Source: an optimization exercise on an open RTL-to-GDS flow (aim: small area). Production flows keep margins and buffers that such runs may drop. Where RTL was checked, it was by simulation tests only, not by an equivalence proof against the original. The series may have gaps, and a smaller design here may also do less where the tests do not look. For runs 4 to 7, only the layout was checked, not whether the RTL still works.

==> design.v <==
module Controller (
    input            clk,
    input            rst_n,
    input            Find_Setting,
    input      [7:0] Vppg,
    output reg [6:0] DC_Comp,
    output reg [3:0] PGA_Gain,
    output reg       LED_RED,
    output reg       LED_IR,
    output reg       clk_filter,
    output           cap_red,      
    output           cap_ir,       
    output           run,          
    output           half,         
    output     [2:0] q             
);
    localparam S1 = 4'd0, S9 = 4'd1, S2 = 4'd2, S3 = 4'd3, S4 = 4'd4, S5 = 4'd5,
               S11 = 4'd6, S6 = 4'd7, S7 = 4'd8, S8 = 4'd9, S10 = 4'd10;
    reg [3:0] State;
    reg [8:0] cnt;
    reg       l;
    reg [6:0] Oth_DC;
    reg [3:0] Oth_Gain;
    wire clip_red = (Vppg < 8'd4)  | (Vppg > 8'd250);
    wire clip_ir  = (Vppg < 8'd21) | (Vppg > 8'd250);
    wire low      = Vppg < 8'd150;
    assign run  = (State == S8) | (State == S10);
    assign half = (State == S10);
    assign q    = cnt[2:0];
    wire   c4   = (cnt[2:0] == 3'd4);
    assign cap_red = rst_n & l & (((State == S7) & clip_ir) | ((State == S10) & c4));
    assign cap_ir  = rst_n & l & (State == S8) & c4;
    always @(posedge clk) begin
        if (!rst_n) clk_filter <= 1'b0;
        else        clk_filter <= !clk_filter;
    end
    always @(posedge clk) begin
        if (!rst_n) begin
            State    <= S1;
            LED_RED  <= 1'b0;
            LED_IR   <= 1'b0;
            l        <= 1'b0;
            cnt      <= 9'd0;
            DC_Comp  <= 7'd0;
            PGA_Gain <= 4'd0;
        end else begin
            if (Find_Setting) l <= 1'b1;
            if (l) begin
                case (State)
                S1: begin
                    PGA_Gain <= 4'd0;
                    LED_RED  <= 1'b1;
                    LED_IR   <= 1'b0;
                    if (cnt[1:0] == 2'd2) State <= S9;
                    else cnt <= cnt + 9'd1;
                end
                S9: begin
                    DC_Comp <= DC_Comp + 7'd1;
                    if (low) State <= S2;
                end
                S2: begin
                    PGA_Gain <= PGA_Gain + 4'd1;
                    cnt      <= 9'd0;
                    State    <= S3;
                end
                S3: begin
                    if (clip_red) begin
                        State    <= S4;
                        Oth_DC   <= DC_Comp;
                        Oth_Gain <= PGA_Gain;
                    end else if (cnt == 9'd475) State <= S2;
                    else cnt <= cnt + 9'd1;
                end
                S4: begin
                    LED_RED <= 1'b0;
                    LED_IR  <= 1'b1;
                    DC_Comp <= 7'd0;
                    cnt     <= 9'd0;
                    State   <= S5;
                end
                S5: begin
                    PGA_Gain <= 4'd0;
                    if (cnt[1:0] == 2'd2) State <= S11;
                    else cnt <= cnt + 9'd1;
                end
                S11: begin
                    DC_Comp <= DC_Comp + 7'd1;
                    if (low) State <= S6;
                end
                S6: begin
                    PGA_Gain <= PGA_Gain + 4'd1;
                    cnt      <= 9'd0;
                    State    <= S7;
                end
                S7: begin
                    if (clip_ir) begin
                        LED_IR   <= 1'b0;
                        LED_RED  <= 1'b1;
                        DC_Comp  <= Oth_DC;
                        PGA_Gain <= Oth_Gain;
                        Oth_DC   <= DC_Comp;
                        Oth_Gain <= PGA_Gain;
                        cnt      <= 9'd0;
                        State    <= S8;
                    end else if (cnt == 9'd475) State <= S6;
                    else cnt <= cnt + 9'd1;
                end
                default: begin  
                    if (c4) begin
                        LED_RED  <= !LED_RED;
                        LED_IR   <= !LED_IR;
                        DC_Comp  <= Oth_DC;
                        PGA_Gain <= Oth_Gain;
                        Oth_DC   <= DC_Comp;
                        Oth_Gain <= PGA_Gain;
                        cnt      <= 9'd0;
                        State    <= (State == S8) ? S10 : S8;
                    end else cnt <= cnt + 9'd1;
                end
                endcase
            end
        end
    end
endmodule
module FIR_FILTER2 (
    input             clk,
    input             rst_n,
    input             en,
    input       [7:0] Vppg,
    input             cap_red,
    input             cap_ir,
    input             run,
    input             half,
    input       [2:0] q,
    output reg [19:0] Out_IR,
    output reg [19:0] Out_RED
);
    reg [7:0] R0, R1, R2, R3, R4, R5;
    reg [7:0] I0, I1, I2, I3, I4, I5;
    always @(posedge clk) begin
        if (!rst_n) begin
            R0 <= 0; R1 <= 0; R2 <= 0; R3 <= 0; R4 <= 0; R5 <= 0;
        end else if (cap_red) begin
            R0 <= Vppg; R1 <= R0; R2 <= R1; R3 <= R2; R4 <= R3; R5 <= R4;
        end
    end
    always @(posedge clk) begin
        if (!rst_n) begin
            I0 <= 0; I1 <= 0; I2 <= 0; I3 <= 0; I4 <= 0; I5 <= 0;
        end else if (cap_ir) begin
            I0 <= Vppg; I1 <= I0; I2 <= I1; I3 <= I2; I4 <= I3; I5 <= I4;
        end
    end
    wire ch_red = run & ~(q[0] ^ half);
    wire [7:0] v0 = ch_red ? R0 : I0;
    wire [7:0] v1 = ch_red ? R1 : I1;
    wire [7:0] v2 = ch_red ? R2 : I2;
    wire [7:0] v3 = ch_red ? R3 : I3;
    wire [7:0] v4 = ch_red ? R4 : I4;
    wire [7:0] v5 = ch_red ? R5 : I5;
    wire sel1 = (q == 3'd0);
    wire sel2 = ~q[0] & ~q[2];
    wire sel3 = ~q[0];
    wire sel4 = ~(q[0] & q[1]);
    wire [7:0] x0  = v0;
    wire [7:0] x1  = sel1 ? v1 : v0;
    wire [7:0] x2  = sel2 ? v1 : v0;
    wire [7:0] x3  = sel3 ? v1 : v0;
    wire [7:0] x4  = sel4 ? v1 : v0;
    wire [7:0] x5  = v1;
    wire [7:0] x6  = sel1 ? v2 : v1;
    wire [7:0] x7  = sel2 ? v2 : v1;
    wire [7:0] x8  = sel3 ? v2 : v1;
    wire [7:0] x9  = sel4 ? v2 : v1;
    wire [7:0] x10 = v2;
    wire [7:0] x11 = sel1 ? v3 : v2;
    wire [7:0] x12 = sel2 ? v3 : v2;
    wire [7:0] x13 = sel3 ? v3 : v2;
    wire [7:0] x14 = sel4 ? v3 : v2;
    wire [7:0] x15 = v3;
    wire [7:0] x16 = sel1 ? v4 : v3;
    wire [7:0] x17 = sel2 ? v4 : v3;
    wire [7:0] x18 = sel3 ? v4 : v3;
    wire [7:0] x19 = sel4 ? v4 : v3;
    wire [7:0] x20 = v4;
    wire [7:0] x21 = sel1 ? v5 : v4;
    wire [18:0] mac;
    FIR_MAC u_mac (
        .x0(x0), .x1(x1), .x2(x2), .x3(x3), .x4(x4), .x5(x5), .x6(x6), .x7(x7),
        .x8(x8), .x9(x9), .x10(x10), .x11(x11), .x12(x12), .x13(x13), .x14(x14),
        .x15(x15), .x16(x16), .x17(x17), .x18(x18), .x19(x19), .x20(x20), .x21(x21),
        .sum(mac)
    );
    reg [18:0] A;
    always @(posedge clk) begin
        if (!rst_n) A <= 0;
        else        A <= mac;
    end
    always @(posedge clk) begin
        if (!rst_n) begin
            Out_IR  <= 0;
            Out_RED <= 0;
        end else if (en) begin
            Out_RED <= ch_red ? mac : A;
            Out_IR  <= ch_red ? A : mac;
        end
    end
endmodule
module FIR_MAC (
    input  [7:0] x0, x1, x2, x3, x4, x5, x6, x7, x8, x9, x10, x11, x12, x13, x14, x15, x16, x17, x18, x19, x20, x21,
    output [18:0] sum
);
    wire s1 = x1[0] ^ x20[0];
    wire c2 = x1[0] & x20[0];
    wire s3 = x1[1] ^ x20[1] ^ c2;
    wire c4 = (x1[1] & x20[1]) | (c2 & (x1[1] ^ x20[1]));
    wire s5 = x1[2] ^ x20[2] ^ c4;
    wire c6 = (x1[2] & x20[2]) | (c4 & (x1[2] ^ x20[2]));
    wire s7 = x1[3] ^ x20[3] ^ c6;
    wire c8 = (x1[3] & x20[3]) | (c6 & (x1[3] ^ x20[3]));
    wire s9 = x1[4] ^ x20[4] ^ c8;
    wire c10 = (x1[4] & x20[4]) | (c8 & (x1[4] ^ x20[4]));
    wire s11 = x1[5] ^ x20[5] ^ c10;
    wire c12 = (x1[5] & x20[5]) | (c10 & (x1[5] ^ x20[5]));
    wire s13 = x1[6] ^ x20[6] ^ c12;
    wire c14 = (x1[6] & x20[6]) | (c12 & (x1[6] ^ x20[6]));
    wire s15 = x1[7] ^ x20[7] ^ c14;
    wire c16 = (x1[7] & x20[7]) | (c14 & (x1[7] ^ x20[7]));
    wire [8:0] p1 = {c16, s15, s13, s11, s9, s7, s5, s3, s1};
    wire s17 = x3[0] ^ x18[0];
    wire c18 = x3[0] & x18[0];
    wire s19 = x3[1] ^ x18[1] ^ c18;
    wire c20 = (x3[1] & x18[1]) | (c18 & (x3[1] ^ x18[1]));
    wire s21 = x3[2] ^ x18[2] ^ c20;
    wire c22 = (x3[2] & x18[2]) | (c20 & (x3[2] ^ x18[2]));
    wire s23 = x3[3] ^ x18[3] ^ c22;
    wire c24 = (x3[3] & x18[3]) | (c22 & (x3[3] ^ x18[3]));
    wire s25 = x3[4] ^ x18[4] ^ c24;
    wire c26 = (x3[4] & x18[4]) | (c24 & (x3[4] ^ x18[4]));
    wire s27 = x3[5] ^ x18[5] ^ c26;
    wire c28 = (x3[5] & x18[5]) | (c26 & (x3[5] ^ x18[5]));
    wire s29 = x3[6] ^ x18[6] ^ c28;
    wire c30 = (x3[6] & x18[6]) | (c28 & (x3[6] ^ x18[6]));
    wire s31 = x3[7] ^ x18[7] ^ c30;
    wire c32 = (x3[7] & x18[7]) | (c30 & (x3[7] ^ x18[7]));
    wire [8:0] p3 = {c32, s31, s29, s27, s25, s23, s21, s19, s17};
    wire s33 = x4[0] ^ x17[0];
    wire c34 = x4[0] & x17[0];
    wire s35 = x4[1] ^ x17[1] ^ c34;
    wire c36 = (x4[1] & x17[1]) | (c34 & (x4[1] ^ x17[1]));
    wire s37 = x4[2] ^ x17[2] ^ c36;
    wire c38 = (x4[2] & x17[2]) | (c36 & (x4[2] ^ x17[2]));
    wire s39 = x4[3] ^ x17[3] ^ c38;
    wire c40 = (x4[3] & x17[3]) | (c38 & (x4[3] ^ x17[3]));
    wire s41 = x4[4] ^ x17[4] ^ c40;
    wire c42 = (x4[4] & x17[4]) | (c40 & (x4[4] ^ x17[4]));
    wire s43 = x4[5] ^ x17[5] ^ c42;
    wire c44 = (x4[5] & x17[5]) | (c42 & (x4[5] ^ x17[5]));
    wire s45 = x4[6] ^ x17[6] ^ c44;
    wire c46 = (x4[6] & x17[6]) | (c44 & (x4[6] ^ x17[6]));
    wire s47 = x4[7] ^ x17[7] ^ c46;
    wire c48 = (x4[7] & x17[7]) | (c46 & (x4[7] ^ x17[7]));
    wire [8:0] p4 = {c48, s47, s45, s43, s41, s39, s37, s35, s33};
    wire s49 = x5[0] ^ x16[0];
    wire c50 = x5[0] & x16[0];
    wire s51 = x5[1] ^ x16[1] ^ c50;
    wire c52 = (x5[1] & x16[1]) | (c50 & (x5[1] ^ x16[1]));
    wire s53 = x5[2] ^ x16[2] ^ c52;
    wire c54 = (x5[2] & x16[2]) | (c52 & (x5[2] ^ x16[2]));
    wire s55 = x5[3] ^ x16[3] ^ c54;
    wire c56 = (x5[3] & x16[3]) | (c54 & (x5[3] ^ x16[3]));
    wire s57 = x5[4] ^ x16[4] ^ c56;
    wire c58 = (x5[4] & x16[4]) | (c56 & (x5[4] ^ x16[4]));
    wire s59 = x5[5] ^ x16[5] ^ c58;
    wire c60 = (x5[5] & x16[5]) | (c58 & (x5[5] ^ x16[5]));
    wire s61 = x5[6] ^ x16[6] ^ c60;
    wire c62 = (x5[6] & x16[6]) | (c60 & (x5[6] ^ x16[6]));
    wire s63 = x5[7] ^ x16[7] ^ c62;
    wire c64 = (x5[7] & x16[7]) | (c62 & (x5[7] ^ x16[7]));
    wire [8:0] p5 = {c64, s63, s61, s59, s57, s55, s53, s51, s49};
    wire s65 = x6[0] ^ x15[0];
    wire c66 = x6[0] & x15[0];
    wire s67 = x6[1] ^ x15[1] ^ c66;
    wire c68 = (x6[1] & x15[1]) | (c66 & (x6[1] ^ x15[1]));
    wire s69 = x6[2] ^ x15[2] ^ c68;
    wire c70 = (x6[2] & x15[2]) | (c68 & (x6[2] ^ x15[2]));
    wire s71 = x6[3] ^ x15[3] ^ c70;
    wire c72 = (x6[3] & x15[3]) | (c70 & (x6[3] ^ x15[3]));
    wire s73 = x6[4] ^ x15[4] ^ c72;
    wire c74 = (x6[4] & x15[4]) | (c72 & (x6[4] ^ x15[4]));
    wire s75 = x6[5] ^ x15[5] ^ c74;
    wire c76 = (x6[5] & x15[5]) | (c74 & (x6[5] ^ x15[5]));
    wire s77 = x6[6] ^ x15[6] ^ c76;
    wire c78 = (x6[6] & x15[6]) | (c76 & (x6[6] ^ x15[6]));
    wire s79 = x6[7] ^ x15[7] ^ c78;
    wire c80 = (x6[7] & x15[7]) | (c78 & (x6[7] ^ x15[7]));
    wire [8:0] p6 = {c80, s79, s77, s75, s73, s71, s69, s67, s65};
    wire s81 = x7[0] ^ x14[0];
    wire c82 = x7[0] & x14[0];
    wire s83 = x7[1] ^ x14[1] ^ c82;
    wire c84 = (x7[1] & x14[1]) | (c82 & (x7[1] ^ x14[1]));
    wire s85 = x7[2] ^ x14[2] ^ c84;
    wire c86 = (x7[2] & x14[2]) | (c84 & (x7[2] ^ x14[2]));
    wire s87 = x7[3] ^ x14[3] ^ c86;
    wire c88 = (x7[3] & x14[3]) | (c86 & (x7[3] ^ x14[3]));
    wire s89 = x7[4] ^ x14[4] ^ c88;
    wire c90 = (x7[4] & x14[4]) | (c88 & (x7[4] ^ x14[4]));
    wire s91 = x7[5] ^ x14[5] ^ c90;
    wire c92 = (x7[5] & x14[5]) | (c90 & (x7[5] ^ x14[5]));
    wire s93 = x7[6] ^ x14[6] ^ c92;
    wire c94 = (x7[6] & x14[6]) | (c92 & (x7[6] ^ x14[6]));
    wire s95 = x7[7] ^ x14[7] ^ c94;
    wire c96 = (x7[7] & x14[7]) | (c94 & (x7[7] ^ x14[7]));
    wire [8:0] p7 = {c96, s95, s93, s91, s89, s87, s85, s83, s81};
    wire s97 = x8[0] ^ x13[0];
    wire c98 = x8[0] & x13[0];
    wire s99 = x8[1] ^ x13[1] ^ c98;
    wire c100 = (x8[1] & x13[1]) | (c98 & (x8[1] ^ x13[1]));
    wire s101 = x8[2] ^ x13[2] ^ c100;
    wire c102 = (x8[2] & x13[2]) | (c100 & (x8[2] ^ x13[2]));
    wire s103 = x8[3] ^ x13[3] ^ c102;
    wire c104 = (x8[3] & x13[3]) | (c102 & (x8[3] ^ x13[3]));
    wire s105 = x8[4] ^ x13[4] ^ c104;
    wire c106 = (x8[4] & x13[4]) | (c104 & (x8[4] ^ x13[4]));
    wire s107 = x8[5] ^ x13[5] ^ c106;
    wire c108 = (x8[5] & x13[5]) | (c106 & (x8[5] ^ x13[5]));
    wire s109 = x8[6] ^ x13[6] ^ c108;
    wire c110 = (x8[6] & x13[6]) | (c108 & (x8[6] ^ x13[6]));
    wire s111 = x8[7] ^ x13[7] ^ c110;
    wire c112 = (x8[7] & x13[7]) | (c110 & (x8[7] ^ x13[7]));
    wire [8:0] p8 = {c112, s111, s109, s107, s105, s103, s101, s99, s97};
    wire s113 = x9[0] ^ x12[0];
    wire c114 = x9[0] & x12[0];
    wire s115 = x9[1] ^ x12[1] ^ c114;
    wire c116 = (x9[1] & x12[1]) | (c114 & (x9[1] ^ x12[1]));
    wire s117 = x9[2] ^ x12[2] ^ c116;
    wire c118 = (x9[2] & x12[2]) | (c116 & (x9[2] ^ x12[2]));
    wire s119 = x9[3] ^ x12[3] ^ c118;
    wire c120 = (x9[3] & x12[3]) | (c118 & (x9[3] ^ x12[3]));
    wire s121 = x9[4] ^ x12[4] ^ c120;
    wire c122 = (x9[4] & x12[4]) | (c120 & (x9[4] ^ x12[4]));
    wire s123 = x9[5] ^ x12[5] ^ c122;
    wire c124 = (x9[5] & x12[5]) | (c122 & (x9[5] ^ x12[5]));
    wire s125 = x9[6] ^ x12[6] ^ c124;
    wire c126 = (x9[6] & x12[6]) | (c124 & (x9[6] ^ x12[6]));
    wire s127 = x9[7] ^ x12[7] ^ c126;
    wire c128 = (x9[7] & x12[7]) | (c126 & (x9[7] ^ x12[7]));
    wire [8:0] p9 = {c128, s127, s125, s123, s121, s119, s117, s115, s113};
    wire s129 = 1'b1 ^ p4[0] ^ ~p7[0];
    wire c130 = (1'b1 & p4[0]) | (~p7[0] & (1'b1 ^ p4[0]));
    wire s131 = ~p8[0] ^ ~p9[0] ^ s129;
    wire c132 = (~p8[0] & ~p9[0]) | (s129 & (~p8[0] ^ ~p9[0]));
    wire s133 = x0[0] ^ x21[0] ^ p1[0];
    wire c134 = (x0[0] & x21[0]) | (p1[0] & (x0[0] ^ x21[0]));
    wire s135 = p4[0] ^ ~p6[0] ^ p4[1];
    wire c136 = (p4[0] & ~p6[0]) | (p4[1] & (p4[0] ^ ~p6[0]));
    wire s137 = s133 ^ ~p7[1] ^ ~p8[1];
    wire c138 = (s133 & ~p7[1]) | (~p8[1] & (s133 ^ ~p7[1]));
    wire s139 = ~p9[1] ^ c130 ^ s135;
    wire c140 = (~p9[1] & c130) | (s135 & (~p9[1] ^ c130));
    wire s141 = c132 ^ s137 ^ s139;
    wire c142 = (c132 & s137) | (s139 & (c132 ^ s137));
    wire s143 = 1'b1 ^ x0[1] ^ x21[1];
    wire c144 = (1'b1 & x0[1]) | (x21[1] & (1'b1 ^ x0[1]));
    wire s145 = ~p3[0] ^ ~p5[0] ^ s143;
    wire c146 = (~p3[0] & ~p5[0]) | (s143 & (~p3[0] ^ ~p5[0]));
    wire s147 = p1[1] ^ p4[1] ^ c134;
    wire c148 = (p1[1] & p4[1]) | (c134 & (p1[1] ^ p4[1]));
    wire s149 = ~p6[1] ^ s145 ^ c136;
    wire c150 = (~p6[1] & s145) | (c136 & (~p6[1] ^ s145));
    wire s151 = p4[2] ^ s147 ^ c138;
    wire c152 = (p4[2] & s147) | (c138 & (p4[2] ^ s147));
    wire s153 = ~p7[2] ^ ~p8[2] ^ ~p9[2];
    wire c154 = (~p7[2] & ~p8[2]) | (~p9[2] & (~p7[2] ^ ~p8[2]));
    wire s155 = c140 ^ s149 ^ s151;
    wire c156 = (c140 & s149) | (s151 & (c140 ^ s149));
    wire s157 = s153 ^ c142 ^ s155;
    wire c158 = (s153 & c142) | (s155 & (s153 ^ c142));
    wire s159 = x0[2] ^ x21[2] ^ p1[0];
    wire c160 = (x0[2] & x21[2]) | (p1[0] & (x0[2] ^ x21[2]));
    wire s161 = p4[0] ^ ~p9[0] ^ c144;
    wire c162 = (p4[0] & ~p9[0]) | (c144 & (p4[0] ^ ~p9[0]));
    wire s163 = s159 ^ ~p3[1] ^ ~p5[1];
    wire c164 = (s159 & ~p3[1]) | (~p5[1] & (s159 ^ ~p3[1]));
    wire s165 = s161 ^ c146 ^ c148;
    wire c166 = (s161 & c146) | (c148 & (s161 ^ c146));
    wire s167 = p1[2] ^ p4[2] ^ ~p6[2];
    wire c168 = (p1[2] & p4[2]) | (~p6[2] & (p1[2] ^ p4[2]));
    wire s169 = s163 ^ c150 ^ p4[3];
    wire c170 = (s163 & c150) | (p4[3] & (s163 ^ c150));
    wire s171 = s165 ^ c152 ^ ~p7[3];
    wire c172 = (s165 & c152) | (~p7[3] & (s165 ^ c152));
    wire s173 = ~p8[3] ^ ~p9[3] ^ c154;
    wire c174 = (~p8[3] & ~p9[3]) | (c154 & (~p8[3] ^ ~p9[3]));
    wire s175 = s167 ^ s169 ^ c156;
    wire c176 = (s167 & s169) | (c156 & (s167 ^ s169));
    wire s177 = s171 ^ s173 ^ c158;
    wire c178 = (s171 & s173) | (c158 & (s171 ^ s173));
    wire s179 = s175 ^ s177;
    wire c180 = s175 & s177;
    wire s181 = x0[3] ^ x21[3] ^ x2[0];
    wire c182 = (x0[3] & x21[3]) | (x2[0] & (x0[3] ^ x21[3]));
    wire s183 = x19[0] ^ p6[0] ^ ~p8[0];
    wire c184 = (x19[0] & p6[0]) | (~p8[0] & (x19[0] ^ p6[0]));
    wire s185 = s181 ^ p1[1] ^ p4[1];
    wire c186 = (s181 & p1[1]) | (p4[1] & (s181 ^ p1[1]));
    wire s187 = c160 ^ ~p9[1] ^ c162;
    wire c188 = (c160 & ~p9[1]) | (c162 & (c160 ^ ~p9[1]));
    wire s189 = s183 ^ s185 ^ c164;
    wire c190 = (s183 & s185) | (c164 & (s183 ^ s185));
    wire s191 = ~p3[2] ^ ~p5[2] ^ s187;
    wire c192 = (~p3[2] & ~p5[2]) | (s187 & (~p3[2] ^ ~p5[2]));
    wire s193 = c166 ^ p1[3] ^ p4[3];
    wire c194 = (c166 & p1[3]) | (p4[3] & (c166 ^ p1[3]));
    wire s195 = ~p6[3] ^ c168 ^ s189;
    wire c196 = (~p6[3] & c168) | (s189 & (~p6[3] ^ c168));
    wire s197 = s191 ^ p4[4] ^ c170;
    wire c198 = (s191 & p4[4]) | (c170 & (s191 ^ p4[4]));
    wire s199 = s193 ^ ~p7[4] ^ ~p8[4];
    wire c200 = (s193 & ~p7[4]) | (~p8[4] & (s193 ^ ~p7[4]));
    wire s201 = ~p9[4] ^ c172 ^ c174;
    wire c202 = (~p9[4] & c172) | (c174 & (~p9[4] ^ c172));
    wire s203 = s195 ^ s197 ^ c176;
    wire c204 = (s195 & s197) | (c176 & (s195 ^ s197));
    wire s205 = s199 ^ s201 ^ c178;
    wire c206 = (s199 & s201) | (c178 & (s199 ^ s201));
    wire s207 = s203 ^ c180 ^ s205;
    wire c208 = (s203 & c180) | (s205 & (s203 ^ c180));
    wire s209 = 1'b1 ^ x0[4] ^ x21[4];
    wire c210 = (1'b1 & x0[4]) | (x21[4] & (1'b1 ^ x0[4]));
    wire s211 = x2[1] ^ x19[1] ^ p3[0];
    wire c212 = (x2[1] & x19[1]) | (p3[0] & (x2[1] ^ x19[1]));
    wire s213 = p4[0] ^ p7[0] ^ c182;
    wire c214 = (p4[0] & p7[0]) | (c182 & (p4[0] ^ p7[0]));
    wire s215 = s209 ^ p6[1] ^ s211;
    wire c216 = (s209 & p6[1]) | (s211 & (s209 ^ p6[1]));
    wire s217 = ~p8[1] ^ c184 ^ s213;
    wire c218 = (~p8[1] & c184) | (s213 & (~p8[1] ^ c184));
    wire s219 = c186 ^ p1[2] ^ p4[2];
    wire c220 = (c186 & p1[2]) | (p4[2] & (c186 ^ p1[2]));
    wire s221 = s215 ^ ~p9[2] ^ c188;
    wire c222 = (s215 & ~p9[2]) | (c188 & (s215 ^ ~p9[2]));
    wire s223 = s217 ^ s219 ^ c190;
    wire c224 = (s217 & s219) | (c190 & (s217 ^ s219));
    wire s225 = ~p3[3] ^ ~p5[3] ^ c192;
    wire c226 = (~p3[3] & ~p5[3]) | (c192 & (~p3[3] ^ ~p5[3]));
    wire s227 = s221 ^ p1[4] ^ p4[4];
    wire c228 = (s221 & p1[4]) | (p4[4] & (s221 ^ p1[4]));
    wire s229 = c194 ^ ~p6[4] ^ c196;
    wire c230 = (c194 & ~p6[4]) | (c196 & (c194 ^ ~p6[4]));
    wire s231 = s223 ^ s225 ^ p4[5];
    wire c232 = (s223 & s225) | (p4[5] & (s223 ^ s225));
    wire s233 = c198 ^ s227 ^ ~p7[5];
    wire c234 = (c198 & s227) | (~p7[5] & (c198 ^ s227));
    wire s235 = ~p8[5] ^ ~p9[5] ^ c200;
    wire c236 = (~p8[5] & ~p9[5]) | (c200 & (~p8[5] ^ ~p9[5]));
    wire s237 = c202 ^ s229 ^ s231;
    wire c238 = (c202 & s229) | (s231 & (c202 ^ s229));
    wire s239 = c204 ^ s233 ^ s235;
    wire c240 = (c204 & s233) | (s235 & (c204 ^ s233));
    wire s241 = s237 ^ c206 ^ s239;
    wire c242 = (s237 & c206) | (s239 & (s237 ^ c206));
    wire s243 = c208 ^ s241;
    wire c244 = c208 & s241;
    wire s245 = x0[5] ^ x21[5] ^ x2[2];
    wire c246 = (x0[5] & x21[5]) | (x2[2] & (x0[5] ^ x21[5]));
    wire s247 = x19[2] ^ p5[0] ^ p6[0];
    wire c248 = (x19[2] & p5[0]) | (p6[0] & (x19[2] ^ p5[0]));
    wire s249 = p7[0] ^ c210 ^ s245;
    wire c250 = (p7[0] & c210) | (s245 & (p7[0] ^ c210));
    wire s251 = p3[1] ^ p4[1] ^ p7[1];
    wire c252 = (p3[1] & p4[1]) | (p7[1] & (p3[1] ^ p4[1]));
    wire s253 = c212 ^ s247 ^ c214;
    wire c254 = (c212 & s247) | (c214 & (c212 ^ s247));
    wire s255 = s249 ^ p6[2] ^ c216;
    wire c256 = (s249 & p6[2]) | (c216 & (s249 ^ p6[2]));
    wire s257 = s251 ^ ~p8[2] ^ c218;
    wire c258 = (s251 & ~p8[2]) | (c218 & (s251 ^ ~p8[2]));
    wire s259 = s253 ^ p1[3] ^ p4[3];
    wire c260 = (s253 & p1[3]) | (p4[3] & (s253 ^ p1[3]));
    wire s261 = c220 ^ ~p9[3] ^ s255;
    wire c262 = (c220 & ~p9[3]) | (s255 & (c220 ^ ~p9[3]));
    wire s263 = c222 ^ s257 ^ s259;
    wire c264 = (c222 & s257) | (s259 & (c222 ^ s257));
    wire s265 = c224 ^ ~p3[4] ^ ~p5[4];
    wire c266 = (c224 & ~p3[4]) | (~p5[4] & (c224 ^ ~p3[4]));
    wire s267 = s261 ^ c226 ^ p1[5];
    wire c268 = (s261 & c226) | (p1[5] & (s261 ^ c226));
    wire s269 = p4[5] ^ c228 ^ ~p6[5];
    wire c270 = (p4[5] & c228) | (~p6[5] & (p4[5] ^ c228));
    wire s271 = s263 ^ c230 ^ s265;
    wire c272 = (s263 & c230) | (s265 & (s263 ^ c230));
    wire s273 = p4[6] ^ c232 ^ s267;
    wire c274 = (p4[6] & c232) | (s267 & (p4[6] ^ c232));
    wire s275 = ~p7[6] ^ ~p8[6] ^ ~p9[6];
    wire c276 = (~p7[6] & ~p8[6]) | (~p9[6] & (~p7[6] ^ ~p8[6]));
    wire s277 = c234 ^ c236 ^ s269;
    wire c278 = (c234 & c236) | (s269 & (c234 ^ c236));
    wire s279 = s271 ^ c238 ^ s273;
    wire c280 = (s271 & c238) | (s273 & (s271 ^ c238));
    wire s281 = c240 ^ s275 ^ s277;
    wire c282 = (c240 & s275) | (s277 & (c240 ^ s275));
    wire s283 = s279 ^ c242 ^ s281;
    wire c284 = (s279 & c242) | (s281 & (s279 ^ c242));
    wire s285 = c244 ^ s283;
    wire c286 = c244 & s283;
    wire s287 = x0[6] ^ x21[6] ^ x2[3];
    wire c288 = (x0[6] & x21[6]) | (x2[3] & (x0[6] ^ x21[6]));
    wire s289 = x19[3] ^ x10[0] ^ x11[0];
    wire c290 = (x19[3] & x10[0]) | (x11[0] & (x19[3] ^ x10[0]));
    wire s291 = p8[0] ^ p9[0] ^ c246;
    wire c292 = (p8[0] & p9[0]) | (c246 & (p8[0] ^ p9[0]));
    wire s293 = s287 ^ s289 ^ p5[1];
    wire c294 = (s287 & s289) | (p5[1] & (s287 ^ s289));
    wire s295 = p6[1] ^ p7[1] ^ c248;
    wire c296 = (p6[1] & p7[1]) | (c248 & (p6[1] ^ p7[1]));
    wire s297 = s291 ^ c250 ^ c252;
    wire c298 = (s291 & c250) | (c252 & (s291 ^ c250));
    wire s299 = p3[2] ^ p4[2] ^ p7[2];
    wire c300 = (p3[2] & p4[2]) | (p7[2] & (p3[2] ^ p4[2]));
    wire s301 = s293 ^ s295 ^ c254;
    wire c302 = (s293 & s295) | (c254 & (s293 ^ s295));
    wire s303 = p6[3] ^ c256 ^ s297;
    wire c304 = (p6[3] & c256) | (s297 & (p6[3] ^ c256));
    wire s305 = s299 ^ ~p8[3] ^ c258;
    wire c306 = (s299 & ~p8[3]) | (c258 & (s299 ^ ~p8[3]));
    wire s307 = s301 ^ p1[4] ^ p4[4];
    wire c308 = (s301 & p1[4]) | (p4[4] & (s301 ^ p1[4]));
    wire s309 = c260 ^ ~p9[4] ^ c262;
    wire c310 = (c260 & ~p9[4]) | (c262 & (c260 ^ ~p9[4]));
    wire s311 = s303 ^ s305 ^ c264;
    wire c312 = (s303 & s305) | (c264 & (s303 ^ s305));
    wire s313 = s307 ^ ~p3[5] ^ ~p5[5];
    wire c314 = (s307 & ~p3[5]) | (~p5[5] & (s307 ^ ~p3[5]));
    wire s315 = c266 ^ s309 ^ p1[6];
    wire c316 = (c266 & s309) | (p1[6] & (c266 ^ s309));
    wire s317 = p4[6] ^ c268 ^ ~p6[6];
    wire c318 = (p4[6] & c268) | (~p6[6] & (p4[6] ^ c268));
    wire s319 = c270 ^ s311 ^ c272;
    wire c320 = (c270 & s311) | (c272 & (c270 ^ s311));
    wire s321 = s313 ^ p4[7] ^ s315;
    wire c322 = (s313 & p4[7]) | (s315 & (s313 ^ p4[7]));
    wire s323 = c274 ^ ~p7[7] ^ ~p8[7];
    wire c324 = (c274 & ~p7[7]) | (~p8[7] & (c274 ^ ~p7[7]));
    wire s325 = ~p9[7] ^ c276 ^ c278;
    wire c326 = (~p9[7] & c276) | (c278 & (~p9[7] ^ c276));
    wire s327 = s317 ^ s319 ^ s321;
    wire c328 = (s317 & s319) | (s321 & (s317 ^ s319));
    wire s329 = c280 ^ s323 ^ c282;
    wire c330 = (c280 & s323) | (c282 & (c280 ^ s323));
    wire s331 = s325 ^ s327 ^ c284;
    wire c332 = (s325 & s327) | (c284 & (s325 ^ s327));
    wire s333 = s329 ^ c286 ^ s331;
    wire c334 = (s329 & c286) | (s331 & (s329 ^ c286));
    wire s335 = x0[7] ^ x21[7] ^ x2[4];
    wire c336 = (x0[7] & x21[7]) | (x2[4] & (x0[7] ^ x21[7]));
    wire s337 = x19[4] ^ x10[1] ^ x11[1];
    wire c338 = (x19[4] & x10[1]) | (x11[1] & (x19[4] ^ x10[1]));
    wire s339 = c288 ^ c290 ^ s335;
    wire c340 = (c288 & c290) | (s335 & (c288 ^ c290));
    wire s341 = s337 ^ p8[1] ^ p9[1];
    wire c342 = (s337 & p8[1]) | (p9[1] & (s337 ^ p8[1]));
    wire s343 = c292 ^ s339 ^ c294;
    wire c344 = (c292 & s339) | (c294 & (c292 ^ s339));
    wire s345 = c296 ^ p5[2] ^ p6[2];
    wire c346 = (c296 & p5[2]) | (p6[2] & (c296 ^ p5[2]));
    wire s347 = p7[2] ^ s341 ^ c298;
    wire c348 = (p7[2] & s341) | (c298 & (p7[2] ^ s341));
    wire s349 = p3[3] ^ p4[3] ^ p7[3];
    wire c350 = (p3[3] & p4[3]) | (p7[3] & (p3[3] ^ p4[3]));
    wire s351 = c300 ^ s343 ^ s345;
    wire c352 = (c300 & s343) | (s345 & (c300 ^ s343));
    wire s353 = c302 ^ p6[4] ^ c304;
    wire c354 = (c302 & p6[4]) | (c304 & (c302 ^ p6[4]));
    wire s355 = s347 ^ s349 ^ ~p8[4];
    wire c356 = (s347 & s349) | (~p8[4] & (s347 ^ s349));
    wire s357 = s351 ^ c306 ^ p1[5];
    wire c358 = (s351 & c306) | (p1[5] & (s351 ^ c306));
    wire s359 = p4[5] ^ c308 ^ ~p9[5];
    wire c360 = (p4[5] & c308) | (~p9[5] & (p4[5] ^ c308));
    wire s361 = c310 ^ s353 ^ s355;
    wire c362 = (c310 & s353) | (s355 & (c310 ^ s353));
    wire s363 = c312 ^ s357 ^ ~p3[6];
    wire c364 = (c312 & s357) | (~p3[6] & (c312 ^ s357));
    wire s365 = ~p5[6] ^ c314 ^ s359;
    wire c366 = (~p5[6] & c314) | (s359 & (~p5[6] ^ c314));
    wire s367 = s361 ^ p4[8] ^ p1[7];
    wire c368 = (s361 & p4[8]) | (p1[7] & (s361 ^ p4[8]));
    wire s369 = p4[7] ^ c316 ^ ~p7[8];
    wire c370 = (p4[7] & c316) | (~p7[8] & (p4[7] ^ c316));
    wire s371 = ~p8[8] ^ ~p9[8] ^ ~p6[7];
    wire c372 = (~p8[8] & ~p9[8]) | (~p6[7] & (~p8[8] ^ ~p9[8]));
    wire s373 = c318 ^ c320 ^ s363;
    wire c374 = (c318 & c320) | (s363 & (c318 ^ c320));
    wire s375 = s365 ^ c322 ^ s367;
    wire c376 = (s365 & c322) | (s367 & (s365 ^ c322));
    wire s377 = c324 ^ s369 ^ s371;
    wire c378 = (c324 & s369) | (s371 & (c324 ^ s369));
    wire s379 = c326 ^ s373 ^ c328;
    wire c380 = (c326 & s373) | (c328 & (c326 ^ s373));
    wire s381 = s375 ^ s377 ^ c330;
    wire c382 = (s375 & s377) | (c330 & (s375 ^ s377));
    wire s383 = s379 ^ c332 ^ s381;
    wire c384 = (s379 & c332) | (s381 & (s379 ^ c332));
    wire s385 = c334 ^ s383;
    wire c386 = c334 & s383;
    wire s387 = 1'b1 ^ x2[5] ^ x19[5];
    wire c388 = (1'b1 & x2[5]) | (x19[5] & (1'b1 ^ x2[5]));
    wire s389 = x10[2] ^ x11[2] ^ c336;
    wire c390 = (x10[2] & x11[2]) | (c336 & (x10[2] ^ x11[2]));
    wire s391 = c338 ^ s387 ^ s389;
    wire c392 = (c338 & s387) | (s389 & (c338 ^ s387));
    wire s393 = c340 ^ c342 ^ p8[2];
    wire c394 = (c340 & c342) | (p8[2] & (c340 ^ c342));
    wire s395 = p9[2] ^ s391 ^ c344;
    wire c396 = (p9[2] & s391) | (c344 & (p9[2] ^ s391));
    wire s397 = p5[3] ^ p6[3] ^ p7[3];
    wire c398 = (p5[3] & p6[3]) | (p7[3] & (p5[3] ^ p6[3]));
    wire s399 = c346 ^ s393 ^ c348;
    wire c400 = (c346 & s393) | (c348 & (c346 ^ s393));
    wire s401 = p3[4] ^ p4[4] ^ p7[4];
    wire c402 = (p3[4] & p4[4]) | (p7[4] & (p3[4] ^ p4[4]));
    wire s403 = c350 ^ s395 ^ c352;
    wire c404 = (c350 & s395) | (c352 & (c350 ^ s395));
    wire s405 = s397 ^ p6[5] ^ c354;
    wire c406 = (s397 & p6[5]) | (c354 & (s397 ^ p6[5]));
    wire s407 = s399 ^ s401 ^ ~p8[5];
    wire c408 = (s399 & s401) | (~p8[5] & (s399 ^ s401));
    wire s409 = c356 ^ s403 ^ p1[6];
    wire c410 = (c356 & s403) | (p1[6] & (c356 ^ s403));
    wire s411 = p4[6] ^ c358 ^ ~p9[6];
    wire c412 = (p4[6] & c358) | (~p9[6] & (p4[6] ^ c358));
    wire s413 = c360 ^ s405 ^ c362;
    wire c414 = (c360 & s405) | (c362 & (c360 ^ s405));
    wire s415 = s407 ^ p1[8] ^ p4[8];
    wire c416 = (s407 & p1[8]) | (p4[8] & (s407 ^ p1[8]));
    wire s417 = ~p6[8] ^ s409 ^ ~p3[7];
    wire c418 = (~p6[8] & s409) | (~p3[7] & (~p6[8] ^ s409));
    wire s419 = ~p5[7] ^ c364 ^ c366;
    wire c420 = (~p5[7] & c364) | (c366 & (~p5[7] ^ c364));
    wire s421 = s411 ^ s413 ^ s415;
    wire c422 = (s411 & s413) | (s415 & (s411 ^ s413));
    wire s423 = c368 ^ c370 ^ c372;
    wire c424 = (c368 & c370) | (c372 & (c368 ^ c370));
    wire s425 = s417 ^ c374 ^ s419;
    wire c426 = (s417 & c374) | (s419 & (s417 ^ c374));
    wire s427 = s421 ^ c376 ^ c378;
    wire c428 = (s421 & c376) | (c378 & (s421 ^ c376));
    wire s429 = s423 ^ s425 ^ c380;
    wire c430 = (s423 & s425) | (c380 & (s423 ^ s425));
    wire s431 = s427 ^ c382 ^ s429;
    wire c432 = (s427 & c382) | (s429 & (s427 ^ c382));
    wire s433 = c384 ^ c386 ^ s431;
    wire c434 = (c384 & c386) | (s431 & (c384 ^ c386));
    wire s435 = 1'b1 ^ x2[6] ^ x19[6];
    wire c436 = (1'b1 & x2[6]) | (x19[6] & (1'b1 ^ x2[6]));
    wire s437 = x10[3] ^ x11[3] ^ c388;
    wire c438 = (x10[3] & x11[3]) | (c388 & (x10[3] ^ x11[3]));
    wire s439 = s435 ^ c390 ^ s437;
    wire c440 = (s435 & c390) | (s437 & (s435 ^ c390));
    wire s441 = c392 ^ s439 ^ p8[3];
    wire c442 = (c392 & s439) | (p8[3] & (c392 ^ s439));
    wire s443 = p9[3] ^ c394 ^ c396;
    wire c444 = (p9[3] & c394) | (c396 & (p9[3] ^ c394));
    wire s445 = p5[4] ^ p6[4] ^ p7[4];
    wire c446 = (p5[4] & p6[4]) | (p7[4] & (p5[4] ^ p6[4]));
    wire s447 = c398 ^ s441 ^ c400;
    wire c448 = (c398 & s441) | (c400 & (c398 ^ s441));
    wire s449 = p3[5] ^ p4[5] ^ p7[5];
    wire c450 = (p3[5] & p4[5]) | (p7[5] & (p3[5] ^ p4[5]));
    wire s451 = c402 ^ s443 ^ c404;
    wire c452 = (c402 & s443) | (c404 & (c402 ^ s443));
    wire s453 = s445 ^ p6[6] ^ c406;
    wire c454 = (s445 & p6[6]) | (c406 & (s445 ^ p6[6]));
    wire s455 = s447 ^ s449 ^ ~p8[6];
    wire c456 = (s447 & s449) | (~p8[6] & (s447 ^ s449));
    wire s457 = c408 ^ s451 ^ p1[7];
    wire c458 = (c408 & s451) | (p1[7] & (c408 ^ s451));
    wire s459 = p4[7] ^ c410 ^ ~p3[8];
    wire c460 = (p4[7] & c410) | (~p3[8] & (p4[7] ^ c410));
    wire s461 = ~p5[8] ^ ~p9[7] ^ s453;
    wire c462 = (~p5[8] & ~p9[7]) | (s453 & (~p5[8] ^ ~p9[7]));
    wire s463 = c412 ^ c414 ^ s455;
    wire c464 = (c412 & c414) | (s455 & (c412 ^ c414));
    wire s465 = c416 ^ s457 ^ c418;
    wire c466 = (c416 & s457) | (c418 & (c416 ^ s457));
    wire s467 = s459 ^ s461 ^ c420;
    wire c468 = (s459 & s461) | (c420 & (s459 ^ s461));
    wire s469 = s463 ^ c422 ^ c424;
    wire c470 = (s463 & c422) | (c424 & (s463 ^ c422));
    wire s471 = s465 ^ c426 ^ s467;
    wire c472 = (s465 & c426) | (s467 & (s465 ^ c426));
    wire s473 = c428 ^ s469 ^ s471;
    wire c474 = (c428 & s469) | (s471 & (c428 ^ s469));
    wire s475 = c430 ^ s473 ^ c432;
    wire c476 = (c430 & s473) | (c432 & (c430 ^ s473));
    wire s477 = c434 ^ s475;
    wire c478 = c434 & s475;
    wire s479 = x2[7] ^ x19[7] ^ x10[4];
    wire c480 = (x2[7] & x19[7]) | (x10[4] & (x2[7] ^ x19[7]));
    wire s481 = x11[4] ^ c436 ^ s479;
    wire c482 = (x11[4] & c436) | (s479 & (x11[4] ^ c436));
    wire s483 = c438 ^ s481 ^ c440;
    wire c484 = (c438 & s481) | (c440 & (c438 ^ s481));
    wire s485 = s483 ^ p8[4] ^ p9[4];
    wire c486 = (s483 & p8[4]) | (p9[4] & (s483 ^ p8[4]));
    wire s487 = c442 ^ c444 ^ p5[5];
    wire c488 = (c442 & c444) | (p5[5] & (c442 ^ c444));
    wire s489 = p6[5] ^ p7[5] ^ c446;
    wire c490 = (p6[5] & p7[5]) | (c446 & (p6[5] ^ p7[5]));
    wire s491 = s485 ^ c448 ^ p3[6];
    wire c492 = (s485 & c448) | (p3[6] & (s485 ^ c448));
    wire s493 = p4[6] ^ p7[6] ^ c450;
    wire c494 = (p4[6] & p7[6]) | (c450 & (p4[6] ^ p7[6]));
    wire s495 = c452 ^ s487 ^ s489;
    wire c496 = (c452 & s487) | (s489 & (c452 ^ s487));
    wire s497 = p1[8] ^ p4[8] ^ p6[7];
    wire c498 = (p1[8] & p4[8]) | (p6[7] & (p1[8] ^ p4[8]));
    wire s499 = ~p9[8] ^ c454 ^ s491;
    wire c500 = (~p9[8] & c454) | (s491 & (~p9[8] ^ c454));
    wire s501 = s493 ^ ~p8[7] ^ c456;
    wire c502 = (s493 & ~p8[7]) | (c456 & (s493 ^ ~p8[7]));
    wire s503 = s495 ^ c458 ^ c460;
    wire c504 = (s495 & c458) | (c460 & (s495 ^ c458));
    wire s505 = s497 ^ c462 ^ s499;
    wire c506 = (s497 & c462) | (s499 & (s497 ^ c462));
    wire s507 = c464 ^ s501 ^ c466;
    wire c508 = (c464 & s501) | (c466 & (c464 ^ s501));
    wire s509 = s503 ^ s505 ^ c468;
    wire c510 = (s503 & s505) | (c468 & (s503 ^ s505));
    wire s511 = c470 ^ s507 ^ c472;
    wire c512 = (c470 & s507) | (c472 & (c470 ^ s507));
    wire s513 = s509 ^ c474 ^ s511;
    wire c514 = (s509 & c474) | (s511 & (s509 ^ c474));
    wire s515 = s513 ^ c476 ^ c478;
    wire c516 = (s513 & c476) | (c478 & (s513 ^ c476));
    wire s517 = 1'b1 ^ x10[5] ^ x11[5];
    wire c518 = (1'b1 & x10[5]) | (x11[5] & (1'b1 ^ x10[5]));
    wire s519 = c480 ^ s517 ^ c482;
    wire c520 = (c480 & s517) | (c482 & (c480 ^ s517));
    wire s521 = s519 ^ c484 ^ p8[5];
    wire c522 = (s519 & c484) | (p8[5] & (s519 ^ c484));
    wire s523 = p9[5] ^ c486 ^ p5[6];
    wire c524 = (p9[5] & c486) | (p5[6] & (p9[5] ^ c486));
    wire s525 = p6[6] ^ p7[6] ^ c488;
    wire c526 = (p6[6] & p7[6]) | (c488 & (p6[6] ^ p7[6]));
    wire s527 = c490 ^ s521 ^ p6[8];
    wire c528 = (c490 & s521) | (p6[8] & (c490 ^ s521));
    wire s529 = p3[7] ^ p4[7] ^ p7[7];
    wire c530 = (p3[7] & p4[7]) | (p7[7] & (p3[7] ^ p4[7]));
    wire s531 = c492 ^ c494 ^ ~p8[8];
    wire c532 = (c492 & c494) | (~p8[8] & (c492 ^ c494));
    wire s533 = s523 ^ s525 ^ c496;
    wire c534 = (s523 & s525) | (c496 & (s523 ^ s525));
    wire s535 = s527 ^ c498 ^ c500;
    wire c536 = (s527 & c498) | (c500 & (s527 ^ c498));
    wire s537 = s529 ^ s531 ^ c502;
    wire c538 = (s529 & s531) | (c502 & (s529 ^ s531));
    wire s539 = s533 ^ c504 ^ c506;
    wire c540 = (s533 & c504) | (c506 & (s533 ^ c504));
    wire s541 = s535 ^ s537 ^ c508;
    wire c542 = (s535 & s537) | (c508 & (s535 ^ s537));
    wire s543 = s539 ^ c510 ^ s541;
    wire c544 = (s539 & c510) | (s541 & (s539 ^ c510));
    wire s545 = c512 ^ s543 ^ c514;
    wire c546 = (c512 & s543) | (c514 & (c512 ^ s543));
    wire s547 = c516 ^ s545;
    wire c548 = c516 & s545;
    wire s549 = 1'b1 ^ x10[6] ^ x11[6];
    wire c550 = (1'b1 & x10[6]) | (x11[6] & (1'b1 ^ x10[6]));
    wire s551 = c518 ^ s549 ^ c520;
    wire c552 = (c518 & s549) | (c520 & (c518 ^ s549));
    wire s553 = s551 ^ p8[6] ^ p9[6];
    wire c554 = (s551 & p8[6]) | (p9[6] & (s551 ^ p8[6]));
    wire s555 = c522 ^ p3[8] ^ p4[8];
    wire c556 = (c522 & p3[8]) | (p4[8] & (c522 ^ p3[8]));
    wire s557 = p7[8] ^ p5[7] ^ p6[7];
    wire c558 = (p7[8] & p5[7]) | (p6[7] & (p7[8] ^ p5[7]));
    wire s559 = p7[7] ^ c524 ^ c526;
    wire c560 = (p7[7] & c524) | (c526 & (p7[7] ^ c524));
    wire s561 = s553 ^ c528 ^ s555;
    wire c562 = (s553 & c528) | (s555 & (s553 ^ c528));
    wire s563 = c530 ^ c532 ^ s557;
    wire c564 = (c530 & c532) | (s557 & (c530 ^ c532));
    wire s565 = s559 ^ c534 ^ s561;
    wire c566 = (s559 & c534) | (s561 & (s559 ^ c534));
    wire s567 = c536 ^ s563 ^ c538;
    wire c568 = (c536 & s563) | (c538 & (c536 ^ s563));
    wire s569 = s565 ^ c540 ^ s567;
    wire c570 = (s565 & c540) | (s567 & (s565 ^ c540));
    wire s571 = c542 ^ s569 ^ c544;
    wire c572 = (c542 & s569) | (c544 & (c542 ^ s569));
    wire s573 = s571 ^ c546 ^ c548;
    wire c574 = (s571 & c546) | (c548 & (s571 ^ c546));
    wire s575 = x10[7] ^ x11[7] ^ c550;
    wire c576 = (x10[7] & x11[7]) | (c550 & (x10[7] ^ x11[7]));
    wire s577 = s575 ^ c552 ^ p5[8];
    wire c578 = (s575 & c552) | (p5[8] & (s575 ^ c552));
    wire s579 = p6[8] ^ p7[8] ^ p8[7];
    wire c580 = (p6[8] & p7[8]) | (p8[7] & (p6[8] ^ p7[8]));
    wire s581 = p9[7] ^ c554 ^ c556;
    wire c582 = (p9[7] & c554) | (c556 & (p9[7] ^ c554));
    wire s583 = s577 ^ c558 ^ c560;
    wire c584 = (s577 & c558) | (c560 & (s577 ^ c558));
    wire s585 = s579 ^ c562 ^ s581;
    wire c586 = (s579 & c562) | (s581 & (s579 ^ c562));
    wire s587 = c564 ^ s583 ^ c566;
    wire c588 = (c564 & s583) | (c566 & (c564 ^ s583));
    wire s589 = s585 ^ c568 ^ s587;
    wire c590 = (s585 & c568) | (s587 & (s585 ^ c568));
    wire s591 = c570 ^ s589 ^ c572;
    wire c592 = (c570 & s589) | (c572 & (c570 ^ s589));
    wire s593 = c574 ^ s591;
    wire c594 = c574 & s591;
    wire s595 = 1'b1 ^ c576 ^ p8[8];
    wire c596 = (1'b1 & c576) | (p8[8] & (1'b1 ^ c576));
    wire s597 = p9[8] ^ c578 ^ s595;
    wire c598 = (p9[8] & c578) | (s595 & (p9[8] ^ c578));
    wire s599 = c580 ^ c582 ^ c584;
    wire c600 = (c580 & c582) | (c584 & (c580 ^ c582));
    wire s601 = s597 ^ c586 ^ s599;
    wire c602 = (s597 & c586) | (s599 & (s597 ^ c586));
    wire s603 = c588 ^ s601 ^ c590;
    wire c604 = (c588 & s601) | (c590 & (c588 ^ s601));
    wire s605 = s603 ^ c592 ^ c594;
    wire c606 = (s603 & c592) | (c594 & (s603 ^ c592));
    wire s607 = 1'b1 ^ c596 ^ c598;
    wire c608 = (1'b1 & c596) | (c598 & (1'b1 ^ c596));
    wire s609 = c600 ^ s607 ^ c602;
    wire c610 = (c600 & s607) | (c602 & (c600 ^ s607));
    wire s611 = s609 ^ c604 ^ c606;
    wire c612 = (s609 & c604) | (c606 & (s609 ^ c604));
    wire s613 = 1'b1 ^ c608 ^ c610;
    wire c614 = (1'b1 & c608) | (c610 & (1'b1 ^ c608));
    wire s615 = c612 ^ s613;
    wire c616 = c612 & s613;
    wire s617 = 1'b1 ^ c614 ^ c616;
    wire c618 = (1'b1 & c614) | (c616 & (1'b1 ^ c614));
    assign sum = {s617, s615, s611, s605, s593, s573, s547, s515, s477, s433, s385, s333, s285, s243, s207, s179, s157, s141, s131};
endmodule
module pulse_oximeter (
    input         CLK,
    input         rst_n,
    input         Find_Setting,
    input  [7:0]  V_ADC,
    output [6:0]  DC_Comp,
    output [3:0]  PGA_Gain,
    output        LED_IR,
    output        LED_RED,
    output [19:0] Out_IR,
    output [19:0] Out_RED
);
    wire       clk_filter, cap_red, cap_ir, run, half;
    wire [2:0] q;
    Controller u_ctrl (
        .clk(CLK), .rst_n(rst_n), .Find_Setting(Find_Setting), .Vppg(V_ADC),
        .DC_Comp(DC_Comp), .PGA_Gain(PGA_Gain), .LED_RED(LED_RED), .LED_IR(LED_IR),
        .clk_filter(clk_filter), .cap_red(cap_red), .cap_ir(cap_ir),
        .run(run), .half(half), .q(q)
    );
    FIR_FILTER2 u_fir (
        .clk(CLK), .rst_n(rst_n), .en(!clk_filter), .Vppg(V_ADC),
        .cap_red(cap_red), .cap_ir(cap_ir), .run(run), .half(half), .q(q),
        .Out_IR(Out_IR), .Out_RED(Out_RED)
    );
endmodule
==> run.sh <==
#!/bin/bash
# synth_recipe.tcl (not shown) runs the flow's synth.tcl, then flattens the netlist and writes it again
# the make line also repeats each setting of config.mk as NAME=value (left out here)
make -C /OpenROAD-flow-scripts/flow DESIGN_CONFIG=/design/flow/config.mk WORK_HOME=/design/flow/orfs CLKGATE_MAP_FILE= SYNTH_SCRIPT=/design/flow/synth_recipe.tcl finish
==> config.mk <==
export PLATFORM = sky130hd
export DESIGN_NAME = pulse_oximeter
export DESIGN_NICKNAME = pulse_oximeter
export VERILOG_FILES = /design/flow/design.v
export SDC_FILE = /design/flow/constraint.sdc
export NUM_CORES = 4
export LEC_CHECK = 0
export CAP_MARGIN = 20
export CORE_MARGIN = 2
export CORE_UTILIZATION = 40
export SLEW_MARGIN = 20
==> constraint.sdc <==
create_clock -name core_clock -period 15.0 [get_ports {CLK}]
set_input_delay 3.0000 -clock core_clock [delete_from_list [all_inputs] [get_ports {CLK}]]
set_output_delay 3.0000 -clock core_clock [all_outputs]
set_load 0.01 [all_outputs]
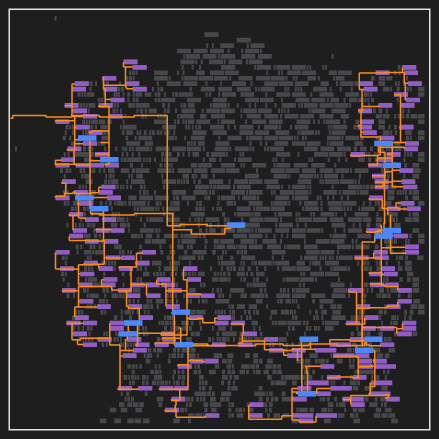
Figure 1: run 1, clock wires, drivers and flops.
Drawn at 2 px/micron.
[orange] clock wires | length: 2420 microns
[purple] flip-flops | count: 192
[blue] clock-net drivers | count: 17
routed clock nets: 18
clock latency on the worst-skew pair: 0.46 ns

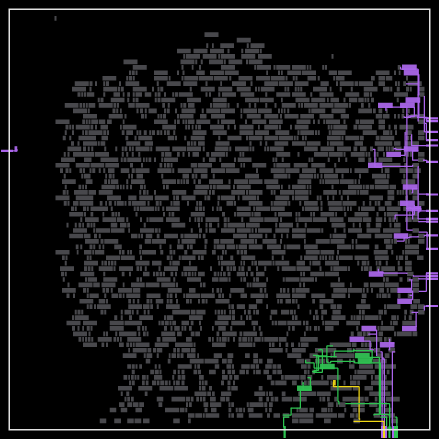
Figure 2: run 1, wires at chosen ports, followed through buffers.
Drawn at 2 px/micron.
[yellow] Find_Setting | bits: 1 | direction: input | edge: bottom | end cells: 1 | wire: 50.5 microns
[purple] Out_RED | bits: 20 | direction: output | edge: 16 right, 3 bottom, 1 left | end cells: 20 | wire: 610 microns
[green] PGA_Gain | bits: 4 | direction: output | edge: bottom | end cells: 4 | wire: 331 microns
count of buffers inserted at the top-level ports: 61
I/O pin count: 64

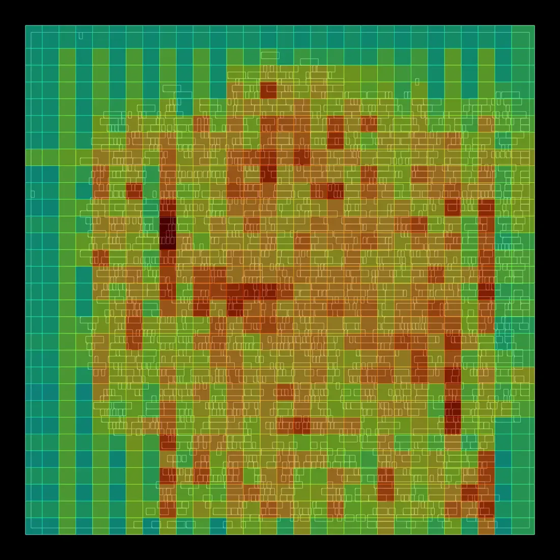
Figure 3: run 1, track usage over the die.
met1 GRT Util: 0.288
met2 track demand over resource in global routing: 0.334
met3 track demand over resource: 0.0289

==> impl_summary.txt, run 1 <==
----------------------------------------------------
[Final layout]
  Filler cell count ... 4104
  Fraction of layout instances using a drive strength above 1 ... 0.0509
  Number of standard cells in the layout, taps in and fillers out ... 2445
  Highest-count cells in the layout ignoring fill and taps ... inv_1, nand2_1, fa_1
  N_diodes ... 0
  Net count, final ... 2217
  Final core utilization ... 0.440
  Area of the multi-input gates ... 11400 sq um
  Sequential cell area in the final layout ... 3960 sq um
  Post-Layout Inst Area ... 18400 sq um
  Leading cell type in the layout, fill and taps excluded ... inv_1
  Layout Area Growth over Synthesis ... 9.04%

[Detailed routing]
  Remaining design rule violation count ... 0
  Final WL ... 42900 microns
  Routed wire length per instance ... 17.5 microns
  Vias ... 12.5k
  Count of TritonRoute iterations in the first routing pass ... 6
  Number of vias per cell ... 5.10
  Initial detailed-routing violation count ... 960
  Antenna Violating Nets Remaining ... 0

[Placement]
  Cell area after placement ... 17800 sq um
  Post-detail-place hpwl ... 34000 microns
  Worst Setup Slack post-DPL ... 3.42 ns
  Total placed cells including tap cells ... 2413
  Weighted congestion at the end of routability-driven global placement ... 0.892

[CTS]
  Post-cts sizing count ... 0
  Number of buffers inserted for hold repair after clock tree synthesis ... 0
  Number of buffers added by the clock tree synthesis step ... 17
  Root Buffer ... clkbuf_16
  Maximum level of the CTS H-tree ... 4
  Number of setup buffers added after CTS ... 0
  Deepest clock path buffer count ... 2
  Clock transition at the registers of the reported paths ... 0.08 ns
  Number of clock sinks ... 192
  Clock tree from TritonCTS ... done

[Synthesis]
  Avg Synthesized Cell Area ... 8.90 sq um
  Cell Area, Synth ... 16900 sq um
  Warning count from the yosys run ... 2
  Post-synthesis sequential area ratio ... 0.234
  Fraction of synthesized cell area taken by the top area cell type ... 0.331
  Yosys top cell by area ... fa_1
  Gate Count Post-Synth ... 1899
  Fraction of synthesis flops using an asynchronous set or reset pin ... 0
  EDFF count, synth ... 11
  Cell types with the largest area share after synthesis ... fa_1, dfxtp_1, inv_1
  Number of synthesized register bits ... 192
  Top FF cell, synth ... dfxtp_1
  Netlist cell types ... 75

[Timing]
  Final setup vio count ... 0
  Final period utilization ... 0.768
  Number of hold violations in the final report ... 0
  Max Clock Freq ... 86.8 MHz
  Least-Margin Pin Slew ... 1.03 ns
  Time the final worst path needs with I/O delays and setup ... 11.52 ns
  Fin Hold WS ... 0.449 ns
  Max-slew violation count ... 0
  Setup WS post-layout ... 3.48 ns
  Relative slew margins ... 0.303
  Setup repair after global routing missed its margin ... no
  Worst clock skew ... 0.0213 ns
  Sum of negative setup slack ... 0 ns

[Run]
  Max_cap viols ... 0

[Floorplan]
  Area of the core ... 41900 sq um
  Initial standard-cell utilization of the core ... 0.404
  Width of the chip ... 210 microns
  FP Rows ... 75
  Total Die Area ... 43900 sq um
  Die boundary height ... 210 microns

[Outcome]
  Run status ... finished clean

[Worst hold path]
  Source of the worst hold timing path ... u_fir.I5[5]
  Depth of the worst hold-timing path ... 2
  Worst hold path class ... flop to flop
  Endpoint, Worst Hold ... u_fir.I5[5]

[Critical path]
  Dominant cell type by count on the critical path ... fa_1
  Slowest CP cell ... dfxtp_1
  Startpoint type of the worst setup path ... flop
  Element type at the critical path end ... flop
  Largest driver fanout on the critical path ... 44
  Max incr delay on CP ... 0.82 ns
  Endpoint of the worst register-to-register path ... u_fir.Out_RED[18]
  R2R setup slack ... 3.48 ns
  Critical path type ... flop to flop
  Worst reg2reg path depth ... 43
  Start of the worst register-to-register path ... u_ctrl.State[1]
  Crit path required time ... 15.36 ns
  Arrival time of the worst setup path ... 11.89 ns

[GRT]
  Number of antenna violations at the first check in global routing ... 0
  Number of global-route vias before repair ... 12.5k
  Wire length of the first global-routing pass ... 69100 microns
  Maximum number of pins on one net before global-route repair ... 97
  Overall Global Routing Usage ... 0.203
  Most Crowded Layer GR ... met2
  Congestion Overflow GR ... 0

----------------------------------------------------
-- run 1: routing by layer --
layer,part of all wire,routed length (microns)
met5,0,0
met4,0.0081,346
met3,0.044,1880
met2,0.48,20400
met1,0.47,20300
-- run 1: cells in the mapped netlist, types with 10 or more instances --
master and instances:
nor2_1 164, nor2b_1 11, fa_1 279, nand3_1 15
a21oi_1 172, mux2i_1 75, nand2_1 281, dfxtp_1 181
ha_1 34, edfxtp_1 11, and2_1 13, clkbuf_1 64
inv_1 301, nor3_1 10, buf_2 16, o21ai_0 107
mux2_2 15, a211oi_1 21, buf_4 11
-- run 1: logic make-up (layout without fill, tap and decap cells) --
logic type,Yosys count,in the layout,synth area share
AND/OR/NAND/NOR,540,540,0.137
AO/OA/AOI/OAI,346,346,0.115
other,1,2,0.000222
XOR/XNOR,8,8,0.00415
buffers and inverters,405,411,0.0958
flip-flops,192,192,0.234
multiplexers,94,94,0.0578
adder cells (fa/ha/maj),313,313,0.356
-- run 1: critical path: cells and delay by family, from the launching register on --
family	cells	cell delay (ns)
AO/OA/AOI/OAI	4	0.63
multiplexers	1	0.42
AND/OR/NAND/NOR	4	0.50
XOR/XNOR	1	0.15
flip-flops	1	0.82
buffers and inverters	11	1.35
adder cells (fa/ha/maj)	22	7.53
-- run 1: area by class of cell --
| cell class | instances | share of cell area |
|---|---|---|
| clock inverter | 13 | 0.00720 |
| inverter | 304 | 0.0620 |
| tap | 539 | 0.0366 |
| multi-input combinational | 1303 | 0.616 |
| sequential | 192 | 0.215 |
| clock buffer | 19 | 0.0246 |
| timing repair buffer | 75 | 0.0386 |
-- run 1: sequential cells by signal, summed over array words and instances (netlist names), 9 cells and up --
signal,count
u_fir.A,19
u_ctrl.cnt,9
u_fir.Out_RED,19
u_fir.Out_IR,19
-- run 1: worst max-delay path by stage --
| stage | to | from | cells after the start | slack (ns) |
|---|---|---|---|---|
| after detailed placement | u_fir.Out_RED[18] | u_ctrl.State[1] | 43 | 3.42 |
| final | u_fir.Out_RED[18] | u_ctrl.State[1] | 43 | 3.48 |
| after global routing | u_fir.Out_RED[18] | u_ctrl.State[1] | 41 | 2.77 |
| after global placement | u_fir.Out_RED[18] | u_ctrl.State[1] | 43 | 3.53 |
| after floorplan | u_fir.Out_RED[18] | u_ctrl.cnt[0] | 47 | 4.82 |
| after CTS | u_fir.Out_RED[18] | u_ctrl.State[1] | 43 | 3.45 |
Figure 4. Metal layers overlaid (run 1).
Drawn at 2 px/micron.
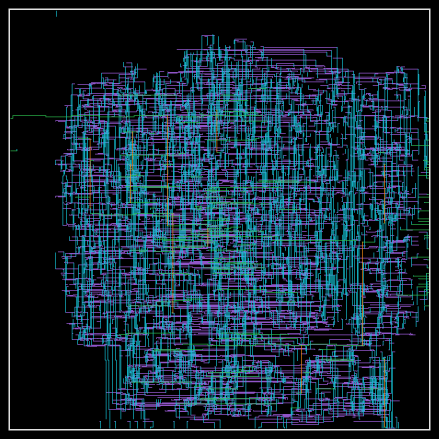

--- run 2 (changed files replaced; the others as in run 1) ---
removed: run.sh
==> design.v <==
module FIR_MAC (
    input  [7:0] v0, v1, v2, v3, v4, y0, y1, y2, y3, y4, z0, z1, z2, z3,
    output [18:0] sum
);
    wire s1, c2;
    FIR_FA u3 (.a(~v1[0]), .b(z1[0]), .c(z2[0]), .s(s1), .co(c2));
    wire s4 = z3[0] ^ ~s1;
    wire c5 = z3[0] & ~s1;
    wire s6, c7;
    FIR_FA u8 (.a(v0[0]), .b(v1[1]), .c(v1[0]), .s(s6), .co(c7));
    wire s9, c10;
    FIR_FA u11 (.a(v2[0]), .b(v4[0]), .c(y1[0]), .s(s9), .co(c10));
    wire s12, c13;
    FIR_FA u14 (.a(y0[0]), .b(y4[0]), .c(z3[1]), .s(s12), .co(c13));
    wire s15, c16;
    FIR_FA u17 (.a(z1[1]), .b(z2[1]), .c(c2), .s(s15), .co(c16));
    wire s18, c19;
    FIR_FA u20 (.a(z3[0]), .b(s6), .c(s12), .s(s18), .co(c19));
    wire s21, c22;
    FIR_FA u23 (.a(s9), .b(~c5), .c(s15), .s(s21), .co(c22));
    wire s24 = s18 ^ ~s21;
    wire c25 = s18 & ~s21;
    wire s26, c27;
    FIR_FA u28 (.a(v0[1]), .b(v1[2]), .c(v1[1]), .s(s26), .co(c27));
    wire s29, c30;
    FIR_FA u31 (.a(v2[1]), .b(v3[0]), .c(v4[1]), .s(s29), .co(c30));
    wire s32, c33;
    FIR_FA u34 (.a(y1[1]), .b(y3[0]), .c(z1[2]), .s(s32), .co(c33));
    wire s35, c36;
    FIR_FA u37 (.a(y0[1]), .b(y4[1]), .c(z3[2]), .s(s35), .co(c36));
    wire s38, c39;
    FIR_FA u40 (.a(z3[1]), .b(c7), .c(c13), .s(s38), .co(c39));
    wire s41, c42;
    FIR_FA u43 (.a(z2[2]), .b(c10), .c(s29), .s(s41), .co(c42));
    wire s44, c45;
    FIR_FA u46 (.a(s26), .b(s35), .c(c19), .s(s44), .co(c45));
    wire s47, c48;
    FIR_FA u49 (.a(s32), .b(c16), .c(s41), .s(s47), .co(c48));
    wire s50, c51;
    FIR_FA u52 (.a(s38), .b(s44), .c(c25), .s(s50), .co(c51));
    wire s53, c54;
    FIR_FA u55 (.a(c22), .b(s47), .c(~s50), .s(s53), .co(c54));
    wire s56, c57;
    FIR_FA u58 (.a(v0[2]), .b(v1[3]), .c(v1[2]), .s(s56), .co(c57));
    wire s59, c60;
    FIR_FA u61 (.a(v2[2]), .b(v3[1]), .c(v4[2]), .s(s59), .co(c60));
    wire s62, c63;
    FIR_FA u64 (.a(v2[0]), .b(y0[2]), .c(y0[0]), .s(s62), .co(c63));
    wire s65, c66;
    FIR_FA u67 (.a(v4[0]), .b(y1[2]), .c(y3[1]), .s(s65), .co(c66));
    wire s68, c69;
    FIR_FA u70 (.a(y4[2]), .b(z3[3]), .c(z3[2]), .s(s68), .co(c69));
    wire s71, c72;
    FIR_FA u73 (.a(z1[3]), .b(z2[3]), .c(z2[0]), .s(s71), .co(c72));
    wire s74, c75;
    FIR_FA u76 (.a(z3[0]), .b(c27), .c(c36), .s(s74), .co(c75));
    wire s77, c78;
    FIR_FA u79 (.a(c30), .b(c33), .c(s59), .s(s77), .co(c78));
    wire s80, c81;
    FIR_FA u82 (.a(s56), .b(s62), .c(s68), .s(s80), .co(c81));
    wire s83, c84;
    FIR_FA u85 (.a(s65), .b(s71), .c(c42), .s(s83), .co(c84));
    wire s86, c87;
    FIR_FA u88 (.a(c39), .b(s74), .c(s80), .s(s86), .co(c87));
    wire s89, c90;
    FIR_FA u91 (.a(s77), .b(c48), .c(s83), .s(s89), .co(c90));
    wire s92, c93;
    FIR_FA u94 (.a(c45), .b(s86), .c(c51), .s(s92), .co(c93));
    wire s95, c96;
    FIR_FA u97 (.a(s89), .b(~s92), .c(c54), .s(s95), .co(c96));
    wire s98, c99;
    FIR_FA u100 (.a(v0[3]), .b(v1[4]), .c(v1[3]), .s(s98), .co(c99));
    wire s101, c102;
    FIR_FA u103 (.a(v2[3]), .b(v3[2]), .c(v4[3]), .s(s101), .co(c102));
    wire s104, c105;
    FIR_FA u106 (.a(v2[1]), .b(y0[3]), .c(y0[1]), .s(s104), .co(c105));
    wire s107, c108;
    FIR_FA u109 (.a(v4[1]), .b(y1[3]), .c(y3[2]), .s(s107), .co(c108));
    wire s110, c111;
    FIR_FA u112 (.a(y1[0]), .b(y4[3]), .c(z0[0]), .s(s110), .co(c111));
    wire s113, c114;
    FIR_FA u115 (.a(z1[4]), .b(z2[4]), .c(z2[1]), .s(s113), .co(c114));
    wire s116, c117;
    FIR_FA u118 (.a(z3[4]), .b(z3[3]), .c(z3[1]), .s(s116), .co(c117));
    wire s119, c120;
    FIR_FA u121 (.a(c57), .b(c63), .c(c69), .s(s119), .co(c120));
    wire s122, c123;
    FIR_FA u124 (.a(c60), .b(c66), .c(c72), .s(s122), .co(c123));
    wire s125, c126;
    FIR_FA u127 (.a(s98), .b(s104), .c(s110), .s(s125), .co(c126));
    wire s128, c129;
    FIR_FA u130 (.a(s101), .b(s107), .c(s113), .s(s128), .co(c129));
    wire s131, c132;
    FIR_FA u133 (.a(s116), .b(c75), .c(c81), .s(s131), .co(c132));
    wire s134, c135;
    FIR_FA u136 (.a(c78), .b(s122), .c(s128), .s(s134), .co(c135));
    wire s137, c138;
    FIR_FA u139 (.a(s119), .b(s125), .c(c87), .s(s137), .co(c138));
    wire s140, c141;
    FIR_FA u142 (.a(c84), .b(s134), .c(c90), .s(s140), .co(c141));
    wire s143, c144;
    FIR_FA u145 (.a(s131), .b(s137), .c(c93), .s(s143), .co(c144));
    wire s146, c147;
    FIR_FA u148 (.a(s140), .b(~s143), .c(c96), .s(s146), .co(c147));
    wire s149, c150;
    FIR_FA u151 (.a(v0[4]), .b(v1[5]), .c(v1[4]), .s(s149), .co(c150));
    wire s152, c153;
    FIR_FA u154 (.a(v2[4]), .b(v2[0]), .c(v3[3]), .s(s152), .co(c153));
    wire s155, c156;
    FIR_FA u157 (.a(v2[2]), .b(v3[0]), .c(y0[4]), .s(s155), .co(c156));
    wire s158, c159;
    FIR_FA u160 (.a(v4[4]), .b(v4[2]), .c(y1[4]), .s(s158), .co(c159));
    wire s161, c162;
    FIR_FA u163 (.a(y0[2]), .b(y1[1]), .c(y4[4]), .s(s161), .co(c162));
    wire s164, c165;
    FIR_FA u166 (.a(y3[3]), .b(z1[5]), .c(z2[5]), .s(s164), .co(c165));
    wire s167, c168;
    FIR_FA u169 (.a(z0[1]), .b(z1[0]), .c(z3[5]), .s(s167), .co(c168));
    wire s170, c171;
    FIR_FA u172 (.a(z3[4]), .b(z3[2]), .c(z3[0]), .s(s170), .co(c171));
    wire s173, c174;
    FIR_FA u175 (.a(z2[2]), .b(c102), .c(c108), .s(s173), .co(c174));
    wire s176, c177;
    FIR_FA u178 (.a(c99), .b(c105), .c(c111), .s(s176), .co(c177));
    wire s179, c180;
    FIR_FA u181 (.a(c114), .b(s152), .c(s158), .s(s179), .co(c180));
    wire s182, c183;
    FIR_FA u184 (.a(c117), .b(s149), .c(s155), .s(s182), .co(c183));
    wire s185, c186;
    FIR_FA u187 (.a(s161), .b(s167), .c(s170), .s(s185), .co(c186));
    wire s188, c189;
    FIR_FA u190 (.a(s164), .b(c123), .c(c129), .s(s188), .co(c189));
    wire s191, c192;
    FIR_FA u193 (.a(c120), .b(c126), .c(s176), .s(s191), .co(c192));
    wire s194, c195;
    FIR_FA u196 (.a(s182), .b(s185), .c(c132), .s(s194), .co(c195));
    wire s197, c198;
    FIR_FA u199 (.a(s173), .b(s179), .c(c135), .s(s197), .co(c198));
    wire s200, c201;
    FIR_FA u202 (.a(s191), .b(c138), .c(s194), .s(s200), .co(c201));
    wire s203, c204;
    FIR_FA u205 (.a(s188), .b(s197), .c(c141), .s(s203), .co(c204));
    wire s206, c207;
    FIR_FA u208 (.a(s200), .b(~s203), .c(c144), .s(s206), .co(c207));
    wire s209 = ~c147 ^ s206;
    wire c210 = ~c147 & s206;
    wire s211 = ~(v0[5] ^ v1[6]);
    wire c212 = v0[5] | v1[6];
    wire s213, c214;
    FIR_FA u215 (.a(v1[5]), .b(v2[3]), .c(v3[1]), .s(s213), .co(c214));
    wire s216, c217;
    FIR_FA u218 (.a(v2[5]), .b(v2[1]), .c(v3[4]), .s(s216), .co(c217));
    wire s219, c220;
    FIR_FA u221 (.a(v4[5]), .b(v4[3]), .c(y1[5]), .s(s219), .co(c220));
    wire s222, c223;
    FIR_FA u224 (.a(v4[0]), .b(y0[5]), .c(y0[3]), .s(s222), .co(c223));
    wire s225, c226;
    FIR_FA u227 (.a(y1[2]), .b(y1[0]), .c(y3[0]), .s(s225), .co(c226));
    wire s228, c229;
    FIR_FA u230 (.a(y4[5]), .b(z0[2]), .c(z1[1]), .s(s228), .co(c229));
    wire s231, c232;
    FIR_FA u233 (.a(y3[4]), .b(z1[6]), .c(z2[6]), .s(s231), .co(c232));
    wire s234, c235;
    FIR_FA u236 (.a(z1[0]), .b(z3[6]), .c(z3[5]), .s(s234), .co(c235));
    wire s237, c238;
    FIR_FA u239 (.a(z3[3]), .b(z3[1]), .c(s211), .s(s237), .co(c238));
    wire s240, c241;
    FIR_FA u242 (.a(z2[3]), .b(c153), .c(c159), .s(s240), .co(c241));
    wire s243, c244;
    FIR_FA u245 (.a(c150), .b(c156), .c(c162), .s(s243), .co(c244));
    wire s246, c247;
    FIR_FA u248 (.a(c165), .b(s216), .c(s219), .s(s246), .co(c247));
    wire s249, c250;
    FIR_FA u251 (.a(c168), .b(c171), .c(s213), .s(s249), .co(c250));
    wire s252, c253;
    FIR_FA u254 (.a(s222), .b(s225), .c(s228), .s(s252), .co(c253));
    wire s255, c256;
    FIR_FA u257 (.a(s234), .b(s237), .c(c177), .s(s255), .co(c256));
    wire s258, c259;
    FIR_FA u260 (.a(s231), .b(c174), .c(c180), .s(s258), .co(c259));
    wire s261, c262;
    FIR_FA u263 (.a(c183), .b(c186), .c(s243), .s(s261), .co(c262));
    wire s264, c265;
    FIR_FA u266 (.a(s240), .b(s246), .c(c189), .s(s264), .co(c265));
    wire s267, c268;
    FIR_FA u269 (.a(s249), .b(s252), .c(c192), .s(s267), .co(c268));
    wire s270, c271;
    FIR_FA u272 (.a(s255), .b(s261), .c(c195), .s(s270), .co(c271));
    wire s273, c274;
    FIR_FA u275 (.a(s258), .b(c198), .c(s264), .s(s273), .co(c274));
    wire s276, c277;
    FIR_FA u278 (.a(s267), .b(c201), .c(s270), .s(s276), .co(c277));
    wire s279, c280;
    FIR_FA u281 (.a(s273), .b(c204), .c(~s276), .s(s279), .co(c280));
    wire s282, c283;
    FIR_FA u284 (.a(~s279), .b(c207), .c(c210), .s(s282), .co(c283));
    wire s285, c286;
    FIR_FA u287 (.a(v0[6]), .b(v1[7]), .c(v1[6]), .s(s285), .co(c286));
    wire s288, c289;
    FIR_FA u290 (.a(v1[0]), .b(v2[4]), .c(v2[0]), .s(s288), .co(c289));
    wire s291, c292;
    FIR_FA u293 (.a(v2[6]), .b(v2[2]), .c(v3[5]), .s(s291), .co(c292));
    wire s294, c295;
    FIR_FA u296 (.a(v3[2]), .b(v4[1]), .c(y0[6]), .s(s294), .co(c295));
    wire s297, c298;
    FIR_FA u299 (.a(v4[6]), .b(v4[4]), .c(y1[6]), .s(s297), .co(c298));
    wire s300, c301;
    FIR_FA u302 (.a(y0[4]), .b(y1[3]), .c(y1[1]), .s(s300), .co(c301));
    wire s303, c304;
    FIR_FA u305 (.a(y2[0]), .b(y3[1]), .c(y4[6]), .s(s303), .co(c304));
    wire s306, c307;
    FIR_FA u308 (.a(y3[5]), .b(z1[7]), .c(z2[7]), .s(s306), .co(c307));
    wire s309, c310;
    FIR_FA u311 (.a(z0[3]), .b(z1[2]), .c(z1[1]), .s(s309), .co(c310));
    wire s312, c313;
    FIR_FA u314 (.a(z2[0]), .b(z3[7]), .c(z3[6]), .s(s312), .co(c313));
    wire s315, c316;
    FIR_FA u317 (.a(z3[4]), .b(z3[2]), .c(c212), .s(s315), .co(c316));
    wire s318, c319;
    FIR_FA u320 (.a(z2[4]), .b(c217), .c(c220), .s(s318), .co(c319));
    wire s321, c322;
    FIR_FA u323 (.a(c214), .b(c223), .c(c226), .s(s321), .co(c322));
    wire s324, c325;
    FIR_FA u326 (.a(c229), .b(c235), .c(s285), .s(s324), .co(c325));
    wire s327, c328;
    FIR_FA u329 (.a(c232), .b(s291), .c(s297), .s(s327), .co(c328));
    wire s330, c331;
    FIR_FA u332 (.a(s288), .b(s294), .c(s300), .s(s330), .co(c331));
    wire s333, c334;
    FIR_FA u335 (.a(s303), .b(s309), .c(s312), .s(s333), .co(c334));
    wire s336, c337;
    FIR_FA u338 (.a(s315), .b(c238), .c(c244), .s(s336), .co(c337));
    wire s339, c340;
    FIR_FA u341 (.a(s306), .b(c241), .c(c247), .s(s339), .co(c340));
    wire s342, c343;
    FIR_FA u344 (.a(c250), .b(c253), .c(s321), .s(s342), .co(c343));
    wire s345, c346;
    FIR_FA u347 (.a(s324), .b(s330), .c(s333), .s(s345), .co(c346));
    wire s348, c349;
    FIR_FA u350 (.a(s318), .b(s327), .c(c259), .s(s348), .co(c349));
    wire s351, c352;
    FIR_FA u353 (.a(c256), .b(c262), .c(s336), .s(s351), .co(c352));
    wire s354, c355;
    FIR_FA u356 (.a(s342), .b(s345), .c(c268), .s(s354), .co(c355));
    wire s357, c358;
    FIR_FA u359 (.a(s339), .b(c265), .c(s348), .s(s357), .co(c358));
    wire s360, c361;
    FIR_FA u362 (.a(s351), .b(c271), .c(s354), .s(s360), .co(c361));
    wire s363, c364;
    FIR_FA u365 (.a(c274), .b(s357), .c(~c277), .s(s363), .co(c364));
    wire s366, c367;
    FIR_FA u368 (.a(~s360), .b(s363), .c(c280), .s(s366), .co(c367));
    wire s369 = c283 ^ ~s366;
    wire c370 = c283 & ~s366;
    wire s371, c372;
    FIR_FA u373 (.a(v0[7]), .b(v1[7]), .c(v1[1]), .s(s371), .co(c372));
    wire s374, c375;
    FIR_FA u376 (.a(v2[7]), .b(v2[3]), .c(v3[6]), .s(s374), .co(c375));
    wire s377, c378;
    FIR_FA u379 (.a(v2[5]), .b(v2[1]), .c(v2[0]), .s(s377), .co(c378));
    wire s380, c381;
    FIR_FA u382 (.a(v3[3]), .b(v3[0]), .c(v4[2]), .s(s380), .co(c381));
    wire s383, c384;
    FIR_FA u385 (.a(v4[7]), .b(v4[5]), .c(y1[7]), .s(s383), .co(c384));
    wire s386, c387;
    FIR_FA u388 (.a(y0[7]), .b(y0[5]), .c(y1[4]), .s(s386), .co(c387));
    wire s389, c390;
    FIR_FA u391 (.a(y1[2]), .b(y2[1]), .c(y3[2]), .s(s389), .co(c390));
    wire s392, c393;
    FIR_FA u394 (.a(y4[7]), .b(z0[4]), .c(z1[3]), .s(s392), .co(c393));
    wire s395, c396;
    FIR_FA u397 (.a(z1[2]), .b(z2[1]), .c(z3[7]), .s(s395), .co(c396));
    wire s398, c399;
    FIR_FA u400 (.a(z3[5]), .b(z3[3]), .c(c286), .s(s398), .co(c399));
    wire s401, c402;
    FIR_FA u403 (.a(y3[6]), .b(z2[5]), .c(c292), .s(s401), .co(c402));
    wire s404, c405;
    FIR_FA u406 (.a(c289), .b(c295), .c(c301), .s(s404), .co(c405));
    wire s407, c408;
    FIR_FA u409 (.a(c304), .b(c310), .c(c313), .s(s407), .co(c408));
    wire s410, c411;
    FIR_FA u412 (.a(c298), .b(c307), .c(s374), .s(s410), .co(c411));
    wire s413, c414;
    FIR_FA u415 (.a(s371), .b(s377), .c(s380), .s(s413), .co(c414));
    wire s416, c417;
    FIR_FA u418 (.a(s386), .b(s389), .c(s392), .s(s416), .co(c417));
    wire s419, c420;
    FIR_FA u421 (.a(s395), .b(c316), .c(c322), .s(s419), .co(c420));
    wire s422, c423;
    FIR_FA u424 (.a(s383), .b(c319), .c(c328), .s(s422), .co(c423));
    wire s425, c426;
    FIR_FA u427 (.a(c325), .b(c331), .c(c334), .s(s425), .co(c426));
    wire s428, c429;
    FIR_FA u430 (.a(s398), .b(s404), .c(s407), .s(s428), .co(c429));
    wire s431, c432;
    FIR_FA u433 (.a(s413), .b(s416), .c(c337), .s(s431), .co(c432));
    wire s434, c435;
    FIR_FA u436 (.a(s401), .b(s410), .c(c340), .s(s434), .co(c435));
    wire s437, c438;
    FIR_FA u439 (.a(c343), .b(s419), .c(c346), .s(s437), .co(c438));
    wire s440, c441;
    FIR_FA u442 (.a(s425), .b(s428), .c(c352), .s(s440), .co(c441));
    wire s443, c444;
    FIR_FA u445 (.a(s422), .b(c349), .c(s434), .s(s443), .co(c444));
    wire s446, c447;
    FIR_FA u448 (.a(s431), .b(s437), .c(c355), .s(s446), .co(c447));
    wire s449, c450;
    FIR_FA u451 (.a(s440), .b(c361), .c(s446), .s(s449), .co(c450));
    wire s452, c453;
    FIR_FA u454 (.a(c358), .b(s443), .c(c364), .s(s452), .co(c453));
    wire s455, c456;
    FIR_FA u457 (.a(~s449), .b(s452), .c(c367), .s(s455), .co(c456));
    wire s458 = c370 ^ ~s455;
    wire c459 = c370 & ~s455;
    wire s460, c461;
    FIR_FA u462 (.a(v1[2]), .b(v2[6]), .c(v2[2]), .s(s460), .co(c461));
    wire s463, c464;
    FIR_FA u465 (.a(v2[4]), .b(v3[7]), .c(v4[6]), .s(s463), .co(c464));
    wire s466, c467;
    FIR_FA u468 (.a(v2[1]), .b(v3[4]), .c(v3[1]), .s(s466), .co(c467));
    wire s469, c470;
    FIR_FA u471 (.a(v4[3]), .b(y0[6]), .c(y1[5]), .s(s469), .co(c470));
    wire s472, c473;
    FIR_FA u474 (.a(y1[3]), .b(y2[2]), .c(y3[3]), .s(s472), .co(c473));
    wire s475, c476;
    FIR_FA u477 (.a(z0[5]), .b(z1[4]), .c(z1[3]), .s(s475), .co(c476));
    wire s478, c479;
    FIR_FA u480 (.a(z2[2]), .b(z3[6]), .c(z3[4]), .s(s478), .co(c479));
    wire s481, c482;
    FIR_FA u483 (.a(y3[7]), .b(z2[6]), .c(c375), .s(s481), .co(c482));
    wire s484, c485;
    FIR_FA u486 (.a(c372), .b(c378), .c(c381), .s(s484), .co(c485));
    wire s487, c488;
    FIR_FA u489 (.a(c387), .b(c390), .c(c393), .s(s487), .co(c488));
    wire s490, c491;
    FIR_FA u492 (.a(c396), .b(s460), .c(s466), .s(s490), .co(c491));
    wire s493, c494;
    FIR_FA u495 (.a(s469), .b(s472), .c(s475), .s(s493), .co(c494));
    wire s496, c497;
    FIR_FA u498 (.a(c384), .b(s463), .c(c402), .s(s496), .co(c497));
    wire s499, c500;
    FIR_FA u501 (.a(s478), .b(c399), .c(c405), .s(s499), .co(c500));
    wire s502, c503;
    FIR_FA u504 (.a(c408), .b(c414), .c(c417), .s(s502), .co(c503));
    wire s505, c506;
    FIR_FA u507 (.a(s484), .b(s487), .c(s490), .s(s505), .co(c506));
    wire s508, c509;
    FIR_FA u510 (.a(c411), .b(s481), .c(c423), .s(s508), .co(c509));
    wire s511, c512;
    FIR_FA u513 (.a(s493), .b(c420), .c(c426), .s(s511), .co(c512));
    wire s514, c515;
    FIR_FA u516 (.a(c429), .b(s499), .c(s502), .s(s514), .co(c515));
    wire s517, c518;
    FIR_FA u519 (.a(s496), .b(c435), .c(s508), .s(s517), .co(c518));
    wire s520, c521;
    FIR_FA u522 (.a(s505), .b(c432), .c(c438), .s(s520), .co(c521));
    wire s523, c524;
    FIR_FA u525 (.a(s511), .b(s514), .c(c441), .s(s523), .co(c524));
    wire s526, c527;
    FIR_FA u528 (.a(s520), .b(c447), .c(s523), .s(s526), .co(c527));
    wire s529, c530;
    FIR_FA u531 (.a(c444), .b(s517), .c(c453), .s(s529), .co(c530));
    wire s532, c533;
    FIR_FA u534 (.a(c450), .b(s526), .c(~s529), .s(s532), .co(c533));
    wire s535, c536;
    FIR_FA u537 (.a(~c456), .b(s532), .c(c459), .s(s535), .co(c536));
    wire s538, c539;
    FIR_FA u540 (.a(v1[3]), .b(v2[7]), .c(v2[3]), .s(s538), .co(c539));
    wire s541, c542;
    FIR_FA u543 (.a(v2[2]), .b(v3[5]), .c(v3[2]), .s(s541), .co(c542));
    wire s544, c545;
    FIR_FA u546 (.a(v4[4]), .b(y0[7]), .c(y1[6]), .s(s544), .co(c545));
    wire s547, c548;
    FIR_FA u549 (.a(y1[4]), .b(y2[3]), .c(y3[4]), .s(s547), .co(c548));
    wire s550, c551;
    FIR_FA u552 (.a(v2[5]), .b(v4[7]), .c(z2[7]), .s(s550), .co(c551));
    wire s553, c554;
    FIR_FA u555 (.a(z0[6]), .b(z1[5]), .c(z1[4]), .s(s553), .co(c554));
    wire s556, c557;
    FIR_FA u558 (.a(z2[3]), .b(z3[7]), .c(z3[5]), .s(s556), .co(c557));
    wire s559, c560;
    FIR_FA u561 (.a(c461), .b(c467), .c(c470), .s(s559), .co(c560));
    wire s562, c563;
    FIR_FA u564 (.a(c473), .b(c476), .c(c479), .s(s562), .co(c563));
    wire s565, c566;
    FIR_FA u567 (.a(s538), .b(s541), .c(s544), .s(s565), .co(c566));
    wire s568, c569;
    FIR_FA u570 (.a(s547), .b(s553), .c(s556), .s(s568), .co(c569));
    wire s571, c572;
    FIR_FA u573 (.a(c464), .b(s550), .c(c482), .s(s571), .co(c572));
    wire s574, c575;
    FIR_FA u576 (.a(c485), .b(c488), .c(c491), .s(s574), .co(c575));
    wire s577, c578;
    FIR_FA u579 (.a(c494), .b(s559), .c(s562), .s(s577), .co(c578));
    wire s580, c581;
    FIR_FA u582 (.a(s565), .b(s568), .c(c500), .s(s580), .co(c581));
    wire s583, c584;
    FIR_FA u585 (.a(c503), .b(c506), .c(s574), .s(s583), .co(c584));
    wire s586, c587;
    FIR_FA u588 (.a(c497), .b(s571), .c(c509), .s(s586), .co(c587));
    wire s589, c590;
    FIR_FA u591 (.a(s577), .b(c512), .c(s580), .s(s589), .co(c590));
    wire s592, c593;
    FIR_FA u594 (.a(c515), .b(s583), .c(c521), .s(s592), .co(c593));
    wire s595, c596;
    FIR_FA u597 (.a(s589), .b(c524), .c(s592), .s(s595), .co(c596));
    wire s598, c599;
    FIR_FA u600 (.a(c518), .b(s586), .c(~c527), .s(s598), .co(c599));
    wire s601, c602;
    FIR_FA u603 (.a(~s595), .b(s598), .c(c530), .s(s601), .co(c602));
    wire s604, c605;
    FIR_FA u606 (.a(c533), .b(~s601), .c(c536), .s(s604), .co(c605));
    wire s607, c608;
    FIR_FA u609 (.a(v1[4]), .b(v2[4]), .c(v2[3]), .s(s607), .co(c608));
    wire s610, c611;
    FIR_FA u612 (.a(v3[6]), .b(v3[3]), .c(v4[5]), .s(s610), .co(c611));
    wire s613, c614;
    FIR_FA u615 (.a(y1[7]), .b(y1[5]), .c(y2[4]), .s(s613), .co(c614));
    wire s616, c617;
    FIR_FA u618 (.a(y3[5]), .b(z0[7]), .c(z1[6]), .s(s616), .co(c617));
    wire s619, c620;
    FIR_FA u621 (.a(z1[5]), .b(z2[4]), .c(z3[6]), .s(s619), .co(c620));
    wire s622, c623;
    FIR_FA u624 (.a(c539), .b(c542), .c(c545), .s(s622), .co(c623));
    wire s625, c626;
    FIR_FA u627 (.a(c548), .b(c554), .c(c557), .s(s625), .co(c626));
    wire s628, c629;
    FIR_FA u630 (.a(s607), .b(s610), .c(s613), .s(s628), .co(c629));
    wire s631, c632;
    FIR_FA u633 (.a(s616), .b(s619), .c(c560), .s(s631), .co(c632));
    wire s634, c635;
    FIR_FA u636 (.a(c563), .b(c566), .c(c569), .s(s634), .co(c635));
    wire s637, c638;
    FIR_FA u639 (.a(s622), .b(s625), .c(s628), .s(s637), .co(c638));
    wire s640, c641;
    FIR_FA u642 (.a(v2[6]), .b(c551), .c(c572), .s(s640), .co(c641));
    wire s643, c644;
    FIR_FA u645 (.a(c575), .b(c578), .c(s631), .s(s643), .co(c644));
    wire s646, c647;
    FIR_FA u648 (.a(s634), .b(s637), .c(c581), .s(s646), .co(c647));
    wire s649, c650;
    FIR_FA u651 (.a(c584), .b(s643), .c(c590), .s(s649), .co(c650));
    wire s652, c653;
    FIR_FA u654 (.a(s646), .b(c593), .c(s649), .s(s652), .co(c653));
    wire s655, c656;
    FIR_FA u657 (.a(s640), .b(c587), .c(c599), .s(s655), .co(c656));
    wire s658, c659;
    FIR_FA u660 (.a(c596), .b(s652), .c(~s655), .s(s658), .co(c659));
    wire s661, c662;
    FIR_FA u663 (.a(~c602), .b(s658), .c(c605), .s(s661), .co(c662));
    wire s664, c665;
    FIR_FA u666 (.a(v1[5]), .b(v2[5]), .c(v2[4]), .s(s664), .co(c665));
    wire s667, c668;
    FIR_FA u669 (.a(v3[7]), .b(v3[4]), .c(v4[6]), .s(s667), .co(c668));
    wire s670, c671;
    FIR_FA u672 (.a(y1[6]), .b(y2[5]), .c(y3[6]), .s(s670), .co(c671));
    wire s673, c674;
    FIR_FA u675 (.a(z1[7]), .b(z1[6]), .c(z2[5]), .s(s673), .co(c674));
    wire s676, c677;
    FIR_FA u678 (.a(z3[7]), .b(c608), .c(c611), .s(s676), .co(c677));
    wire s679, c680;
    FIR_FA u681 (.a(c614), .b(c617), .c(c620), .s(s679), .co(c680));
    wire s682, c683;
    FIR_FA u684 (.a(s664), .b(s667), .c(s670), .s(s682), .co(c683));
    wire s685, c686;
    FIR_FA u687 (.a(s673), .b(c623), .c(c626), .s(s685), .co(c686));
    wire s688, c689;
    FIR_FA u690 (.a(c629), .b(s676), .c(s679), .s(s688), .co(c689));
    wire s691, c692;
    FIR_FA u693 (.a(s682), .b(c632), .c(c635), .s(s691), .co(c692));
    wire s694, c695;
    FIR_FA u696 (.a(s685), .b(c638), .c(s688), .s(s694), .co(c695));
    wire s697, c698;
    FIR_FA u699 (.a(c644), .b(s691), .c(s694), .s(s697), .co(c698));
    wire s700, c701;
    FIR_FA u702 (.a(c647), .b(s697), .c(c650), .s(s700), .co(c701));
    wire s703, c704;
    FIR_FA u705 (.a(v2[7]), .b(c641), .c(~s700), .s(s703), .co(c704));
    wire s706, c707;
    FIR_FA u708 (.a(~c653), .b(s703), .c(c656), .s(s706), .co(c707));
    wire s709, c710;
    FIR_FA u711 (.a(c659), .b(~s706), .c(c662), .s(s709), .co(c710));
    wire s712, c713;
    FIR_FA u714 (.a(v1[6]), .b(v2[6]), .c(v2[5]), .s(s712), .co(c713));
    wire s715, c716;
    FIR_FA u717 (.a(v3[5]), .b(v4[7]), .c(y1[7]), .s(s715), .co(c716));
    wire s718, c719;
    FIR_FA u720 (.a(y2[6]), .b(y3[7]), .c(z1[7]), .s(s718), .co(c719));
    wire s721, c722;
    FIR_FA u723 (.a(z2[6]), .b(c665), .c(c668), .s(s721), .co(c722));
    wire s724, c725;
    FIR_FA u726 (.a(c671), .b(c674), .c(s712), .s(s724), .co(c725));
    wire s727, c728;
    FIR_FA u729 (.a(s715), .b(s718), .c(c677), .s(s727), .co(c728));
    wire s730, c731;
    FIR_FA u732 (.a(c680), .b(c683), .c(s721), .s(s730), .co(c731));
    wire s733, c734;
    FIR_FA u735 (.a(s724), .b(c686), .c(c689), .s(s733), .co(c734));
    wire s736, c737;
    FIR_FA u738 (.a(s727), .b(s730), .c(c692), .s(s736), .co(c737));
    wire s739, c740;
    FIR_FA u741 (.a(c695), .b(s733), .c(s736), .s(s739), .co(c740));
    wire s742, c743;
    FIR_FA u744 (.a(c698), .b(s739), .c(c701), .s(s742), .co(c743));
    wire s745, c746;
    FIR_FA u747 (.a(~s742), .b(c704), .c(c707), .s(s745), .co(c746));
    wire s748 = c710 ^ ~s745;
    wire c749 = c710 & ~s745;
    wire s750 = ~(v1[7] ^ v2[7]);
    wire c751 = v1[7] | v2[7];
    wire s752, c753;
    FIR_FA u754 (.a(v2[6]), .b(v3[6]), .c(y2[7]), .s(s752), .co(c753));
    wire s755, c756;
    FIR_FA u757 (.a(z2[7]), .b(s750), .c(c713), .s(s755), .co(c756));
    wire s758, c759;
    FIR_FA u760 (.a(c716), .b(c719), .c(s752), .s(s758), .co(c759));
    wire s761, c762;
    FIR_FA u763 (.a(c722), .b(c725), .c(s755), .s(s761), .co(c762));
    wire s764, c765;
    FIR_FA u766 (.a(s758), .b(c728), .c(c731), .s(s764), .co(c765));
    wire s767, c768;
    FIR_FA u769 (.a(s761), .b(c734), .c(s764), .s(s767), .co(c768));
    wire s770, c771;
    FIR_FA u772 (.a(c737), .b(s767), .c(c740), .s(s770), .co(c771));
    wire s773, c774;
    FIR_FA u775 (.a(s770), .b(c743), .c(~c746), .s(s773), .co(c774));
    wire s776 = c749 ^ s773;
    wire c777 = c749 & s773;
    wire s778 = ~(v2[7] ^ v3[7]);
    wire c779 = v2[7] | v3[7];
    wire s780, c781;
    FIR_FA u782 (.a(c751), .b(s778), .c(c753), .s(s780), .co(c781));
    wire s783, c784;
    FIR_FA u785 (.a(c756), .b(c759), .c(s780), .s(s783), .co(c784));
    wire s786, c787;
    FIR_FA u788 (.a(c762), .b(s783), .c(c765), .s(s786), .co(c787));
    wire s789, c790;
    FIR_FA u791 (.a(c768), .b(s786), .c(c771), .s(s789), .co(c790));
    wire s792, c793;
    FIR_FA u794 (.a(s789), .b(c774), .c(c777), .s(s792), .co(c793));
    wire s795 = ~(c779 ^ c781);
    wire c796 = c779 | c781;
    wire s797, c798;
    FIR_FA u799 (.a(s795), .b(c784), .c(c787), .s(s797), .co(c798));
    wire s800, c801;
    FIR_FA u802 (.a(s797), .b(c790), .c(c793), .s(s800), .co(c801));
    wire s803 = ~(c796 ^ c798);
    wire c804 = c796 | c798;
    wire s805 = c801 ^ s803;
    wire c806 = c801 & s803;
    wire s807 = ~(c804 ^ c806);
    wire c808 = c804 | c806;
    assign sum = {s807, s805, s800, s792, s776, s748, s709, s661, s604, s535, s458, s369, s282, s209, ~s146, ~s95, ~s53, s24, s4};
endmodule
module FIR_FA (input a, input b, input c, output s, output co);
    assign s  = a ^ b ^ c;
    assign co = (a & b) | (c & (a ^ b));
endmodule
module pulse_oximeter (
    input             CLK,
    input             rst_n,
    input             Find_Setting,
    input      [7:0]  V_ADC,
    output reg [6:0]  DC_Comp,
    output reg [3:0]  PGA_Gain,
    output reg        LED_IR,
    output reg        LED_RED,
    output reg [19:0] Out_IR,
    output reg [19:0] Out_RED
);
    wire       clk = CLK;
    wire [7:0] Vppg = V_ADC;
    reg        clk_filter;
    wire       en = !clk_filter;
    localparam S1 = 4'b0000, S9 = 4'b0001, S2 = 4'b0010, S3 = 4'b0011,
               S4 = 4'b0100, S8 = 4'b0101,
               S5 = 4'b1000, S11 = 4'b1001, S6 = 4'b1010, S7 = 4'b1011,
               S10 = 4'b1101;
    reg [3:0] State;
    reg [8:0] cnt;
    reg       l;
    reg [6:0] Oth_DC;
    reg [3:0] Oth_Gain;
    wire ir_on = State[3];
    wire [2:0] step = State[2:0];
    wire st_delay = (step == 3'b000);
    wire st_dc    = (step == 3'b001);
    wire st_gain  = (step == 3'b010);
    wire st_clip  = (step == 3'b011);
    wire st_sw    = (step == 3'b100);
    wire run      = (step == 3'b101);
    wire half     = ir_on;
    wire clip = ir_on ? ((Vppg < 8'd21) | (Vppg > 8'd250))
                      : ((Vppg < 8'd4)  | (Vppg > 8'd250));
    wire low  = Vppg < 8'd150;
    wire [2:0] q  = cnt[2:0];
    wire       c4 = (cnt[2:0] == 3'd4);
    wire active   = l | ir_on | (step != 3'b000);
    wire clip_end = st_clip & clip;             
    wire toggle   = run & c4;                   
    wire swap     = (clip_end & ir_on) | toggle;
    wire cap_red  = (clip_end & ir_on) | (toggle & ir_on);
    wire cap_ir   = toggle & ~ir_on;
    always @(*) begin
        LED_IR  = ir_on;
        LED_RED = ~ir_on & ((step != 3'b000) | (cnt[1:0] != 2'd0));
    end
    always @(posedge clk) begin
        if (!rst_n) clk_filter <= 1'b0;
        else        clk_filter <= !clk_filter;
    end
    always @(posedge clk) begin
        if (clip_end | toggle) begin
            Oth_DC   <= DC_Comp;
            Oth_Gain <= PGA_Gain;
        end
    end
    always @(posedge clk) begin
        if (!rst_n) begin
            State    <= S1;
            l        <= 1'b0;
            cnt      <= 9'd0;
            DC_Comp  <= 7'd0;
            PGA_Gain <= 4'd0;
        end else begin
            if (Find_Setting) l <= 1'b1;
            if (active) begin
                if (swap) begin
                    DC_Comp  <= Oth_DC;
                    PGA_Gain <= Oth_Gain;
                end
                case (step)
                3'b000: begin
                    PGA_Gain <= 4'd0;
                    if (cnt[1:0] == 2'd2) State <= {ir_on, 3'b001};
                    else cnt <= cnt + 9'd1;
                end
                3'b001: begin
                    DC_Comp <= DC_Comp + 7'd1;
                    if (low) State <= {ir_on, 3'b010};
                end
                3'b010: begin
                    PGA_Gain <= PGA_Gain + 4'd1;
                    cnt      <= 9'd0;
                    State    <= {ir_on, 3'b011};
                end
                3'b011: begin
                    if (clip) begin
                        cnt   <= 9'd0;
                        State <= ir_on ? S8 : S4;
                    end else if (cnt == 9'd475) State <= {ir_on, 3'b010};
                    else cnt <= cnt + 9'd1;
                end
                3'b100: begin
                    DC_Comp <= 7'd0;
                    State   <= S5;
                end
                default: begin  
                    if (c4) begin
                        cnt   <= 9'd0;
                        State <= {~ir_on, 3'b101};
                    end else cnt <= cnt + 9'd1;
                end
                endcase
            end
        end
    end
    reg [7:0] R0, R1, R2, R3, R4, R5;
    reg [7:0] I0, I1, I2, I3, I4, I5;
    wire shift_red = cap_red | !run;
    wire shift_ir  = cap_ir  | !run;
    always @(posedge clk) begin
        if (shift_red) begin
            R0 <= cap_red ? Vppg : 8'd0;
            R1 <= R0; R2 <= R1; R3 <= R2; R4 <= R3; R5 <= R4;
        end
    end
    always @(posedge clk) begin
        if (shift_ir) begin
            I0 <= cap_ir ? Vppg : 8'd0;
            I1 <= I0; I2 <= I1; I3 <= I2; I4 <= I3; I5 <= I4;
        end
    end
    wire ch_red = run & ~(q[0] ^ half);
    wire ch_ir  = run &  (q[0] ^ half);
    wire rev    = q[0];
    wire red_rev = ch_red & rev, red_fwd = ch_red & ~rev;
    wire ir_rev = ch_ir & rev,  ir_fwd = ch_ir & ~rev;
    wire [7:0] v0 = ({8{red_fwd}} & R0) | ({8{red_rev}} & R4) | ({8{ir_fwd}} & I0) | ({8{ir_rev}} & I4);
    wire [7:0] v1 = ({8{red_fwd}} & R1) | ({8{red_rev}} & R3) | ({8{ir_fwd}} & I1) | ({8{ir_rev}} & I3);
    wire [7:0] v2 = ({8{ch_red}} & R2) | ({8{ch_ir}} & I2);
    wire [7:0] v3 = ({8{red_fwd}} & R3) | ({8{red_rev}} & R1) | ({8{ir_fwd}} & I3) | ({8{ir_rev}} & I1);
    wire [7:0] v4 = ({8{red_fwd}} & R4) | ({8{red_rev}} & R0) | ({8{ir_fwd}} & I4) | ({8{ir_rev}} & I0);
    wire [7:0] v5 = ({8{ch_red}} & R5) | ({8{ch_ir}} & I5);
    wire sel1 = (q == 3'd0);                               
    wire sel2 = (q == 3'd0) | (q == 3'd2) | (q == 3'd3);   
    wire [7:0] y0 = sel1 ? v1 : v0;
    wire [7:0] y1 = sel1 ? v2 : v1;
    wire [7:0] y2 = sel1 ? v3 : v2;
    wire [7:0] y3 = sel1 ? v4 : v3;
    wire [7:0] y4 = sel1 ? v5 : v4;
    wire [7:0] z0 = sel2 ? v1 : v0;
    wire [7:0] z1 = sel2 ? v2 : v1;
    wire [7:0] z2 = sel2 ? v3 : v2;
    wire [7:0] z3 = sel2 ? v4 : v3;
    wire [18:0] mac;
    FIR_MAC u_mac (
        .v0(v0), .v1(v1), .v2(v2), .v3(v3), .v4(v4),
        .y0(y0), .y1(y1), .y2(y2), .y3(y3), .y4(y4),
        .z0(z0), .z1(z1), .z2(z2), .z3(z3),
        .sum(mac)
    );
    reg [18:0] A;
    always @(posedge clk) A <= mac;
    always @(posedge clk) begin
        if (!rst_n) begin
            Out_IR  <= 0;
            Out_RED <= 0;
        end else if (en) begin
            Out_RED <= (ch_red | !run) ? mac : A;
            Out_IR  <= ch_red ? A : mac;
        end
    end
endmodule
==> flow/run.sh <==
#!/bin/bash
# The standard layout (standard.sh), with the port buffers made from the
# smallest buffer cell.
set -e
export BUFFER_PORTS_ARGS="-buffer_cell sky130_fd_sc_hd__buf_1"
bash standard.sh > standard.log 2>&1
==> standard.sh <==
#!/bin/bash
# synth_recipe.tcl (not shown) runs the flow's synth.tcl, then flattens the netlist and writes it again
# the make line also repeats each setting of config.mk as NAME=value (left out here)
make -C /OpenROAD-flow-scripts/flow DESIGN_CONFIG=/design/flow/config.mk WORK_HOME=/design/flow/orfs CLKGATE_MAP_FILE= SYNTH_SCRIPT=/design/flow/synth_recipe.tcl "${@:-finish}"
==> config.mk <==
export PLATFORM = sky130hd
export DESIGN_NAME = pulse_oximeter
export DESIGN_NICKNAME = pulse_oximeter
export VERILOG_FILES = /design/flow/design.v
export SDC_FILE = /design/flow/constraint.sdc
export NUM_CORES = 4
export LEC_CHECK = 0
export CAP_MARGIN = 20
export CORE_MARGIN = 2
export CORE_UTILIZATION = 65
export SLEW_MARGIN = 20
export SYNTH_HIERARCHICAL = 1
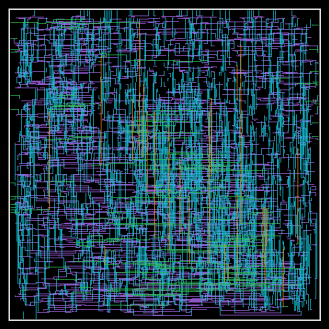
Figure 5: run 2, metal layers overlaid.
Drawn at 2 px/micron.
[purple] M1 | wire length: 13700 microns
[cyan] M2 | wire length: 16700 microns
[orange] M4 | wire length: 930 microns
[green] M3 | wire length: 2370 microns

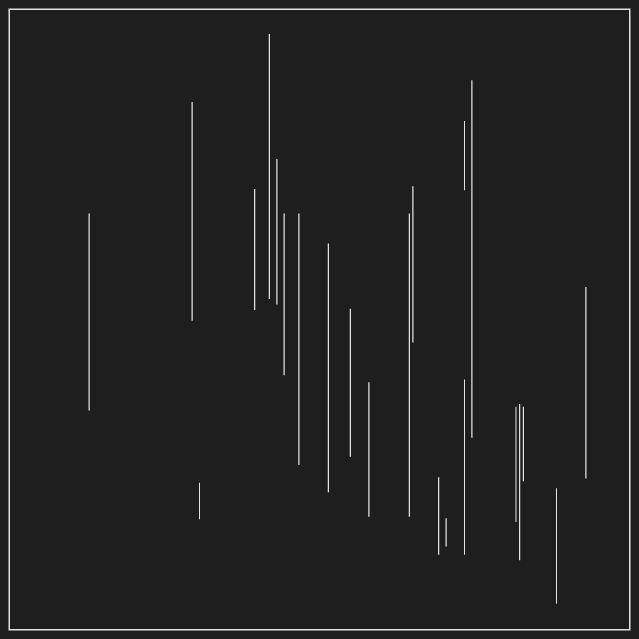
Figure 6: run 2, met4 routing.
Drawn at 4 px/micron.
nets with wire on the layer: 19
main direction: vertical
longest straight run: 89.1 microns
wire length on this layer: 930 microns

==> run 2 against run 1 <==
  * Register-to-register slack better by 0.73 ns
  * Flip-flop and latch count is 2 lower
  * Count of clock-buffer cells in the layout is 1 lower
==> impl_summary.txt, run 2 <==
----------------------------------------------------
[Timing]
  Max Clock Freq ... 92.6 MHz
  Time the final worst path needs with I/O delays and setup ... 10.80 ns
  Relative slew margins ... 0.299
  Final setup vio count ... 0
  Final period utilization ... 0.720
  Number of hold violations in the final report ... 0
  Max-slew violation count ... 0
  Least-Margin Pin Slew ... 1.04 ns
  Worst clock skew ... 0.0214 ns
  Sum of negative setup slack ... 0 ns
  Setup WS post-layout ... 4.20 ns
  Setup repair after global routing missed its margin ... no

[Synthesis]
  List of most frequent post-synthesis cells ... fa_1, edfxtp_1, nand2_1
  Fraction of synthesized cell area taken by the top area cell type ... 0.352
  Avg Synthesized Cell Area ... 12.9 sq um
  Warning count from the yosys run ... 7
  Post-synthesis sequential area ratio ... 0.330
  Cell types with the largest area share after synthesis ... fa_1, edfxtp_1, dfxtp_1
  Yosys top cell by area ... fa_1
  Netlist cell types ... 60
  Gate Count Post-Synth ... 1148
  Fraction of synthesis flops using an asynchronous set or reset pin ... 0
  Top FF cell, synth ... edfxtp_1
  Most repeated cell in the gate-level netlist after synthesis ... fa_1
  Cell Area, Synth ... 14800 sq um
  EDFF count, synth ... 107
  Number of synthesized register bits ... 190

[Worst hold path]
  Depth of the worst hold-timing path ... 0
  Worst hold path class ... flop to flop

[CTS]
  Post-cts sizing count ... 0
  Deepest clock path buffer count ... 2
  Number of clock sinks ... 190
  Root Buffer ... clkbuf_16
  Number of setup buffers added after CTS ... 0
  Number of buffers inserted for hold repair after clock tree synthesis ... 0
  Clock tree from TritonCTS ... done
  Clock latency on the worst-skew pair ... 0.44 ns
  Clock transition at the registers of the reported paths ... 0.08 ns
  Maximum level of the CTS H-tree ... 4
  Number of buffers added by the clock tree synthesis step ... 17

[Placement]
  Weighted congestion at the end of routability-driven global placement ... 0.997
  Post-detail-place hpwl ... 26300 microns
  Worst Setup Slack post-DPL ... 4.18 ns
  Total placed cells including tap cells ... 1438
  Count of buffers inserted at the top-level ports ... 61

[GRT]
  Maximum number of pins on one net before global-route repair ... 81
  Number of global-route vias before repair ... 9321
  Overall Global Routing Usage ... 0.303
  Number of antenna violations at the first check in global routing ... 0
  Wire length of the first global-routing pass ... 53600 microns
  Congestion Overflow GR ... 0

[Detailed routing]
  Remaining design rule violation count ... 0
  Top Metal Used ... met4
  Number of vias per cell ... 6.05
  Met3 WL ... 2370 microns
  Count of TritonRoute iterations in the first routing pass ... 5
  Routed wire length per instance ... 22.9 microns
  Detailed route wirelength on metal2 ... 16700 microns
  Initial detailed-routing violation count ... 730
  Antenna Violating Nets Remaining ... 0
  Final WL ... 33700 microns
  Routed met1 length ... 13700 microns
  Vias ... 8897

[Floorplan]
  Area of the core ... 22500 sq um
  Width of the chip ... 155 microns
  Initial standard-cell utilization of the core ... 0.656
  Total Die Area ... 23900 sq um
  FP Rows ... 55
  I/O pin count ... 64
  Die boundary height ... 155 microns

[Final layout]
  Net count, final ... 1462
  Fraction of layout instances using a drive strength above 1 ... 0.111
  Leading cell type in the layout, fill and taps excluded ... fa_1
  Layout Area Growth over Synthesis ... 6.71%
  Largest registers in the final layout ... A (19), Out_IR (19), Out_RED (19)
  Number of standard cells in the layout, taps in and fillers out ... 1470
  N_diodes ... 0
  Highest-count cells in the layout ignoring fill and taps ... fa_1, edfxtp_1, nand2_1

[Critical path]
  Critical path type ... flop to flop
  R2R setup slack ... 4.20 ns
  Arrival time of the worst setup path ... 11.10 ns
  Endpoint of the worst register-to-register path ... Out_RED[18]
  Critical Path Start ... State[0]
  Startpoint type of the worst setup path ... flop
  Start of the worst register-to-register path ... State[0]
  Crit path required time ... 15.30 ns
  Critical Path Sink ... Out_RED[18]
  Slowest CP cell ... and2_1
  Element type at the critical path end ... flop
  Max incr delay on CP ... 0.68 ns
  Worst reg2reg path depth ... 29
  Dominant cell type by count on the critical path ... fa_1
  Largest driver fanout on the critical path ... 36

[Outcome]
  Run status ... finished clean

[Run]
  Max_cap viols ... 0

----------------------------------------------------
## run 2: cell types whose count changed after synthesis, sizes merged, moves of 32 or more
cell	change
clkbuf	-38
nand2	-191
inv	-227
nor2	-76
dfxtp	-98
edfxtp	+96
a21oi	-138
o21ai	-56
mux4	+32
## run 2: how the worst min path moves through the flow
stage	start	to	slack [ns]
after CTS	R2[4]	R3[4]	0.45
final	R2[4]	R3[4]	0.45
after detailed placement	R2[4]	R3[4]	0.44
after floorplan	R2[0]	R3[0]	0.43
after global placement	R2[4]	R3[4]	0.43
after global routing	R2[4]	R3[4]	0.47
## run 2: critical path: cells and delay by family, from the launching register on
family / cells / cell delay (ns)
adders and majority gates: 18 / 7.04
and+or+nand+nor: 4 / 1.05
DFF: 1 / 0.60
buffers and inverters: 2 / 0.40
muxes: 2 / 0.40
xor gates and xnor gates: 1 / 0.18
AOI/OAI and AO/OA: 2 / 0.98
## run 2: final cells by class
type                    instances  area, sq um
repair buffers                 77          349
multi-input cells             809         9260
fillers                      1620         6740
inverters                      77          289
well taps                     285          357
clock inverters                14          175
flip-flops and latches        190         4880
clock buffers                  18          450
## run 2: cells by family (layout without fill, tap and decap cells)
logic type	count (synthesis)	count (layout)	synth area share
simple gates	258	258	0.0787
fa+ha+maj	279	279	0.369
mux	120	120	0.112
buf+inv	150	186	0.0452
compound gates	138	138	0.0584
xor+xnor	12	12	0.00712
other cells	1	2	0.000254
flops	190	190	0.330
## run 2: modules after synthesis, one instance, submodules excluded
| module | flip-flops and latches | copies in the design | cells |
|---|---|---|---|
| pulse_oximeter | 190 | 1 | 812 |
| FIR_FA | 0 | 260 | 1 |
| FIR_MAC | 0 | 1 | 76 |
## run 2: per-stage QoR
step           utilization  instance area (sq um)  hold WS (ns)
5_1_grt              0.700                  15800         0.472
3_5_place_dp         0.672                  15100         0.445
2_1_floorplan            -                  14800         0.427
4_1_cts              0.700                  15800         0.453
3_3_place_gp         0.672                  15100         0.431
6_report             0.700                  15800         0.453
## run 2: metal layers
metal,global-route usage,vias to the layer above
li1,-,3928
met1,0.415,4564
met2,0.496,355
met3,0.0622,50
met4,0.0944,0
met5,0,-
Figure 7. Track usage over the die (run 2).
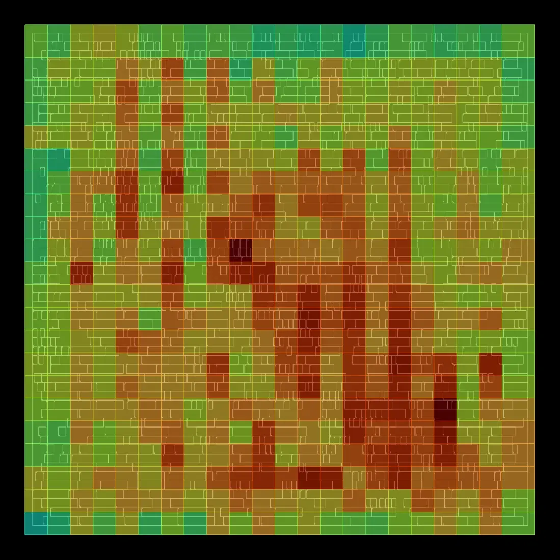

## Run 3: what changed since run 2
==> flow/run.sh (replaced) <==
#!/bin/bash
# The standard layout (standard.sh), with two changes: the port buffers are
# made from the smallest buffer cell, and the clock tree may use clkbuf_8 as
# well as clkbuf_16, in smaller sink clusters, without dummy loads.
set -e
export BUFFER_PORTS_ARGS="-buffer_cell sky130_fd_sc_hd__buf_1"
export CTS_ARGS='-sink_clustering_enable -repair_clock_nets -root_buf sky130_fd_sc_hd__clkbuf_16 -buf_list {sky130_fd_sc_hd__clkbuf_8 sky130_fd_sc_hd__clkbuf_16} -sink_clustering_size 10 -sink_clustering_max_diameter 40 -dont_use_dummy_load'
bash standard.sh > standard.log 2>&1
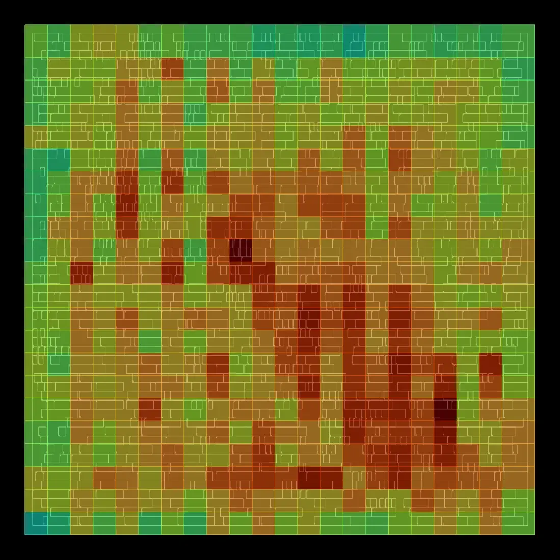
Figure 8: run 3, track usage over the die.
met1 GRT Util: 0.412
Overall Global Routing Usage: 0.301
met2 track demand over resource in global routing: 0.496
routed wire length per instance: 23.2 microns

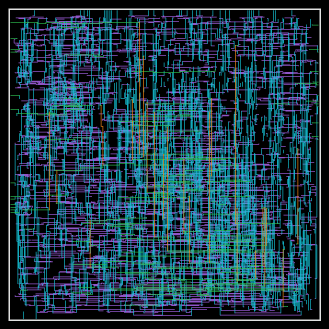
Figure 9: run 3, metal layers overlaid.
Drawn at 2 px/micron.
[green] M3 | wire length: 2240 microns
[purple] M1 | wire length: 13800 microns
[orange] M4 | wire length: 953 microns
[cyan] M2 | wire length: 16700 microns
final WL: 33700 microns
vias: 8853

==> run 3 against run 2 <==
  * Die area unchanged
  * Highest routed layer unchanged
  * Flip-flop and latch count unchanged
  * Clock skew rose by 0.013 ns
  * Wire length barely moved
  * Setup slack better by 0.017 ns
  * Count of clock-buffer cells in the layout decreased by 1
  * Sequential share of layout area up 0.40 points
  * Final area fell by 1.3%
==> impl_summary.txt, run 3 <==
----------------------------------------------------
[Timing]
  Number of hold violations in the final report ... 0
  Setup repair after global routing missed its margin ... no
  Time the final worst path needs with I/O delays and setup ... 10.78 ns
  Final setup vio count ... 0
  Final period utilization ... 0.719
  Sum of negative setup slack ... 0 ns
  Least-Margin Pin Slew ... 1.05 ns
  Max Clock Freq ... 92.8 MHz
  Setup WS post-layout ... 4.22 ns

[Final layout]
  Largest registers in the final layout ... A (19), Out_IR (19), Out_RED (19)
  Net count, final ... 1462
  Layout Area Growth over Synthesis ... 5.35%
  Fraction of layout instances using a drive strength above 1 ... 0.0991
  Leading cell type in the layout, fill and taps excluded ... fa_1
  Highest-count cells in the layout ignoring fill and taps ... fa_1, edfxtp_1, nand2_1
  Final core utilization ... 0.691
  N_diodes ... 0
  Number of standard cells in the layout, taps in and fillers out ... 1455

[Detailed routing]
  Antenna Violating Nets Remaining ... 0
  Initial detailed-routing violation count ... 665
  Count of TritonRoute iterations in the first routing pass ... 5

[Placement]
  Weighted congestion at the end of routability-driven global placement ... 0.997
  Total placed cells including tap cells ... 1438
  Worst Setup Slack post-DPL ... 4.18 ns
  Count of buffers inserted at the top-level ports ... 61

[Critical path]
  Crit path required time ... 15.29 ns
  Critical path type ... flop to flop
  R2R setup slack ... 4.22 ns
  Slowest CP cell ... and2_1
  Element type at the critical path end ... flop
  Max incr delay on CP ... 0.68 ns
  Dominant cell type by count on the critical path ... fa_1

[Synthesis]
  Number of synthesized register bits ... 190
  List of most frequent post-synthesis cells ... fa_1, edfxtp_1, nand2_1
  Top FF cell, synth ... edfxtp_1
  EDFF count, synth ... 107
  Yosys top cell by area ... fa_1
  Netlist cell types ... 60
  Most repeated cell in the gate-level netlist after synthesis ... fa_1
  Cell types with the largest area share after synthesis ... fa_1, edfxtp_1, dfxtp_1
  Fraction of synthesized cell area taken by the top area cell type ... 0.352
  Cell Area, Synth ... 14800 sq um
  Warning count from the yosys run ... 7

[Run]
  Max_cap viols ... 0

[CTS]
  Deepest clock path buffer count ... 2
  Clock transition at the registers of the reported paths ... 0.07 ns
  Clock tree from TritonCTS ... done
  Number of clock sinks ... 190
  Root Buffer ... clkbuf_16
  Number of buffers added by the clock tree synthesis step ... 17
  Clock latency on the worst-skew pair ... 0.44 ns
  Maximum level of the CTS H-tree ... 4
  Number of setup buffers added after CTS ... 0
  Post-cts sizing count ... 0

[GRT]
  Number of antenna violations at the first check in global routing ... 0
  Congestion Overflow GR ... 0
  Maximum number of pins on one net before global-route repair ... 81
  Number of global-route vias before repair ... 9331
  Wire length of the first global-routing pass ... 53300 microns

[Outcome]
  Run status ... finished clean

[Floorplan]
  I/O pin count ... 64
  Total Die Area ... 23900 sq um

----------------------------------------------------
## run 3: cell counts after synthesis
Identical to the previous run, type by type.
## run 3: worst paths after layout
check	startpoint	cells past startpoint	to
hold reg to reg	R2[4]	0	R3[4]
setup / recovery	State[0]	34	Out_RED[18]
setup reg to reg	State[0]	34	Out_RED[18]
hold / removal	R2[4]	0	R3[4]
## run 3: critical path: cells and delay by family (launching register included)
kind / cells / cell delay [ns]
AO/OA/AOI/OAI: 2 / 1.04
flip-flops: 1 / 0.59
adder cells (fa/ha/maj): 21 / 6.84
buffers and inverters: 4 / 0.52
AND/OR/NAND/NOR: 4 / 1.04
multiplexers: 2 / 0.40
XOR/XNOR: 1 / 0.19
## run 3: routing by layer
layer	vias to the layer above	global-route usage	wire (microns)
met5	-	0	0
met4	0	0.0939	952
met3	49	0.0594	2240
met2	343	0.496	16700
met1	4553	0.412	13800
li1	3908	-	-
## run 3: cell type report
cell class	instances	area, sq um
multi-input combinational	809	9260
fill	1643	6940
sequential	190	4880
clock buffer	17	425
tap	285	357
timing repair buffer	77	349
inverter	77	289
## run 3: cell families after synthesis
logic type / count (synthesis) / synth area share
adders and majority gates: 279 / 0.369
and+or+nand+nor: 258 / 0.0787
DFF: 190 / 0.330
buffers and inverters: 150 / 0.0452
AOI/OAI and AO/OA: 138 / 0.0584
muxes: 120 / 0.112
xor gates and xnor gates: 12 / 0.00712
other: 1 / 0.000254
## run 3: stage by stage
step	hold slack [ns]	area [sq um]
after detailed placement	0.445	15100
after CTS	0.439	15600
final	0.439	15600
after floorplan	0.427	14800
after global routing	0.457	15600
after global placement	0.431	15100
## run 3: Yosys stat by module, one instance, submodules excluded
module | cells inside | copies in the design | flops+latches | area [sq um]
pulse_oximeter | 812 | 1 | 190 | 9100
FIR_FA | 1 | 260 | 0 | 20.0
FIR_MAC | 76 | 1 | 0 | 464
Figure 10. Wires at chosen ports, followed through buffers (run 3).
Drawn at 3 px/micron.
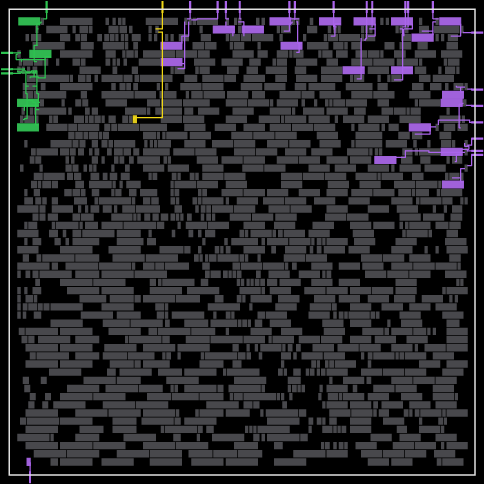

## Run 4: what changed since run 3
--- a/design.v
+++ b/design.v
@@ -573,5 +573,6 @@
     reg        clk_filter;
     wire       en = !clk_filter;
-    localparam S1 = 4'b0000, S9 = 4'b0001, S2 = 4'b0010, S3 = 4'b0011,
+    localparam S0 = 4'b0110,
+               S1 = 4'b0000, S9 = 4'b0001, S2 = 4'b0010, S3 = 4'b0011,
                S4 = 4'b0100, S8 = 4'b0101,
                S5 = 4'b1000, S11 = 4'b1001, S6 = 4'b1010, S7 = 4'b1011,
@@ -579,23 +580,21 @@
     reg [3:0] State;
     reg [8:0] cnt;
-    reg       l;
     reg [6:0] Oth_DC;
     reg [3:0] Oth_Gain;
     wire ir_on = State[3];
     wire [2:0] step = State[2:0];
-    wire st_delay = (step == 3'b000);
-    wire st_dc    = (step == 3'b001);
-    wire st_gain  = (step == 3'b010);
-    wire st_clip  = (step == 3'b011);
-    wire st_sw    = (step == 3'b100);
-    wire run      = (step == 3'b101);
-    wire half     = ir_on;
+    wire run  = (step == 3'b101);
+    wire half = ir_on;
     wire clip = ir_on ? ((Vppg < 8'd21) | (Vppg > 8'd250))
                       : ((Vppg < 8'd4)  | (Vppg > 8'd250));
     wire low  = Vppg < 8'd150;
-    wire [2:0] q  = cnt[2:0];
-    wire       c4 = (cnt[2:0] == 3'd4);
-    wire active   = l | ir_on | (step != 3'b000);
-    wire clip_end = st_clip & clip;             
+    wire [8:0] cnt_next = {cnt[7:0], ~(cnt[8] ^ cnt[4])};
+    wire c2   = cnt[1];                      
+    wire c4   = cnt[3];                      
+    wire c475 = (cnt == 9'b110100001);
+    wire q0   = ~cnt[0];                     
+    wire qodd = (cnt[0] & ~cnt[1]) | (cnt[2] & ~cnt[3]);    
+    wire q023 = ~cnt[0] | (cnt[1] & ~cnt[3]);               
+    wire clip_end = (step == 3'b011) & clip;    
     wire toggle   = run & c4;                   
     wire swap     = (clip_end & ir_on) | toggle;
@@ -604,5 +603,5 @@
     always @(*) begin
         LED_IR  = ir_on;
-        LED_RED = ~ir_on & ((step != 3'b000) | (cnt[1:0] != 2'd0));
+        LED_RED = ~ir_on & (step != 3'b110) & ((step != 3'b000) | cnt[0]);
     end
     always @(posedge clk) begin
@@ -618,50 +617,49 @@
     always @(posedge clk) begin
         if (!rst_n) begin
-            State    <= S1;
-            l        <= 1'b0;
+            State    <= S0;
             cnt      <= 9'd0;
             DC_Comp  <= 7'd0;
             PGA_Gain <= 4'd0;
         end else begin
-            if (Find_Setting) l <= 1'b1;
-            if (active) begin
-                if (swap) begin
-                    DC_Comp  <= Oth_DC;
-                    PGA_Gain <= Oth_Gain;
-                end
-                case (step)
-                3'b000: begin
-                    PGA_Gain <= 4'd0;
-                    if (cnt[1:0] == 2'd2) State <= {ir_on, 3'b001};
-                    else cnt <= cnt + 9'd1;
-                end
-                3'b001: begin
-                    DC_Comp <= DC_Comp + 7'd1;
-                    if (low) State <= {ir_on, 3'b010};
-                end
-                3'b010: begin
-                    PGA_Gain <= PGA_Gain + 4'd1;
-                    cnt      <= 9'd0;
-                    State    <= {ir_on, 3'b011};
-                end
-                3'b011: begin
-                    if (clip) begin
-                        cnt   <= 9'd0;
-                        State <= ir_on ? S8 : S4;
-                    end else if (cnt == 9'd475) State <= {ir_on, 3'b010};
-                    else cnt <= cnt + 9'd1;
-                end
-                3'b100: begin
-                    DC_Comp <= 7'd0;
-                    State   <= S5;
-                end
-                default: begin  
-                    if (c4) begin
-                        cnt   <= 9'd0;
-                        State <= {~ir_on, 3'b101};
-                    end else cnt <= cnt + 9'd1;
-                end
-                endcase
+            if (swap) begin
+                DC_Comp  <= Oth_DC;
+                PGA_Gain <= Oth_Gain;
             end
+            case (step)
+            3'b110: begin
+                if (Find_Setting) State <= S1;
+            end
+            3'b000: begin
+                PGA_Gain <= 4'd0;
+                if (c2) State <= {ir_on, 3'b001};
+                else cnt <= cnt_next;
+            end
+            3'b001: begin
+                DC_Comp <= DC_Comp + 7'd1;
+                if (low) State <= {ir_on, 3'b010};
+            end
+            3'b010: begin
+                PGA_Gain <= PGA_Gain + 4'd1;
+                cnt      <= 9'd0;
+                State    <= {ir_on, 3'b011};
+            end
+            3'b011: begin
+                if (clip) begin
+                    cnt   <= 9'd0;
+                    State <= ir_on ? S8 : S4;
+                end else if (c475) State <= {ir_on, 3'b010};
+                else cnt <= cnt_next;
+            end
+            3'b100: begin
+                DC_Comp <= 7'd0;
+                State   <= S5;
+            end
+            default: begin  
+                if (c4) begin
+                    cnt   <= 9'd0;
+                    State <= {~ir_on, 3'b101};
+                end else cnt <= cnt_next;
+            end
+            endcase
         end
     end
@@ -682,7 +680,7 @@
         end
     end
-    wire ch_red = run & ~(q[0] ^ half);
-    wire ch_ir  = run &  (q[0] ^ half);
-    wire rev    = q[0];
+    wire ch_red = run & ~(qodd ^ half);
+    wire ch_ir  = run &  (qodd ^ half);
+    wire rev    = qodd;
     wire red_rev = ch_red & rev, red_fwd = ch_red & ~rev;
     wire ir_rev = ch_ir & rev,  ir_fwd = ch_ir & ~rev;
@@ -693,6 +691,6 @@
     wire [7:0] v4 = ({8{red_fwd}} & R4) | ({8{red_rev}} & R0) | ({8{ir_fwd}} & I4) | ({8{ir_rev}} & I0);
     wire [7:0] v5 = ({8{ch_red}} & R5) | ({8{ch_ir}} & I5);
-    wire sel1 = (q == 3'd0);                               
-    wire sel2 = (q == 3'd0) | (q == 3'd2) | (q == 3'd3);   
+    wire sel1 = q0;      
+    wire sel2 = q023;    
     wire [7:0] y0 = sel1 ? v1 : v0;
     wire [7:0] y1 = sel1 ? v2 : v1;
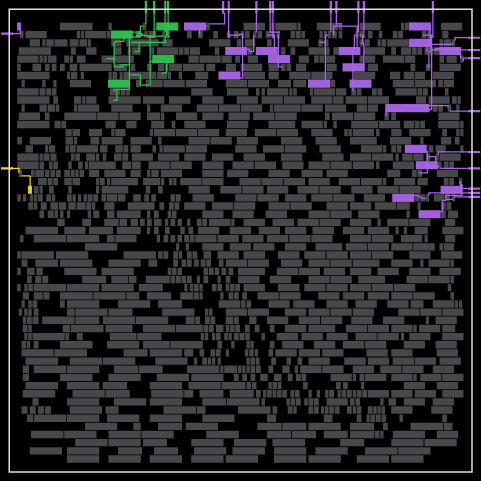
Figure 11: run 4, wires at chosen ports, followed through buffers.
Drawn at 3 px/micron.
[purple] Out_RED | bits: 20 | direction: output | edge: 10 top, 9 right, 1 left | end cells: 20 | wire: 427 microns
[green] PGA_Gain | bits: 4 | direction: output | edge: top | end cells: 4 | wire: 176 microns
[yellow] Find_Setting | bits: 1 | direction: input | edge: left | end cells: 1 | wire: 11.7 microns

==> run 4 against run 3 <==
  * Setup slack got worse by 0.69 ns
  * Wire length decreased by 1.6%
  * Highest routed layer unchanged
  * Non-clock buffer count is 2 higher
  * First-iteration DRC count is 32% higher
  * Global-route usage fell by 0.063 points
  * Flip-flop and latch count is 1 lower
  * Critical path depth is 5 lower
  * Count of clock-buffer cells in the layout is the same
  * Final area fell by 1.6%
==> impl_summary.txt, run 4 <==
----------------------------------------------------
[Synthesis]
  Post-synthesis sequential area ratio ... 0.333
  Warning count from the yosys run ... 7
  Gate Count Post-Synth ... 1160
  Number of synthesized register bits ... 189
  Cell Area, Synth ... 14600 sq um
  Top FF cell, synth ... edfxtp_1
  Most repeated cell in the gate-level netlist after synthesis ... fa_1
  Cell types with the largest area share after synthesis ... fa_1, edfxtp_1, dfxtp_1
  Netlist cell types ... 54
  Fraction of synthesized cell area taken by the top area cell type ... 0.357
  List of most frequent post-synthesis cells ... fa_1, edfxtp_1, o21ai_0
  Yosys top cell by area ... fa_1
  EDFF count, synth ... 107
  Fraction of synthesis flops using an asynchronous set or reset pin ... 0
  Avg Synthesized Cell Area ... 12.6 sq um

[CTS]
  Maximum level of the CTS H-tree ... 4
  Clock transition at the registers of the reported paths ... 0.07 ns
  Number of clock sinks ... 189
  Number of buffers inserted for hold repair after clock tree synthesis ... 0
  Deepest clock path buffer count ... 2
  Root Buffer ... clkbuf_16
  Post-cts sizing count ... 0
  Number of setup buffers added after CTS ... 0
  Number of buffers added by the clock tree synthesis step ... 17
  Clock latency on the worst-skew pair ... 0.45 ns
  Clock tree from TritonCTS ... done

[Final layout]
  Highest-count cells in the layout ignoring fill and taps ... fa_1, edfxtp_1, o21ai_0
  Layout Area Growth over Synthesis ... 5.04%
  Net count, final ... 1459
  Leading cell type in the layout, fill and taps excluded ... fa_1
  N_diodes ... 0
  Fraction of layout instances using a drive strength above 1 ... 0.0726
  Largest registers in the final layout ... A (19), Out_IR (19), Out_RED (19)

[Timing]
  Time the final worst path needs with I/O delays and setup ... 11.47 ns
  Final setup vio count ... 0
  Max Clock Freq ... 87.2 MHz
  Number of hold violations in the final report ... 0
  Sum of negative setup slack ... 0 ns
  Least-Margin Pin Slew ... 1.13 ns
  Setup repair after global routing missed its margin ... no
  Final period utilization ... 0.765
  Relative slew margins ... 0.237
  Max-slew violation count ... 0
  Worst clock skew ... 0.0338 ns
  Fin Hold WS ... 0.430 ns

[Floorplan]
  Area of the core ... 21900 sq um
  Width of the chip ... 154 microns
  FP Rows ... 54
  Initial standard-cell utilization of the core ... 0.666
  I/O pin count ... 64
  Die boundary height ... 154 microns
  Total Die Area ... 23600 sq um

[GRT]
  Number of antenna violations at the first check in global routing ... 0
  Maximum number of pins on one net before global-route repair ... 101
  Wire length of the first global-routing pass ... 53300 microns
  Number of global-route vias before repair ... 9568
  Congestion Overflow GR ... 0

[Detailed routing]
  Remaining design rule violation count ... 0
  Number of vias per cell ... 6.23
  Antenna Violating Nets Remaining ... 0
  Count of TritonRoute iterations in the first routing pass ... 6
  Final WL ... 33200 microns
  Initial detailed-routing violation count ... 877
  Vias ... 9038

[Critical path]
  Slowest CP cell ... o21ai_0
  Element type at the critical path end ... flop
  Arrival time of the worst setup path ... 11.82 ns
  Critical path type ... flop to flop
  Max incr delay on CP ... 0.85 ns
  Startpoint type of the worst setup path ... flop
  Largest driver fanout on the critical path ... 100
  Crit path required time ... 15.35 ns
  Dominant cell type by count on the critical path ... fa_1

[Outcome]
  Run status ... finished clean

[Worst hold path]
  Worst hold path class ... flop to flop

[Placement]
  Weighted congestion at the end of routability-driven global placement ... 0.994
  Count of buffers inserted at the top-level ports ... 61
  Post-detail-place hpwl ... 25700 microns

[Run]
  Max_cap viols ... 0

----------------------------------------------------
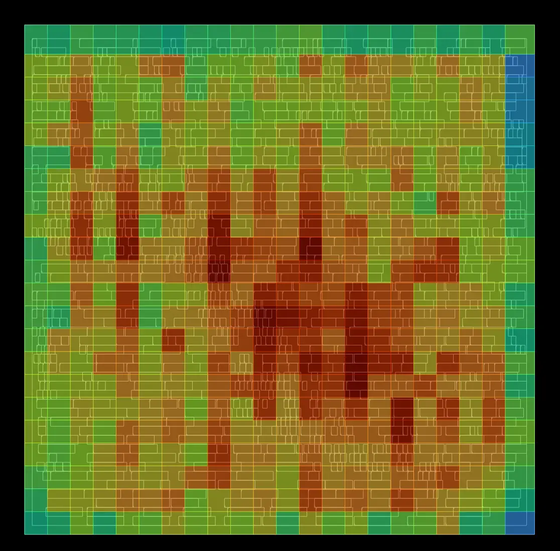
Figure 12: run 4, track usage over the die.
met3 track demand over resource: 0.0645
Overall Global Routing Usage: 0.300
met2 track demand over resource in global routing: 0.502
routed wire length per instance: 22.9 microns

[run 4: cell count changes after synthesis, moves of 14 or more]
cell      previous run  this run
clkbuf_1            25        39
nand3_1              8        60
a21oi_1             35        91
nor2_1              89        18
o21ai_0             52        95
and2_1              29         8
nand2_1             91        64
mux2_2              38         0
inv_1               77        93
[run 4: cell families after synthesis]
logic type,Yosys count,share of synthesized area
xor gates and xnor gates,5,0.00300
AOI/OAI and AO/OA,258,0.105
adders and majority gates,275,0.370
DFF,189,0.333
buffers and inverters,182,0.0555
muxes,71,0.0762
and+or+nand+nor,179,0.0570
other,1,0.000257
[run 4: final timing paths]
check                   from     endpoint  slack, ns  depth (start not counted)
setup / recovery    State[2]  Out_RED[18]       3.53                         29
setup reg to reg    State[2]  Out_RED[18]       3.53                         29
hold reg to reg   clk_filter   clk_filter       0.43                          1
hold / removal    clk_filter   clk_filter       0.43                          1
[run 4: per-layer routing]
layer / part of all wire / wire length (microns) / track usage / up-vias
li1: - / - / - / 4025
met1: 0.41 / 13500 / 0.410 / 4612
met2: 0.50 / 16500 / 0.502 / 349
met3: 0.074 / 2450 / 0.0645 / 52
met4: 0.022 / 740 / 0.0747 / 0
met5: 0 / 0 / 0 / -
[run 4: per-stage QoR]
| step | util | cells | cell area [sq um] | setup WS [ns] |
|---|---|---|---|---|
| 2_1_floorplan | - | 1161 | 14600 | 5.43 |
| 3_3_place_gp | 0.680 | 1433 | 14900 | 3.74 |
| 3_5_place_dp | 0.680 | 1433 | 14900 | 3.59 |
| 4_1_cts | 0.699 | 1450 | 15300 | 3.55 |
| 5_1_grt | 0.699 | 1451 | 15300 | 2.89 |
| 6_report | 0.699 | 1451 | 15300 | 3.53 |
[run 4: critical path: cells and delay by family (launching register included)]
family	cells	cell delay, ns
buffers and inverters	4	1.47
xor gates and xnor gates	1	0.22
AOI/OAI and AO/OA	3	1.26
DFF	1	0.72
and+or+nand+nor	2	0.51
muxes	1	0.10
adders and majority gates	18	7.11
[run 4: layout make-up]
cell class,count,area [sq um]
multi-input combinational,790,8960
fill,1629,6580
sequential,189,4860
clock buffer,17,425
timing repair buffer,79,363
inverter,96,360
tap,280,350
Figure 13. Metal layers overlaid (run 4).
Drawn at 2 px/micron.
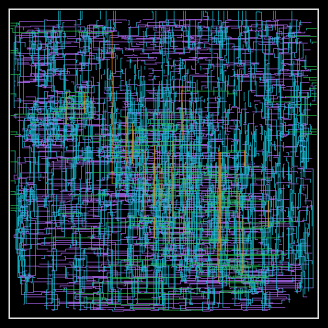

--- run 5 (changed files replaced; the others as in run 4) ---
removed: flow/run.sh
removed: standard.sh
==> design.v <==
module FIR_MAC (
    input  [7:0] x0, x1, x2, x3, x4, x5, x6, x7, x8, x9, x10, x11, x12, x13, x14, x15, x16, x17, x18, x19, x20, x21,
    output [18:0] sum
);
    wire s1 = x1[0] ^ x20[0];
    wire c2 = x1[0] & x20[0];
    wire s3, c4;
    FIR_FA u5 (.a(x1[1]), .b(x20[1]), .c(c2), .s(s3), .co(c4));
    wire s6, c7;
    FIR_FA u8 (.a(x1[2]), .b(x20[2]), .c(c4), .s(s6), .co(c7));
    wire s9, c10;
    FIR_FA u11 (.a(x1[3]), .b(x20[3]), .c(c7), .s(s9), .co(c10));
    wire s12, c13;
    FIR_FA u14 (.a(x1[4]), .b(x20[4]), .c(c10), .s(s12), .co(c13));
    wire s15, c16;
    FIR_FA u17 (.a(x1[5]), .b(x20[5]), .c(c13), .s(s15), .co(c16));
    wire s18, c19;
    FIR_FA u20 (.a(x1[6]), .b(x20[6]), .c(c16), .s(s18), .co(c19));
    wire s21, c22;
    FIR_FA u23 (.a(x1[7]), .b(x20[7]), .c(c19), .s(s21), .co(c22));
    wire s24 = x3[0] ^ x18[0];
    wire c25 = x3[0] & x18[0];
    wire s26, c27;
    FIR_FA u28 (.a(x3[1]), .b(x18[1]), .c(c25), .s(s26), .co(c27));
    wire s29, c30;
    FIR_FA u31 (.a(x3[2]), .b(x18[2]), .c(c27), .s(s29), .co(c30));
    wire s32, c33;
    FIR_FA u34 (.a(x3[3]), .b(x18[3]), .c(c30), .s(s32), .co(c33));
    wire s35, c36;
    FIR_FA u37 (.a(x3[4]), .b(x18[4]), .c(c33), .s(s35), .co(c36));
    wire s38, c39;
    FIR_FA u40 (.a(x3[5]), .b(x18[5]), .c(c36), .s(s38), .co(c39));
    wire s41, c42;
    FIR_FA u43 (.a(x3[6]), .b(x18[6]), .c(c39), .s(s41), .co(c42));
    wire s44, c45;
    FIR_FA u46 (.a(x3[7]), .b(x18[7]), .c(c42), .s(s44), .co(c45));
    wire s47 = x4[0] ^ x17[0];
    wire c48 = x4[0] & x17[0];
    wire s49, c50;
    FIR_FA u51 (.a(x4[1]), .b(x17[1]), .c(c48), .s(s49), .co(c50));
    wire s52, c53;
    FIR_FA u54 (.a(x4[2]), .b(x17[2]), .c(c50), .s(s52), .co(c53));
    wire s55, c56;
    FIR_FA u57 (.a(x4[3]), .b(x17[3]), .c(c53), .s(s55), .co(c56));
    wire s58, c59;
    FIR_FA u60 (.a(x4[4]), .b(x17[4]), .c(c56), .s(s58), .co(c59));
    wire s61, c62;
    FIR_FA u63 (.a(x4[5]), .b(x17[5]), .c(c59), .s(s61), .co(c62));
    wire s64, c65;
    FIR_FA u66 (.a(x4[6]), .b(x17[6]), .c(c62), .s(s64), .co(c65));
    wire s67, c68;
    FIR_FA u69 (.a(x4[7]), .b(x17[7]), .c(c65), .s(s67), .co(c68));
    wire s70 = x5[0] ^ x16[0];
    wire c71 = x5[0] & x16[0];
    wire s72, c73;
    FIR_FA u74 (.a(x5[1]), .b(x16[1]), .c(c71), .s(s72), .co(c73));
    wire s75, c76;
    FIR_FA u77 (.a(x5[2]), .b(x16[2]), .c(c73), .s(s75), .co(c76));
    wire s78, c79;
    FIR_FA u80 (.a(x5[3]), .b(x16[3]), .c(c76), .s(s78), .co(c79));
    wire s81, c82;
    FIR_FA u83 (.a(x5[4]), .b(x16[4]), .c(c79), .s(s81), .co(c82));
    wire s84, c85;
    FIR_FA u86 (.a(x5[5]), .b(x16[5]), .c(c82), .s(s84), .co(c85));
    wire s87, c88;
    FIR_FA u89 (.a(x5[6]), .b(x16[6]), .c(c85), .s(s87), .co(c88));
    wire s90, c91;
    FIR_FA u92 (.a(x5[7]), .b(x16[7]), .c(c88), .s(s90), .co(c91));
    wire s93 = x6[0] ^ x15[0];
    wire c94 = x6[0] & x15[0];
    wire s95, c96;
    FIR_FA u97 (.a(x6[1]), .b(x15[1]), .c(c94), .s(s95), .co(c96));
    wire s98, c99;
    FIR_FA u100 (.a(x6[2]), .b(x15[2]), .c(c96), .s(s98), .co(c99));
    wire s101, c102;
    FIR_FA u103 (.a(x6[3]), .b(x15[3]), .c(c99), .s(s101), .co(c102));
    wire s104, c105;
    FIR_FA u106 (.a(x6[4]), .b(x15[4]), .c(c102), .s(s104), .co(c105));
    wire s107, c108;
    FIR_FA u109 (.a(x6[5]), .b(x15[5]), .c(c105), .s(s107), .co(c108));
    wire s110, c111;
    FIR_FA u112 (.a(x6[6]), .b(x15[6]), .c(c108), .s(s110), .co(c111));
    wire s113, c114;
    FIR_FA u115 (.a(x6[7]), .b(x15[7]), .c(c111), .s(s113), .co(c114));
    wire s116 = x7[0] ^ x14[0];
    wire c117 = x7[0] & x14[0];
    wire s118, c119;
    FIR_FA u120 (.a(x7[1]), .b(x14[1]), .c(c117), .s(s118), .co(c119));
    wire s121, c122;
    FIR_FA u123 (.a(x7[2]), .b(x14[2]), .c(c119), .s(s121), .co(c122));
    wire s124, c125;
    FIR_FA u126 (.a(x7[3]), .b(x14[3]), .c(c122), .s(s124), .co(c125));
    wire s127, c128;
    FIR_FA u129 (.a(x7[4]), .b(x14[4]), .c(c125), .s(s127), .co(c128));
    wire s130, c131;
    FIR_FA u132 (.a(x7[5]), .b(x14[5]), .c(c128), .s(s130), .co(c131));
    wire s133, c134;
    FIR_FA u135 (.a(x7[6]), .b(x14[6]), .c(c131), .s(s133), .co(c134));
    wire s136, c137;
    FIR_FA u138 (.a(x7[7]), .b(x14[7]), .c(c134), .s(s136), .co(c137));
    wire s139 = x8[0] ^ x13[0];
    wire c140 = x8[0] & x13[0];
    wire s141, c142;
    FIR_FA u143 (.a(x8[1]), .b(x13[1]), .c(c140), .s(s141), .co(c142));
    wire s144, c145;
    FIR_FA u146 (.a(x8[2]), .b(x13[2]), .c(c142), .s(s144), .co(c145));
    wire s147, c148;
    FIR_FA u149 (.a(x8[3]), .b(x13[3]), .c(c145), .s(s147), .co(c148));
    wire s150, c151;
    FIR_FA u152 (.a(x8[4]), .b(x13[4]), .c(c148), .s(s150), .co(c151));
    wire s153, c154;
    FIR_FA u155 (.a(x8[5]), .b(x13[5]), .c(c151), .s(s153), .co(c154));
    wire s156, c157;
    FIR_FA u158 (.a(x8[6]), .b(x13[6]), .c(c154), .s(s156), .co(c157));
    wire s159, c160;
    FIR_FA u161 (.a(x8[7]), .b(x13[7]), .c(c157), .s(s159), .co(c160));
    wire s162 = x9[0] ^ x12[0];
    wire c163 = x9[0] & x12[0];
    wire s164, c165;
    FIR_FA u166 (.a(x9[1]), .b(x12[1]), .c(c163), .s(s164), .co(c165));
    wire s167, c168;
    FIR_FA u169 (.a(x9[2]), .b(x12[2]), .c(c165), .s(s167), .co(c168));
    wire s170, c171;
    FIR_FA u172 (.a(x9[3]), .b(x12[3]), .c(c168), .s(s170), .co(c171));
    wire s173, c174;
    FIR_FA u175 (.a(x9[4]), .b(x12[4]), .c(c171), .s(s173), .co(c174));
    wire s176, c177;
    FIR_FA u178 (.a(x9[5]), .b(x12[5]), .c(c174), .s(s176), .co(c177));
    wire s179, c180;
    FIR_FA u181 (.a(x9[6]), .b(x12[6]), .c(c177), .s(s179), .co(c180));
    wire s182, c183;
    FIR_FA u184 (.a(x9[7]), .b(x12[7]), .c(c180), .s(s182), .co(c183));
    wire s185 = ~(s47 ^ ~s116);
    wire c186 = s47 | ~s116;
    wire s187, c188;
    FIR_FA u189 (.a(s139), .b(s162), .c(~s185), .s(s187), .co(c188));
    wire s190, c191;
    FIR_FA u192 (.a(x0[0]), .b(x21[0]), .c(s1), .s(s190), .co(c191));
    wire s193, c194;
    FIR_FA u195 (.a(s47), .b(~s93), .c(c186), .s(s193), .co(c194));
    wire s196, c197;
    FIR_FA u198 (.a(s118), .b(s141), .c(s164), .s(s196), .co(c197));
    wire s199, c200;
    FIR_FA u201 (.a(s49), .b(s190), .c(s193), .s(s199), .co(c200));
    wire s202, c203;
    FIR_FA u204 (.a(c188), .b(s196), .c(~s199), .s(s202), .co(c203));
    wire s205 = ~(x0[1] ^ x21[1]);
    wire c206 = x0[1] | x21[1];
    wire s207, c208;
    FIR_FA u209 (.a(s24), .b(s70), .c(~s205), .s(s207), .co(c208));
    wire s210, c211;
    FIR_FA u212 (.a(s3), .b(s49), .c(c191), .s(s210), .co(c211));
    wire s213, c214;
    FIR_FA u215 (.a(s95), .b(s207), .c(c197), .s(s213), .co(c214));
    wire s216, c217;
    FIR_FA u218 (.a(c194), .b(s52), .c(~s121), .s(s216), .co(c217));
    wire s219, c220;
    FIR_FA u221 (.a(s144), .b(s167), .c(~s210), .s(s219), .co(c220));
    wire s222, c223;
    FIR_FA u224 (.a(c200), .b(~s213), .c(s216), .s(s222), .co(c223));
    wire s225, c226;
    FIR_FA u227 (.a(s219), .b(c203), .c(~s222), .s(s225), .co(c226));
    wire s228, c229;
    FIR_FA u230 (.a(x0[2]), .b(x21[2]), .c(c206), .s(s228), .co(c229));
    wire s231, c232;
    FIR_FA u233 (.a(s1), .b(s47), .c(~s162), .s(s231), .co(c232));
    wire s234, c235;
    FIR_FA u236 (.a(s26), .b(s72), .c(c208), .s(s234), .co(c235));
    wire s237, c238;
    FIR_FA u239 (.a(s228), .b(s231), .c(c211), .s(s237), .co(c238));
    wire s240, c241;
    FIR_FA u242 (.a(s6), .b(s52), .c(~s98), .s(s240), .co(c241));
    wire s243, c244;
    FIR_FA u245 (.a(s234), .b(c214), .c(s124), .s(s243), .co(c244));
    wire s246, c247;
    FIR_FA u248 (.a(~s55), .b(s147), .c(s170), .s(s246), .co(c247));
    wire s249, c250;
    FIR_FA u251 (.a(c217), .b(s237), .c(s240), .s(s249), .co(c250));
    wire s252, c253;
    FIR_FA u254 (.a(c220), .b(s243), .c(s246), .s(s252), .co(c253));
    wire s255, c256;
    FIR_FA u257 (.a(c223), .b(s249), .c(~s252), .s(s255), .co(c256));
    wire s258 = ~c226 ^ s255;
    wire c259 = ~c226 & s255;
    wire s260, c261;
    FIR_FA u262 (.a(x0[3]), .b(x21[3]), .c(x2[0]), .s(s260), .co(c261));
    wire s263, c264;
    FIR_FA u265 (.a(x19[0]), .b(s93), .c(~s139), .s(s263), .co(c264));
    wire s266, c267;
    FIR_FA u268 (.a(s260), .b(c229), .c(s3), .s(s266), .co(c267));
    wire s269, c270;
    FIR_FA u271 (.a(s49), .b(c232), .c(s263), .s(s269), .co(c270));
    wire s272, c273;
    FIR_FA u274 (.a(s164), .b(s29), .c(s75), .s(s272), .co(c273));
    wire s275, c276;
    FIR_FA u277 (.a(~c235), .b(s266), .c(s269), .s(s275), .co(c276));
    wire s278, c279;
    FIR_FA u280 (.a(c238), .b(s9), .c(s55), .s(s278), .co(c279));
    wire s281, c282;
    FIR_FA u283 (.a(s101), .b(~c241), .c(s272), .s(s281), .co(c282));
    wire s284, c285;
    FIR_FA u286 (.a(s275), .b(s58), .c(~s127), .s(s284), .co(c285));
    wire s287, c288;
    FIR_FA u289 (.a(s150), .b(s173), .c(c244), .s(s287), .co(c288));
    wire s290, c291;
    FIR_FA u292 (.a(~c247), .b(s278), .c(c250), .s(s290), .co(c291));
    wire s293, c294;
    FIR_FA u295 (.a(s281), .b(s287), .c(c253), .s(s293), .co(c294));
    wire s296, c297;
    FIR_FA u298 (.a(s284), .b(s290), .c(c256), .s(s296), .co(c297));
    wire s299, c300;
    FIR_FA u301 (.a(~s293), .b(c259), .c(s296), .s(s299), .co(c300));
    wire s302 = ~(x0[4] ^ x21[4]);
    wire c303 = x0[4] | x21[4];
    wire s304, c305;
    FIR_FA u306 (.a(x2[1]), .b(x19[1]), .c(s24), .s(s304), .co(c305));
    wire s307, c308;
    FIR_FA u309 (.a(s47), .b(s116), .c(s302), .s(s307), .co(c308));
    wire s310, c311;
    FIR_FA u312 (.a(c261), .b(s95), .c(s304), .s(s310), .co(c311));
    wire s313, c314;
    FIR_FA u315 (.a(~s141), .b(s307), .c(c264), .s(s313), .co(c314));
    wire s316, c317;
    FIR_FA u318 (.a(c267), .b(s6), .c(s52), .s(s316), .co(c317));
    wire s319, c320;
    FIR_FA u321 (.a(c270), .b(s310), .c(s313), .s(s319), .co(c320));
    wire s322, c323;
    FIR_FA u324 (.a(s167), .b(s32), .c(s78), .s(s322), .co(c323));
    wire s325, c326;
    FIR_FA u327 (.a(s316), .b(c276), .c(s319), .s(s325), .co(c326));
    wire s328, c329;
    FIR_FA u330 (.a(~c273), .b(s12), .c(s58), .s(s328), .co(c329));
    wire s331, c332;
    FIR_FA u333 (.a(s104), .b(s322), .c(c282), .s(s331), .co(c332));
    wire s334, c335;
    FIR_FA u336 (.a(c279), .b(s325), .c(s61), .s(s334), .co(c335));
    wire s337, c338;
    FIR_FA u339 (.a(s130), .b(s153), .c(s176), .s(s337), .co(c338));
    wire s340, c341;
    FIR_FA u342 (.a(c285), .b(s328), .c(c291), .s(s340), .co(c341));
    wire s343, c344;
    FIR_FA u345 (.a(c288), .b(s331), .c(s337), .s(s343), .co(c344));
    wire s346, c347;
    FIR_FA u348 (.a(s334), .b(~c294), .c(s340), .s(s346), .co(c347));
    wire s349, c350;
    FIR_FA u351 (.a(~s343), .b(c297), .c(s346), .s(s349), .co(c350));
    wire s352 = c300 ^ s349;
    wire c353 = c300 & s349;
    wire s354, c355;
    FIR_FA u356 (.a(x0[5]), .b(x21[5]), .c(x2[2]), .s(s354), .co(c355));
    wire s357, c358;
    FIR_FA u359 (.a(x19[2]), .b(c303), .c(s70), .s(s357), .co(c358));
    wire s360, c361;
    FIR_FA u362 (.a(s93), .b(s116), .c(s354), .s(s360), .co(c361));
    wire s363, c364;
    FIR_FA u365 (.a(s26), .b(s49), .c(s118), .s(s363), .co(c364));
    wire s366, c367;
    FIR_FA u368 (.a(c305), .b(c308), .c(s357), .s(s366), .co(c367));
    wire s369, c370;
    FIR_FA u371 (.a(s360), .b(s98), .c(c311), .s(s369), .co(c370));
    wire s372, c373;
    FIR_FA u374 (.a(s363), .b(s366), .c(c314), .s(s372), .co(c373));
    wire s375, c376;
    FIR_FA u377 (.a(~s144), .b(s9), .c(s55), .s(s375), .co(c376));
    wire s378, c379;
    FIR_FA u380 (.a(c317), .b(s369), .c(c320), .s(s378), .co(c379));
    wire s381, c382;
    FIR_FA u383 (.a(s170), .b(s35), .c(s81), .s(s381), .co(c382));
    wire s384, c385;
    FIR_FA u386 (.a(s372), .b(s375), .c(c326), .s(s384), .co(c385));
    wire s387, c388;
    FIR_FA u389 (.a(s378), .b(s15), .c(s61), .s(s387), .co(c388));
    wire s390, c391;
    FIR_FA u392 (.a(c323), .b(s107), .c(s381), .s(s390), .co(c391));
    wire s393, c394;
    FIR_FA u395 (.a(c329), .b(s384), .c(s64), .s(s393), .co(c394));
    wire s396, c397;
    FIR_FA u398 (.a(c332), .b(s133), .c(s156), .s(s396), .co(c397));
    wire s399, c400;
    FIR_FA u401 (.a(s179), .b(~c335), .c(c338), .s(s399), .co(c400));
    wire s402, c403;
    FIR_FA u404 (.a(s387), .b(~s390), .c(c341), .s(s402), .co(c403));
    wire s405, c406;
    FIR_FA u407 (.a(s396), .b(c344), .c(s399), .s(s405), .co(c406));
    wire s408, c409;
    FIR_FA u410 (.a(s393), .b(c347), .c(s402), .s(s408), .co(c409));
    wire s411, c412;
    FIR_FA u413 (.a(~s405), .b(s408), .c(c350), .s(s411), .co(c412));
    wire s414 = c353 ^ s411;
    wire c415 = c353 & s411;
    wire s416, c417;
    FIR_FA u418 (.a(x0[6]), .b(x21[6]), .c(x2[3]), .s(s416), .co(c417));
    wire s419, c420;
    FIR_FA u421 (.a(x19[3]), .b(x10[0]), .c(x11[0]), .s(s419), .co(c420));
    wire s422, c423;
    FIR_FA u424 (.a(s139), .b(s162), .c(c355), .s(s422), .co(c423));
    wire s425, c426;
    FIR_FA u427 (.a(s416), .b(s419), .c(s72), .s(s425), .co(c426));
    wire s428, c429;
    FIR_FA u430 (.a(s95), .b(s118), .c(c358), .s(s428), .co(c429));
    wire s431, c432;
    FIR_FA u433 (.a(s422), .b(c361), .c(c364), .s(s431), .co(c432));
    wire s434, c435;
    FIR_FA u436 (.a(s29), .b(s52), .c(s121), .s(s434), .co(c435));
    wire s437, c438;
    FIR_FA u439 (.a(c367), .b(s425), .c(s428), .s(s437), .co(c438));
    wire s440, c441;
    FIR_FA u442 (.a(s101), .b(c370), .c(s431), .s(s440), .co(c441));
    wire s443, c444;
    FIR_FA u445 (.a(s434), .b(c373), .c(s437), .s(s443), .co(c444));
    wire s446, c447;
    FIR_FA u448 (.a(~s147), .b(s12), .c(s58), .s(s446), .co(c447));
    wire s449, c450;
    FIR_FA u451 (.a(c376), .b(s440), .c(c379), .s(s449), .co(c450));
    wire s452, c453;
    FIR_FA u454 (.a(s173), .b(s38), .c(s84), .s(s452), .co(c453));
    wire s455, c456;
    FIR_FA u457 (.a(s443), .b(s446), .c(c385), .s(s455), .co(c456));
    wire s458, c459;
    FIR_FA u460 (.a(s449), .b(s18), .c(s64), .s(s458), .co(c459));
    wire s461, c462;
    FIR_FA u463 (.a(c382), .b(s110), .c(c391), .s(s461), .co(c462));
    wire s464, c465;
    FIR_FA u466 (.a(c388), .b(s455), .c(s67), .s(s464), .co(c465));
    wire s467, c468;
    FIR_FA u469 (.a(s452), .b(s136), .c(s159), .s(s467), .co(c468));
    wire s470, c471;
    FIR_FA u472 (.a(s182), .b(c397), .c(c400), .s(s470), .co(c471));
    wire s473, c474;
    FIR_FA u475 (.a(c394), .b(s458), .c(c403), .s(s473), .co(c474));
    wire s476, c477;
    FIR_FA u478 (.a(s461), .b(s467), .c(c406), .s(s476), .co(c477));
    wire s479, c480;
    FIR_FA u481 (.a(s464), .b(c409), .c(s473), .s(s479), .co(c480));
    wire s482, c483;
    FIR_FA u484 (.a(s470), .b(s476), .c(~s479), .s(s482), .co(c483));
    wire s485, c486;
    FIR_FA u487 (.a(c412), .b(c415), .c(~s482), .s(s485), .co(c486));
    wire s488, c489;
    FIR_FA u490 (.a(x0[7]), .b(x21[7]), .c(x2[4]), .s(s488), .co(c489));
    wire s491, c492;
    FIR_FA u493 (.a(x19[4]), .b(x10[1]), .c(x11[1]), .s(s491), .co(c492));
    wire s494, c495;
    FIR_FA u496 (.a(c417), .b(c420), .c(s488), .s(s494), .co(c495));
    wire s497, c498;
    FIR_FA u499 (.a(s491), .b(s141), .c(s164), .s(s497), .co(c498));
    wire s500, c501;
    FIR_FA u502 (.a(c423), .b(s494), .c(c426), .s(s500), .co(c501));
    wire s503, c504;
    FIR_FA u505 (.a(c429), .b(s75), .c(s98), .s(s503), .co(c504));
    wire s506, c507;
    FIR_FA u508 (.a(s121), .b(s497), .c(c432), .s(s506), .co(c507));
    wire s509, c510;
    FIR_FA u511 (.a(s32), .b(s55), .c(s124), .s(s509), .co(c510));
    wire s512, c513;
    FIR_FA u514 (.a(c435), .b(c438), .c(s500), .s(s512), .co(c513));
    wire s515, c516;
    FIR_FA u517 (.a(s503), .b(s104), .c(c441), .s(s515), .co(c516));
    wire s518, c519;
    FIR_FA u520 (.a(s506), .b(s509), .c(c444), .s(s518), .co(c519));
    wire s521, c522;
    FIR_FA u523 (.a(s512), .b(s15), .c(s61), .s(s521), .co(c522));
    wire s524, c525;
    FIR_FA u526 (.a(s150), .b(s176), .c(~c447), .s(s524), .co(c525));
    wire s527, c528;
    FIR_FA u529 (.a(s515), .b(c450), .c(s518), .s(s527), .co(c528));
    wire s530, c531;
    FIR_FA u532 (.a(s41), .b(s87), .c(c453), .s(s530), .co(c531));
    wire s533, c534;
    FIR_FA u535 (.a(s521), .b(c456), .c(s527), .s(s533), .co(c534));
    wire s536, c537;
    FIR_FA u538 (.a(s524), .b(c137), .c(c160), .s(s536), .co(c537));
    wire s539, c540;
    FIR_FA u541 (.a(c68), .b(s21), .c(s67), .s(s539), .co(c540));
    wire s542, c543;
    FIR_FA u544 (.a(c183), .b(s113), .c(s530), .s(s542), .co(c543));
    wire s545, c546;
    FIR_FA u547 (.a(c459), .b(~c462), .c(s533), .s(s545), .co(c546));
    wire s548, c549;
    FIR_FA u550 (.a(s536), .b(c468), .c(c471), .s(s548), .co(c549));
    wire s551, c552;
    FIR_FA u553 (.a(c465), .b(s539), .c(c474), .s(s551), .co(c552));
    wire s554, c555;
    FIR_FA u556 (.a(s542), .b(c477), .c(s548), .s(s554), .co(c555));
    wire s557, c558;
    FIR_FA u559 (.a(s545), .b(c480), .c(s551), .s(s557), .co(c558));
    wire s560, c561;
    FIR_FA u562 (.a(s554), .b(~s557), .c(c483), .s(s560), .co(c561));
    wire s563 = c486 ^ ~s560;
    wire c564 = c486 & ~s560;
    wire s565 = ~(x2[5] ^ x19[5]);
    wire c566 = x2[5] | x19[5];
    wire s567, c568;
    FIR_FA u569 (.a(x10[2]), .b(x11[2]), .c(s565), .s(s567), .co(c568));
    wire s570, c571;
    FIR_FA u572 (.a(c489), .b(c492), .c(s567), .s(s570), .co(c571));
    wire s573, c574;
    FIR_FA u575 (.a(c495), .b(c498), .c(s144), .s(s573), .co(c574));
    wire s576, c577;
    FIR_FA u578 (.a(s167), .b(s570), .c(c501), .s(s576), .co(c577));
    wire s579, c580;
    FIR_FA u581 (.a(s78), .b(s101), .c(s124), .s(s579), .co(c580));
    wire s582, c583;
    FIR_FA u584 (.a(c504), .b(s573), .c(c507), .s(s582), .co(c583));
    wire s585, c586;
    FIR_FA u587 (.a(s35), .b(s58), .c(s127), .s(s585), .co(c586));
    wire s588, c589;
    FIR_FA u590 (.a(c510), .b(c513), .c(s576), .s(s588), .co(c589));
    wire s591, c592;
    FIR_FA u593 (.a(s579), .b(s107), .c(c516), .s(s591), .co(c592));
    wire s594, c595;
    FIR_FA u596 (.a(s582), .b(s585), .c(c519), .s(s594), .co(c595));
    wire s597, c598;
    FIR_FA u599 (.a(s588), .b(s18), .c(s64), .s(s597), .co(c598));
    wire s600, c601;
    FIR_FA u602 (.a(s153), .b(s179), .c(c525), .s(s600), .co(c601));
    wire s603, c604;
    FIR_FA u605 (.a(c522), .b(s591), .c(c528), .s(s603), .co(c604));
    wire s606, c607;
    FIR_FA u608 (.a(s594), .b(c22), .c(c68), .s(s606), .co(c607));
    wire s609, c610;
    FIR_FA u611 (.a(c114), .b(s44), .c(s90), .s(s609), .co(c610));
    wire s612, c613;
    FIR_FA u614 (.a(c531), .b(~s597), .c(s600), .s(s612), .co(c613));
    wire s615, c616;
    FIR_FA u617 (.a(s603), .b(c534), .c(s606), .s(s615), .co(c616));
    wire s618, c619;
    FIR_FA u620 (.a(c537), .b(c543), .c(s609), .s(s618), .co(c619));
    wire s621, c622;
    FIR_FA u623 (.a(c540), .b(c546), .c(s615), .s(s621), .co(c622));
    wire s624, c625;
    FIR_FA u626 (.a(s612), .b(c549), .c(s618), .s(s624), .co(c625));
    wire s627, c628;
    FIR_FA u629 (.a(c552), .b(s621), .c(~c555), .s(s627), .co(c628));
    wire s630, c631;
    FIR_FA u632 (.a(~s624), .b(c558), .c(s627), .s(s630), .co(c631));
    wire s633, c634;
    FIR_FA u635 (.a(~c561), .b(c564), .c(s630), .s(s633), .co(c634));
    wire s636 = ~(x2[6] ^ x19[6]);
    wire c637 = x2[6] | x19[6];
    wire s638, c639;
    FIR_FA u640 (.a(x10[3]), .b(x11[3]), .c(c566), .s(s638), .co(c639));
    wire s641, c642;
    FIR_FA u643 (.a(s636), .b(c568), .c(s638), .s(s641), .co(c642));
    wire s644, c645;
    FIR_FA u646 (.a(c571), .b(s641), .c(s147), .s(s644), .co(c645));
    wire s647, c648;
    FIR_FA u649 (.a(s170), .b(c574), .c(c577), .s(s647), .co(c648));
    wire s650, c651;
    FIR_FA u652 (.a(s81), .b(s104), .c(s127), .s(s650), .co(c651));
    wire s653, c654;
    FIR_FA u655 (.a(c580), .b(s644), .c(c583), .s(s653), .co(c654));
    wire s656, c657;
    FIR_FA u658 (.a(s38), .b(s61), .c(s130), .s(s656), .co(c657));
    wire s659, c660;
    FIR_FA u661 (.a(c586), .b(c589), .c(s647), .s(s659), .co(c660));
    wire s662, c663;
    FIR_FA u664 (.a(s650), .b(s110), .c(c592), .s(s662), .co(c663));
    wire s665, c666;
    FIR_FA u667 (.a(s653), .b(s656), .c(c595), .s(s665), .co(c666));
    wire s668, c669;
    FIR_FA u670 (.a(s156), .b(c45), .c(c91), .s(s668), .co(c669));
    wire s671, c672;
    FIR_FA u673 (.a(s659), .b(s21), .c(s67), .s(s671), .co(c672));
    wire s674, c675;
    FIR_FA u676 (.a(s182), .b(~c598), .c(c601), .s(s674), .co(c675));
    wire s677, c678;
    FIR_FA u679 (.a(s662), .b(c604), .c(s665), .s(s677), .co(c678));
    wire s680, c681;
    FIR_FA u682 (.a(~c607), .b(s668), .c(c610), .s(s680), .co(c681));
    wire s683, c684;
    FIR_FA u685 (.a(~s671), .b(c613), .c(s674), .s(s683), .co(c684));
    wire s686, c687;
    FIR_FA u688 (.a(s677), .b(c616), .c(~c619), .s(s686), .co(c687));
    wire s689, c690;
    FIR_FA u691 (.a(s680), .b(s683), .c(c625), .s(s689), .co(c690));
    wire s692, c693;
    FIR_FA u694 (.a(c622), .b(s686), .c(c628), .s(s692), .co(c693));
    wire s695, c696;
    FIR_FA u697 (.a(~s689), .b(s692), .c(c631), .s(s695), .co(c696));
    wire s698 = c634 ^ s695;
    wire c699 = c634 & s695;
    wire s700, c701;
    FIR_FA u702 (.a(x2[7]), .b(x19[7]), .c(x10[4]), .s(s700), .co(c701));
    wire s703, c704;
    FIR_FA u705 (.a(x11[4]), .b(c637), .c(s700), .s(s703), .co(c704));
    wire s706, c707;
    FIR_FA u708 (.a(c639), .b(s703), .c(c642), .s(s706), .co(c707));
    wire s709, c710;
    FIR_FA u711 (.a(s706), .b(s150), .c(s173), .s(s709), .co(c710));
    wire s712, c713;
    FIR_FA u714 (.a(c645), .b(c648), .c(s84), .s(s712), .co(c713));
    wire s715, c716;
    FIR_FA u717 (.a(s107), .b(s130), .c(c651), .s(s715), .co(c716));
    wire s718, c719;
    FIR_FA u720 (.a(s709), .b(c654), .c(s41), .s(s718), .co(c719));
    wire s721, c722;
    FIR_FA u723 (.a(s64), .b(s133), .c(c657), .s(s721), .co(c722));
    wire s724, c725;
    FIR_FA u726 (.a(c660), .b(s712), .c(s715), .s(s724), .co(c725));
    wire s727, c728;
    FIR_FA u729 (.a(c22), .b(c68), .c(s113), .s(s727), .co(c728));
    wire s730, c731;
    FIR_FA u732 (.a(c183), .b(s159), .c(~c663), .s(s730), .co(c731));
    wire s733, c734;
    FIR_FA u735 (.a(s718), .b(s721), .c(c666), .s(s733), .co(c734));
    wire s736, c737;
    FIR_FA u738 (.a(s724), .b(c672), .c(s727), .s(s736), .co(c737));
    wire s739, c740;
    FIR_FA u741 (.a(c669), .b(c675), .c(s730), .s(s739), .co(c740));
    wire s742, c743;
    FIR_FA u744 (.a(c678), .b(s733), .c(s736), .s(s742), .co(c743));
    wire s745, c746;
    FIR_FA u747 (.a(c681), .b(s739), .c(c684), .s(s745), .co(c746));
    wire s748, c749;
    FIR_FA u750 (.a(c687), .b(s742), .c(~s745), .s(s748), .co(c749));
    wire s751, c752;
    FIR_FA u753 (.a(~c690), .b(s748), .c(c693), .s(s751), .co(c752));
    wire s754, c755;
    FIR_FA u756 (.a(s751), .b(c696), .c(c699), .s(s754), .co(c755));
    wire s757 = ~(x10[5] ^ x11[5]);
    wire c758 = x10[5] | x11[5];
    wire s759, c760;
    FIR_FA u761 (.a(s757), .b(c701), .c(c704), .s(s759), .co(c760));
    wire s762, c763;
    FIR_FA u764 (.a(s759), .b(c707), .c(s153), .s(s762), .co(c763));
    wire s765, c766;
    FIR_FA u767 (.a(s176), .b(c710), .c(s87), .s(s765), .co(c766));
    wire s768, c769;
    FIR_FA u770 (.a(s110), .b(s133), .c(c713), .s(s768), .co(c769));
    wire s771, c772;
    FIR_FA u773 (.a(c716), .b(s762), .c(c114), .s(s771), .co(c772));
    wire s774, c775;
    FIR_FA u776 (.a(s44), .b(s67), .c(s136), .s(s774), .co(c775));
    wire s777, c778;
    FIR_FA u779 (.a(c719), .b(c722), .c(s765), .s(s777), .co(c778));
    wire s780, c781;
    FIR_FA u782 (.a(~c160), .b(s768), .c(c725), .s(s780), .co(c781));
    wire s783, c784;
    FIR_FA u785 (.a(s771), .b(c728), .c(s774), .s(s783), .co(c784));
    wire s786, c787;
    FIR_FA u788 (.a(s777), .b(c734), .c(s780), .s(s786), .co(c787));
    wire s789, c790;
    FIR_FA u791 (.a(~c731), .b(c737), .c(s783), .s(s789), .co(c790));
    wire s792, c793;
    FIR_FA u794 (.a(s786), .b(c743), .c(s789), .s(s792), .co(c793));
    wire s795, c796;
    FIR_FA u797 (.a(c740), .b(c746), .c(~s792), .s(s795), .co(c796));
    wire s798, c799;
    FIR_FA u800 (.a(c749), .b(~s795), .c(c752), .s(s798), .co(c799));
    wire s801 = c755 ^ s798;
    wire c802 = c755 & s798;
    wire s803 = ~(x10[6] ^ x11[6]);
    wire c804 = x10[6] | x11[6];
    wire s805, c806;
    FIR_FA u807 (.a(c758), .b(s803), .c(c760), .s(s805), .co(c806));
    wire s808, c809;
    FIR_FA u810 (.a(s805), .b(s156), .c(s179), .s(s808), .co(c809));
    wire s811, c812;
    FIR_FA u813 (.a(c763), .b(c45), .c(c68), .s(s811), .co(c812));
    wire s814, c815;
    FIR_FA u816 (.a(c137), .b(s90), .c(s113), .s(s814), .co(c815));
    wire s817, c818;
    FIR_FA u819 (.a(s136), .b(c766), .c(c769), .s(s817), .co(c818));
    wire s820, c821;
    FIR_FA u822 (.a(s808), .b(c772), .c(s811), .s(s820), .co(c821));
    wire s823, c824;
    FIR_FA u825 (.a(c775), .b(c778), .c(s814), .s(s823), .co(c824));
    wire s826, c827;
    FIR_FA u828 (.a(s817), .b(c781), .c(s820), .s(s826), .co(c827));
    wire s829, c830;
    FIR_FA u831 (.a(c784), .b(s823), .c(c787), .s(s829), .co(c830));
    wire s832, c833;
    FIR_FA u834 (.a(s826), .b(c790), .c(s829), .s(s832), .co(c833));
    wire s835, c836;
    FIR_FA u837 (.a(c793), .b(s832), .c(~c796), .s(s835), .co(c836));
    wire s838, c839;
    FIR_FA u840 (.a(s835), .b(c799), .c(c802), .s(s838), .co(c839));
    wire s841, c842;
    FIR_FA u843 (.a(x10[7]), .b(x11[7]), .c(c804), .s(s841), .co(c842));
    wire s844, c845;
    FIR_FA u846 (.a(s841), .b(c806), .c(c91), .s(s844), .co(c845));
    wire s847, c848;
    FIR_FA u849 (.a(c114), .b(c137), .c(s159), .s(s847), .co(c848));
    wire s850, c851;
    FIR_FA u852 (.a(s182), .b(c809), .c(c812), .s(s850), .co(c851));
    wire s853, c854;
    FIR_FA u855 (.a(s844), .b(c815), .c(c818), .s(s853), .co(c854));
    wire s856, c857;
    FIR_FA u858 (.a(s847), .b(c821), .c(s850), .s(s856), .co(c857));
    wire s859, c860;
    FIR_FA u861 (.a(c824), .b(s853), .c(c827), .s(s859), .co(c860));
    wire s862, c863;
    FIR_FA u864 (.a(s856), .b(c830), .c(s859), .s(s862), .co(c863));
    wire s865, c866;
    FIR_FA u867 (.a(c833), .b(s862), .c(c836), .s(s865), .co(c866));
    wire s868 = c839 ^ s865;
    wire c869 = c839 & s865;
    wire s870 = ~(c842 ^ c160);
    wire c871 = c842 | c160;
    wire s872, c873;
    FIR_FA u874 (.a(c183), .b(s870), .c(c845), .s(s872), .co(c873));
    wire s875, c876;
    FIR_FA u877 (.a(c848), .b(c851), .c(s872), .s(s875), .co(c876));
    wire s878, c879;
    FIR_FA u880 (.a(c854), .b(c857), .c(s875), .s(s878), .co(c879));
    wire s881, c882;
    FIR_FA u883 (.a(c860), .b(s878), .c(c863), .s(s881), .co(c882));
    wire s884, c885;
    FIR_FA u886 (.a(s881), .b(c866), .c(c869), .s(s884), .co(c885));
    wire s887 = ~(c871 ^ c873);
    wire c888 = c871 | c873;
    wire s889, c890;
    FIR_FA u891 (.a(s887), .b(c876), .c(c879), .s(s889), .co(c890));
    wire s892, c893;
    FIR_FA u894 (.a(s889), .b(c882), .c(c885), .s(s892), .co(c893));
    wire s895 = ~(c888 ^ c890);
    wire c896 = c888 | c890;
    wire s897 = c893 ^ s895;
    wire c898 = c893 & s895;
    wire s899 = ~(c896 ^ c898);
    wire c900 = c896 | c898;
    assign sum = {s899, s897, s892, s884, s868, s838, s801, s754, s698, s633, s563, s485, s414, s352, s299, s258, ~s225, ~s202, ~s187};
endmodule
module FIR_FA (input a, input b, input c, output s, output co);
    assign s  = a ^ b ^ c;
    assign co = (a & b) | (c & (a ^ b));
endmodule
module pulse_oximeter (
    input             CLK,
    input             rst_n,
    input             Find_Setting,
    input      [7:0]  V_ADC,
    output reg [6:0]  DC_Comp,
    output reg [3:0]  PGA_Gain,
    output reg        LED_IR,
    output reg        LED_RED,
    output reg [19:0] Out_IR,
    output reg [19:0] Out_RED
);
    wire       clk = CLK;
    wire [7:0] Vppg = V_ADC;
    reg        clk_filter;
    wire       en = !clk_filter;
    localparam S1 = 4'd0, S9 = 4'd1, S2 = 4'd2, S3 = 4'd3, S4 = 4'd4, S5 = 4'd5,
               S11 = 4'd6, S6 = 4'd7, S7 = 4'd8, S8 = 4'd9, S10 = 4'd10;
    reg [3:0] State;
    reg [8:0] cnt;
    reg       l;
    reg [6:0] Oth_DC;
    reg [3:0] Oth_Gain;
    wire clip_red = (Vppg < 8'd4)  | (Vppg > 8'd250);
    wire clip_ir  = (Vppg < 8'd21) | (Vppg > 8'd250);
    wire low      = Vppg < 8'd150;
    wire       run  = (State == S8) | (State == S10);
    wire       half = (State == S10);
    wire [2:0] q    = cnt[2:0];
    wire       c4   = (cnt[2:0] == 3'd4);
    wire cap_red = rst_n & l & (((State == S7) & clip_ir) | ((State == S10) & c4));
    wire cap_ir  = rst_n & l & (State == S8) & c4;
    always @(posedge clk) begin
        if (!rst_n) clk_filter <= 1'b0;
        else        clk_filter <= !clk_filter;
    end
    always @(posedge clk) begin
        if (!rst_n) begin
            State    <= S1;
            LED_RED  <= 1'b0;
            LED_IR   <= 1'b0;
            l        <= 1'b0;
            cnt      <= 9'd0;
            DC_Comp  <= 7'd0;
            PGA_Gain <= 4'd0;
        end else begin
            if (Find_Setting) l <= 1'b1;
            if (l) begin
                case (State)
                S1: begin
                    PGA_Gain <= 4'd0;
                    LED_RED  <= 1'b1;
                    LED_IR   <= 1'b0;
                    if (cnt[1:0] == 2'd2) State <= S9;
                    else cnt <= cnt + 9'd1;
                end
                S9: begin
                    DC_Comp <= DC_Comp + 7'd1;
                    if (low) State <= S2;
                end
                S2: begin
                    PGA_Gain <= PGA_Gain + 4'd1;
                    cnt      <= 9'd0;
                    State    <= S3;
                end
                S3: begin
                    if (clip_red) begin
                        State    <= S4;
                        Oth_DC   <= DC_Comp;
                        Oth_Gain <= PGA_Gain;
                    end else if (cnt == 9'd475) State <= S2;
                    else cnt <= cnt + 9'd1;
                end
                S4: begin
                    LED_RED <= 1'b0;
                    LED_IR  <= 1'b1;
                    DC_Comp <= 7'd0;
                    cnt     <= 9'd0;
                    State   <= S5;
                end
                S5: begin
                    PGA_Gain <= 4'd0;
                    if (cnt[1:0] == 2'd2) State <= S11;
                    else cnt <= cnt + 9'd1;
                end
                S11: begin
                    DC_Comp <= DC_Comp + 7'd1;
                    if (low) State <= S6;
                end
                S6: begin
                    PGA_Gain <= PGA_Gain + 4'd1;
                    cnt      <= 9'd0;
                    State    <= S7;
                end
                S7: begin
                    if (clip_ir) begin
                        LED_IR   <= 1'b0;
                        LED_RED  <= 1'b1;
                        DC_Comp  <= Oth_DC;
                        PGA_Gain <= Oth_Gain;
                        Oth_DC   <= DC_Comp;
                        Oth_Gain <= PGA_Gain;
                        cnt      <= 9'd0;
                        State    <= S8;
                    end else if (cnt == 9'd475) State <= S6;
                    else cnt <= cnt + 9'd1;
                end
                default: begin  
                    if (c4) begin
                        LED_RED  <= !LED_RED;
                        LED_IR   <= !LED_IR;
                        DC_Comp  <= Oth_DC;
                        PGA_Gain <= Oth_Gain;
                        Oth_DC   <= DC_Comp;
                        Oth_Gain <= PGA_Gain;
                        cnt      <= 9'd0;
                        State    <= (State == S8) ? S10 : S8;
                    end else cnt <= cnt + 9'd1;
                end
                endcase
            end
        end
    end
    reg [7:0] R0, R1, R2, R3, R4, R5;
    reg [7:0] I0, I1, I2, I3, I4, I5;
    wire shift_red = cap_red | !run;
    wire shift_ir  = cap_ir  | !run;
    always @(posedge clk) begin
        if (shift_red) begin
            R0 <= cap_red ? Vppg : 8'd0;
            R1 <= R0; R2 <= R1; R3 <= R2; R4 <= R3; R5 <= R4;
        end
    end
    always @(posedge clk) begin
        if (shift_ir) begin
            I0 <= cap_ir ? Vppg : 8'd0;
            I1 <= I0; I2 <= I1; I3 <= I2; I4 <= I3; I5 <= I4;
        end
    end
    wire ch_red = run & ~(q[0] ^ half);
    wire ch_ir  = run &  (q[0] ^ half);
    wire rev    = q[0];
    wire red_rev = ch_red & rev, red_fwd = ch_red & ~rev;
    wire ir_rev = ch_ir & rev,  ir_fwd = ch_ir & ~rev;
    wire [7:0] v0 = ({8{red_fwd}} & R0) | ({8{red_rev}} & R4) | ({8{ir_fwd}} & I0) | ({8{ir_rev}} & I4);
    wire [7:0] v1 = ({8{red_fwd}} & R1) | ({8{red_rev}} & R3) | ({8{ir_fwd}} & I1) | ({8{ir_rev}} & I3);
    wire [7:0] v2 = ({8{ch_red}} & R2) | ({8{ch_ir}} & I2);
    wire [7:0] v3 = ({8{red_fwd}} & R3) | ({8{red_rev}} & R1) | ({8{ir_fwd}} & I3) | ({8{ir_rev}} & I1);
    wire [7:0] v4 = ({8{red_fwd}} & R4) | ({8{red_rev}} & R0) | ({8{ir_fwd}} & I4) | ({8{ir_rev}} & I0);
    wire [7:0] v5 = ({8{ch_red}} & R5) | ({8{ch_ir}} & I5);
    wire sel1 = (q == 3'd0);           
    wire sel2 = (q == 3'd0) | (q == 3'd2) | (q == 3'd3);    
    wire [7:0] x0  = v0;
    wire [7:0] x1  = sel1 ? v1 : v0;
    wire [7:0] x2  = sel2 ? v1 : v0;
    wire [7:0] x3  = v1;
    wire [7:0] x4  = v1;
    wire [7:0] x5  = v1;
    wire [7:0] x6  = sel1 ? v2 : v1;
    wire [7:0] x7  = sel2 ? v2 : v1;
    wire [7:0] x8  = v2;
    wire [7:0] x9  = v2;
    wire [7:0] x10 = v2;
    wire [7:0] x11 = sel1 ? v3 : v2;
    wire [7:0] x12 = sel2 ? v3 : v2;
    wire [7:0] x13 = v3;
    wire [7:0] x14 = v3;
    wire [7:0] x15 = v3;
    wire [7:0] x16 = sel1 ? v4 : v3;
    wire [7:0] x17 = sel2 ? v4 : v3;
    wire [7:0] x18 = v4;
    wire [7:0] x19 = v4;
    wire [7:0] x20 = v4;
    wire [7:0] x21 = sel1 ? v5 : v4;
    wire [18:0] mac;
    FIR_MAC u_mac (
        .x0(x0), .x1(x1), .x2(x2), .x3(x3), .x4(x4), .x5(x5), .x6(x6), .x7(x7),
        .x8(x8), .x9(x9), .x10(x10), .x11(x11), .x12(x12), .x13(x13), .x14(x14),
        .x15(x15), .x16(x16), .x17(x17), .x18(x18), .x19(x19), .x20(x20), .x21(x21),
        .sum(mac)
    );
    reg [18:0] A;
    always @(posedge clk) A <= mac;
    always @(posedge clk) begin
        if (!rst_n) begin
            Out_IR  <= 0;
            Out_RED <= 0;
        end else if (en) begin
            Out_RED <= (ch_red | !run) ? mac : A;
            Out_IR  <= ch_red ? A : mac;
        end
    end
endmodule
==> run.sh <==
#!/bin/bash
# synth_recipe.tcl (not shown) runs the flow's synth.tcl, then flattens the netlist and writes it again
# the make line also repeats each setting of config.mk as NAME=value (left out here)
make -C /OpenROAD-flow-scripts/flow DESIGN_CONFIG=/design/flow/config.mk WORK_HOME=/design/flow/orfs CLKGATE_MAP_FILE= SYNTH_SCRIPT=/design/flow/synth_recipe.tcl finish
==> config.mk <==
export PLATFORM = sky130hd
export DESIGN_NAME = pulse_oximeter
export DESIGN_NICKNAME = pulse_oximeter
export VERILOG_FILES = /design/flow/design.v
export SDC_FILE = /design/flow/constraint.sdc
export NUM_CORES = 4
export LEC_CHECK = 0
export CAP_MARGIN = 20
export CORE_MARGIN = 2
export CORE_UTILIZATION = 65
export CTS_BUF_LIST = sky130_fd_sc_hd__clkbuf_8
export CTS_CLUSTER_SIZE = 12
export SLEW_MARGIN = 20
export SYNTH_HIERARCHICAL = 1
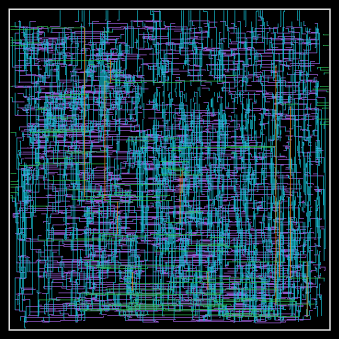
Figure 14: run 5, metal layers overlaid.
Drawn at 2 px/micron.
Overall Global Routing Usage: 0.294
vias: 9599
final WL: 34700 microns
routed wire length per instance: 22.0 microns

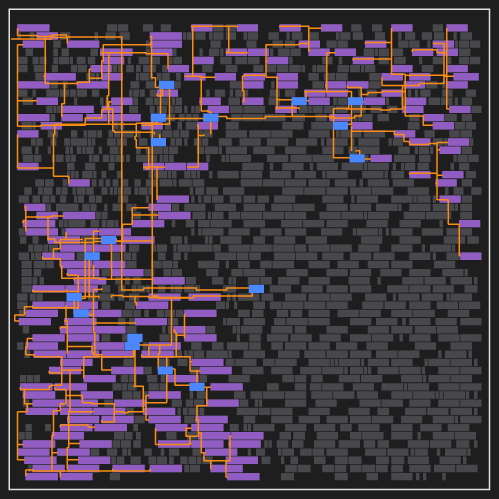
Figure 15: run 5, clock wires, drivers and flops.
Drawn at 3 px/micron.
[purple] flip-flops | count: 192
[blue] clock-net drivers | count: 17
[orange] clock wires | length: 2430 microns
flops lie: all over the die

==> run 5 against run 4 <==
  * Cell count rose by 8.6%
  * Final area rose by 11%
  * Global-route usage fell by 0.58 points
  * Via count rose by 6.2%
  * Hold slack improved by 0.035 ns
  * Register-to-register slack got worse by 0.30 ns
  * Clock skew fell by 0.015 ns
  * Flip-flop and latch count rose by 3
==> impl_summary.txt, run 5 <==
----------------------------------------------------
[Timing]
  Max Clock Freq ... 85.0 MHz
  Final period utilization ... 0.784
  Sum of negative setup slack ... 0 ns
  Worst clock skew ... 0.0188 ns
  Number of hold violations in the final report ... 0
  Time the final worst path needs with I/O delays and setup ... 11.77 ns
  Relative slew margins ... 0.311
  Max-slew violation count ... 0
  Setup WS post-layout ... 3.23 ns
  Setup repair after global routing missed its margin ... no
  Final setup vio count ... 0
  Least-Margin Pin Slew ... 1.03 ns

[Critical path]
  Startpoint type of the worst setup path ... flop
  Max incr delay on CP ... 0.76 ns
  Critical path type ... flop to flop
  Start of the worst register-to-register path ... State[1]
  Crit path required time ... 15.33 ns
  Worst reg2reg path depth ... 36
  Arrival time of the worst setup path ... 12.10 ns
  Dominant cell type by count on the critical path ... fa_1
  Slowest CP cell ... dfxtp_1
  Largest driver fanout on the critical path ... 32
  Element type at the critical path end ... flop
  R2R setup slack ... 3.23 ns
  Endpoint of the worst register-to-register path ... Out_RED[18]

[Synthesis]
  Compound-gate portion of the synthesized area ... 0.0706
  Post-synthesis sequential area ratio ... 0.312
  Netlist cell types ... 65
  Fraction of synthesized cell area taken by the top area cell type ... 0.359
  Most repeated cell in the gate-level netlist after synthesis ... fa_1
  Fraction of synthesis flops using an asynchronous set or reset pin ... 0
  Dominant combinational cell family by area after synthesis ... adder cells
  Avg Synthesized Cell Area ... 13.0 sq um
  List of most frequent post-synthesis cells ... fa_1, edfxtp_1, mux2_2
  Cell types with the largest area share after synthesis ... fa_1, edfxtp_1, dfxtp_1
  Warning count from the yosys run ... 7
  Cell Area, Synth ... 15700 sq um
  Post-Synth Simple-Gate Area ... 0.0653
  Number of synthesized register bits ... 192
  Gate Count Post-Synth ... 1215
  Fraction of the mapped netlist area in adder cells ... 0.384
  EDFF count, synth ... 107
  Post-synthesis mux area share ... 0.121
  Yosys top cell by area ... fa_1
  Top FF cell, synth ... edfxtp_1
  Post-synthesis share of cell area spent on xor and xnor gates ... 0.00167

[Floorplan]
  Area of the core ... 23600 sq um
  Width of the chip ... 160 microns
  Die boundary height ... 160 microns
  Total Die Area ... 25500 sq um
  FP Rows ... 56
  I/O pin count ... 64
  Initial standard-cell utilization of the core ... 0.667

[GRT]
  Congestion Overflow GR ... 0
  Maximum number of pins on one net before global-route repair ... 62
  Number of antenna violations at the first check in global routing ... 0
  Wire length of the first global-routing pass ... 57200 microns
  Number of global-route vias before repair ... 10.5k

[CTS]
  Number of setup buffers added after CTS ... 0
  Maximum level of the CTS H-tree ... 4
  Root Buffer ... clkbuf_8
  Number of buffers inserted for hold repair after clock tree synthesis ... 0
  Clock tree from TritonCTS ... done
  Deepest clock path buffer count ... 2
  Post-cts sizing count ... 0
  Clock latency on the worst-skew pair ... 0.47 ns
  Number of buffers added by the clock tree synthesis step ... 17
  Clock transition at the registers of the reported paths ... 0.11 ns
  Number of clock sinks ... 192

[Outcome]
  Run status ... finished clean

[Placement]
  Post-detail-place hpwl ... 27000 microns
  Worst Setup Slack post-DPL ... 3.22 ns
  Weighted congestion at the end of routability-driven global placement ... 0.907
  Cell area after placement ... 16600 sq um
  Count of buffers inserted at the top-level ports ... 61

[Final layout]
  Largest registers in the final layout ... A (19), Out_IR (19), Out_RED (19)
  Post-Layout Inst Area ... 16900 sq um
  Net count, final ... 1569
  N_diodes ... 0
  Leading cell type in the layout, fill and taps excluded ... fa_1
  Filler cell count ... 1662
  Layout Area Growth over Synthesis ... 7.68%
  Fraction of layout instances using a drive strength above 1 ... 0.133
  Highest-count cells in the layout ignoring fill and taps ... fa_1, edfxtp_1, mux2_2

[Run]
  Max_cap viols ... 0

[Detailed routing]
  Remaining design rule violation count ... 0
  Number of vias per cell ... 6.09
  Count of TritonRoute iterations in the first routing pass ... 5
  Antenna Violating Nets Remaining ... 0
  Initial detailed-routing violation count ... 870

[Worst hold path]
  Endpoint, Worst Hold ... I3[4]
  Depth of the worst hold-timing path ... 0
  Source of the worst hold timing path ... I2[4]
  Worst hold path class ... flop to flop

----------------------------------------------------
run 5: kinds of logic (layout without fill, tap and decap cells):
kind of cell	Yosys count	in the layout
compound gates	155	155
xor+xnor	3	3
fa+ha+maj	314	314
buf+inv	162	203
flops	192	192
mux	177	177
other cells	1	2
simple gates	211	211
run 5: critical path, delay by kind of cell, from the launching register on:
kind,cells,cell delay (ns)
adders and majority gates,22,8.21
muxes,3,0.84
DFF,1,0.76
and+or+nand+nor,4,0.64
AOI/OAI and AO/OA,2,0.54
buffers and inverters,4,0.42
xor gates and xnor gates,1,0.18
run 5: cell type report:
class | count | area (sq um) | area share
clock buffer | 17 | 234 | 0.0138
clock inverter | 15 | 156 | 0.00923
inverter | 92 | 345 | 0.0204
multi-input combinational | 862 | 10100 | 0.599
sequential | 192 | 4920 | 0.290
tap | 319 | 399 | 0.0235
timing repair buffer | 79 | 746 | 0.0440
run 5: through the flow:
stage / hold slack, ns / utilization / cells
2_1_floorplan: 0.427 / - / 1216
3_3_place_gp: 0.429 / 0.701 / 1544
3_5_place_dp: 0.437 / 0.701 / 1544
4_1_cts: 0.462 / 0.718 / 1576
5_1_grt: 0.471 / 0.718 / 1576
6_report: 0.464 / 0.718 / 1576
run 5: metal layers:
| layer | vias up | wire length (microns) | share of wire | GRT usage |
|---|---|---|---|---|
| li1 | 4267 | - | - | - |
| met5 | - | 0 | 0 | 0 |
| met2 | 286 | 17300 | 0.50 | 0.484 |
| met1 | 5020 | 14800 | 0.43 | 0.415 |
| met4 | 0 | 491 | 0.014 | 0.0632 |
| met3 | 26 | 2140 | 0.061 | 0.0571 |
run 5: modules after synthesis (local to each module, per instance):
module,cells inside,flops+latches,times used
FIR_FA,1,0,282
pulse_oximeter,807,192,1
FIR_MAC,126,0,1
run 5: worst max-delay path by stage:
stage              from  slack [ns]     endpoint
2_1_floorplan    cnt[0]        4.30   Out_IR[18]
3_3_place_gp   State[1]        3.42   Out_IR[18]
3_5_place_dp   State[1]        3.22  Out_RED[18]
4_1_cts        State[1]        3.21  Out_RED[18]
5_1_grt        State[1]        2.56  Out_RED[18]
6_report       State[1]        3.23  Out_RED[18]
Figure 16. Track usage over the die (run 5).
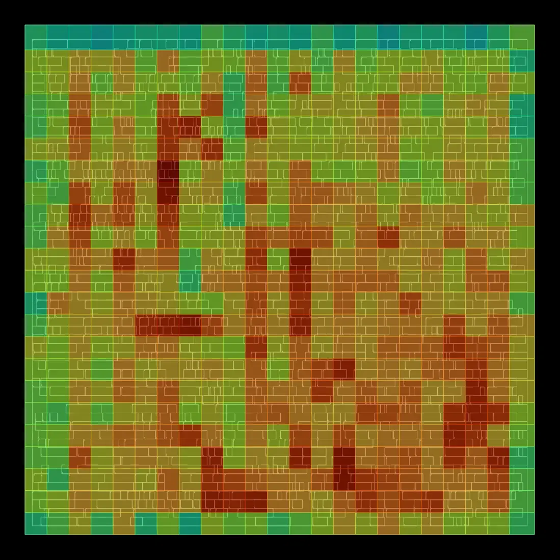

## Run 6: what changed since run 5
--- a/config.mk
+++ b/config.mk
@@ -9,6 +9,5 @@
 export CORE_MARGIN = 2
 export CORE_UTILIZATION = 65
-export CTS_BUF_LIST = sky130_fd_sc_hd__clkbuf_8
-export CTS_CLUSTER_SIZE = 12
+export CTS_BUF_LIST = sky130_fd_sc_hd__clkbuf_4 sky130_fd_sc_hd__clkbuf_8 sky130_fd_sc_hd__clkbuf_16
 export SLEW_MARGIN = 20
 export SYNTH_HIERARCHICAL = 1
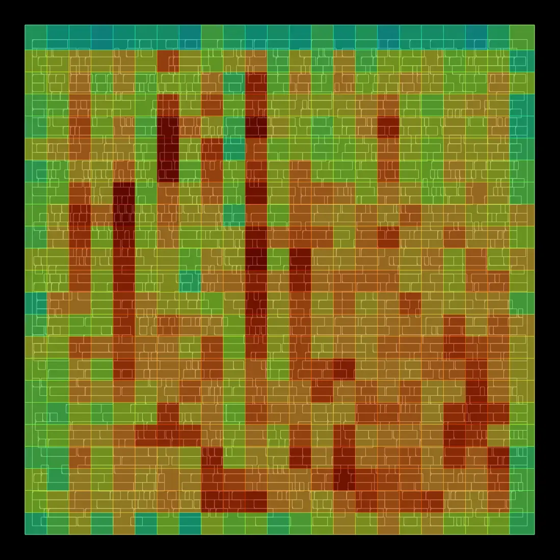
Figure 17: run 6, track usage over the die.
Most Crowded Layer GR: met2
Overall Global Routing Usage: 0.296
met2 track demand over resource in global routing: 0.486

==> run 6 against run 5 <==
  * Still clean
  * Die area unchanged
  * Register-to-register slack hardly changed
  * Area after synthesis unchanged
  * Setup slack worse by 0.012 ns
  * Critical path type unchanged
==> impl_summary.txt, run 6 <==
----------------------------------------------------
[Critical path]
  Largest driver fanout on the critical path ... 22
  Element type at the critical path end ... flop
  R2R setup slack ... 3.22 ns
  Slowest CP cell ... fa_1
  Worst reg2reg path depth ... 31
  Crit path required time ... 15.31 ns
  Dominant cell type by count on the critical path ... fa_1
  Max incr delay on CP ... 0.59 ns
  Arrival time of the worst setup path ... 12.09 ns
  Endpoint of the worst register-to-register path ... Out_RED[18]
  Start of the worst register-to-register path ... State[1]
  Critical path type ... flop to flop

[Synthesis]
  Top FF cell, synth ... edfxtp_1
  Cell types with the largest area share after synthesis ... fa_1, edfxtp_1, dfxtp_1
  Fraction of synthesized cell area taken by the top area cell type ... 0.359
  List of most frequent post-synthesis cells ... fa_1, edfxtp_1, mux2_2
  Netlist cell types ... 65
  Yosys top cell by area ... fa_1
  Gate Count Post-Synth ... 1215
  Fraction of synthesis flops using an asynchronous set or reset pin ... 0
  Avg Synthesized Cell Area ... 13.0 sq um
  EDFF count, synth ... 107
  Post-synthesis sequential area ratio ... 0.312

[Final layout]
  Largest registers in the final layout ... A (19), Out_IR (19), Out_RED (19)
  Highest-count cells in the layout ignoring fill and taps ... fa_1, edfxtp_1, mux2_2
  N_diodes ... 0
  Leading cell type in the layout, fill and taps excluded ... fa_1
  Layout Area Growth over Synthesis ... 8.90%
  Number of standard cells in the layout, taps in and fillers out ... 1576
  Fraction of layout instances using a drive strength above 1 ... 0.133

[Timing]
  Relative slew margins ... 0.301
  Final period utilization ... 0.785
  Number of hold violations in the final report ... 0
  Sum of negative setup slack ... 0 ns
  Time the final worst path needs with I/O delays and setup ... 11.78 ns
  Least-Margin Pin Slew ... 1.05 ns
  Max-slew violation count ... 0
  Worst clock skew ... 0.0217 ns
  Max Clock Freq ... 84.9 MHz
  Fin Hold WS ... 0.455 ns
  Final setup vio count ... 0

[Detailed routing]
  Number of vias per cell ... 6.16
  Initial detailed-routing violation count ... 781
  Routed wire length per instance ... 22.3 microns
  Final WL ... 35100 microns
  Antenna Violating Nets Remaining ... 0
  Vias ... 9705
  Count of TritonRoute iterations in the first routing pass ... 5

[Placement]
  Total placed cells including tap cells ... 1544
  Post-detail-place hpwl ... 27000 microns
  Count of buffers inserted at the top-level ports ... 61
  Weighted congestion at the end of routability-driven global placement ... 0.907
  Worst Setup Slack post-DPL ... 3.22 ns

[CTS]
  Deepest clock path buffer count ... 2
  Maximum level of the CTS H-tree ... 4
  Clock tree from TritonCTS ... done
  Number of buffers added by the clock tree synthesis step ... 17
  Number of buffers inserted for hold repair after clock tree synthesis ... 0
  Post-cts sizing count ... 0
  Number of setup buffers added after CTS ... 0
  Clock latency on the worst-skew pair ... 0.45 ns
  Number of clock sinks ... 192

[GRT]
  Congestion Overflow GR ... 0
  Wire length of the first global-routing pass ... 57400 microns
  Maximum number of pins on one net before global-route repair ... 62
  Number of global-route vias before repair ... 10.5k
  Number of antenna violations at the first check in global routing ... 0

[Floorplan]
  Initial standard-cell utilization of the core ... 0.667
  Die boundary height ... 160 microns
  Area of the core ... 23600 sq um
  FP Rows ... 56
  I/O pin count ... 64
  Total Die Area ... 25500 sq um

[Worst hold path]
  Worst hold path class ... flop to flop
  Endpoint, Worst Hold ... R3[6]
  Depth of the worst hold-timing path ... 0
  Source of the worst hold timing path ... R2[6]

[Run]
  Max_cap viols ... 0

[Outcome]
  Run status ... finished clean

----------------------------------------------------
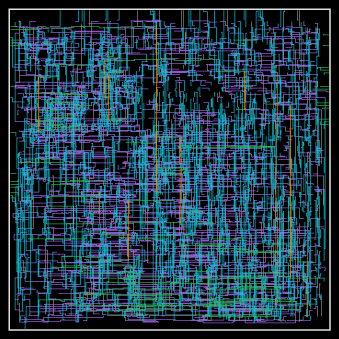
Figure 18: run 6, metal layers overlaid.
Drawn at 2 px/micron.
[orange] M4 | wire length: 636 microns
[purple] M1 | wire length: 14800 microns
[green] M3 | wire length: 2270 microns
[cyan] M2 | wire length: 17300 microns

-- run 6: worst max path at each step --
stage / from / end / slack (ns) / cells after the start
2_1_floorplan: cnt[0] / Out_IR[18] / 4.30 / 36
3_3_place_gp: State[1] / Out_IR[18] / 3.42 / 33
3_5_place_dp: State[1] / Out_RED[18] / 3.22 / 31
4_1_cts: State[1] / Out_RED[18] / 3.22 / 31
5_1_grt: State[1] / Out_RED[18] / 2.59 / 36
6_report: State[1] / Out_RED[18] / 3.22 / 31
-- run 6: critical path, delay by kind of cell, from the launching register on --
family                     cells  cell delay (ns)
adders and majority gates     20             8.01
and+or+nand+nor                4             1.22
muxes                          3             0.73
AOI/OAI and AO/OA              2             0.60
DFF                            1             0.53
buffers and inverters          1             0.36
xor gates and xnor gates       1             0.18
-- run 6: per-stage QoR --
stage	area (sq um)	util
after floorplan	15700	-
after global placement	16600	0.701
after detailed placement	16600	0.701
after CTS	17100	0.726
after global routing	17100	0.726
final	17100	0.726
-- run 6: area by class of cell --
class / instances / area (sq um)
clock buffer: 17 / 425
clock inverter: 15 / 156
fill: 1640 / 6470
inverter: 92 / 345
multi-input combinational: 862 / 10100
sequential: 192 / 4920
tap: 319 / 399
timing repair buffer: 79 / 746
-- run 6: routing by layer --
metal  vias to the layer above  routed length [microns]  part of all wire  track usage
li1                       4271                        -                 -            -
met1                      5060                    14800              0.42        0.417
met2                       333                    17300              0.49        0.486
met3                        41                     2270             0.065       0.0571
met4                         0                      635             0.018       0.0682
met5                         -                        0                 0            0
-- run 6: cell families after synthesis --
logic type,synth area share
fa+ha+maj,0.384
simple gates,0.0653
flops,0.312
mux,0.121
buf+inv,0.0452
compound gates,0.0706
xor+xnor,0.00167
other cells,0.000238
-- run 6: Yosys stat by module (local to each module, per instance) --
module          area, sq um  flip-flops and latches
FIR_MAC                 766                       0
pulse_oximeter         9330                     192
FIR_FA                 20.0                       0
Figure 19. Wires at chosen ports, followed through buffers (run 6).
Drawn at 3 px/micron.
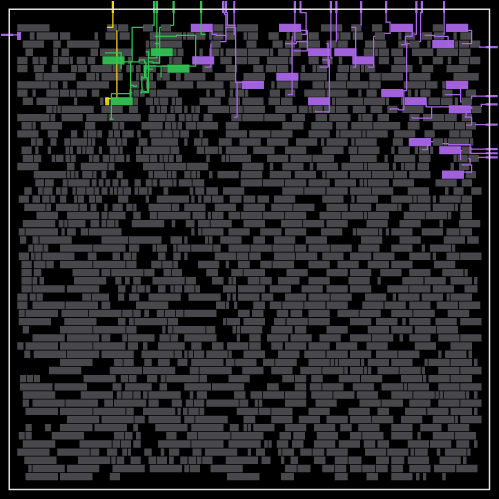

## Run 7: what changed since run 6
--- a/design.v
+++ b/design.v
@@ -768,35 +768,34 @@
     wire ch_red = run & ~(q[0] ^ half);
     wire ch_ir  = run &  (q[0] ^ half);
-    wire rev    = q[0];
-    wire red_rev = ch_red & rev, red_fwd = ch_red & ~rev;
-    wire ir_rev = ch_ir & rev,  ir_fwd = ch_ir & ~rev;
-    wire [7:0] v0 = ({8{red_fwd}} & R0) | ({8{red_rev}} & R4) | ({8{ir_fwd}} & I0) | ({8{ir_rev}} & I4);
-    wire [7:0] v1 = ({8{red_fwd}} & R1) | ({8{red_rev}} & R3) | ({8{ir_fwd}} & I1) | ({8{ir_rev}} & I3);
+    wire [7:0] v0 = ({8{ch_red}} & R0) | ({8{ch_ir}} & I0);
+    wire [7:0] v1 = ({8{ch_red}} & R1) | ({8{ch_ir}} & I1);
     wire [7:0] v2 = ({8{ch_red}} & R2) | ({8{ch_ir}} & I2);
-    wire [7:0] v3 = ({8{red_fwd}} & R3) | ({8{red_rev}} & R1) | ({8{ir_fwd}} & I3) | ({8{ir_rev}} & I1);
-    wire [7:0] v4 = ({8{red_fwd}} & R4) | ({8{red_rev}} & R0) | ({8{ir_fwd}} & I4) | ({8{ir_rev}} & I0);
+    wire [7:0] v3 = ({8{ch_red}} & R3) | ({8{ch_ir}} & I3);
+    wire [7:0] v4 = ({8{ch_red}} & R4) | ({8{ch_ir}} & I4);
     wire [7:0] v5 = ({8{ch_red}} & R5) | ({8{ch_ir}} & I5);
-    wire sel1 = (q == 3'd0);           
-    wire sel2 = (q == 3'd0) | (q == 3'd2) | (q == 3'd3);    
+    wire sel1 = (q == 3'd0);
+    wire sel2 = ~q[0] & ~q[2];
+    wire sel3 = ~q[0];
+    wire sel4 = ~(q[0] & q[1]);
     wire [7:0] x0  = v0;
     wire [7:0] x1  = sel1 ? v1 : v0;
     wire [7:0] x2  = sel2 ? v1 : v0;
-    wire [7:0] x3  = v1;
-    wire [7:0] x4  = v1;
+    wire [7:0] x3  = sel3 ? v1 : v0;
+    wire [7:0] x4  = sel4 ? v1 : v0;
     wire [7:0] x5  = v1;
     wire [7:0] x6  = sel1 ? v2 : v1;
     wire [7:0] x7  = sel2 ? v2 : v1;
-    wire [7:0] x8  = v2;
-    wire [7:0] x9  = v2;
+    wire [7:0] x8  = sel3 ? v2 : v1;
+    wire [7:0] x9  = sel4 ? v2 : v1;
     wire [7:0] x10 = v2;
     wire [7:0] x11 = sel1 ? v3 : v2;
     wire [7:0] x12 = sel2 ? v3 : v2;
-    wire [7:0] x13 = v3;
-    wire [7:0] x14 = v3;
+    wire [7:0] x13 = sel3 ? v3 : v2;
+    wire [7:0] x14 = sel4 ? v3 : v2;
     wire [7:0] x15 = v3;
     wire [7:0] x16 = sel1 ? v4 : v3;
     wire [7:0] x17 = sel2 ? v4 : v3;
-    wire [7:0] x18 = v4;
-    wire [7:0] x19 = v4;
+    wire [7:0] x18 = sel3 ? v4 : v3;
+    wire [7:0] x19 = sel4 ? v4 : v3;
     wire [7:0] x20 = v4;
     wire [7:0] x21 = sel1 ? v5 : v4;
--- a/config.mk
+++ b/config.mk
@@ -8,6 +8,5 @@
 export CAP_MARGIN = 20
 export CORE_MARGIN = 2
-export CORE_UTILIZATION = 65
-export CTS_BUF_LIST = sky130_fd_sc_hd__clkbuf_4 sky130_fd_sc_hd__clkbuf_8 sky130_fd_sc_hd__clkbuf_16
+export CORE_UTILIZATION = 40
 export SLEW_MARGIN = 20
 export SYNTH_HIERARCHICAL = 1
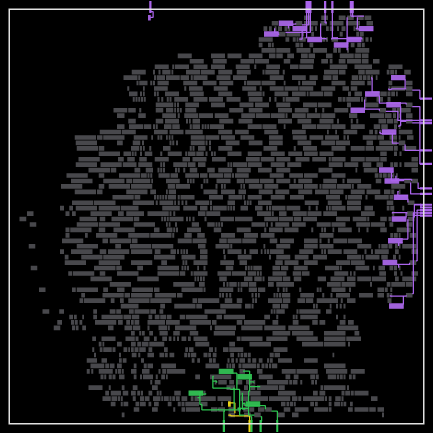
Figure 20: run 7, wires at chosen ports, followed through buffers.
Drawn at 2 px/micron.

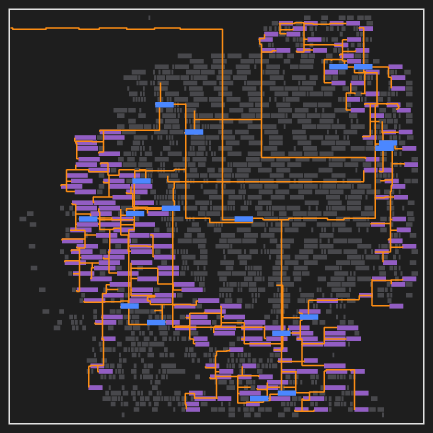
Figure 21: run 7, clock wires, drivers and flops.
Drawn at 2 px/micron.
[purple] flip-flops | count: 192
[blue] clock-net drivers | count: 17
[orange] clock wires | length: 2950 microns
flops lie: all over the die
routed clock nets: 18
clock latency on the worst-skew pair: 0.48 ns
worst clock skew: 0.0248 ns

==> run 7 against run 6 <==
  * Critical path depth is 3 higher
  * Still clean on timing, DRC and antenna
  * Cell count is 24% higher
  * Wire length is 8.3% higher
  * Highest routed layer unchanged
==> impl_summary.txt, run 7 <==
----------------------------------------------------
[Detailed routing]
  Routed wire length per instance ... 19.5 microns
  Vias ... 10.1k
  Remaining design rule violation count ... 0
  Number of vias per cell ... 5.20
  Initial detailed-routing violation count ... 814
  Count of TritonRoute iterations in the first routing pass ... 5
  Final WL ... 38000 microns
  Antenna Violating Nets Remaining ... 0

[Timing]
  Sum of negative setup slack ... 0 ns
  Final period utilization ... 0.796
  Number of hold violations in the final report ... 0
  Max-slew violation count ... 0
  Final setup vio count ... 0
  Setup WS post-layout ... 3.06 ns
  Setup repair after global routing missed its margin ... no
  Least-Margin Pin Slew ... 0.912 ns
  Time the final worst path needs with I/O delays and setup ... 11.94 ns
  Fin Hold WS ... 0.399 ns
  Relative slew margins ... 0.392
  Max Clock Freq ... 83.7 MHz

[CTS]
  Number of clock sinks ... 192
  Clock transition at the registers of the reported paths ... 0.08 ns
  Clock tree from TritonCTS ... done
  Number of buffers added by the clock tree synthesis step ... 17
  Post-cts sizing count ... 0
  Number of setup buffers added after CTS ... 0
  Number of buffers inserted for hold repair after clock tree synthesis ... 0
  Root Buffer ... clkbuf_16
  Deepest clock path buffer count ... 2
  Maximum level of the CTS H-tree ... 4

[Synthesis]
  Warning count from the yosys run ... 7
  Number of synthesized register bits ... 192
  Netlist cell types ... 71
  Top FF cell, synth ... edfxtp_1
  Yosys top cell by area ... fa_1
  Gate Count Post-Synth ... 1415
  Cell types with the largest area share after synthesis ... fa_1, edfxtp_1, dfxtp_1
  Avg Synthesized Cell Area ... 11.6 sq um
  Fraction of synthesis flops using an asynchronous set or reset pin ... 0
  List of most frequent post-synthesis cells ... fa_1, nor2_1, edfxtp_1
  Post-synthesis sequential area ratio ... 0.300
  EDFF count, synth ... 107
  Most repeated cell in the gate-level netlist after synthesis ... fa_1
  Cell Area, Synth ... 16400 sq um
  Fraction of synthesized cell area taken by the top area cell type ... 0.344

[GRT]
  Congestion Overflow GR ... 0
  Overall Global Routing Usage ... 0.191
  Maximum number of pins on one net before global-route repair ... 77
  Number of antenna violations at the first check in global routing ... 0
  Wire length of the first global-routing pass ... 61000 microns
  Number of global-route vias before repair ... 10.7k

[Critical path]
  R2R setup slack ... 3.06 ns
  Start of the worst register-to-register path ... State[1]
  Startpoint type of the worst setup path ... flop
  Max incr delay on CP ... 0.91 ns
  Critical Path Start ... State[1]
  Element type at the critical path end ... flop
  Crit path required time ... 15.36 ns
  Largest driver fanout on the critical path ... 67
  Critical path type ... flop to flop
  Slowest CP cell ... dfxtp_1
  Dominant cell type by count on the critical path ... fa_1
  Arrival time of the worst setup path ... 12.30 ns

[Placement]
  Total placed cells including tap cells ... 1916
  Post-detail-place hpwl ... 29000 microns
  Weighted congestion at the end of routability-driven global placement ... 0.865
  Worst Setup Slack post-DPL ... 3.05 ns
  Count of buffers inserted at the top-level ports ... 61

[Final layout]
  Filler cell count ... 3769
  Number of standard cells in the layout, taps in and fillers out ... 1948
  Largest registers in the final layout ... A (19), Out_IR (19), Out_RED (19)
  Layout Area Growth over Synthesis ... 8.69%
  Highest-count cells in the layout ignoring fill and taps ... fa_1, nor2_1, edfxtp_1
  N_diodes ... 0
  Net count, final ... 1727
  Leading cell type in the layout, fill and taps excluded ... fa_1
  Fraction of layout instances using a drive strength above 1 ... 0.107

[Floorplan]
  Die boundary height ... 207 microns
  Width of the chip ... 207 microns
  FP Rows ... 74
  Initial standard-cell utilization of the core ... 0.404
  I/O pin count ... 64
  Area of the core ... 40600 sq um
  Total Die Area ... 42700 sq um

[Outcome]
  Run status ... finished clean

[Run]
  Max_cap viols ... 0

[Worst hold path]
  Source of the worst hold timing path ... clk_filter
  Worst hold path class ... flop to flop

----------------------------------------------------
run 7: cell types whose count changed after synthesis, sizes merged, moves of 27 or more:
cell | before | now
nor2 | 88 | 213
a22o | 8 | 45
and2 | 21 | 57
buf | 40 | 75
mux2i | 75 | 40
nand2 | 31 | 61
mux2 | 102 | 74
a22oi | 29 | 2
run 7: logic make-up after synthesis:
kind of cell / Yosys count / share of synthesized area
buffers and inverters: 199 / 0.0568
and+or+nand+nor: 411 / 0.117
muxes: 114 / 0.0752
AOI/OAI and AO/OA: 176 / 0.0787
adders and majority gates: 313 / 0.368
xor gates and xnor gates: 9 / 0.00480
DFF: 192 / 0.300
other: 1 / 0.000229
run 7: layout make-up:
class / count / area [sq um] / area share
multi-input combinational: 1025 / 10600 / 0.594
timing repair buffer: 75 / 711 / 0.0399
sequential: 192 / 4920 / 0.276
inverter: 92 / 345 / 0.0194
clock inverter: 13 / 135 / 0.00758
tap: 532 / 666 / 0.0373
clock buffer: 19 / 475 / 0.0267
run 7: critical path: cells and delay by family, from the launching register on:
family,cells,cell delay [ns]
xor gates and xnor gates,1,0.18
adders and majority gates,22,8.25
buffers and inverters,3,0.75
and+or+nand+nor,3,0.44
muxes,3,0.70
DFF,1,0.91
AOI/OAI and AO/OA,2,0.52
run 7: routing by layer:
metal  global-route usage  vias up  share of wire
met5                    0        -              0
met4               0.0597        0          0.019
met2                0.287      224           0.45
met1                0.273     5184           0.48
li1                     -     4683              -
met3               0.0443       43          0.054
run 7: path summary, 6_finish.rpt:
path,end,cells past startpoint
max,Out_RED[18],34
min,clk_filter,1
max reg2reg,Out_RED[18],34
min reg2reg,clk_filter,1
run 7: stage by stage:
step | util | area (sq um)
final | 0.439 | 17800
after global routing | 0.439 | 17800
after CTS | 0.439 | 17800
after detailed placement | 0.424 | 17200
after global placement | 0.424 | 17200
after floorplan | - | 16400
run 7: modules after synthesis (local to each module, per instance):
module          cells  area [sq um]
FIR_FA              1          20.0
FIR_MAC           126           766
pulse_oximeter   1007         10000
Figure 22. Met4 routing (run 7).
Drawn at 4 px/micron.
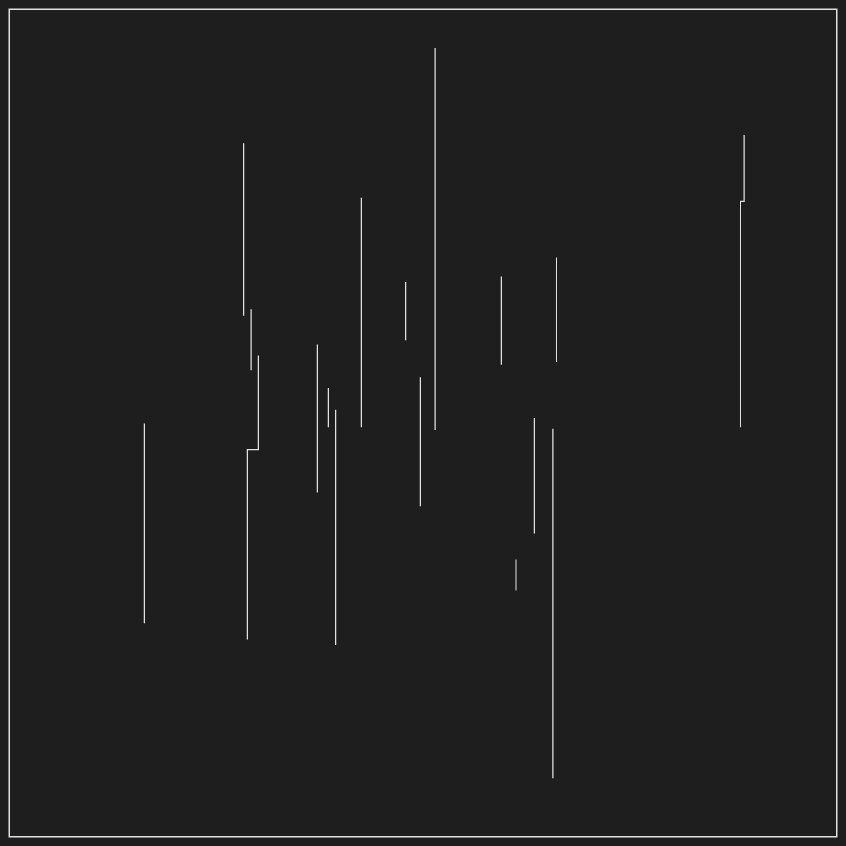

--- run 8: outline of the changes from run 7 ---
design.v: 820 -> 676 lines; modules unchanged: 1
  FIR_MAC: edited, 624 -> 508 lines
  pulse_oximeter: edited, 192 -> 164 lines
==> module pulse_oximeter as of run 8 <==
module pulse_oximeter (
    input             CLK,
    input             rst_n,
    input             Find_Setting,
    input      [7:0]  V_ADC,
    output reg [6:0]  DC_Comp,
    output reg [3:0]  PGA_Gain,
    output reg        LED_IR,
    output reg        LED_RED,
    output reg [19:0] Out_IR,
    output reg [19:0] Out_RED
);
    wire       clk = CLK;
    wire [7:0] Vppg = V_ADC;
    reg        clk_filter;
    wire       en = !clk_filter;
    localparam S0 = 4'b0110,
               S1 = 4'b0000, S9 = 4'b0001, S2 = 4'b0010, S3 = 4'b0011,
               S4 = 4'b0100, S8 = 4'b0101,
               S5 = 4'b1000, S11 = 4'b1001, S6 = 4'b1010, S7 = 4'b1011,
               S10 = 4'b1101;
    reg [3:0] State;
    reg [8:0] cnt;
    reg [6:0] Oth_DC;
    reg [3:0] Oth_Gain;
    wire ir_on = State[3];
    wire [2:0] step = State[2:0];
    wire run  = (step == 3'b101);
    wire half = ir_on;
    wire clip = ir_on ? ((Vppg < 8'd21) | (Vppg > 8'd250))
                      : ((Vppg < 8'd4)  | (Vppg > 8'd250));
    wire low  = Vppg < 8'd150;
    wire [8:0] cnt_next = {cnt[7:0], ~(cnt[8] ^ cnt[4])};
    wire c2   = cnt[1];                      
    wire c4   = cnt[3];                      
    wire c475 = (cnt == 9'b110100001);
    wire q0   = ~cnt[0];                     
    wire qodd = (cnt[0] & ~cnt[1]) | (cnt[2] & ~cnt[3]);    
    wire q023 = ~cnt[0] | (cnt[1] & ~cnt[3]);               
    wire clip_end = (step == 3'b011) & clip;    
    wire toggle   = run & c4;                   
    wire swap     = (clip_end & ir_on) | toggle;
    wire cap_red  = (clip_end & ir_on) | (toggle & ir_on);
    wire cap_ir   = toggle & ~ir_on;
    always @(*) begin
        LED_IR  = ir_on;
        LED_RED = ~ir_on & (step != 3'b110) & ((step != 3'b000) | cnt[0]);
    end
    always @(posedge clk) begin
        if (!rst_n) clk_filter <= 1'b0;
        else        clk_filter <= !clk_filter;
    end
    always @(posedge clk) begin
        if (clip_end | toggle) begin
            Oth_DC   <= DC_Comp;
            Oth_Gain <= PGA_Gain;
        end
    end
    always @(posedge clk) begin
        if (!rst_n) begin
            State    <= S0;
            cnt      <= 9'd0;
            DC_Comp  <= 7'd0;
            PGA_Gain <= 4'd0;
        end else begin
            if (swap) begin
                DC_Comp  <= Oth_DC;
                PGA_Gain <= Oth_Gain;
            end
            case (step)
            3'b110: begin
                if (Find_Setting) State <= S1;
            end
            3'b000: begin
                PGA_Gain <= 4'd0;
                if (c2) State <= {ir_on, 3'b001};
                else cnt <= cnt_next;
            end
            3'b001: begin
                DC_Comp <= DC_Comp + 7'd1;
                if (low) State <= {ir_on, 3'b010};
            end
            3'b010: begin
                PGA_Gain <= PGA_Gain + 4'd1;
                cnt      <= 9'd0;
                State    <= {ir_on, 3'b011};
            end
            3'b011: begin
                if (clip) begin
                    cnt   <= 9'd0;
                    State <= ir_on ? S8 : S4;
                end else if (c475) State <= {ir_on, 3'b010};
                else cnt <= cnt_next;
            end
            3'b100: begin
                DC_Comp <= 7'd0;
                State   <= S5;
            end
            default: begin  
                if (c4) begin
                    cnt   <= 9'd0;
                    State <= {~ir_on, 3'b101};
                end else cnt <= cnt_next;
            end
            endcase
        end
    end
    reg [7:0] R0, R1, R2, R3, R4, R5;
    reg [7:0] I0, I1, I2, I3, I4, I5;
    wire shift_red = cap_red | !run;
    wire shift_ir  = cap_ir  | !run;
    always @(posedge clk) begin
        if (shift_red) begin
            R0 <= cap_red ? Vppg : 8'd0;
            R1 <= R0; R2 <= R1; R3 <= R2; R4 <= R3; R5 <= R4;
        end
    end
    always @(posedge clk) begin
        if (shift_ir) begin
            I0 <= cap_ir ? Vppg : 8'd0;
            I1 <= I0; I2 <= I1; I3 <= I2; I4 <= I3; I5 <= I4;
        end
    end
    wire ch_red = run & ~(qodd ^ half);
    wire ch_ir  = run &  (qodd ^ half);
    wire rev    = qodd;
    wire red_rev = ch_red & rev, red_fwd = ch_red & ~rev;
    wire ir_rev = ch_ir & rev,  ir_fwd = ch_ir & ~rev;
    wire [7:0] v0 = ({8{red_fwd}} & R0) | ({8{red_rev}} & R4) | ({8{ir_fwd}} & I0) | ({8{ir_rev}} & I4);
    wire [7:0] v1 = ({8{red_fwd}} & R1) | ({8{red_rev}} & R3) | ({8{ir_fwd}} & I1) | ({8{ir_rev}} & I3);
    wire [7:0] v2 = ({8{ch_red}} & R2) | ({8{ch_ir}} & I2);
    wire [7:0] v3 = ({8{red_fwd}} & R3) | ({8{red_rev}} & R1) | ({8{ir_fwd}} & I3) | ({8{ir_rev}} & I1);
    wire [7:0] v4 = ({8{red_fwd}} & R4) | ({8{red_rev}} & R0) | ({8{ir_fwd}} & I4) | ({8{ir_rev}} & I0);
    wire [7:0] v5 = ({8{ch_red}} & R5) | ({8{ch_ir}} & I5);
    wire sel1 = q0;      
    wire sel2 = q023;    
    wire [7:0] y0 = sel1 ? v1 : v0;
    wire [7:0] y1 = sel1 ? v2 : v1;
    wire [7:0] y2 = sel1 ? v3 : v2;
    wire [7:0] y3 = sel1 ? v4 : v3;
    wire [7:0] y4 = sel1 ? v5 : v4;
    wire [7:0] z0 = sel2 ? v1 : v0;
    wire [7:0] z1 = sel2 ? v2 : v1;
    wire [7:0] z2 = sel2 ? v3 : v2;
    wire [7:0] z3 = sel2 ? v4 : v3;
    wire [18:0] mac;
    FIR_MAC u_mac (
        .v0(v0), .v1(v1), .v2(v2), .v3(v3), .v4(v4),
        .y0(y0), .y1(y1), .y2(y2), .y3(y3), .y4(y4),
        .z0(z0), .z1(z1), .z2(z2), .z3(z3),
        .sum(mac)
    );
    reg [18:0] A;
    always @(posedge clk) A <= mac;
    always @(posedge clk) begin
        if (!rst_n) begin
            Out_IR  <= 0;
            Out_RED <= 0;
        end else if (en) begin
            Out_RED <= (ch_red | !run) ? mac : A;
            Out_IR  <= ch_red ? A : mac;
        end
    end
endmodule
==> flow/run.sh (new file) <==
#!/bin/bash
# The standard layout (standard.sh), with two changes: the port buffers are
# made from the smallest buffer cell, and the clock tree may use clkbuf_8 as
# well as clkbuf_16, in smaller sink clusters, without dummy loads.
set -e
export BUFFER_PORTS_ARGS="-buffer_cell sky130_fd_sc_hd__buf_1"
export CTS_ARGS='-sink_clustering_enable -repair_clock_nets -root_buf sky130_fd_sc_hd__clkbuf_16 -buf_list {sky130_fd_sc_hd__clkbuf_8 sky130_fd_sc_hd__clkbuf_16} -sink_clustering_size 10 -sink_clustering_max_diameter 40 -dont_use_dummy_load'
bash standard.sh > standard.log 2>&1
==> standard.sh (new file) <==
#!/bin/bash
# synth_recipe.tcl (not shown) runs the flow's synth.tcl, then flattens the netlist and writes it again
# the make line also repeats each setting of config.mk as NAME=value (left out here)
make -C /OpenROAD-flow-scripts/flow DESIGN_CONFIG=/design/flow/config.mk WORK_HOME=/design/flow/orfs CLKGATE_MAP_FILE= SYNTH_SCRIPT=/design/flow/synth_recipe.tcl "${@:-finish}"
--- a/config.mk
+++ b/config.mk
@@ -8,5 +8,5 @@
 export CAP_MARGIN = 20
 export CORE_MARGIN = 2
-export CORE_UTILIZATION = 40
+export CORE_UTILIZATION = 65
 export SLEW_MARGIN = 20
 export SYNTH_HIERARCHICAL = 1
removed: run.sh
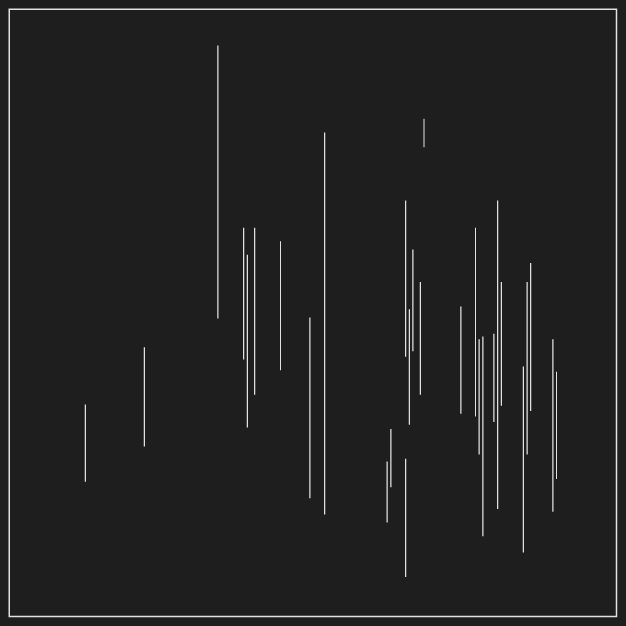
Figure 23: run 8, met4 routing.
Drawn at 4 px/micron.
nets with wire on the layer: 26
share of all routed wire: 3.3%
main direction: vertical
wire length on this layer: 1060 microns
longest straight run: 95.2 microns

==> run 8 against run 7 <==
  * Still clean
  * Count of clock-buffer cells in the layout down 2
  * Utilization up 26 points
  * Flip-flop and latch count down 3
  * Sequential share of layout area up 5.2 points
  * Final area down 17%
  * Highest routed layer unchanged
==> impl_summary.txt, run 8 <==
----------------------------------------------------
[Synthesis]
  Fraction of synthesis flops using an asynchronous set or reset pin ... 0
  Fraction of the mapped netlist area in adder cells ... 0.346
  List of most frequent post-synthesis cells ... fa_1, inv_1, edfxtp_1
  Post-synthesis mux area share ... 0.0786
  Avg Synthesized Cell Area ... 12.2 sq um
  Number of synthesized register bits ... 189
  Post-Synth Simple-Gate Area ... 0.0588
  Post-synthesis sequential area ratio ... 0.343
  Fraction of synthesized cell area taken by the top area cell type ... 0.329
  Post-synthesis share of cell area spent on xor and xnor gates ... 0.00310
  Cell types with the largest area share after synthesis ... fa_1, edfxtp_1, dfxtp_1
  Top FF cell, synth ... edfxtp_1
  Cell Area, Synth ... 14100 sq um
  Yosys top cell by area ... fa_1
  Netlist cell types ... 54
  Dominant combinational cell family by area after synthesis ... adder cells
  Gate Count Post-Synth ... 1154
  Compound-gate portion of the synthesized area ... 0.108

[CTS]
  Clock tree from TritonCTS ... done
  Clock transition at the registers of the reported paths ... 0.07 ns
  Number of setup buffers added after CTS ... 0
  Clock latency on the worst-skew pair ... 0.44 ns
  Deepest clock path buffer count ... 2
  Number of buffers added by the clock tree synthesis step ... 17
  Maximum level of the CTS H-tree ... 4
  Root Buffer ... clkbuf_16
  Number of buffers inserted for hold repair after clock tree synthesis ... 0
  Post-cts sizing count ... 0
  Number of clock sinks ... 189

[Timing]
  Setup WS post-layout ... 2.75 ns
  Final period utilization ... 0.817
  Number of hold violations in the final report ... 0
  Relative slew margins ... 0.334
  Max-slew violation count ... 0
  Least-Margin Pin Slew ... 0.997 ns
  Sum of negative setup slack ... 0 ns
  Worst clock skew ... 0.0261 ns
  Setup repair after global routing missed its margin ... no
  Time the final worst path needs with I/O delays and setup ... 12.25 ns

[Critical path]
  R2R setup slack ... 2.75 ns
  Startpoint type of the worst setup path ... flop
  Slowest CP cell ... dfxtp_1
  Arrival time of the worst setup path ... 12.52 ns
  Max incr delay on CP ... 0.76 ns
  Worst reg2reg path depth ... 32
  Critical path type ... flop to flop
  Largest driver fanout on the critical path ... 22
  Critical Path Sink ... Out_RED[18]
  Dominant cell type by count on the critical path ... fa_1
  Endpoint of the worst register-to-register path ... Out_RED[18]
  Start of the worst register-to-register path ... State[2]
  Element type at the critical path end ... flop
  Crit path required time ... 15.27 ns

[Placement]
  Weighted congestion at the end of routability-driven global placement ... 0.957
  Post-detail-place hpwl ... 25300 microns
  Count of buffers inserted at the top-level ports ... 61
  Worst Setup Slack post-DPL ... 2.83 ns

[Final layout]
  Net count, final ... 1426
  Leading cell type in the layout, fill and taps excluded ... fa_1
  Layout Area Growth over Synthesis ... 4.96%
  Highest-count cells in the layout ignoring fill and taps ... fa_1, inv_1, edfxtp_1
  N_diodes ... 0
  Largest registers in the final layout ... A (19), Out_IR (19), Out_RED (19)

[Floorplan]
  Total Die Area ... 22900 sq um
  Initial standard-cell utilization of the core ... 0.668
  I/O pin count ... 64
  Die boundary height ... 151 microns
  FP Rows ... 53
  Area of the core ... 21200 sq um
  Width of the chip ... 151 microns

[Detailed routing]
  Final WL ... 31800 microns
  Count of TritonRoute iterations in the first routing pass ... 6
  Vias ... 8861
  Antenna Violating Nets Remaining ... 0
  Initial detailed-routing violation count ... 577
  Remaining design rule violation count ... 0

[GRT]
  Wire length of the first global-routing pass ... 50000 microns
  Congestion Overflow GR ... 0
  Number of antenna violations at the first check in global routing ... 0
  Maximum number of pins on one net before global-route repair ... 77

[Worst hold path]
  Worst hold path class ... flop to flop
  Source of the worst hold timing path ... clk_filter
  Depth of the worst hold-timing path ... 1

[Outcome]
  Run status ... finished clean

----------------------------------------------------
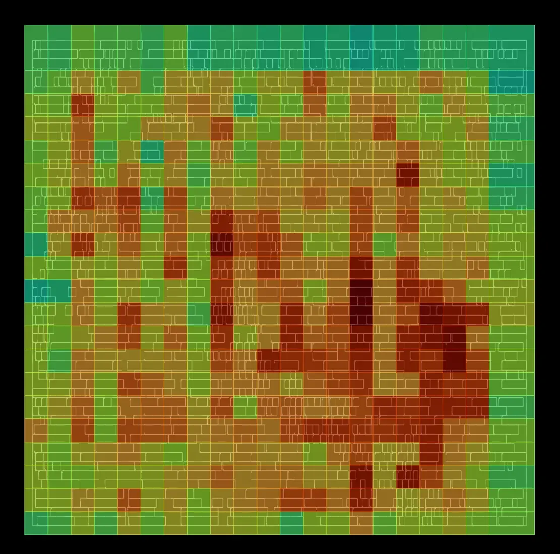
Figure 24: run 8, track usage over the die.
routed wire length per instance: 22.1 microns
met1 GRT Util: 0.418
Overall Global Routing Usage: 0.303
met2 track demand over resource in global routing: 0.479
met3 track demand over resource: 0.0671

[run 8: cell type report]
class                   instances  area, sq um
fillers                      1551         6320
well taps                     275          344
repair buffers                 73          320
inverters                     115          432
flip-flops and latches        189         4860
multi-input cells             767         8460
clock buffers                  17          425
[run 8: layer usage]
| layer | track usage | wire length, microns | up-vias |
|---|---|---|---|
| li1 | - | - | 3984 |
| met3 | 0.0671 | 2550 | 63 |
| met5 | 0 | 0 | - |
| met2 | 0.479 | 15100 | 365 |
| met4 | 0.114 | 1060 | 0 |
| met1 | 0.418 | 13100 | 4449 |
[run 8: stage by stage]
stage / instances / util / instance area (sq um)
after floorplan: 1155 / - / 14100
after global placement: 1419 / 0.681 / 14400
after detailed placement: 1419 / 0.681 / 14400
after CTS: 1436 / 0.701 / 14800
after global routing: 1436 / 0.701 / 14800
final: 1436 / 0.701 / 14800
[run 8: kinds of logic after synthesis]
logic type | after synthesis
AO/OA/AOI/OAI | 258
XOR/XNOR | 5
flip-flops | 189
other | 1
adder cells (fa/ha/maj) | 252
multiplexers | 71
AND/OR/NAND/NOR | 179
buffers and inverters | 199
[run 8: how the worst min path moves through the flow]
| stage | endpoint |
|---|---|
| after floorplan | clk_filter |
| after global placement | clk_filter |
| after detailed placement | clk_filter |
| after CTS | clk_filter |
| after global routing | clk_filter |
| final | clk_filter |
[run 8: modules after synthesis (local to each module, per instance)]
module	cells inside	area [sq um]	copies in the design	flip-flops and latches
pulse_oximeter	824	8910	1	189
FIR_FA	1	20.0	232	0
FIR_MAC	98	583	1	0
[run 8: worst max-delay path, delay by kind of cell, from the launching register on]
kind	cells	cell delay, ns
compound gates	3	0.79
simple gates	2	1.27
fa+ha+maj	21	8.60
xor+xnor	1	0.18
flops	1	0.76
mux	1	0.14
buf+inv	4	0.33
Figure 25. Clock wires, drivers and flops (run 8).
Drawn at 3 px/micron.
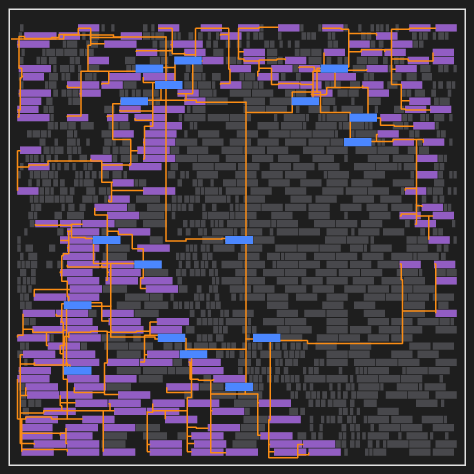

## Run 9: what changed since run 8
==> flow/run.sh (replaced) <==
#!/bin/bash
# The standard layout (standard.sh), with two changes: the port buffers are
# made from the smallest buffer cell, and the clock tree may use clkbuf_8 as
# well as clkbuf_16, in smaller sink clusters, without dummy loads.
set -e
export BUFFER_PORTS_ARGS="-buffer_cell sky130_fd_sc_hd__buf_1"
export CTS_ARGS='-sink_clustering_enable -repair_clock_nets -root_buf sky130_fd_sc_hd__clkbuf_16 -buf_list {sky130_fd_sc_hd__clkbuf_8} -sink_buffer_max_cap_derate 0.3 -dont_use_dummy_load'
bash standard.sh > standard.log 2>&1
--- a/config.mk
+++ b/config.mk
@@ -8,5 +8,6 @@
 export CAP_MARGIN = 20
 export CORE_MARGIN = 2
-export CORE_UTILIZATION = 65
+export CORE_UTILIZATION = 75
+export PLACE_DENSITY = 0.8
 export SLEW_MARGIN = 20
 export SYNTH_HIERARCHICAL = 1
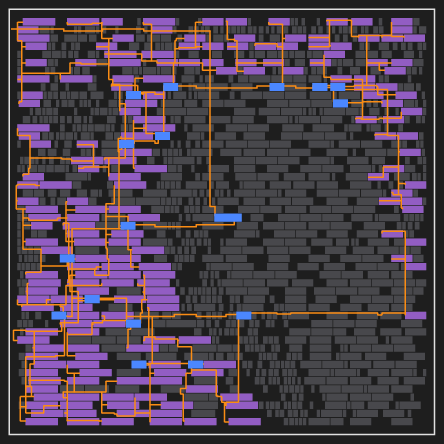
Figure 26: run 9, clock wires, drivers and flops.
Drawn at 3 px/micron.
worst clock skew: 0.0387 ns
clock latency on the worst-skew pair: 0.40 ns

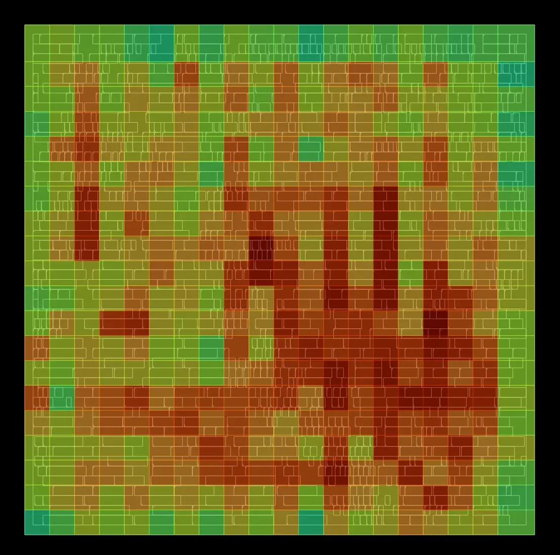
Figure 27: run 9, track usage over the die.
met1 GRT Util: 0.470
routed wire length per instance: 22.9 microns
met3 track demand over resource: 0.0891
met2 track demand over resource in global routing: 0.542

==> run 9 against run 8 <==
  * Still clean
  * Register-to-register slack got worse by 0.19 ns
  * Cell count fell by 2.8%
  * Hold slack got worse by 0.0088 ns
  * Critical endpoint is now Out_IR[18]
==> impl_summary.txt, run 9 <==
----------------------------------------------------
[Critical path]
  Dominant cell type by count on the critical path ... fa_1
  Critical path's top delay family ... adder cells
  Max incr delay on CP ... 0.52 ns
  Slowest CP cell ... fa_1
  Start of the worst register-to-register path ... cnt[0]
  R2R setup slack ... 2.56 ns
  Arrival time of the worst setup path ... 12.76 ns
  Startpoint type of the worst setup path ... flop
  Largest driver fanout on the critical path ... 48
  Worst reg2reg path depth ... 35
  Bufs and invs on worst path ... 7
  Critical path type ... flop to flop
  Element type at the critical path end ... flop
  Crit path required time ... 15.32 ns
  Endpoint of the worst register-to-register path ... Out_IR[18]

[Detailed routing]
  Number of vias per cell ... 6.58
  Remaining design rule violation count ... 0
  Antenna Violating Nets Remaining ... 0
  Final WL ... 32000 microns
  Count of TritonRoute iterations in the first routing pass ... 6
  Vias ... 9184
  Initial detailed-routing violation count ... 813

[Floorplan]
  FP Rows ... 50
  Initial standard-cell utilization of the core ... 0.761
  Width of the chip ... 141 microns
  Total Die Area ... 20000 sq um
  Area of the core ... 18600 sq um
  Die boundary height ... 141 microns
  I/O pin count ... 64

[Timing]
  Final period utilization ... 0.829
  Max Clock Freq ... 80.4 MHz
  Setup repair after global routing missed its margin ... no
  Relative slew margins ... 0.311
  Time the final worst path needs with I/O delays and setup ... 12.44 ns
  Sum of negative setup slack ... 0 ns
  Max-slew violation count ... 0
  Final setup vio count ... 0
  Number of hold violations in the final report ... 0
  Least-Margin Pin Slew ... 1.02 ns

[Synthesis]
  Cell Area, Synth ... 14100 sq um
  Top FF cell, synth ... edfxtp_1
  Yosys top cell by area ... fa_1
  Netlist cell types ... 54
  EDFF count, synth ... 107
  Fraction of synthesized cell area taken by the top area cell type ... 0.329
  Number of synthesized register bits ... 189
  Post-synthesis sequential area ratio ... 0.343
  Gate Count Post-Synth ... 1154
  Warning count from the yosys run ... 7
  Avg Synthesized Cell Area ... 12.2 sq um
  Cell types with the largest area share after synthesis ... fa_1, edfxtp_1, dfxtp_1
  Most repeated cell in the gate-level netlist after synthesis ... fa_1
  List of most frequent post-synthesis cells ... fa_1, inv_1, edfxtp_1
  Fraction of synthesis flops using an asynchronous set or reset pin ... 0

[Placement]
  Count of buffers inserted at the top-level ports ... 61
  Cell area after placement ... 14400 sq um
  Weighted congestion at the end of routability-driven global placement ... 0.985
  Post-detail-place hpwl ... 25600 microns
  Total placed cells including tap cells ... 1379

[Final layout]
  Largest registers in the final layout ... A (19), Out_IR (19), Out_RED (19)
  Post-Layout Inst Area ... 14600 sq um
  Layout Area Growth over Synthesis ... 3.51%
  Leading cell type in the layout, fill and taps excluded ... fa_1
  Fraction of layout instances using a drive strength above 1 ... 0.0688
  Number of standard cells in the layout, taps in and fillers out ... 1396
  N_diodes ... 0
  Net count, final ... 1427
  Highest-count cells in the layout ignoring fill and taps ... fa_1, inv_1, edfxtp_1
  Final core utilization ... 0.787

[CTS]
  Number of buffers inserted for hold repair after clock tree synthesis ... 0
  Root Buffer ... clkbuf_16
  Clock tree from TritonCTS ... done
  Deepest clock path buffer count ... 2
  Number of setup buffers added after CTS ... 0
  Maximum level of the CTS H-tree ... 4
  Number of buffers added by the clock tree synthesis step ... 17
  Post-cts sizing count ... 0
  Clock transition at the registers of the reported paths ... 0.09 ns
  Number of clock sinks ... 189

[GRT]
  Number of global-route vias before repair ... 9213
  Overall Global Routing Usage ... 0.341
  Congestion Overflow GR ... 0
  Maximum number of pins on one net before global-route repair ... 77
  Wire length of the first global-routing pass ... 50300 microns
  Number of antenna violations at the first check in global routing ... 0

[Worst hold path]
  Source of the worst hold timing path ... clk_filter
  Endpoint, Worst Hold ... clk_filter
  Worst hold path class ... flop to flop
  Depth of the worst hold-timing path ... 1

[Run]
  Max_cap viols ... 0

[Outcome]
  Run status ... finished clean

----------------------------------------------------
-- run 9: cell counts after synthesis --
No cell type changed its count.
-- run 9: per-stage QoR --
| step | setup WS (ns) | hold WS (ns) |
|---|---|---|
| after floorplan | 4.09 | 0.392 |
| after global placement | 2.87 | 0.409 |
| after detailed placement | 2.55 | 0.413 |
| after CTS | 2.54 | 0.428 |
| after global routing | 2.01 | 0.440 |
| final | 2.56 | 0.424 |
-- run 9: how the worst max path moves through the flow --
stage	startpoint	endpoint	cells past startpoint
after floorplan	State[3]	Out_IR[18]	34
after global placement	cnt[0]	Out_IR[18]	35
after detailed placement	cnt[0]	Out_IR[18]	35
after CTS	cnt[0]	Out_IR[18]	35
after global routing	cnt[0]	Out_RED[18]	35
final	cnt[0]	Out_IR[18]	35
-- run 9: per-module statistics from Yosys, one instance, submodules excluded --
module          cells  flip-flops and latches  times used  cell area, sq um
pulse_oximeter    824                     189           1              8910
FIR_MAC            98                       0           1               583
FIR_FA              1                       0         232              20.0
-- run 9: kinds of logic (layout without fill, tap and decap cells) --
group           Yosys count  after routing  synth area share
mux                      71             71            0.0786
xor+xnor                  5              5           0.00310
fa+ha+maj               252            252             0.346
simple gates            179            179            0.0588
flops                   189            189             0.343
buf+inv                 199            206            0.0612
other cells               1              2          0.000265
compound gates          258            258             0.108
-- run 9: cell type report --
| cell class | instances | area (sq um) |
|---|---|---|
| repair buffers | 74 | 348 |
| multi-input cells | 767 | 8460 |
| inverters | 115 | 432 |
| flip-flops and latches | 189 | 4860 |
| clock buffers | 17 | 245 |
| well taps | 234 | 293 |
| fillers | 1146 | 3950 |
-- run 9: metal layers --
layer,global-route usage,up-vias,part of all wire
met1,0.470,4606,0.39
li1,-,4001,-
met2,0.542,497,0.49
met5,0,-,0
met4,0.118,0,0.033
met3,0.0891,80,0.090
Figure 28. Met4 routing (run 9).
Drawn at 6 px/micron.
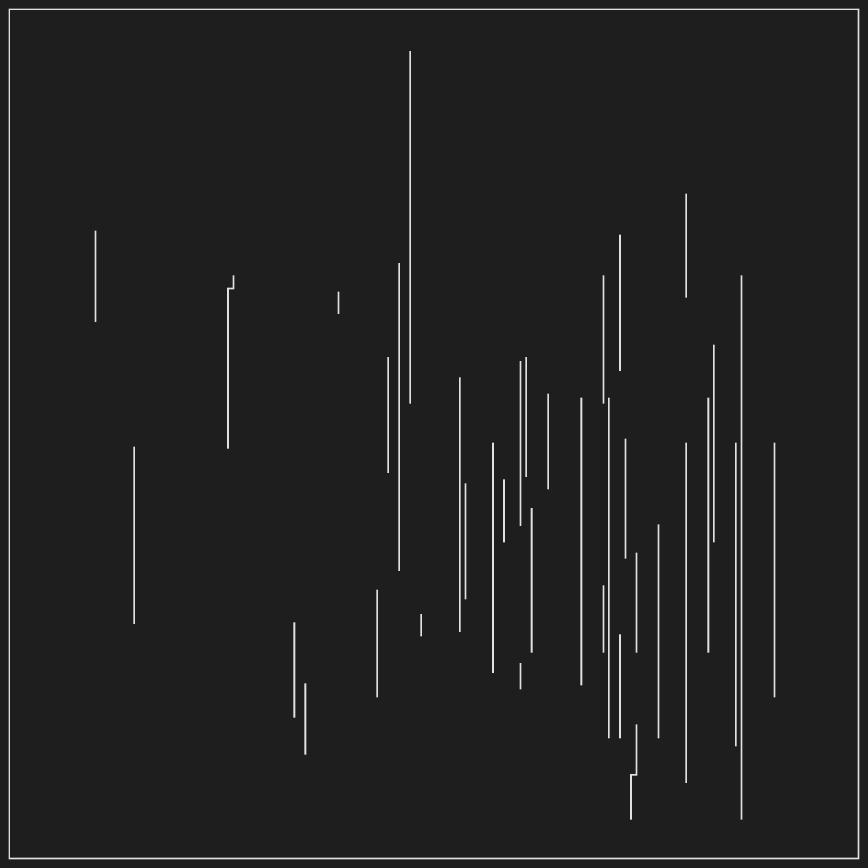

## Run 10: what changed since run 9
--- a/flow/run.sh
+++ b/flow/run.sh
@@ -1,6 +1,6 @@
 #!/bin/bash
 # The standard layout (standard.sh), with two changes: the port buffers are
-# made from the smallest buffer cell, and the clock tree may use clkbuf_8 as
-# well as clkbuf_16, in smaller sink clusters, without dummy loads.
+# made from the smallest buffer cell, and the clock tree's sink buffers are
+# clkbuf_8 (below a clkbuf_16 root), without dummy loads.
 set -e
 export BUFFER_PORTS_ARGS="-buffer_cell sky130_fd_sc_hd__buf_1"
--- a/config.mk
+++ b/config.mk
@@ -8,6 +8,6 @@
 export CAP_MARGIN = 20
 export CORE_MARGIN = 2
-export CORE_UTILIZATION = 75
-export PLACE_DENSITY = 0.8
+export CORE_UTILIZATION = 85
+export PLACE_DENSITY = 0.9
 export SLEW_MARGIN = 20
 export SYNTH_HIERARCHICAL = 1
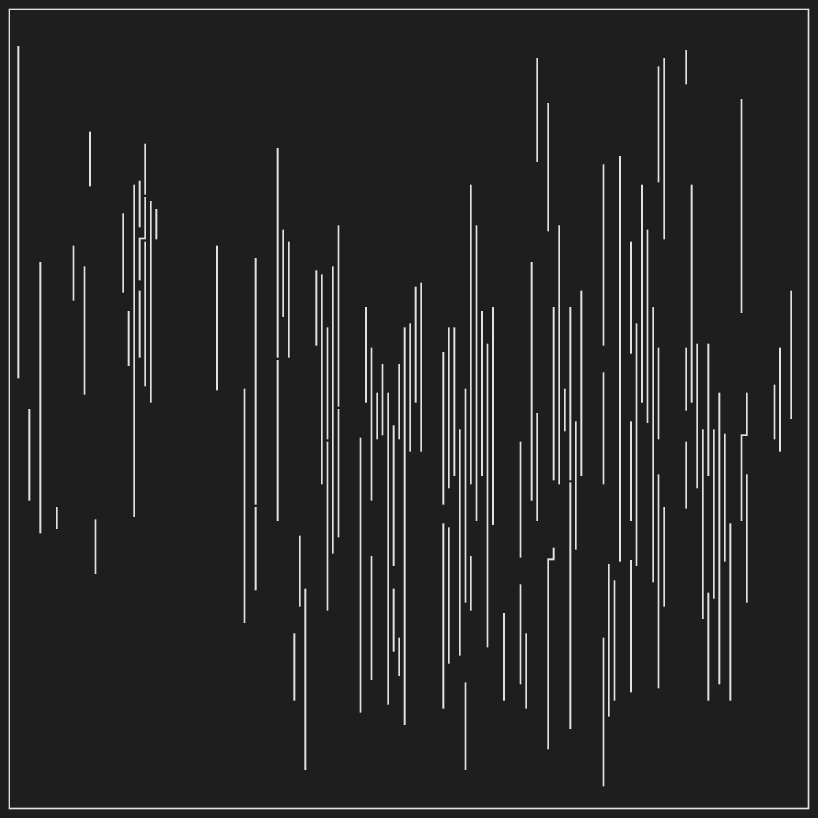
Figure 29: run 10, met4 routing.
Drawn at 6 px/micron.
nets with wire on the layer: 105
share of all routed wire: 7.5%
wire length on this layer: 2910 microns
main direction: vertical

==> run 10 against run 9 <==
  * Wire length is 22% higher
  * Setup slack worse by 0.28 ns
  * Clock skew is 0.0024 ns lower
  * Highest routed layer unchanged
==> impl_summary.txt, run 10 <==
----------------------------------------------------
[Outcome]
  Run status ... finished clean

[Synthesis]
  Most repeated cell in the gate-level netlist after synthesis ... fa_1
  EDFF count, synth ... 107
  Fraction of synthesized cell area taken by the top area cell type ... 0.329
  Yosys top cell by area ... fa_1
  Cell Area, Synth ... 14100 sq um
  Warning count from the yosys run ... 7
  Netlist cell types ... 54
  List of most frequent post-synthesis cells ... fa_1, inv_1, edfxtp_1
  Cell types with the largest area share after synthesis ... fa_1, edfxtp_1, dfxtp_1
  Post-synthesis sequential area ratio ... 0.343
  Avg Synthesized Cell Area ... 12.2 sq um
  Gate Count Post-Synth ... 1154
  Number of synthesized register bits ... 189

[Floorplan]
  Die boundary height ... 133 microns
  I/O pin count ... 64
  Initial standard-cell utilization of the core ... 0.862
  Area of the core ... 16400 sq um
  Total Die Area ... 17700 sq um
  Width of the chip ... 133 microns
  FP Rows ... 47

[Timing]
  Final setup vio count ... 0
  Worst clock skew ... 0.0363 ns
  Setup repair after global routing missed its margin ... no
  Fin Hold WS ... 0.424 ns
  Relative slew margins ... 0.344
  Least-Margin Pin Slew ... 0.974 ns
  Time the final worst path needs with I/O delays and setup ... 12.72 ns
  Max Clock Freq ... 78.6 MHz
  Number of hold violations in the final report ... 0
  Max-slew violation count ... 0
  Sum of negative setup slack ... 0 ns
  Final period utilization ... 0.848

[Final layout]
  Highest-count cells in the layout ignoring fill and taps ... fa_1, inv_1, edfxtp_1
  Filler cell count ... 681
  Fraction of layout instances using a drive strength above 1 ... 0.0680
  Layout Area Growth over Synthesis ... 3.23%
  Leading cell type in the layout, fill and taps excluded ... fa_1
  Number of standard cells in the layout, taps in and fillers out ... 1381
  Final core utilization ... 0.889
  N_diodes ... 0
  Sequential cell area in the final layout ... 4860 sq um
  Area of the multi-input gates ... 8460 sq um
  Net count, final ... 1426
  Largest registers in the final layout ... A (19), Out_IR (19), Out_RED (19)

[Critical path]
  Critical path type ... flop to flop
  Startpoint type of the worst setup path ... flop
  Critical Path Sink ... Out_RED[18]
  Endpoint of the worst register-to-register path ... Out_RED[18]
  R2R setup slack ... 2.28 ns
  Worst reg2reg path depth ... 38
  Critical Path Start ... cnt[0]
  Arrival time of the worst setup path ... 13.04 ns
  Start of the worst register-to-register path ... cnt[0]
  Max incr delay on CP ... 0.52 ns
  Largest driver fanout on the critical path ... 48
  Slowest CP cell ... fa_1
  Crit path required time ... 15.32 ns

[CTS]
  Number of setup buffers added after CTS ... 0
  Clock transition at the registers of the reported paths ... 0.08 ns
  Clock tree from TritonCTS ... done
  Number of buffers added by the clock tree synthesis step ... 17
  Maximum level of the CTS H-tree ... 4
  Root Buffer ... clkbuf_16
  Post-cts sizing count ... 0
  Number of clock sinks ... 189
  Number of buffers inserted for hold repair after clock tree synthesis ... 0
  Clock latency on the worst-skew pair ... 0.41 ns
  Deepest clock path buffer count ... 2

[Detailed routing]
  Vias ... 10.1k
  Final WL ... 39000 microns
  Initial detailed-routing violation count ... 1718
  Remaining design rule violation count ... 0
  Antenna Violating Nets Remaining ... 0
  Number of vias per cell ... 7.31
  Count of TritonRoute iterations in the first routing pass ... 5

[Worst hold path]
  Worst hold path class ... flop to flop
  Depth of the worst hold-timing path ... 1

[Placement]
  Total placed cells including tap cells ... 1364
  Weighted congestion at the end of routability-driven global placement ... 1.04
  Count of buffers inserted at the top-level ports ... 61
  Post-detail-place hpwl ... 28200 microns

[Run]
  Max_cap viols ... 0

[GRT]
  Number of antenna violations at the first check in global routing ... 1
  Maximum number of pins on one net before global-route repair ... 97
  Wire length of the first global-routing pass ... 61200 microns
  Congestion Overflow GR ... 0
  Overall Global Routing Usage ... 0.478
  Number of global-route vias before repair ... 10.8k

----------------------------------------------------
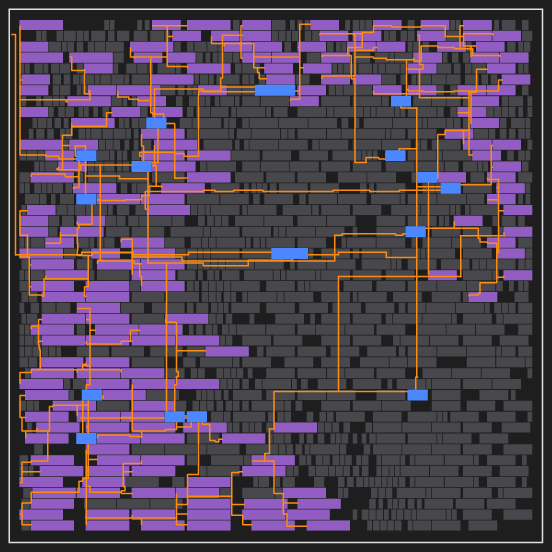
Figure 30: run 10, clock wires, drivers and flops.
Drawn at 4 px/micron.
[blue] clock-net drivers | count: 17
[orange] clock wires | length: 2380 microns
[purple] flip-flops | count: 189
flops lie: all over the die
routed clock nets: 18

## run 10: cell count changes in the layout (fill, tap and decap cells not counted), sizes merged
cell,delta
buf,-1
## run 10: how the worst min path moves through the flow
stage | startpoint | endpoint | slack (ns)
2_1_floorplan | clk_filter | clk_filter | 0.39
3_3_place_gp | clk_filter | clk_filter | 0.41
3_5_place_dp | clk_filter | clk_filter | 0.41
4_1_cts | clk_filter | clk_filter | 0.43
5_1_grt | I2[2] | I3[2] | 0.44
6_report | clk_filter | clk_filter | 0.42
## run 10: cells by family after synthesis
| logic type | count (synthesis) | synth area share |
|---|---|---|
| AOI/OAI and AO/OA | 258 | 0.108 |
| xor gates and xnor gates | 5 | 0.00310 |
| adders and majority gates | 252 | 0.346 |
| buffers and inverters | 199 | 0.0612 |
| DFF | 189 | 0.343 |
| muxes | 71 | 0.0786 |
| other | 1 | 0.000265 |
| and+or+nand+nor | 179 | 0.0588 |
## run 10: through the flow
stage          area [sq um]  setup slack (ns)
4_1_cts               14600              2.51
3_3_place_gp          14300              3.05
3_5_place_dp          14300              2.70
2_1_floorplan         14100              4.09
6_report              14600              2.28
5_1_grt               14600              1.85
## run 10: critical path, delay by kind of cell, from the launching register on
kind / cells / cell delay (ns)
compound gates: 4 / 1.06
xor+xnor: 2 / 0.59
fa+ha+maj: 22 / 8.67
buf+inv: 8 / 1.61
flops: 1 / 0.39
mux: 1 / 0.14
simple gates: 1 / 0.19
## run 10: metal layers
metal,wire length (microns),part of all wire,up-vias,track usage
li1,-,-,3996,-
met1,12300,0.32,4914,0.570
met2,18800,0.48,937,0.758
met3,4880,0.13,250,0.155
met4,2910,0.075,0,0.308
met5,0,0,-,0
## run 10: layout make-up
cell class / instances / share of cell area
well taps: 220 / 0.0189
clock buffers: 17 / 0.0168
multi-input cells: 767 / 0.580
flip-flops and latches: 189 / 0.333
repair buffers: 73 / 0.0220
inverters: 115 / 0.0296
## run 10: modules after synthesis, one instance, submodules excluded
module / flip-flops and latches / area [sq um] / times used / cells
FIR_FA: 0 / 20.0 / 232 / 1
FIR_MAC: 0 / 583 / 1 / 98
pulse_oximeter: 189 / 8910 / 1 / 824
Figure 31. Track usage over the die (run 10).
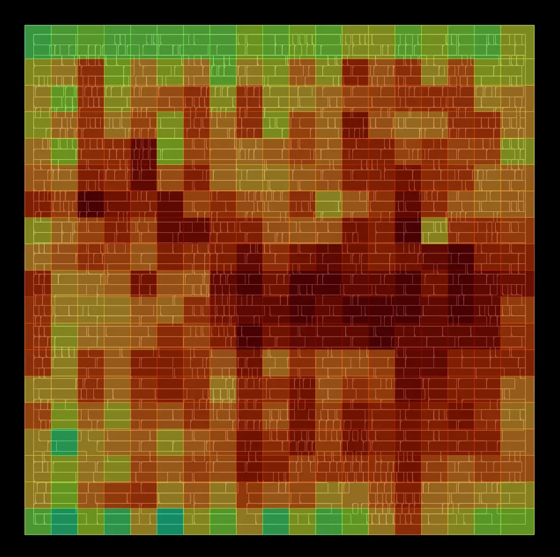

## Run 11: what changed since run 10
--- a/design.v
+++ b/design.v
@@ -618,6 +618,7 @@
         end
     end
-    reg [7:0] R0, R1, R2, R3, R4, R5;
-    reg [7:0] I0, I1, I2, I3, I4, I5;
+    reg [7:0] R0, R1, R2, R3, R4;
+    reg [7:0] I0, I1, I2, I3, I4;
+    reg [7:0] V5;
     wire shift_red = cap_red | !run;
     wire shift_ir  = cap_ir  | !run;
@@ -625,11 +626,15 @@
         if (shift_red) begin
             R0 <= cap_red ? Vppg : 8'd0;
-            R1 <= R0; R2 <= R1; R3 <= R2; R4 <= R3; R5 <= R4;
+            R1 <= R0; R2 <= R1; R3 <= R2; R4 <= R3;
         end
     end
     always @(posedge clk) begin
+        if (cap_ir)         V5 <= I4;
+        else if (shift_red) V5 <= R4;
+    end
+    always @(posedge clk) begin
         if (shift_ir) begin
             I0 <= cap_ir ? Vppg : 8'd0;
-            I1 <= I0; I2 <= I1; I3 <= I2; I4 <= I3; I5 <= I4;
+            I1 <= I0; I2 <= I1; I3 <= I2; I4 <= I3;
         end
     end
@@ -644,5 +649,5 @@
     wire [7:0] v3 = ({8{red_fwd}} & R3) | ({8{red_rev}} & R1) | ({8{ir_fwd}} & I3) | ({8{ir_rev}} & I1);
     wire [7:0] v4 = ({8{red_fwd}} & R4) | ({8{red_rev}} & R0) | ({8{ir_fwd}} & I4) | ({8{ir_rev}} & I0);
-    wire [7:0] v5 = ({8{ch_red}} & R5) | ({8{ch_ir}} & I5);
+    wire [7:0] v5 = {8{run}} & V5;
     wire sel1 = q0;      
     wire sel2 = q023;    
==> flow/run.sh (replaced) <==
#!/bin/bash
# The standard layout (standard.sh), with two changes: the port buffers are
# made from the smallest buffer cell, and the clock tree is built without
# dummy loads.
set -e
export BUFFER_PORTS_ARGS="-buffer_cell sky130_fd_sc_hd__buf_1"
export CTS_ARGS='-sink_clustering_enable -repair_clock_nets -dont_use_dummy_load'
bash standard.sh > standard.log 2>&1
--- a/config.mk
+++ b/config.mk
@@ -8,6 +8,6 @@
 export CAP_MARGIN = 20
 export CORE_MARGIN = 2
-export CORE_UTILIZATION = 85
-export PLACE_DENSITY = 0.9
+export CORE_UTILIZATION = 75
+export PLACE_DENSITY = 0.8
 export SLEW_MARGIN = 20
 export SYNTH_HIERARCHICAL = 1
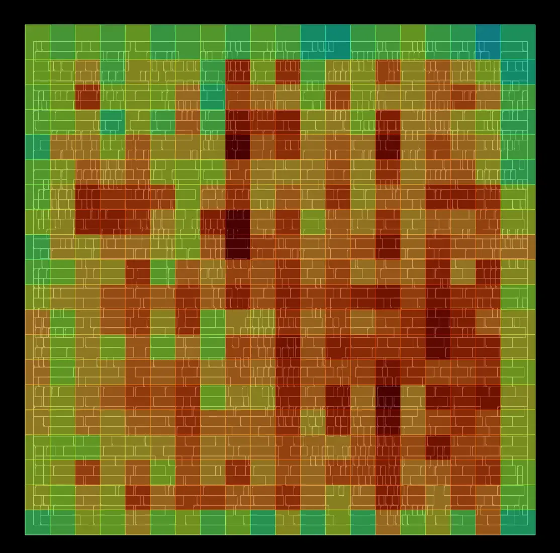
Figure 32: run 11, track usage over the die.
Overall Global Routing Usage: 0.366
final core utilization: 0.807
met1 GRT Util: 0.509

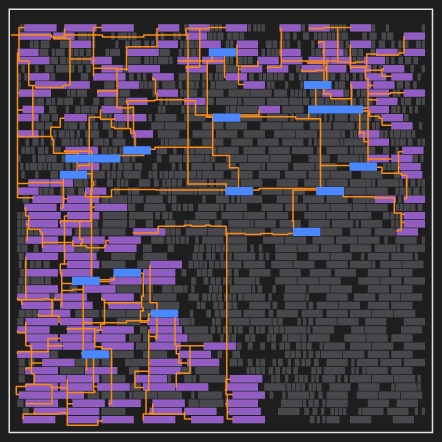
Figure 33: run 11, clock wires, drivers and flops.
Drawn at 3 px/micron.
[blue] clock-net drivers | count: 17
[purple] flip-flops | count: 181
[orange] clock wires | length: 2230 microns
routed clock nets: 18
flops lie: all over the die

==> run 11 against run 10 <==
  * Still clean
  * Final area up 0.33%
  * Synthesized cell count is 3.6% higher
  * Hold slack gained 0.016 ns
  * Critical endpoint is now Out_IR[18]
  * Critical path depth down 6
==> impl_summary.txt, run 11 <==
----------------------------------------------------
[Outcome]
  Run status ... finished clean

[CTS]
  Number of setup buffers added after CTS ... 0
  Root Buffer ... clkbuf_16
  Clock latency on the worst-skew pair ... 0.45 ns
  Number of clock sinks ... 181
  Number of buffers added by the clock tree synthesis step ... 17
  Maximum level of the CTS H-tree ... 4
  Deepest clock path buffer count ... 2
  Clock transition at the registers of the reported paths ... 0.06 ns
  Post-cts sizing count ... 0
  Number of buffers inserted for hold repair after clock tree synthesis ... 0
  Clock tree from TritonCTS ... done

[Detailed routing]
  Initial detailed-routing violation count ... 1010
  Count of TritonRoute iterations in the first routing pass ... 6
  Remaining design rule violation count ... 0
  Vias ... 9423
  Antenna Violating Nets Remaining ... 0
  Routed wire length per instance ... 23.4 microns
  Final WL ... 33600 microns
  Number of vias per cell ... 6.57

[GRT]
  Congestion Overflow GR ... 0
  Wire length of the first global-routing pass ... 53800 microns
  Number of global-route vias before repair ... 9708
  Number of antenna violations at the first check in global routing ... 0
  Maximum number of pins on one net before global-route repair ... 86

[Synthesis]
  Yosys top cell by area ... fa_1
  Cell types with the largest area share after synthesis ... fa_1, edfxtp_1, dfxtp_1
  Most repeated cell in the gate-level netlist after synthesis ... fa_1
  Gate Count Post-Synth ... 1195
  Fraction of synthesis flops using an asynchronous set or reset pin ... 0
  Top FF cell, synth ... edfxtp_1
  Netlist cell types ... 63
  Cell Area, Synth ... 14000 sq um
  List of most frequent post-synthesis cells ... fa_1, nand2_1, inv_1
  Number of synthesized register bits ... 181
  Fraction of synthesized cell area taken by the top area cell type ... 0.332
  EDFF count, synth ... 99
  Warning count from the yosys run ... 7
  Post-synthesis sequential area ratio ... 0.330
  Avg Synthesized Cell Area ... 11.7 sq um

[Final layout]
  Leading cell type in the layout, fill and taps excluded ... fa_1
  Largest registers in the final layout ... A (19), Out_IR (19), Out_RED (19)
  Net count, final ... 1471
  Highest-count cells in the layout ignoring fill and taps ... fa_1, nand2_1, inv_1
  N_diodes ... 0
  Filler cell count ... 1082
  Fraction of layout instances using a drive strength above 1 ... 0.0738
  Layout Area Growth over Synthesis ... 4.59%

[Timing]
  Least-Margin Pin Slew ... 0.986 ns
  Worst clock skew ... 0.0420 ns
  Max Clock Freq ... 82.3 MHz
  Setup repair after global routing missed its margin ... no
  Relative slew margins ... 0.342
  Final period utilization ... 0.810
  Final setup vio count ... 0
  Time the final worst path needs with I/O delays and setup ... 12.15 ns
  Number of hold violations in the final report ... 0
  Max-slew violation count ... 0
  Setup WS post-layout ... 2.85 ns
  Sum of negative setup slack ... 0 ns
  Fin Hold WS ... 0.440 ns

[Placement]
  Count of buffers inserted at the top-level ports ... 61
  Post-detail-place hpwl ... 26000 microns
  Worst Setup Slack post-DPL ... 2.90 ns
  Weighted congestion at the end of routability-driven global placement ... 0.977

[Critical path]
  Stages on the worst setup path ... 32
  Dominant cell type by count on the critical path ... fa_1
  Critical path type ... flop to flop
  Largest driver fanout on the critical path ... 85
  Startpoint type of the worst setup path ... flop
  Slowest CP cell ... dfxtp_1
  Worst reg2reg path depth ... 32
  Arrival time of the worst setup path ... 12.49 ns
  Critical path's top delay family ... adder cells
  Element type at the critical path end ... flop
  Bufs and invs on worst path ... 4
  Crit path required time ... 15.34 ns
  Max incr delay on CP ... 0.91 ns

[Worst hold path]
  Depth of the worst hold-timing path ... 1
  Worst hold path class ... flop to flop

[Run]
  Max_cap viols ... 0

[Floorplan]
  Width of the chip ... 141 microns
  Initial standard-cell utilization of the core ... 0.771
  Die boundary height ... 141 microns
  Total Die Area ... 19800 sq um
  FP Rows ... 49
  Area of the core ... 18100 sq um
  I/O pin count ... 64

----------------------------------------------------
run 11: cell type report:
| type | instances | area [sq um] | share of cell area |
|---|---|---|---|
| clock buffers | 17 | 425 | 0.0291 |
| repair buffers | 71 | 305 | 0.0209 |
| well taps | 229 | 287 | 0.0196 |
| inverters | 114 | 430 | 0.0294 |
| flip-flops and latches | 181 | 4620 | 0.315 |
| multi-input cells | 823 | 8570 | 0.586 |
run 11: logic make-up after synthesis:
logic type | after synthesis | synth area share
simple gates | 279 | 0.0896
other cells | 1 | 0.000268
xor+xnor | 8 | 0.00554
flops | 181 | 0.330
buf+inv | 192 | 0.0600
compound gates | 227 | 0.0963
mux | 55 | 0.0690
fa+ha+maj | 252 | 0.350
run 11: metal layers:
metal / global-route usage / wire length [microns]
met1: 0.509 / 12800
met2: 0.590 / 16200
met3: 0.0724 / 3310
met4: 0.136 / 1330
met5: 0 / 0
run 11: worst reg2reg max path: cells and delay by family (launching register included):
family | cells | cell delay [ns]
adder cells (fa/ha/maj) | 21 | 8.49
AND/OR/NAND/NOR | 4 | 0.94
flip-flops | 1 | 0.91
buffers and inverters | 4 | 0.84
AO/OA/AOI/OAI | 2 | 0.61
XOR/XNOR | 1 | 0.24
run 11: worst paths after layout:
path / start / end / slack, ns
setup / recovery: State[2] / Out_IR[18] / 2.85
hold / removal: clk_filter / clk_filter / 0.44
setup reg to reg: State[2] / Out_IR[18] / 2.85
hold reg to reg: clk_filter / clk_filter / 0.44
run 11: modules after synthesis (local to each module, per instance):
module          flip-flops and latches  area, sq um
FIR_FA                               0         20.0
FIR_MAC                              0          583
pulse_oximeter                     181         8770
run 11: per-stage QoR:
stage,instance area (sq um),cells
final,14600,1435
after global routing,14600,1435
after CTS,14600,1435
after detailed placement,14200,1418
after global placement,14200,1418
after floorplan,14000,1196
Figure 34. Met4 routing (run 11).
Drawn at 6 px/micron.
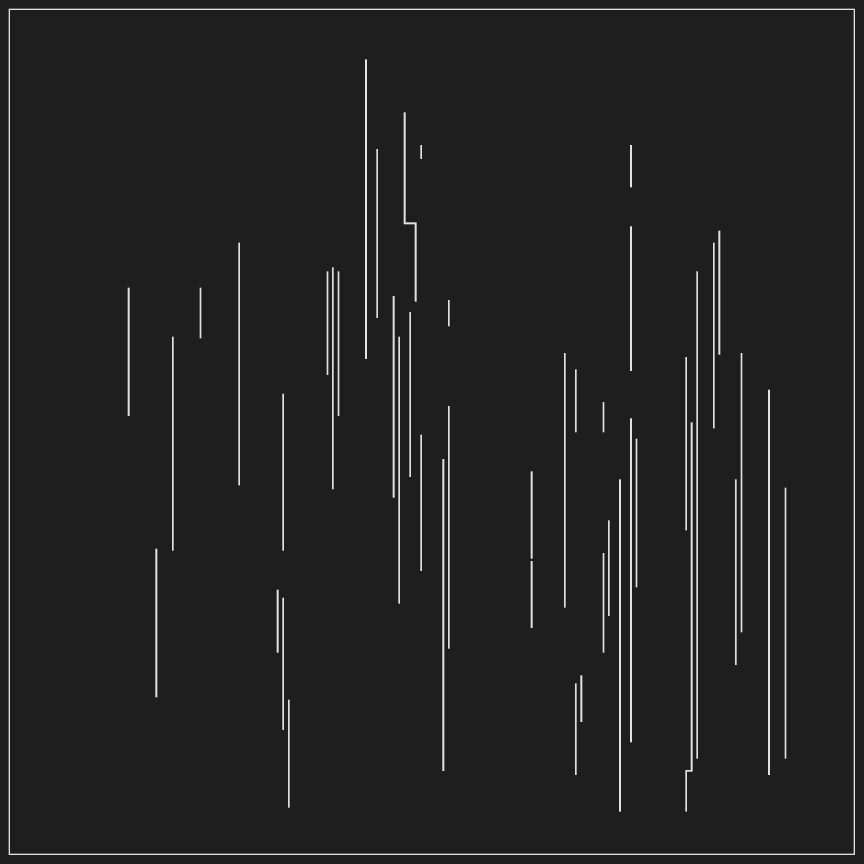

## Run 12: what changed since run 11
--- a/design.v
+++ b/design.v
@@ -618,35 +618,27 @@
         end
     end
-    reg [7:0] R0, R1, R2, R3, R4;
-    reg [7:0] I0, I1, I2, I3, I4;
+    reg [7:0] P0, P1, P2, P3, P4;
+    reg [7:0] Q0, Q1, Q2, Q3, Q4;
     reg [7:0] V5;
-    wire shift_red = cap_red | !run;
-    wire shift_ir  = cap_ir  | !run;
+    wire cap   = cap_red | cap_ir;
+    wire shift = cap | !run;
     always @(posedge clk) begin
-        if (shift_red) begin
-            R0 <= cap_red ? Vppg : 8'd0;
-            R1 <= R0; R2 <= R1; R3 <= R2; R4 <= R3;
-        end
-    end
-    always @(posedge clk) begin
-        if (cap_ir)         V5 <= I4;
-        else if (shift_red) V5 <= R4;
-    end
-    always @(posedge clk) begin
-        if (shift_ir) begin
-            I0 <= cap_ir ? Vppg : 8'd0;
-            I1 <= I0; I2 <= I1; I3 <= I2; I4 <= I3;
+        Q0 <= P0; Q1 <= P1; Q2 <= P2; Q3 <= P3; Q4 <= P4;
+        if (shift) begin
+            P0 <= cap ? Vppg : 8'd0;
+            P1 <= Q0; P2 <= Q1; P3 <= Q2; P4 <= Q3;
+            V5 <= Q4;
+        end else begin
+            P0 <= Q0; P1 <= Q1; P2 <= Q2; P3 <= Q3; P4 <= Q4;
         end
     end
     wire ch_red = run & ~(qodd ^ half);
-    wire ch_ir  = run &  (qodd ^ half);
     wire rev    = qodd;
-    wire red_rev = ch_red & rev, red_fwd = ch_red & ~rev;
-    wire ir_rev = ch_ir & rev,  ir_fwd = ch_ir & ~rev;
-    wire [7:0] v0 = ({8{red_fwd}} & R0) | ({8{red_rev}} & R4) | ({8{ir_fwd}} & I0) | ({8{ir_rev}} & I4);
-    wire [7:0] v1 = ({8{red_fwd}} & R1) | ({8{red_rev}} & R3) | ({8{ir_fwd}} & I1) | ({8{ir_rev}} & I3);
-    wire [7:0] v2 = ({8{ch_red}} & R2) | ({8{ch_ir}} & I2);
-    wire [7:0] v3 = ({8{red_fwd}} & R3) | ({8{red_rev}} & R1) | ({8{ir_fwd}} & I3) | ({8{ir_rev}} & I1);
-    wire [7:0] v4 = ({8{red_fwd}} & R4) | ({8{red_rev}} & R0) | ({8{ir_fwd}} & I4) | ({8{ir_rev}} & I0);
+    wire fwd_on = run & ~rev, rev_on = run & rev;
+    wire [7:0] v0 = ({8{fwd_on}} & P0) | ({8{rev_on}} & P4);
+    wire [7:0] v1 = ({8{fwd_on}} & P1) | ({8{rev_on}} & P3);
+    wire [7:0] v2 = {8{run}} & P2;
+    wire [7:0] v3 = ({8{fwd_on}} & P3) | ({8{rev_on}} & P1);
+    wire [7:0] v4 = ({8{fwd_on}} & P4) | ({8{rev_on}} & P0);
     wire [7:0] v5 = {8{run}} & V5;
     wire sel1 = q0;      
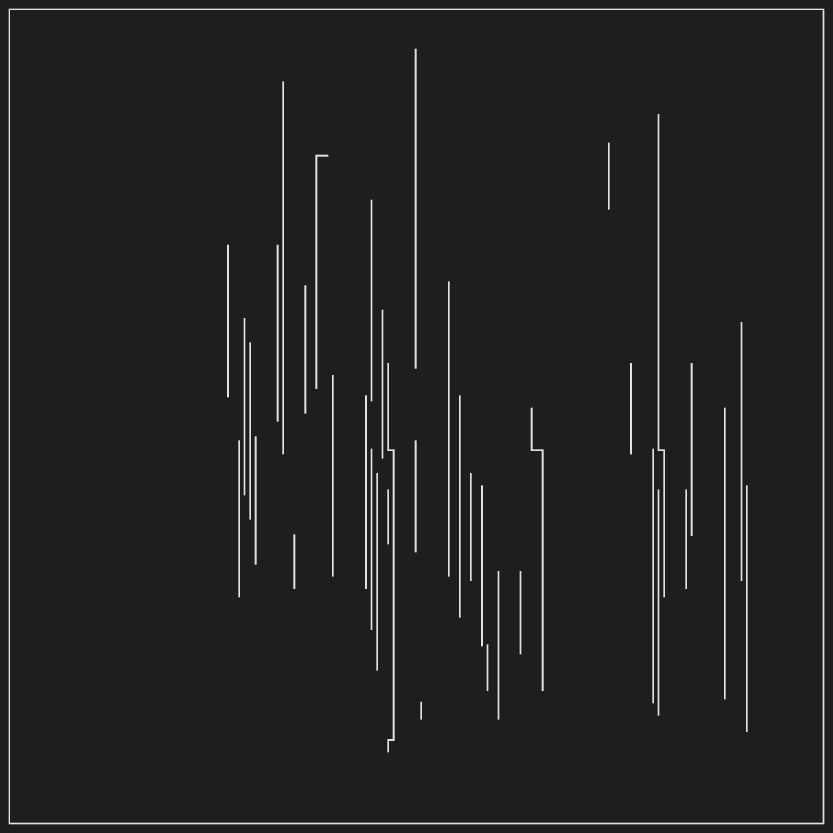
Figure 35: run 12, met4 routing.
Drawn at 6 px/micron.
wire length on this layer: 1210 microns
main direction: vertical
share of all routed wire: 3.9%
nets with wire on the layer: 37
longest straight run: 61.9 microns
final WL: 31000 microns
vias: 8855

==> run 12 against run 11 <==
  * Synthesized cell count increased by 2.8%
  * Global-route usage fell by 0.12 points
  * Clock skew fell by 0.010 ns
  * Final area down 7.1%
  * Die area decreased by 7.2%
  * Wire length down 7.5%
  * Non-clock buffer count up 2
  * Area after synthesis fell by 7.4%
  * Hold slack got worse by 0.090 ns
  * Critical endpoint is now Out_RED[18]
  * Largest cell class unchanged
  * Highest routed layer unchanged
==> impl_summary.txt, run 12 <==
----------------------------------------------------
[Outcome]
  Run status ... finished clean

[Placement]
  Cell area after placement ... 13200 sq um

[Critical path]
  Dominant cell type by count on the critical path ... fa_1
  Largest driver fanout on the critical path ... 55
  Max incr delay on CP ... 0.59 ns

[CTS]
  Number of buffers inserted for hold repair after clock tree synthesis ... 0
  Root Buffer ... clkbuf_16
  Clock transition at the registers of the reported paths ... 0.07 ns
  Clock tree from TritonCTS ... done
  Number of buffers added by the clock tree synthesis step ... 17

[Final layout]
  Highest-count cells in the layout ignoring fill and taps ... nand2_1, fa_1, dfxtp_1
  Post-Layout Inst Area ... 13600 sq um

[Synthesis]
  Most repeated cell in the gate-level netlist after synthesis ... nand2_1
  Yosys top cell by area ... fa_1
  Fraction of synthesized cell area taken by the top area cell type ... 0.358
  Netlist cell types ... 57
  Avg Synthesized Cell Area ... 10.5 sq um

[Worst hold path]
  Worst hold path class ... flop to flop

[Timing]
  Number of hold violations in the final report ... 0
  Max-slew violation count ... 0

[GRT]
  Met3 track demand over resource ... 0.102

[Detailed routing]
  Initial detailed-routing violation count ... 811
  Top Metal Used ... met4

----------------------------------------------------
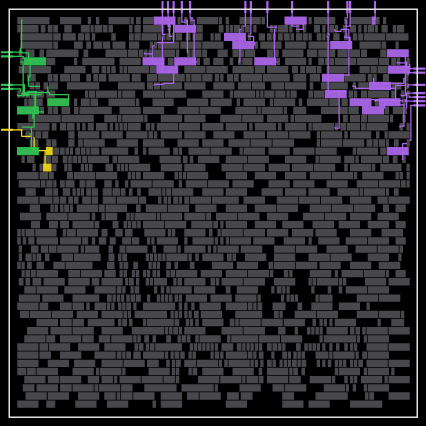
Figure 36: run 12, wires at chosen ports, followed through buffers.
Drawn at 3 px/micron.
[yellow] Find_Setting | bits: 1 | direction: input | edge: left | end cells: 2 | wire: 24.5 microns
[green] PGA_Gain | bits: 4 | direction: output | edge: left | end cells: 4 | wire: 140 microns
[purple] Out_RED | bits: 20 | direction: output | edge: 13 top, 7 right | end cells: 20 | wire: 411 microns

==> run 12: final cells by class <==
class | count | area share
well taps | 225 | 0.0207
inverters | 78 | 0.0215
clock buffers | 17 | 0.0313
flip-flops and latches | 181 | 0.281
multi-input cells | 896 | 0.622
repair buffers | 73 | 0.0236
==> run 12: final timing paths <==
| kind | endpoint | cells after the start | slack [ns] | start |
|---|---|---|---|---|
| worst min register to register | Q2[1] | 0 | 0.35 | P2[1] |
| worst max-delay path | Out_RED[18] | 37 | 2.73 | cnt[0] |
| worst max register to register | Out_RED[18] | 37 | 2.73 | cnt[0] |
| worst min-delay path | Q2[1] | 0 | 0.35 | P2[1] |
==> run 12: cell families (layout without fill, tap and decap cells) <==
logic type	count (synthesis)	in the layout	synth area share
mux	71	71	0.0584
other cells	1	2	0.000289
flops	181	181	0.294
fa+ha+maj	252	252	0.378
simple gates	378	378	0.128
buf+inv	153	168	0.0545
xor+xnor	7	7	0.00473
compound gates	186	186	0.0819
==> run 12: per-module statistics from Yosys, one instance, submodules excluded <==
module          copies in the design  flip-flops and latches
FIR_FA                           232                       0
FIR_MAC                            1                       0
pulse_oximeter                     1                     181
==> run 12: worst register-to-register path, delay by kind of cell, from the launching register on <==
kind                     cells  cell delay (ns)
AND/OR/NAND/NOR              5             1.26
adder cells (fa/ha/maj)     22             8.62
buffers and inverters        6             0.71
flip-flops                   1             0.32
multiplexers                 1             0.28
AO/OA/AOI/OAI                2             0.79
XOR/XNOR                     1             0.19

-- static timing again, ports no longer ideal --
Ports are ideal in the flow. The routed layouts listed here were re-timed in OpenROAD. Step 1 (the two cells are an assumption about what drives the block):
set clk [get_ports {CLK}]
set_driving_cell -lib_cell sky130_fd_sc_hd__clkbuf_16 $clk
set_driving_cell -lib_cell sky130_fd_sc_hd__buf_2 [delete_from_list [all_inputs] $clk]
Step 2 times the ports against the registers' clock, not the clock port: input delays grow and output delays shrink by t, the midpoint of the rising clock arrivals with the driver on. a / b / c = ideal / step 1 / step 2; a / b = the first two.
run | shift t [ns] | slack for setup (ns) | hold slack, ns | slew at the worst register clock pin (ns) | worst slew at a driven data input, ns
run 1 | 0.504 | 3.477 / 3.477 / 3.477 | 0.449 / 0.449 / 0.449 | 0.08 / 0.08 | 0.03
run 2 | 0.481 | 4.204 / 4.204 / 4.204 | 0.453 / 0.453 / 0.453 | 0.09 / 0.09 | 0.03
run 3 | 0.469 | 4.221 / 4.221 / 4.221 | 0.439 / 0.439 / 0.439 | 0.09 / 0.09 | 0.03
run 4 | 0.483 | 3.532 / 3.532 / 3.532 | 0.430 / 0.430 / 0.430 | 0.09 / 0.09 | 0.03
run 5 | 0.514 | 3.233 / 3.233 / 3.233 | 0.464 / 0.464 / 0.464 | 0.12 / 0.12 | 0.03
run 6 | 0.494 | 3.221 / 3.221 / 3.221 | 0.455 / 0.455 / 0.455 | 0.08 / 0.08 | 0.03
run 7 | 0.527 | 3.057 / 3.057 / 3.057 | 0.399 / 0.399 / 0.399 | 0.09 / 0.09 | 0.04
run 8 | 0.477 | 2.749 / 2.749 / 2.749 | 0.432 / 0.432 / 0.432 | 0.08 / 0.08 | 0.03
run 9 | 0.422 | 2.559 / 2.559 / 2.559 | 0.424 / 0.424 / 0.424 | 0.10 / 0.10 | 0.03
run 10 | 0.441 | 2.279 / 2.279 / 2.279 | 0.424 / 0.424 / 0.424 | 0.12 / 0.12 | 0.04
run 11 | 0.477 | 2.846 / 2.846 / 2.846 | 0.440 / 0.440 / 0.440 | 0.09 / 0.09 | 0.03
run 12 | 0.467 | 2.726 / 2.726 / 2.726 | 0.350 / 0.350 / 0.350 | 0.08 / 0.08 | 0.03
After both steps every run listed still meets setup and hold.
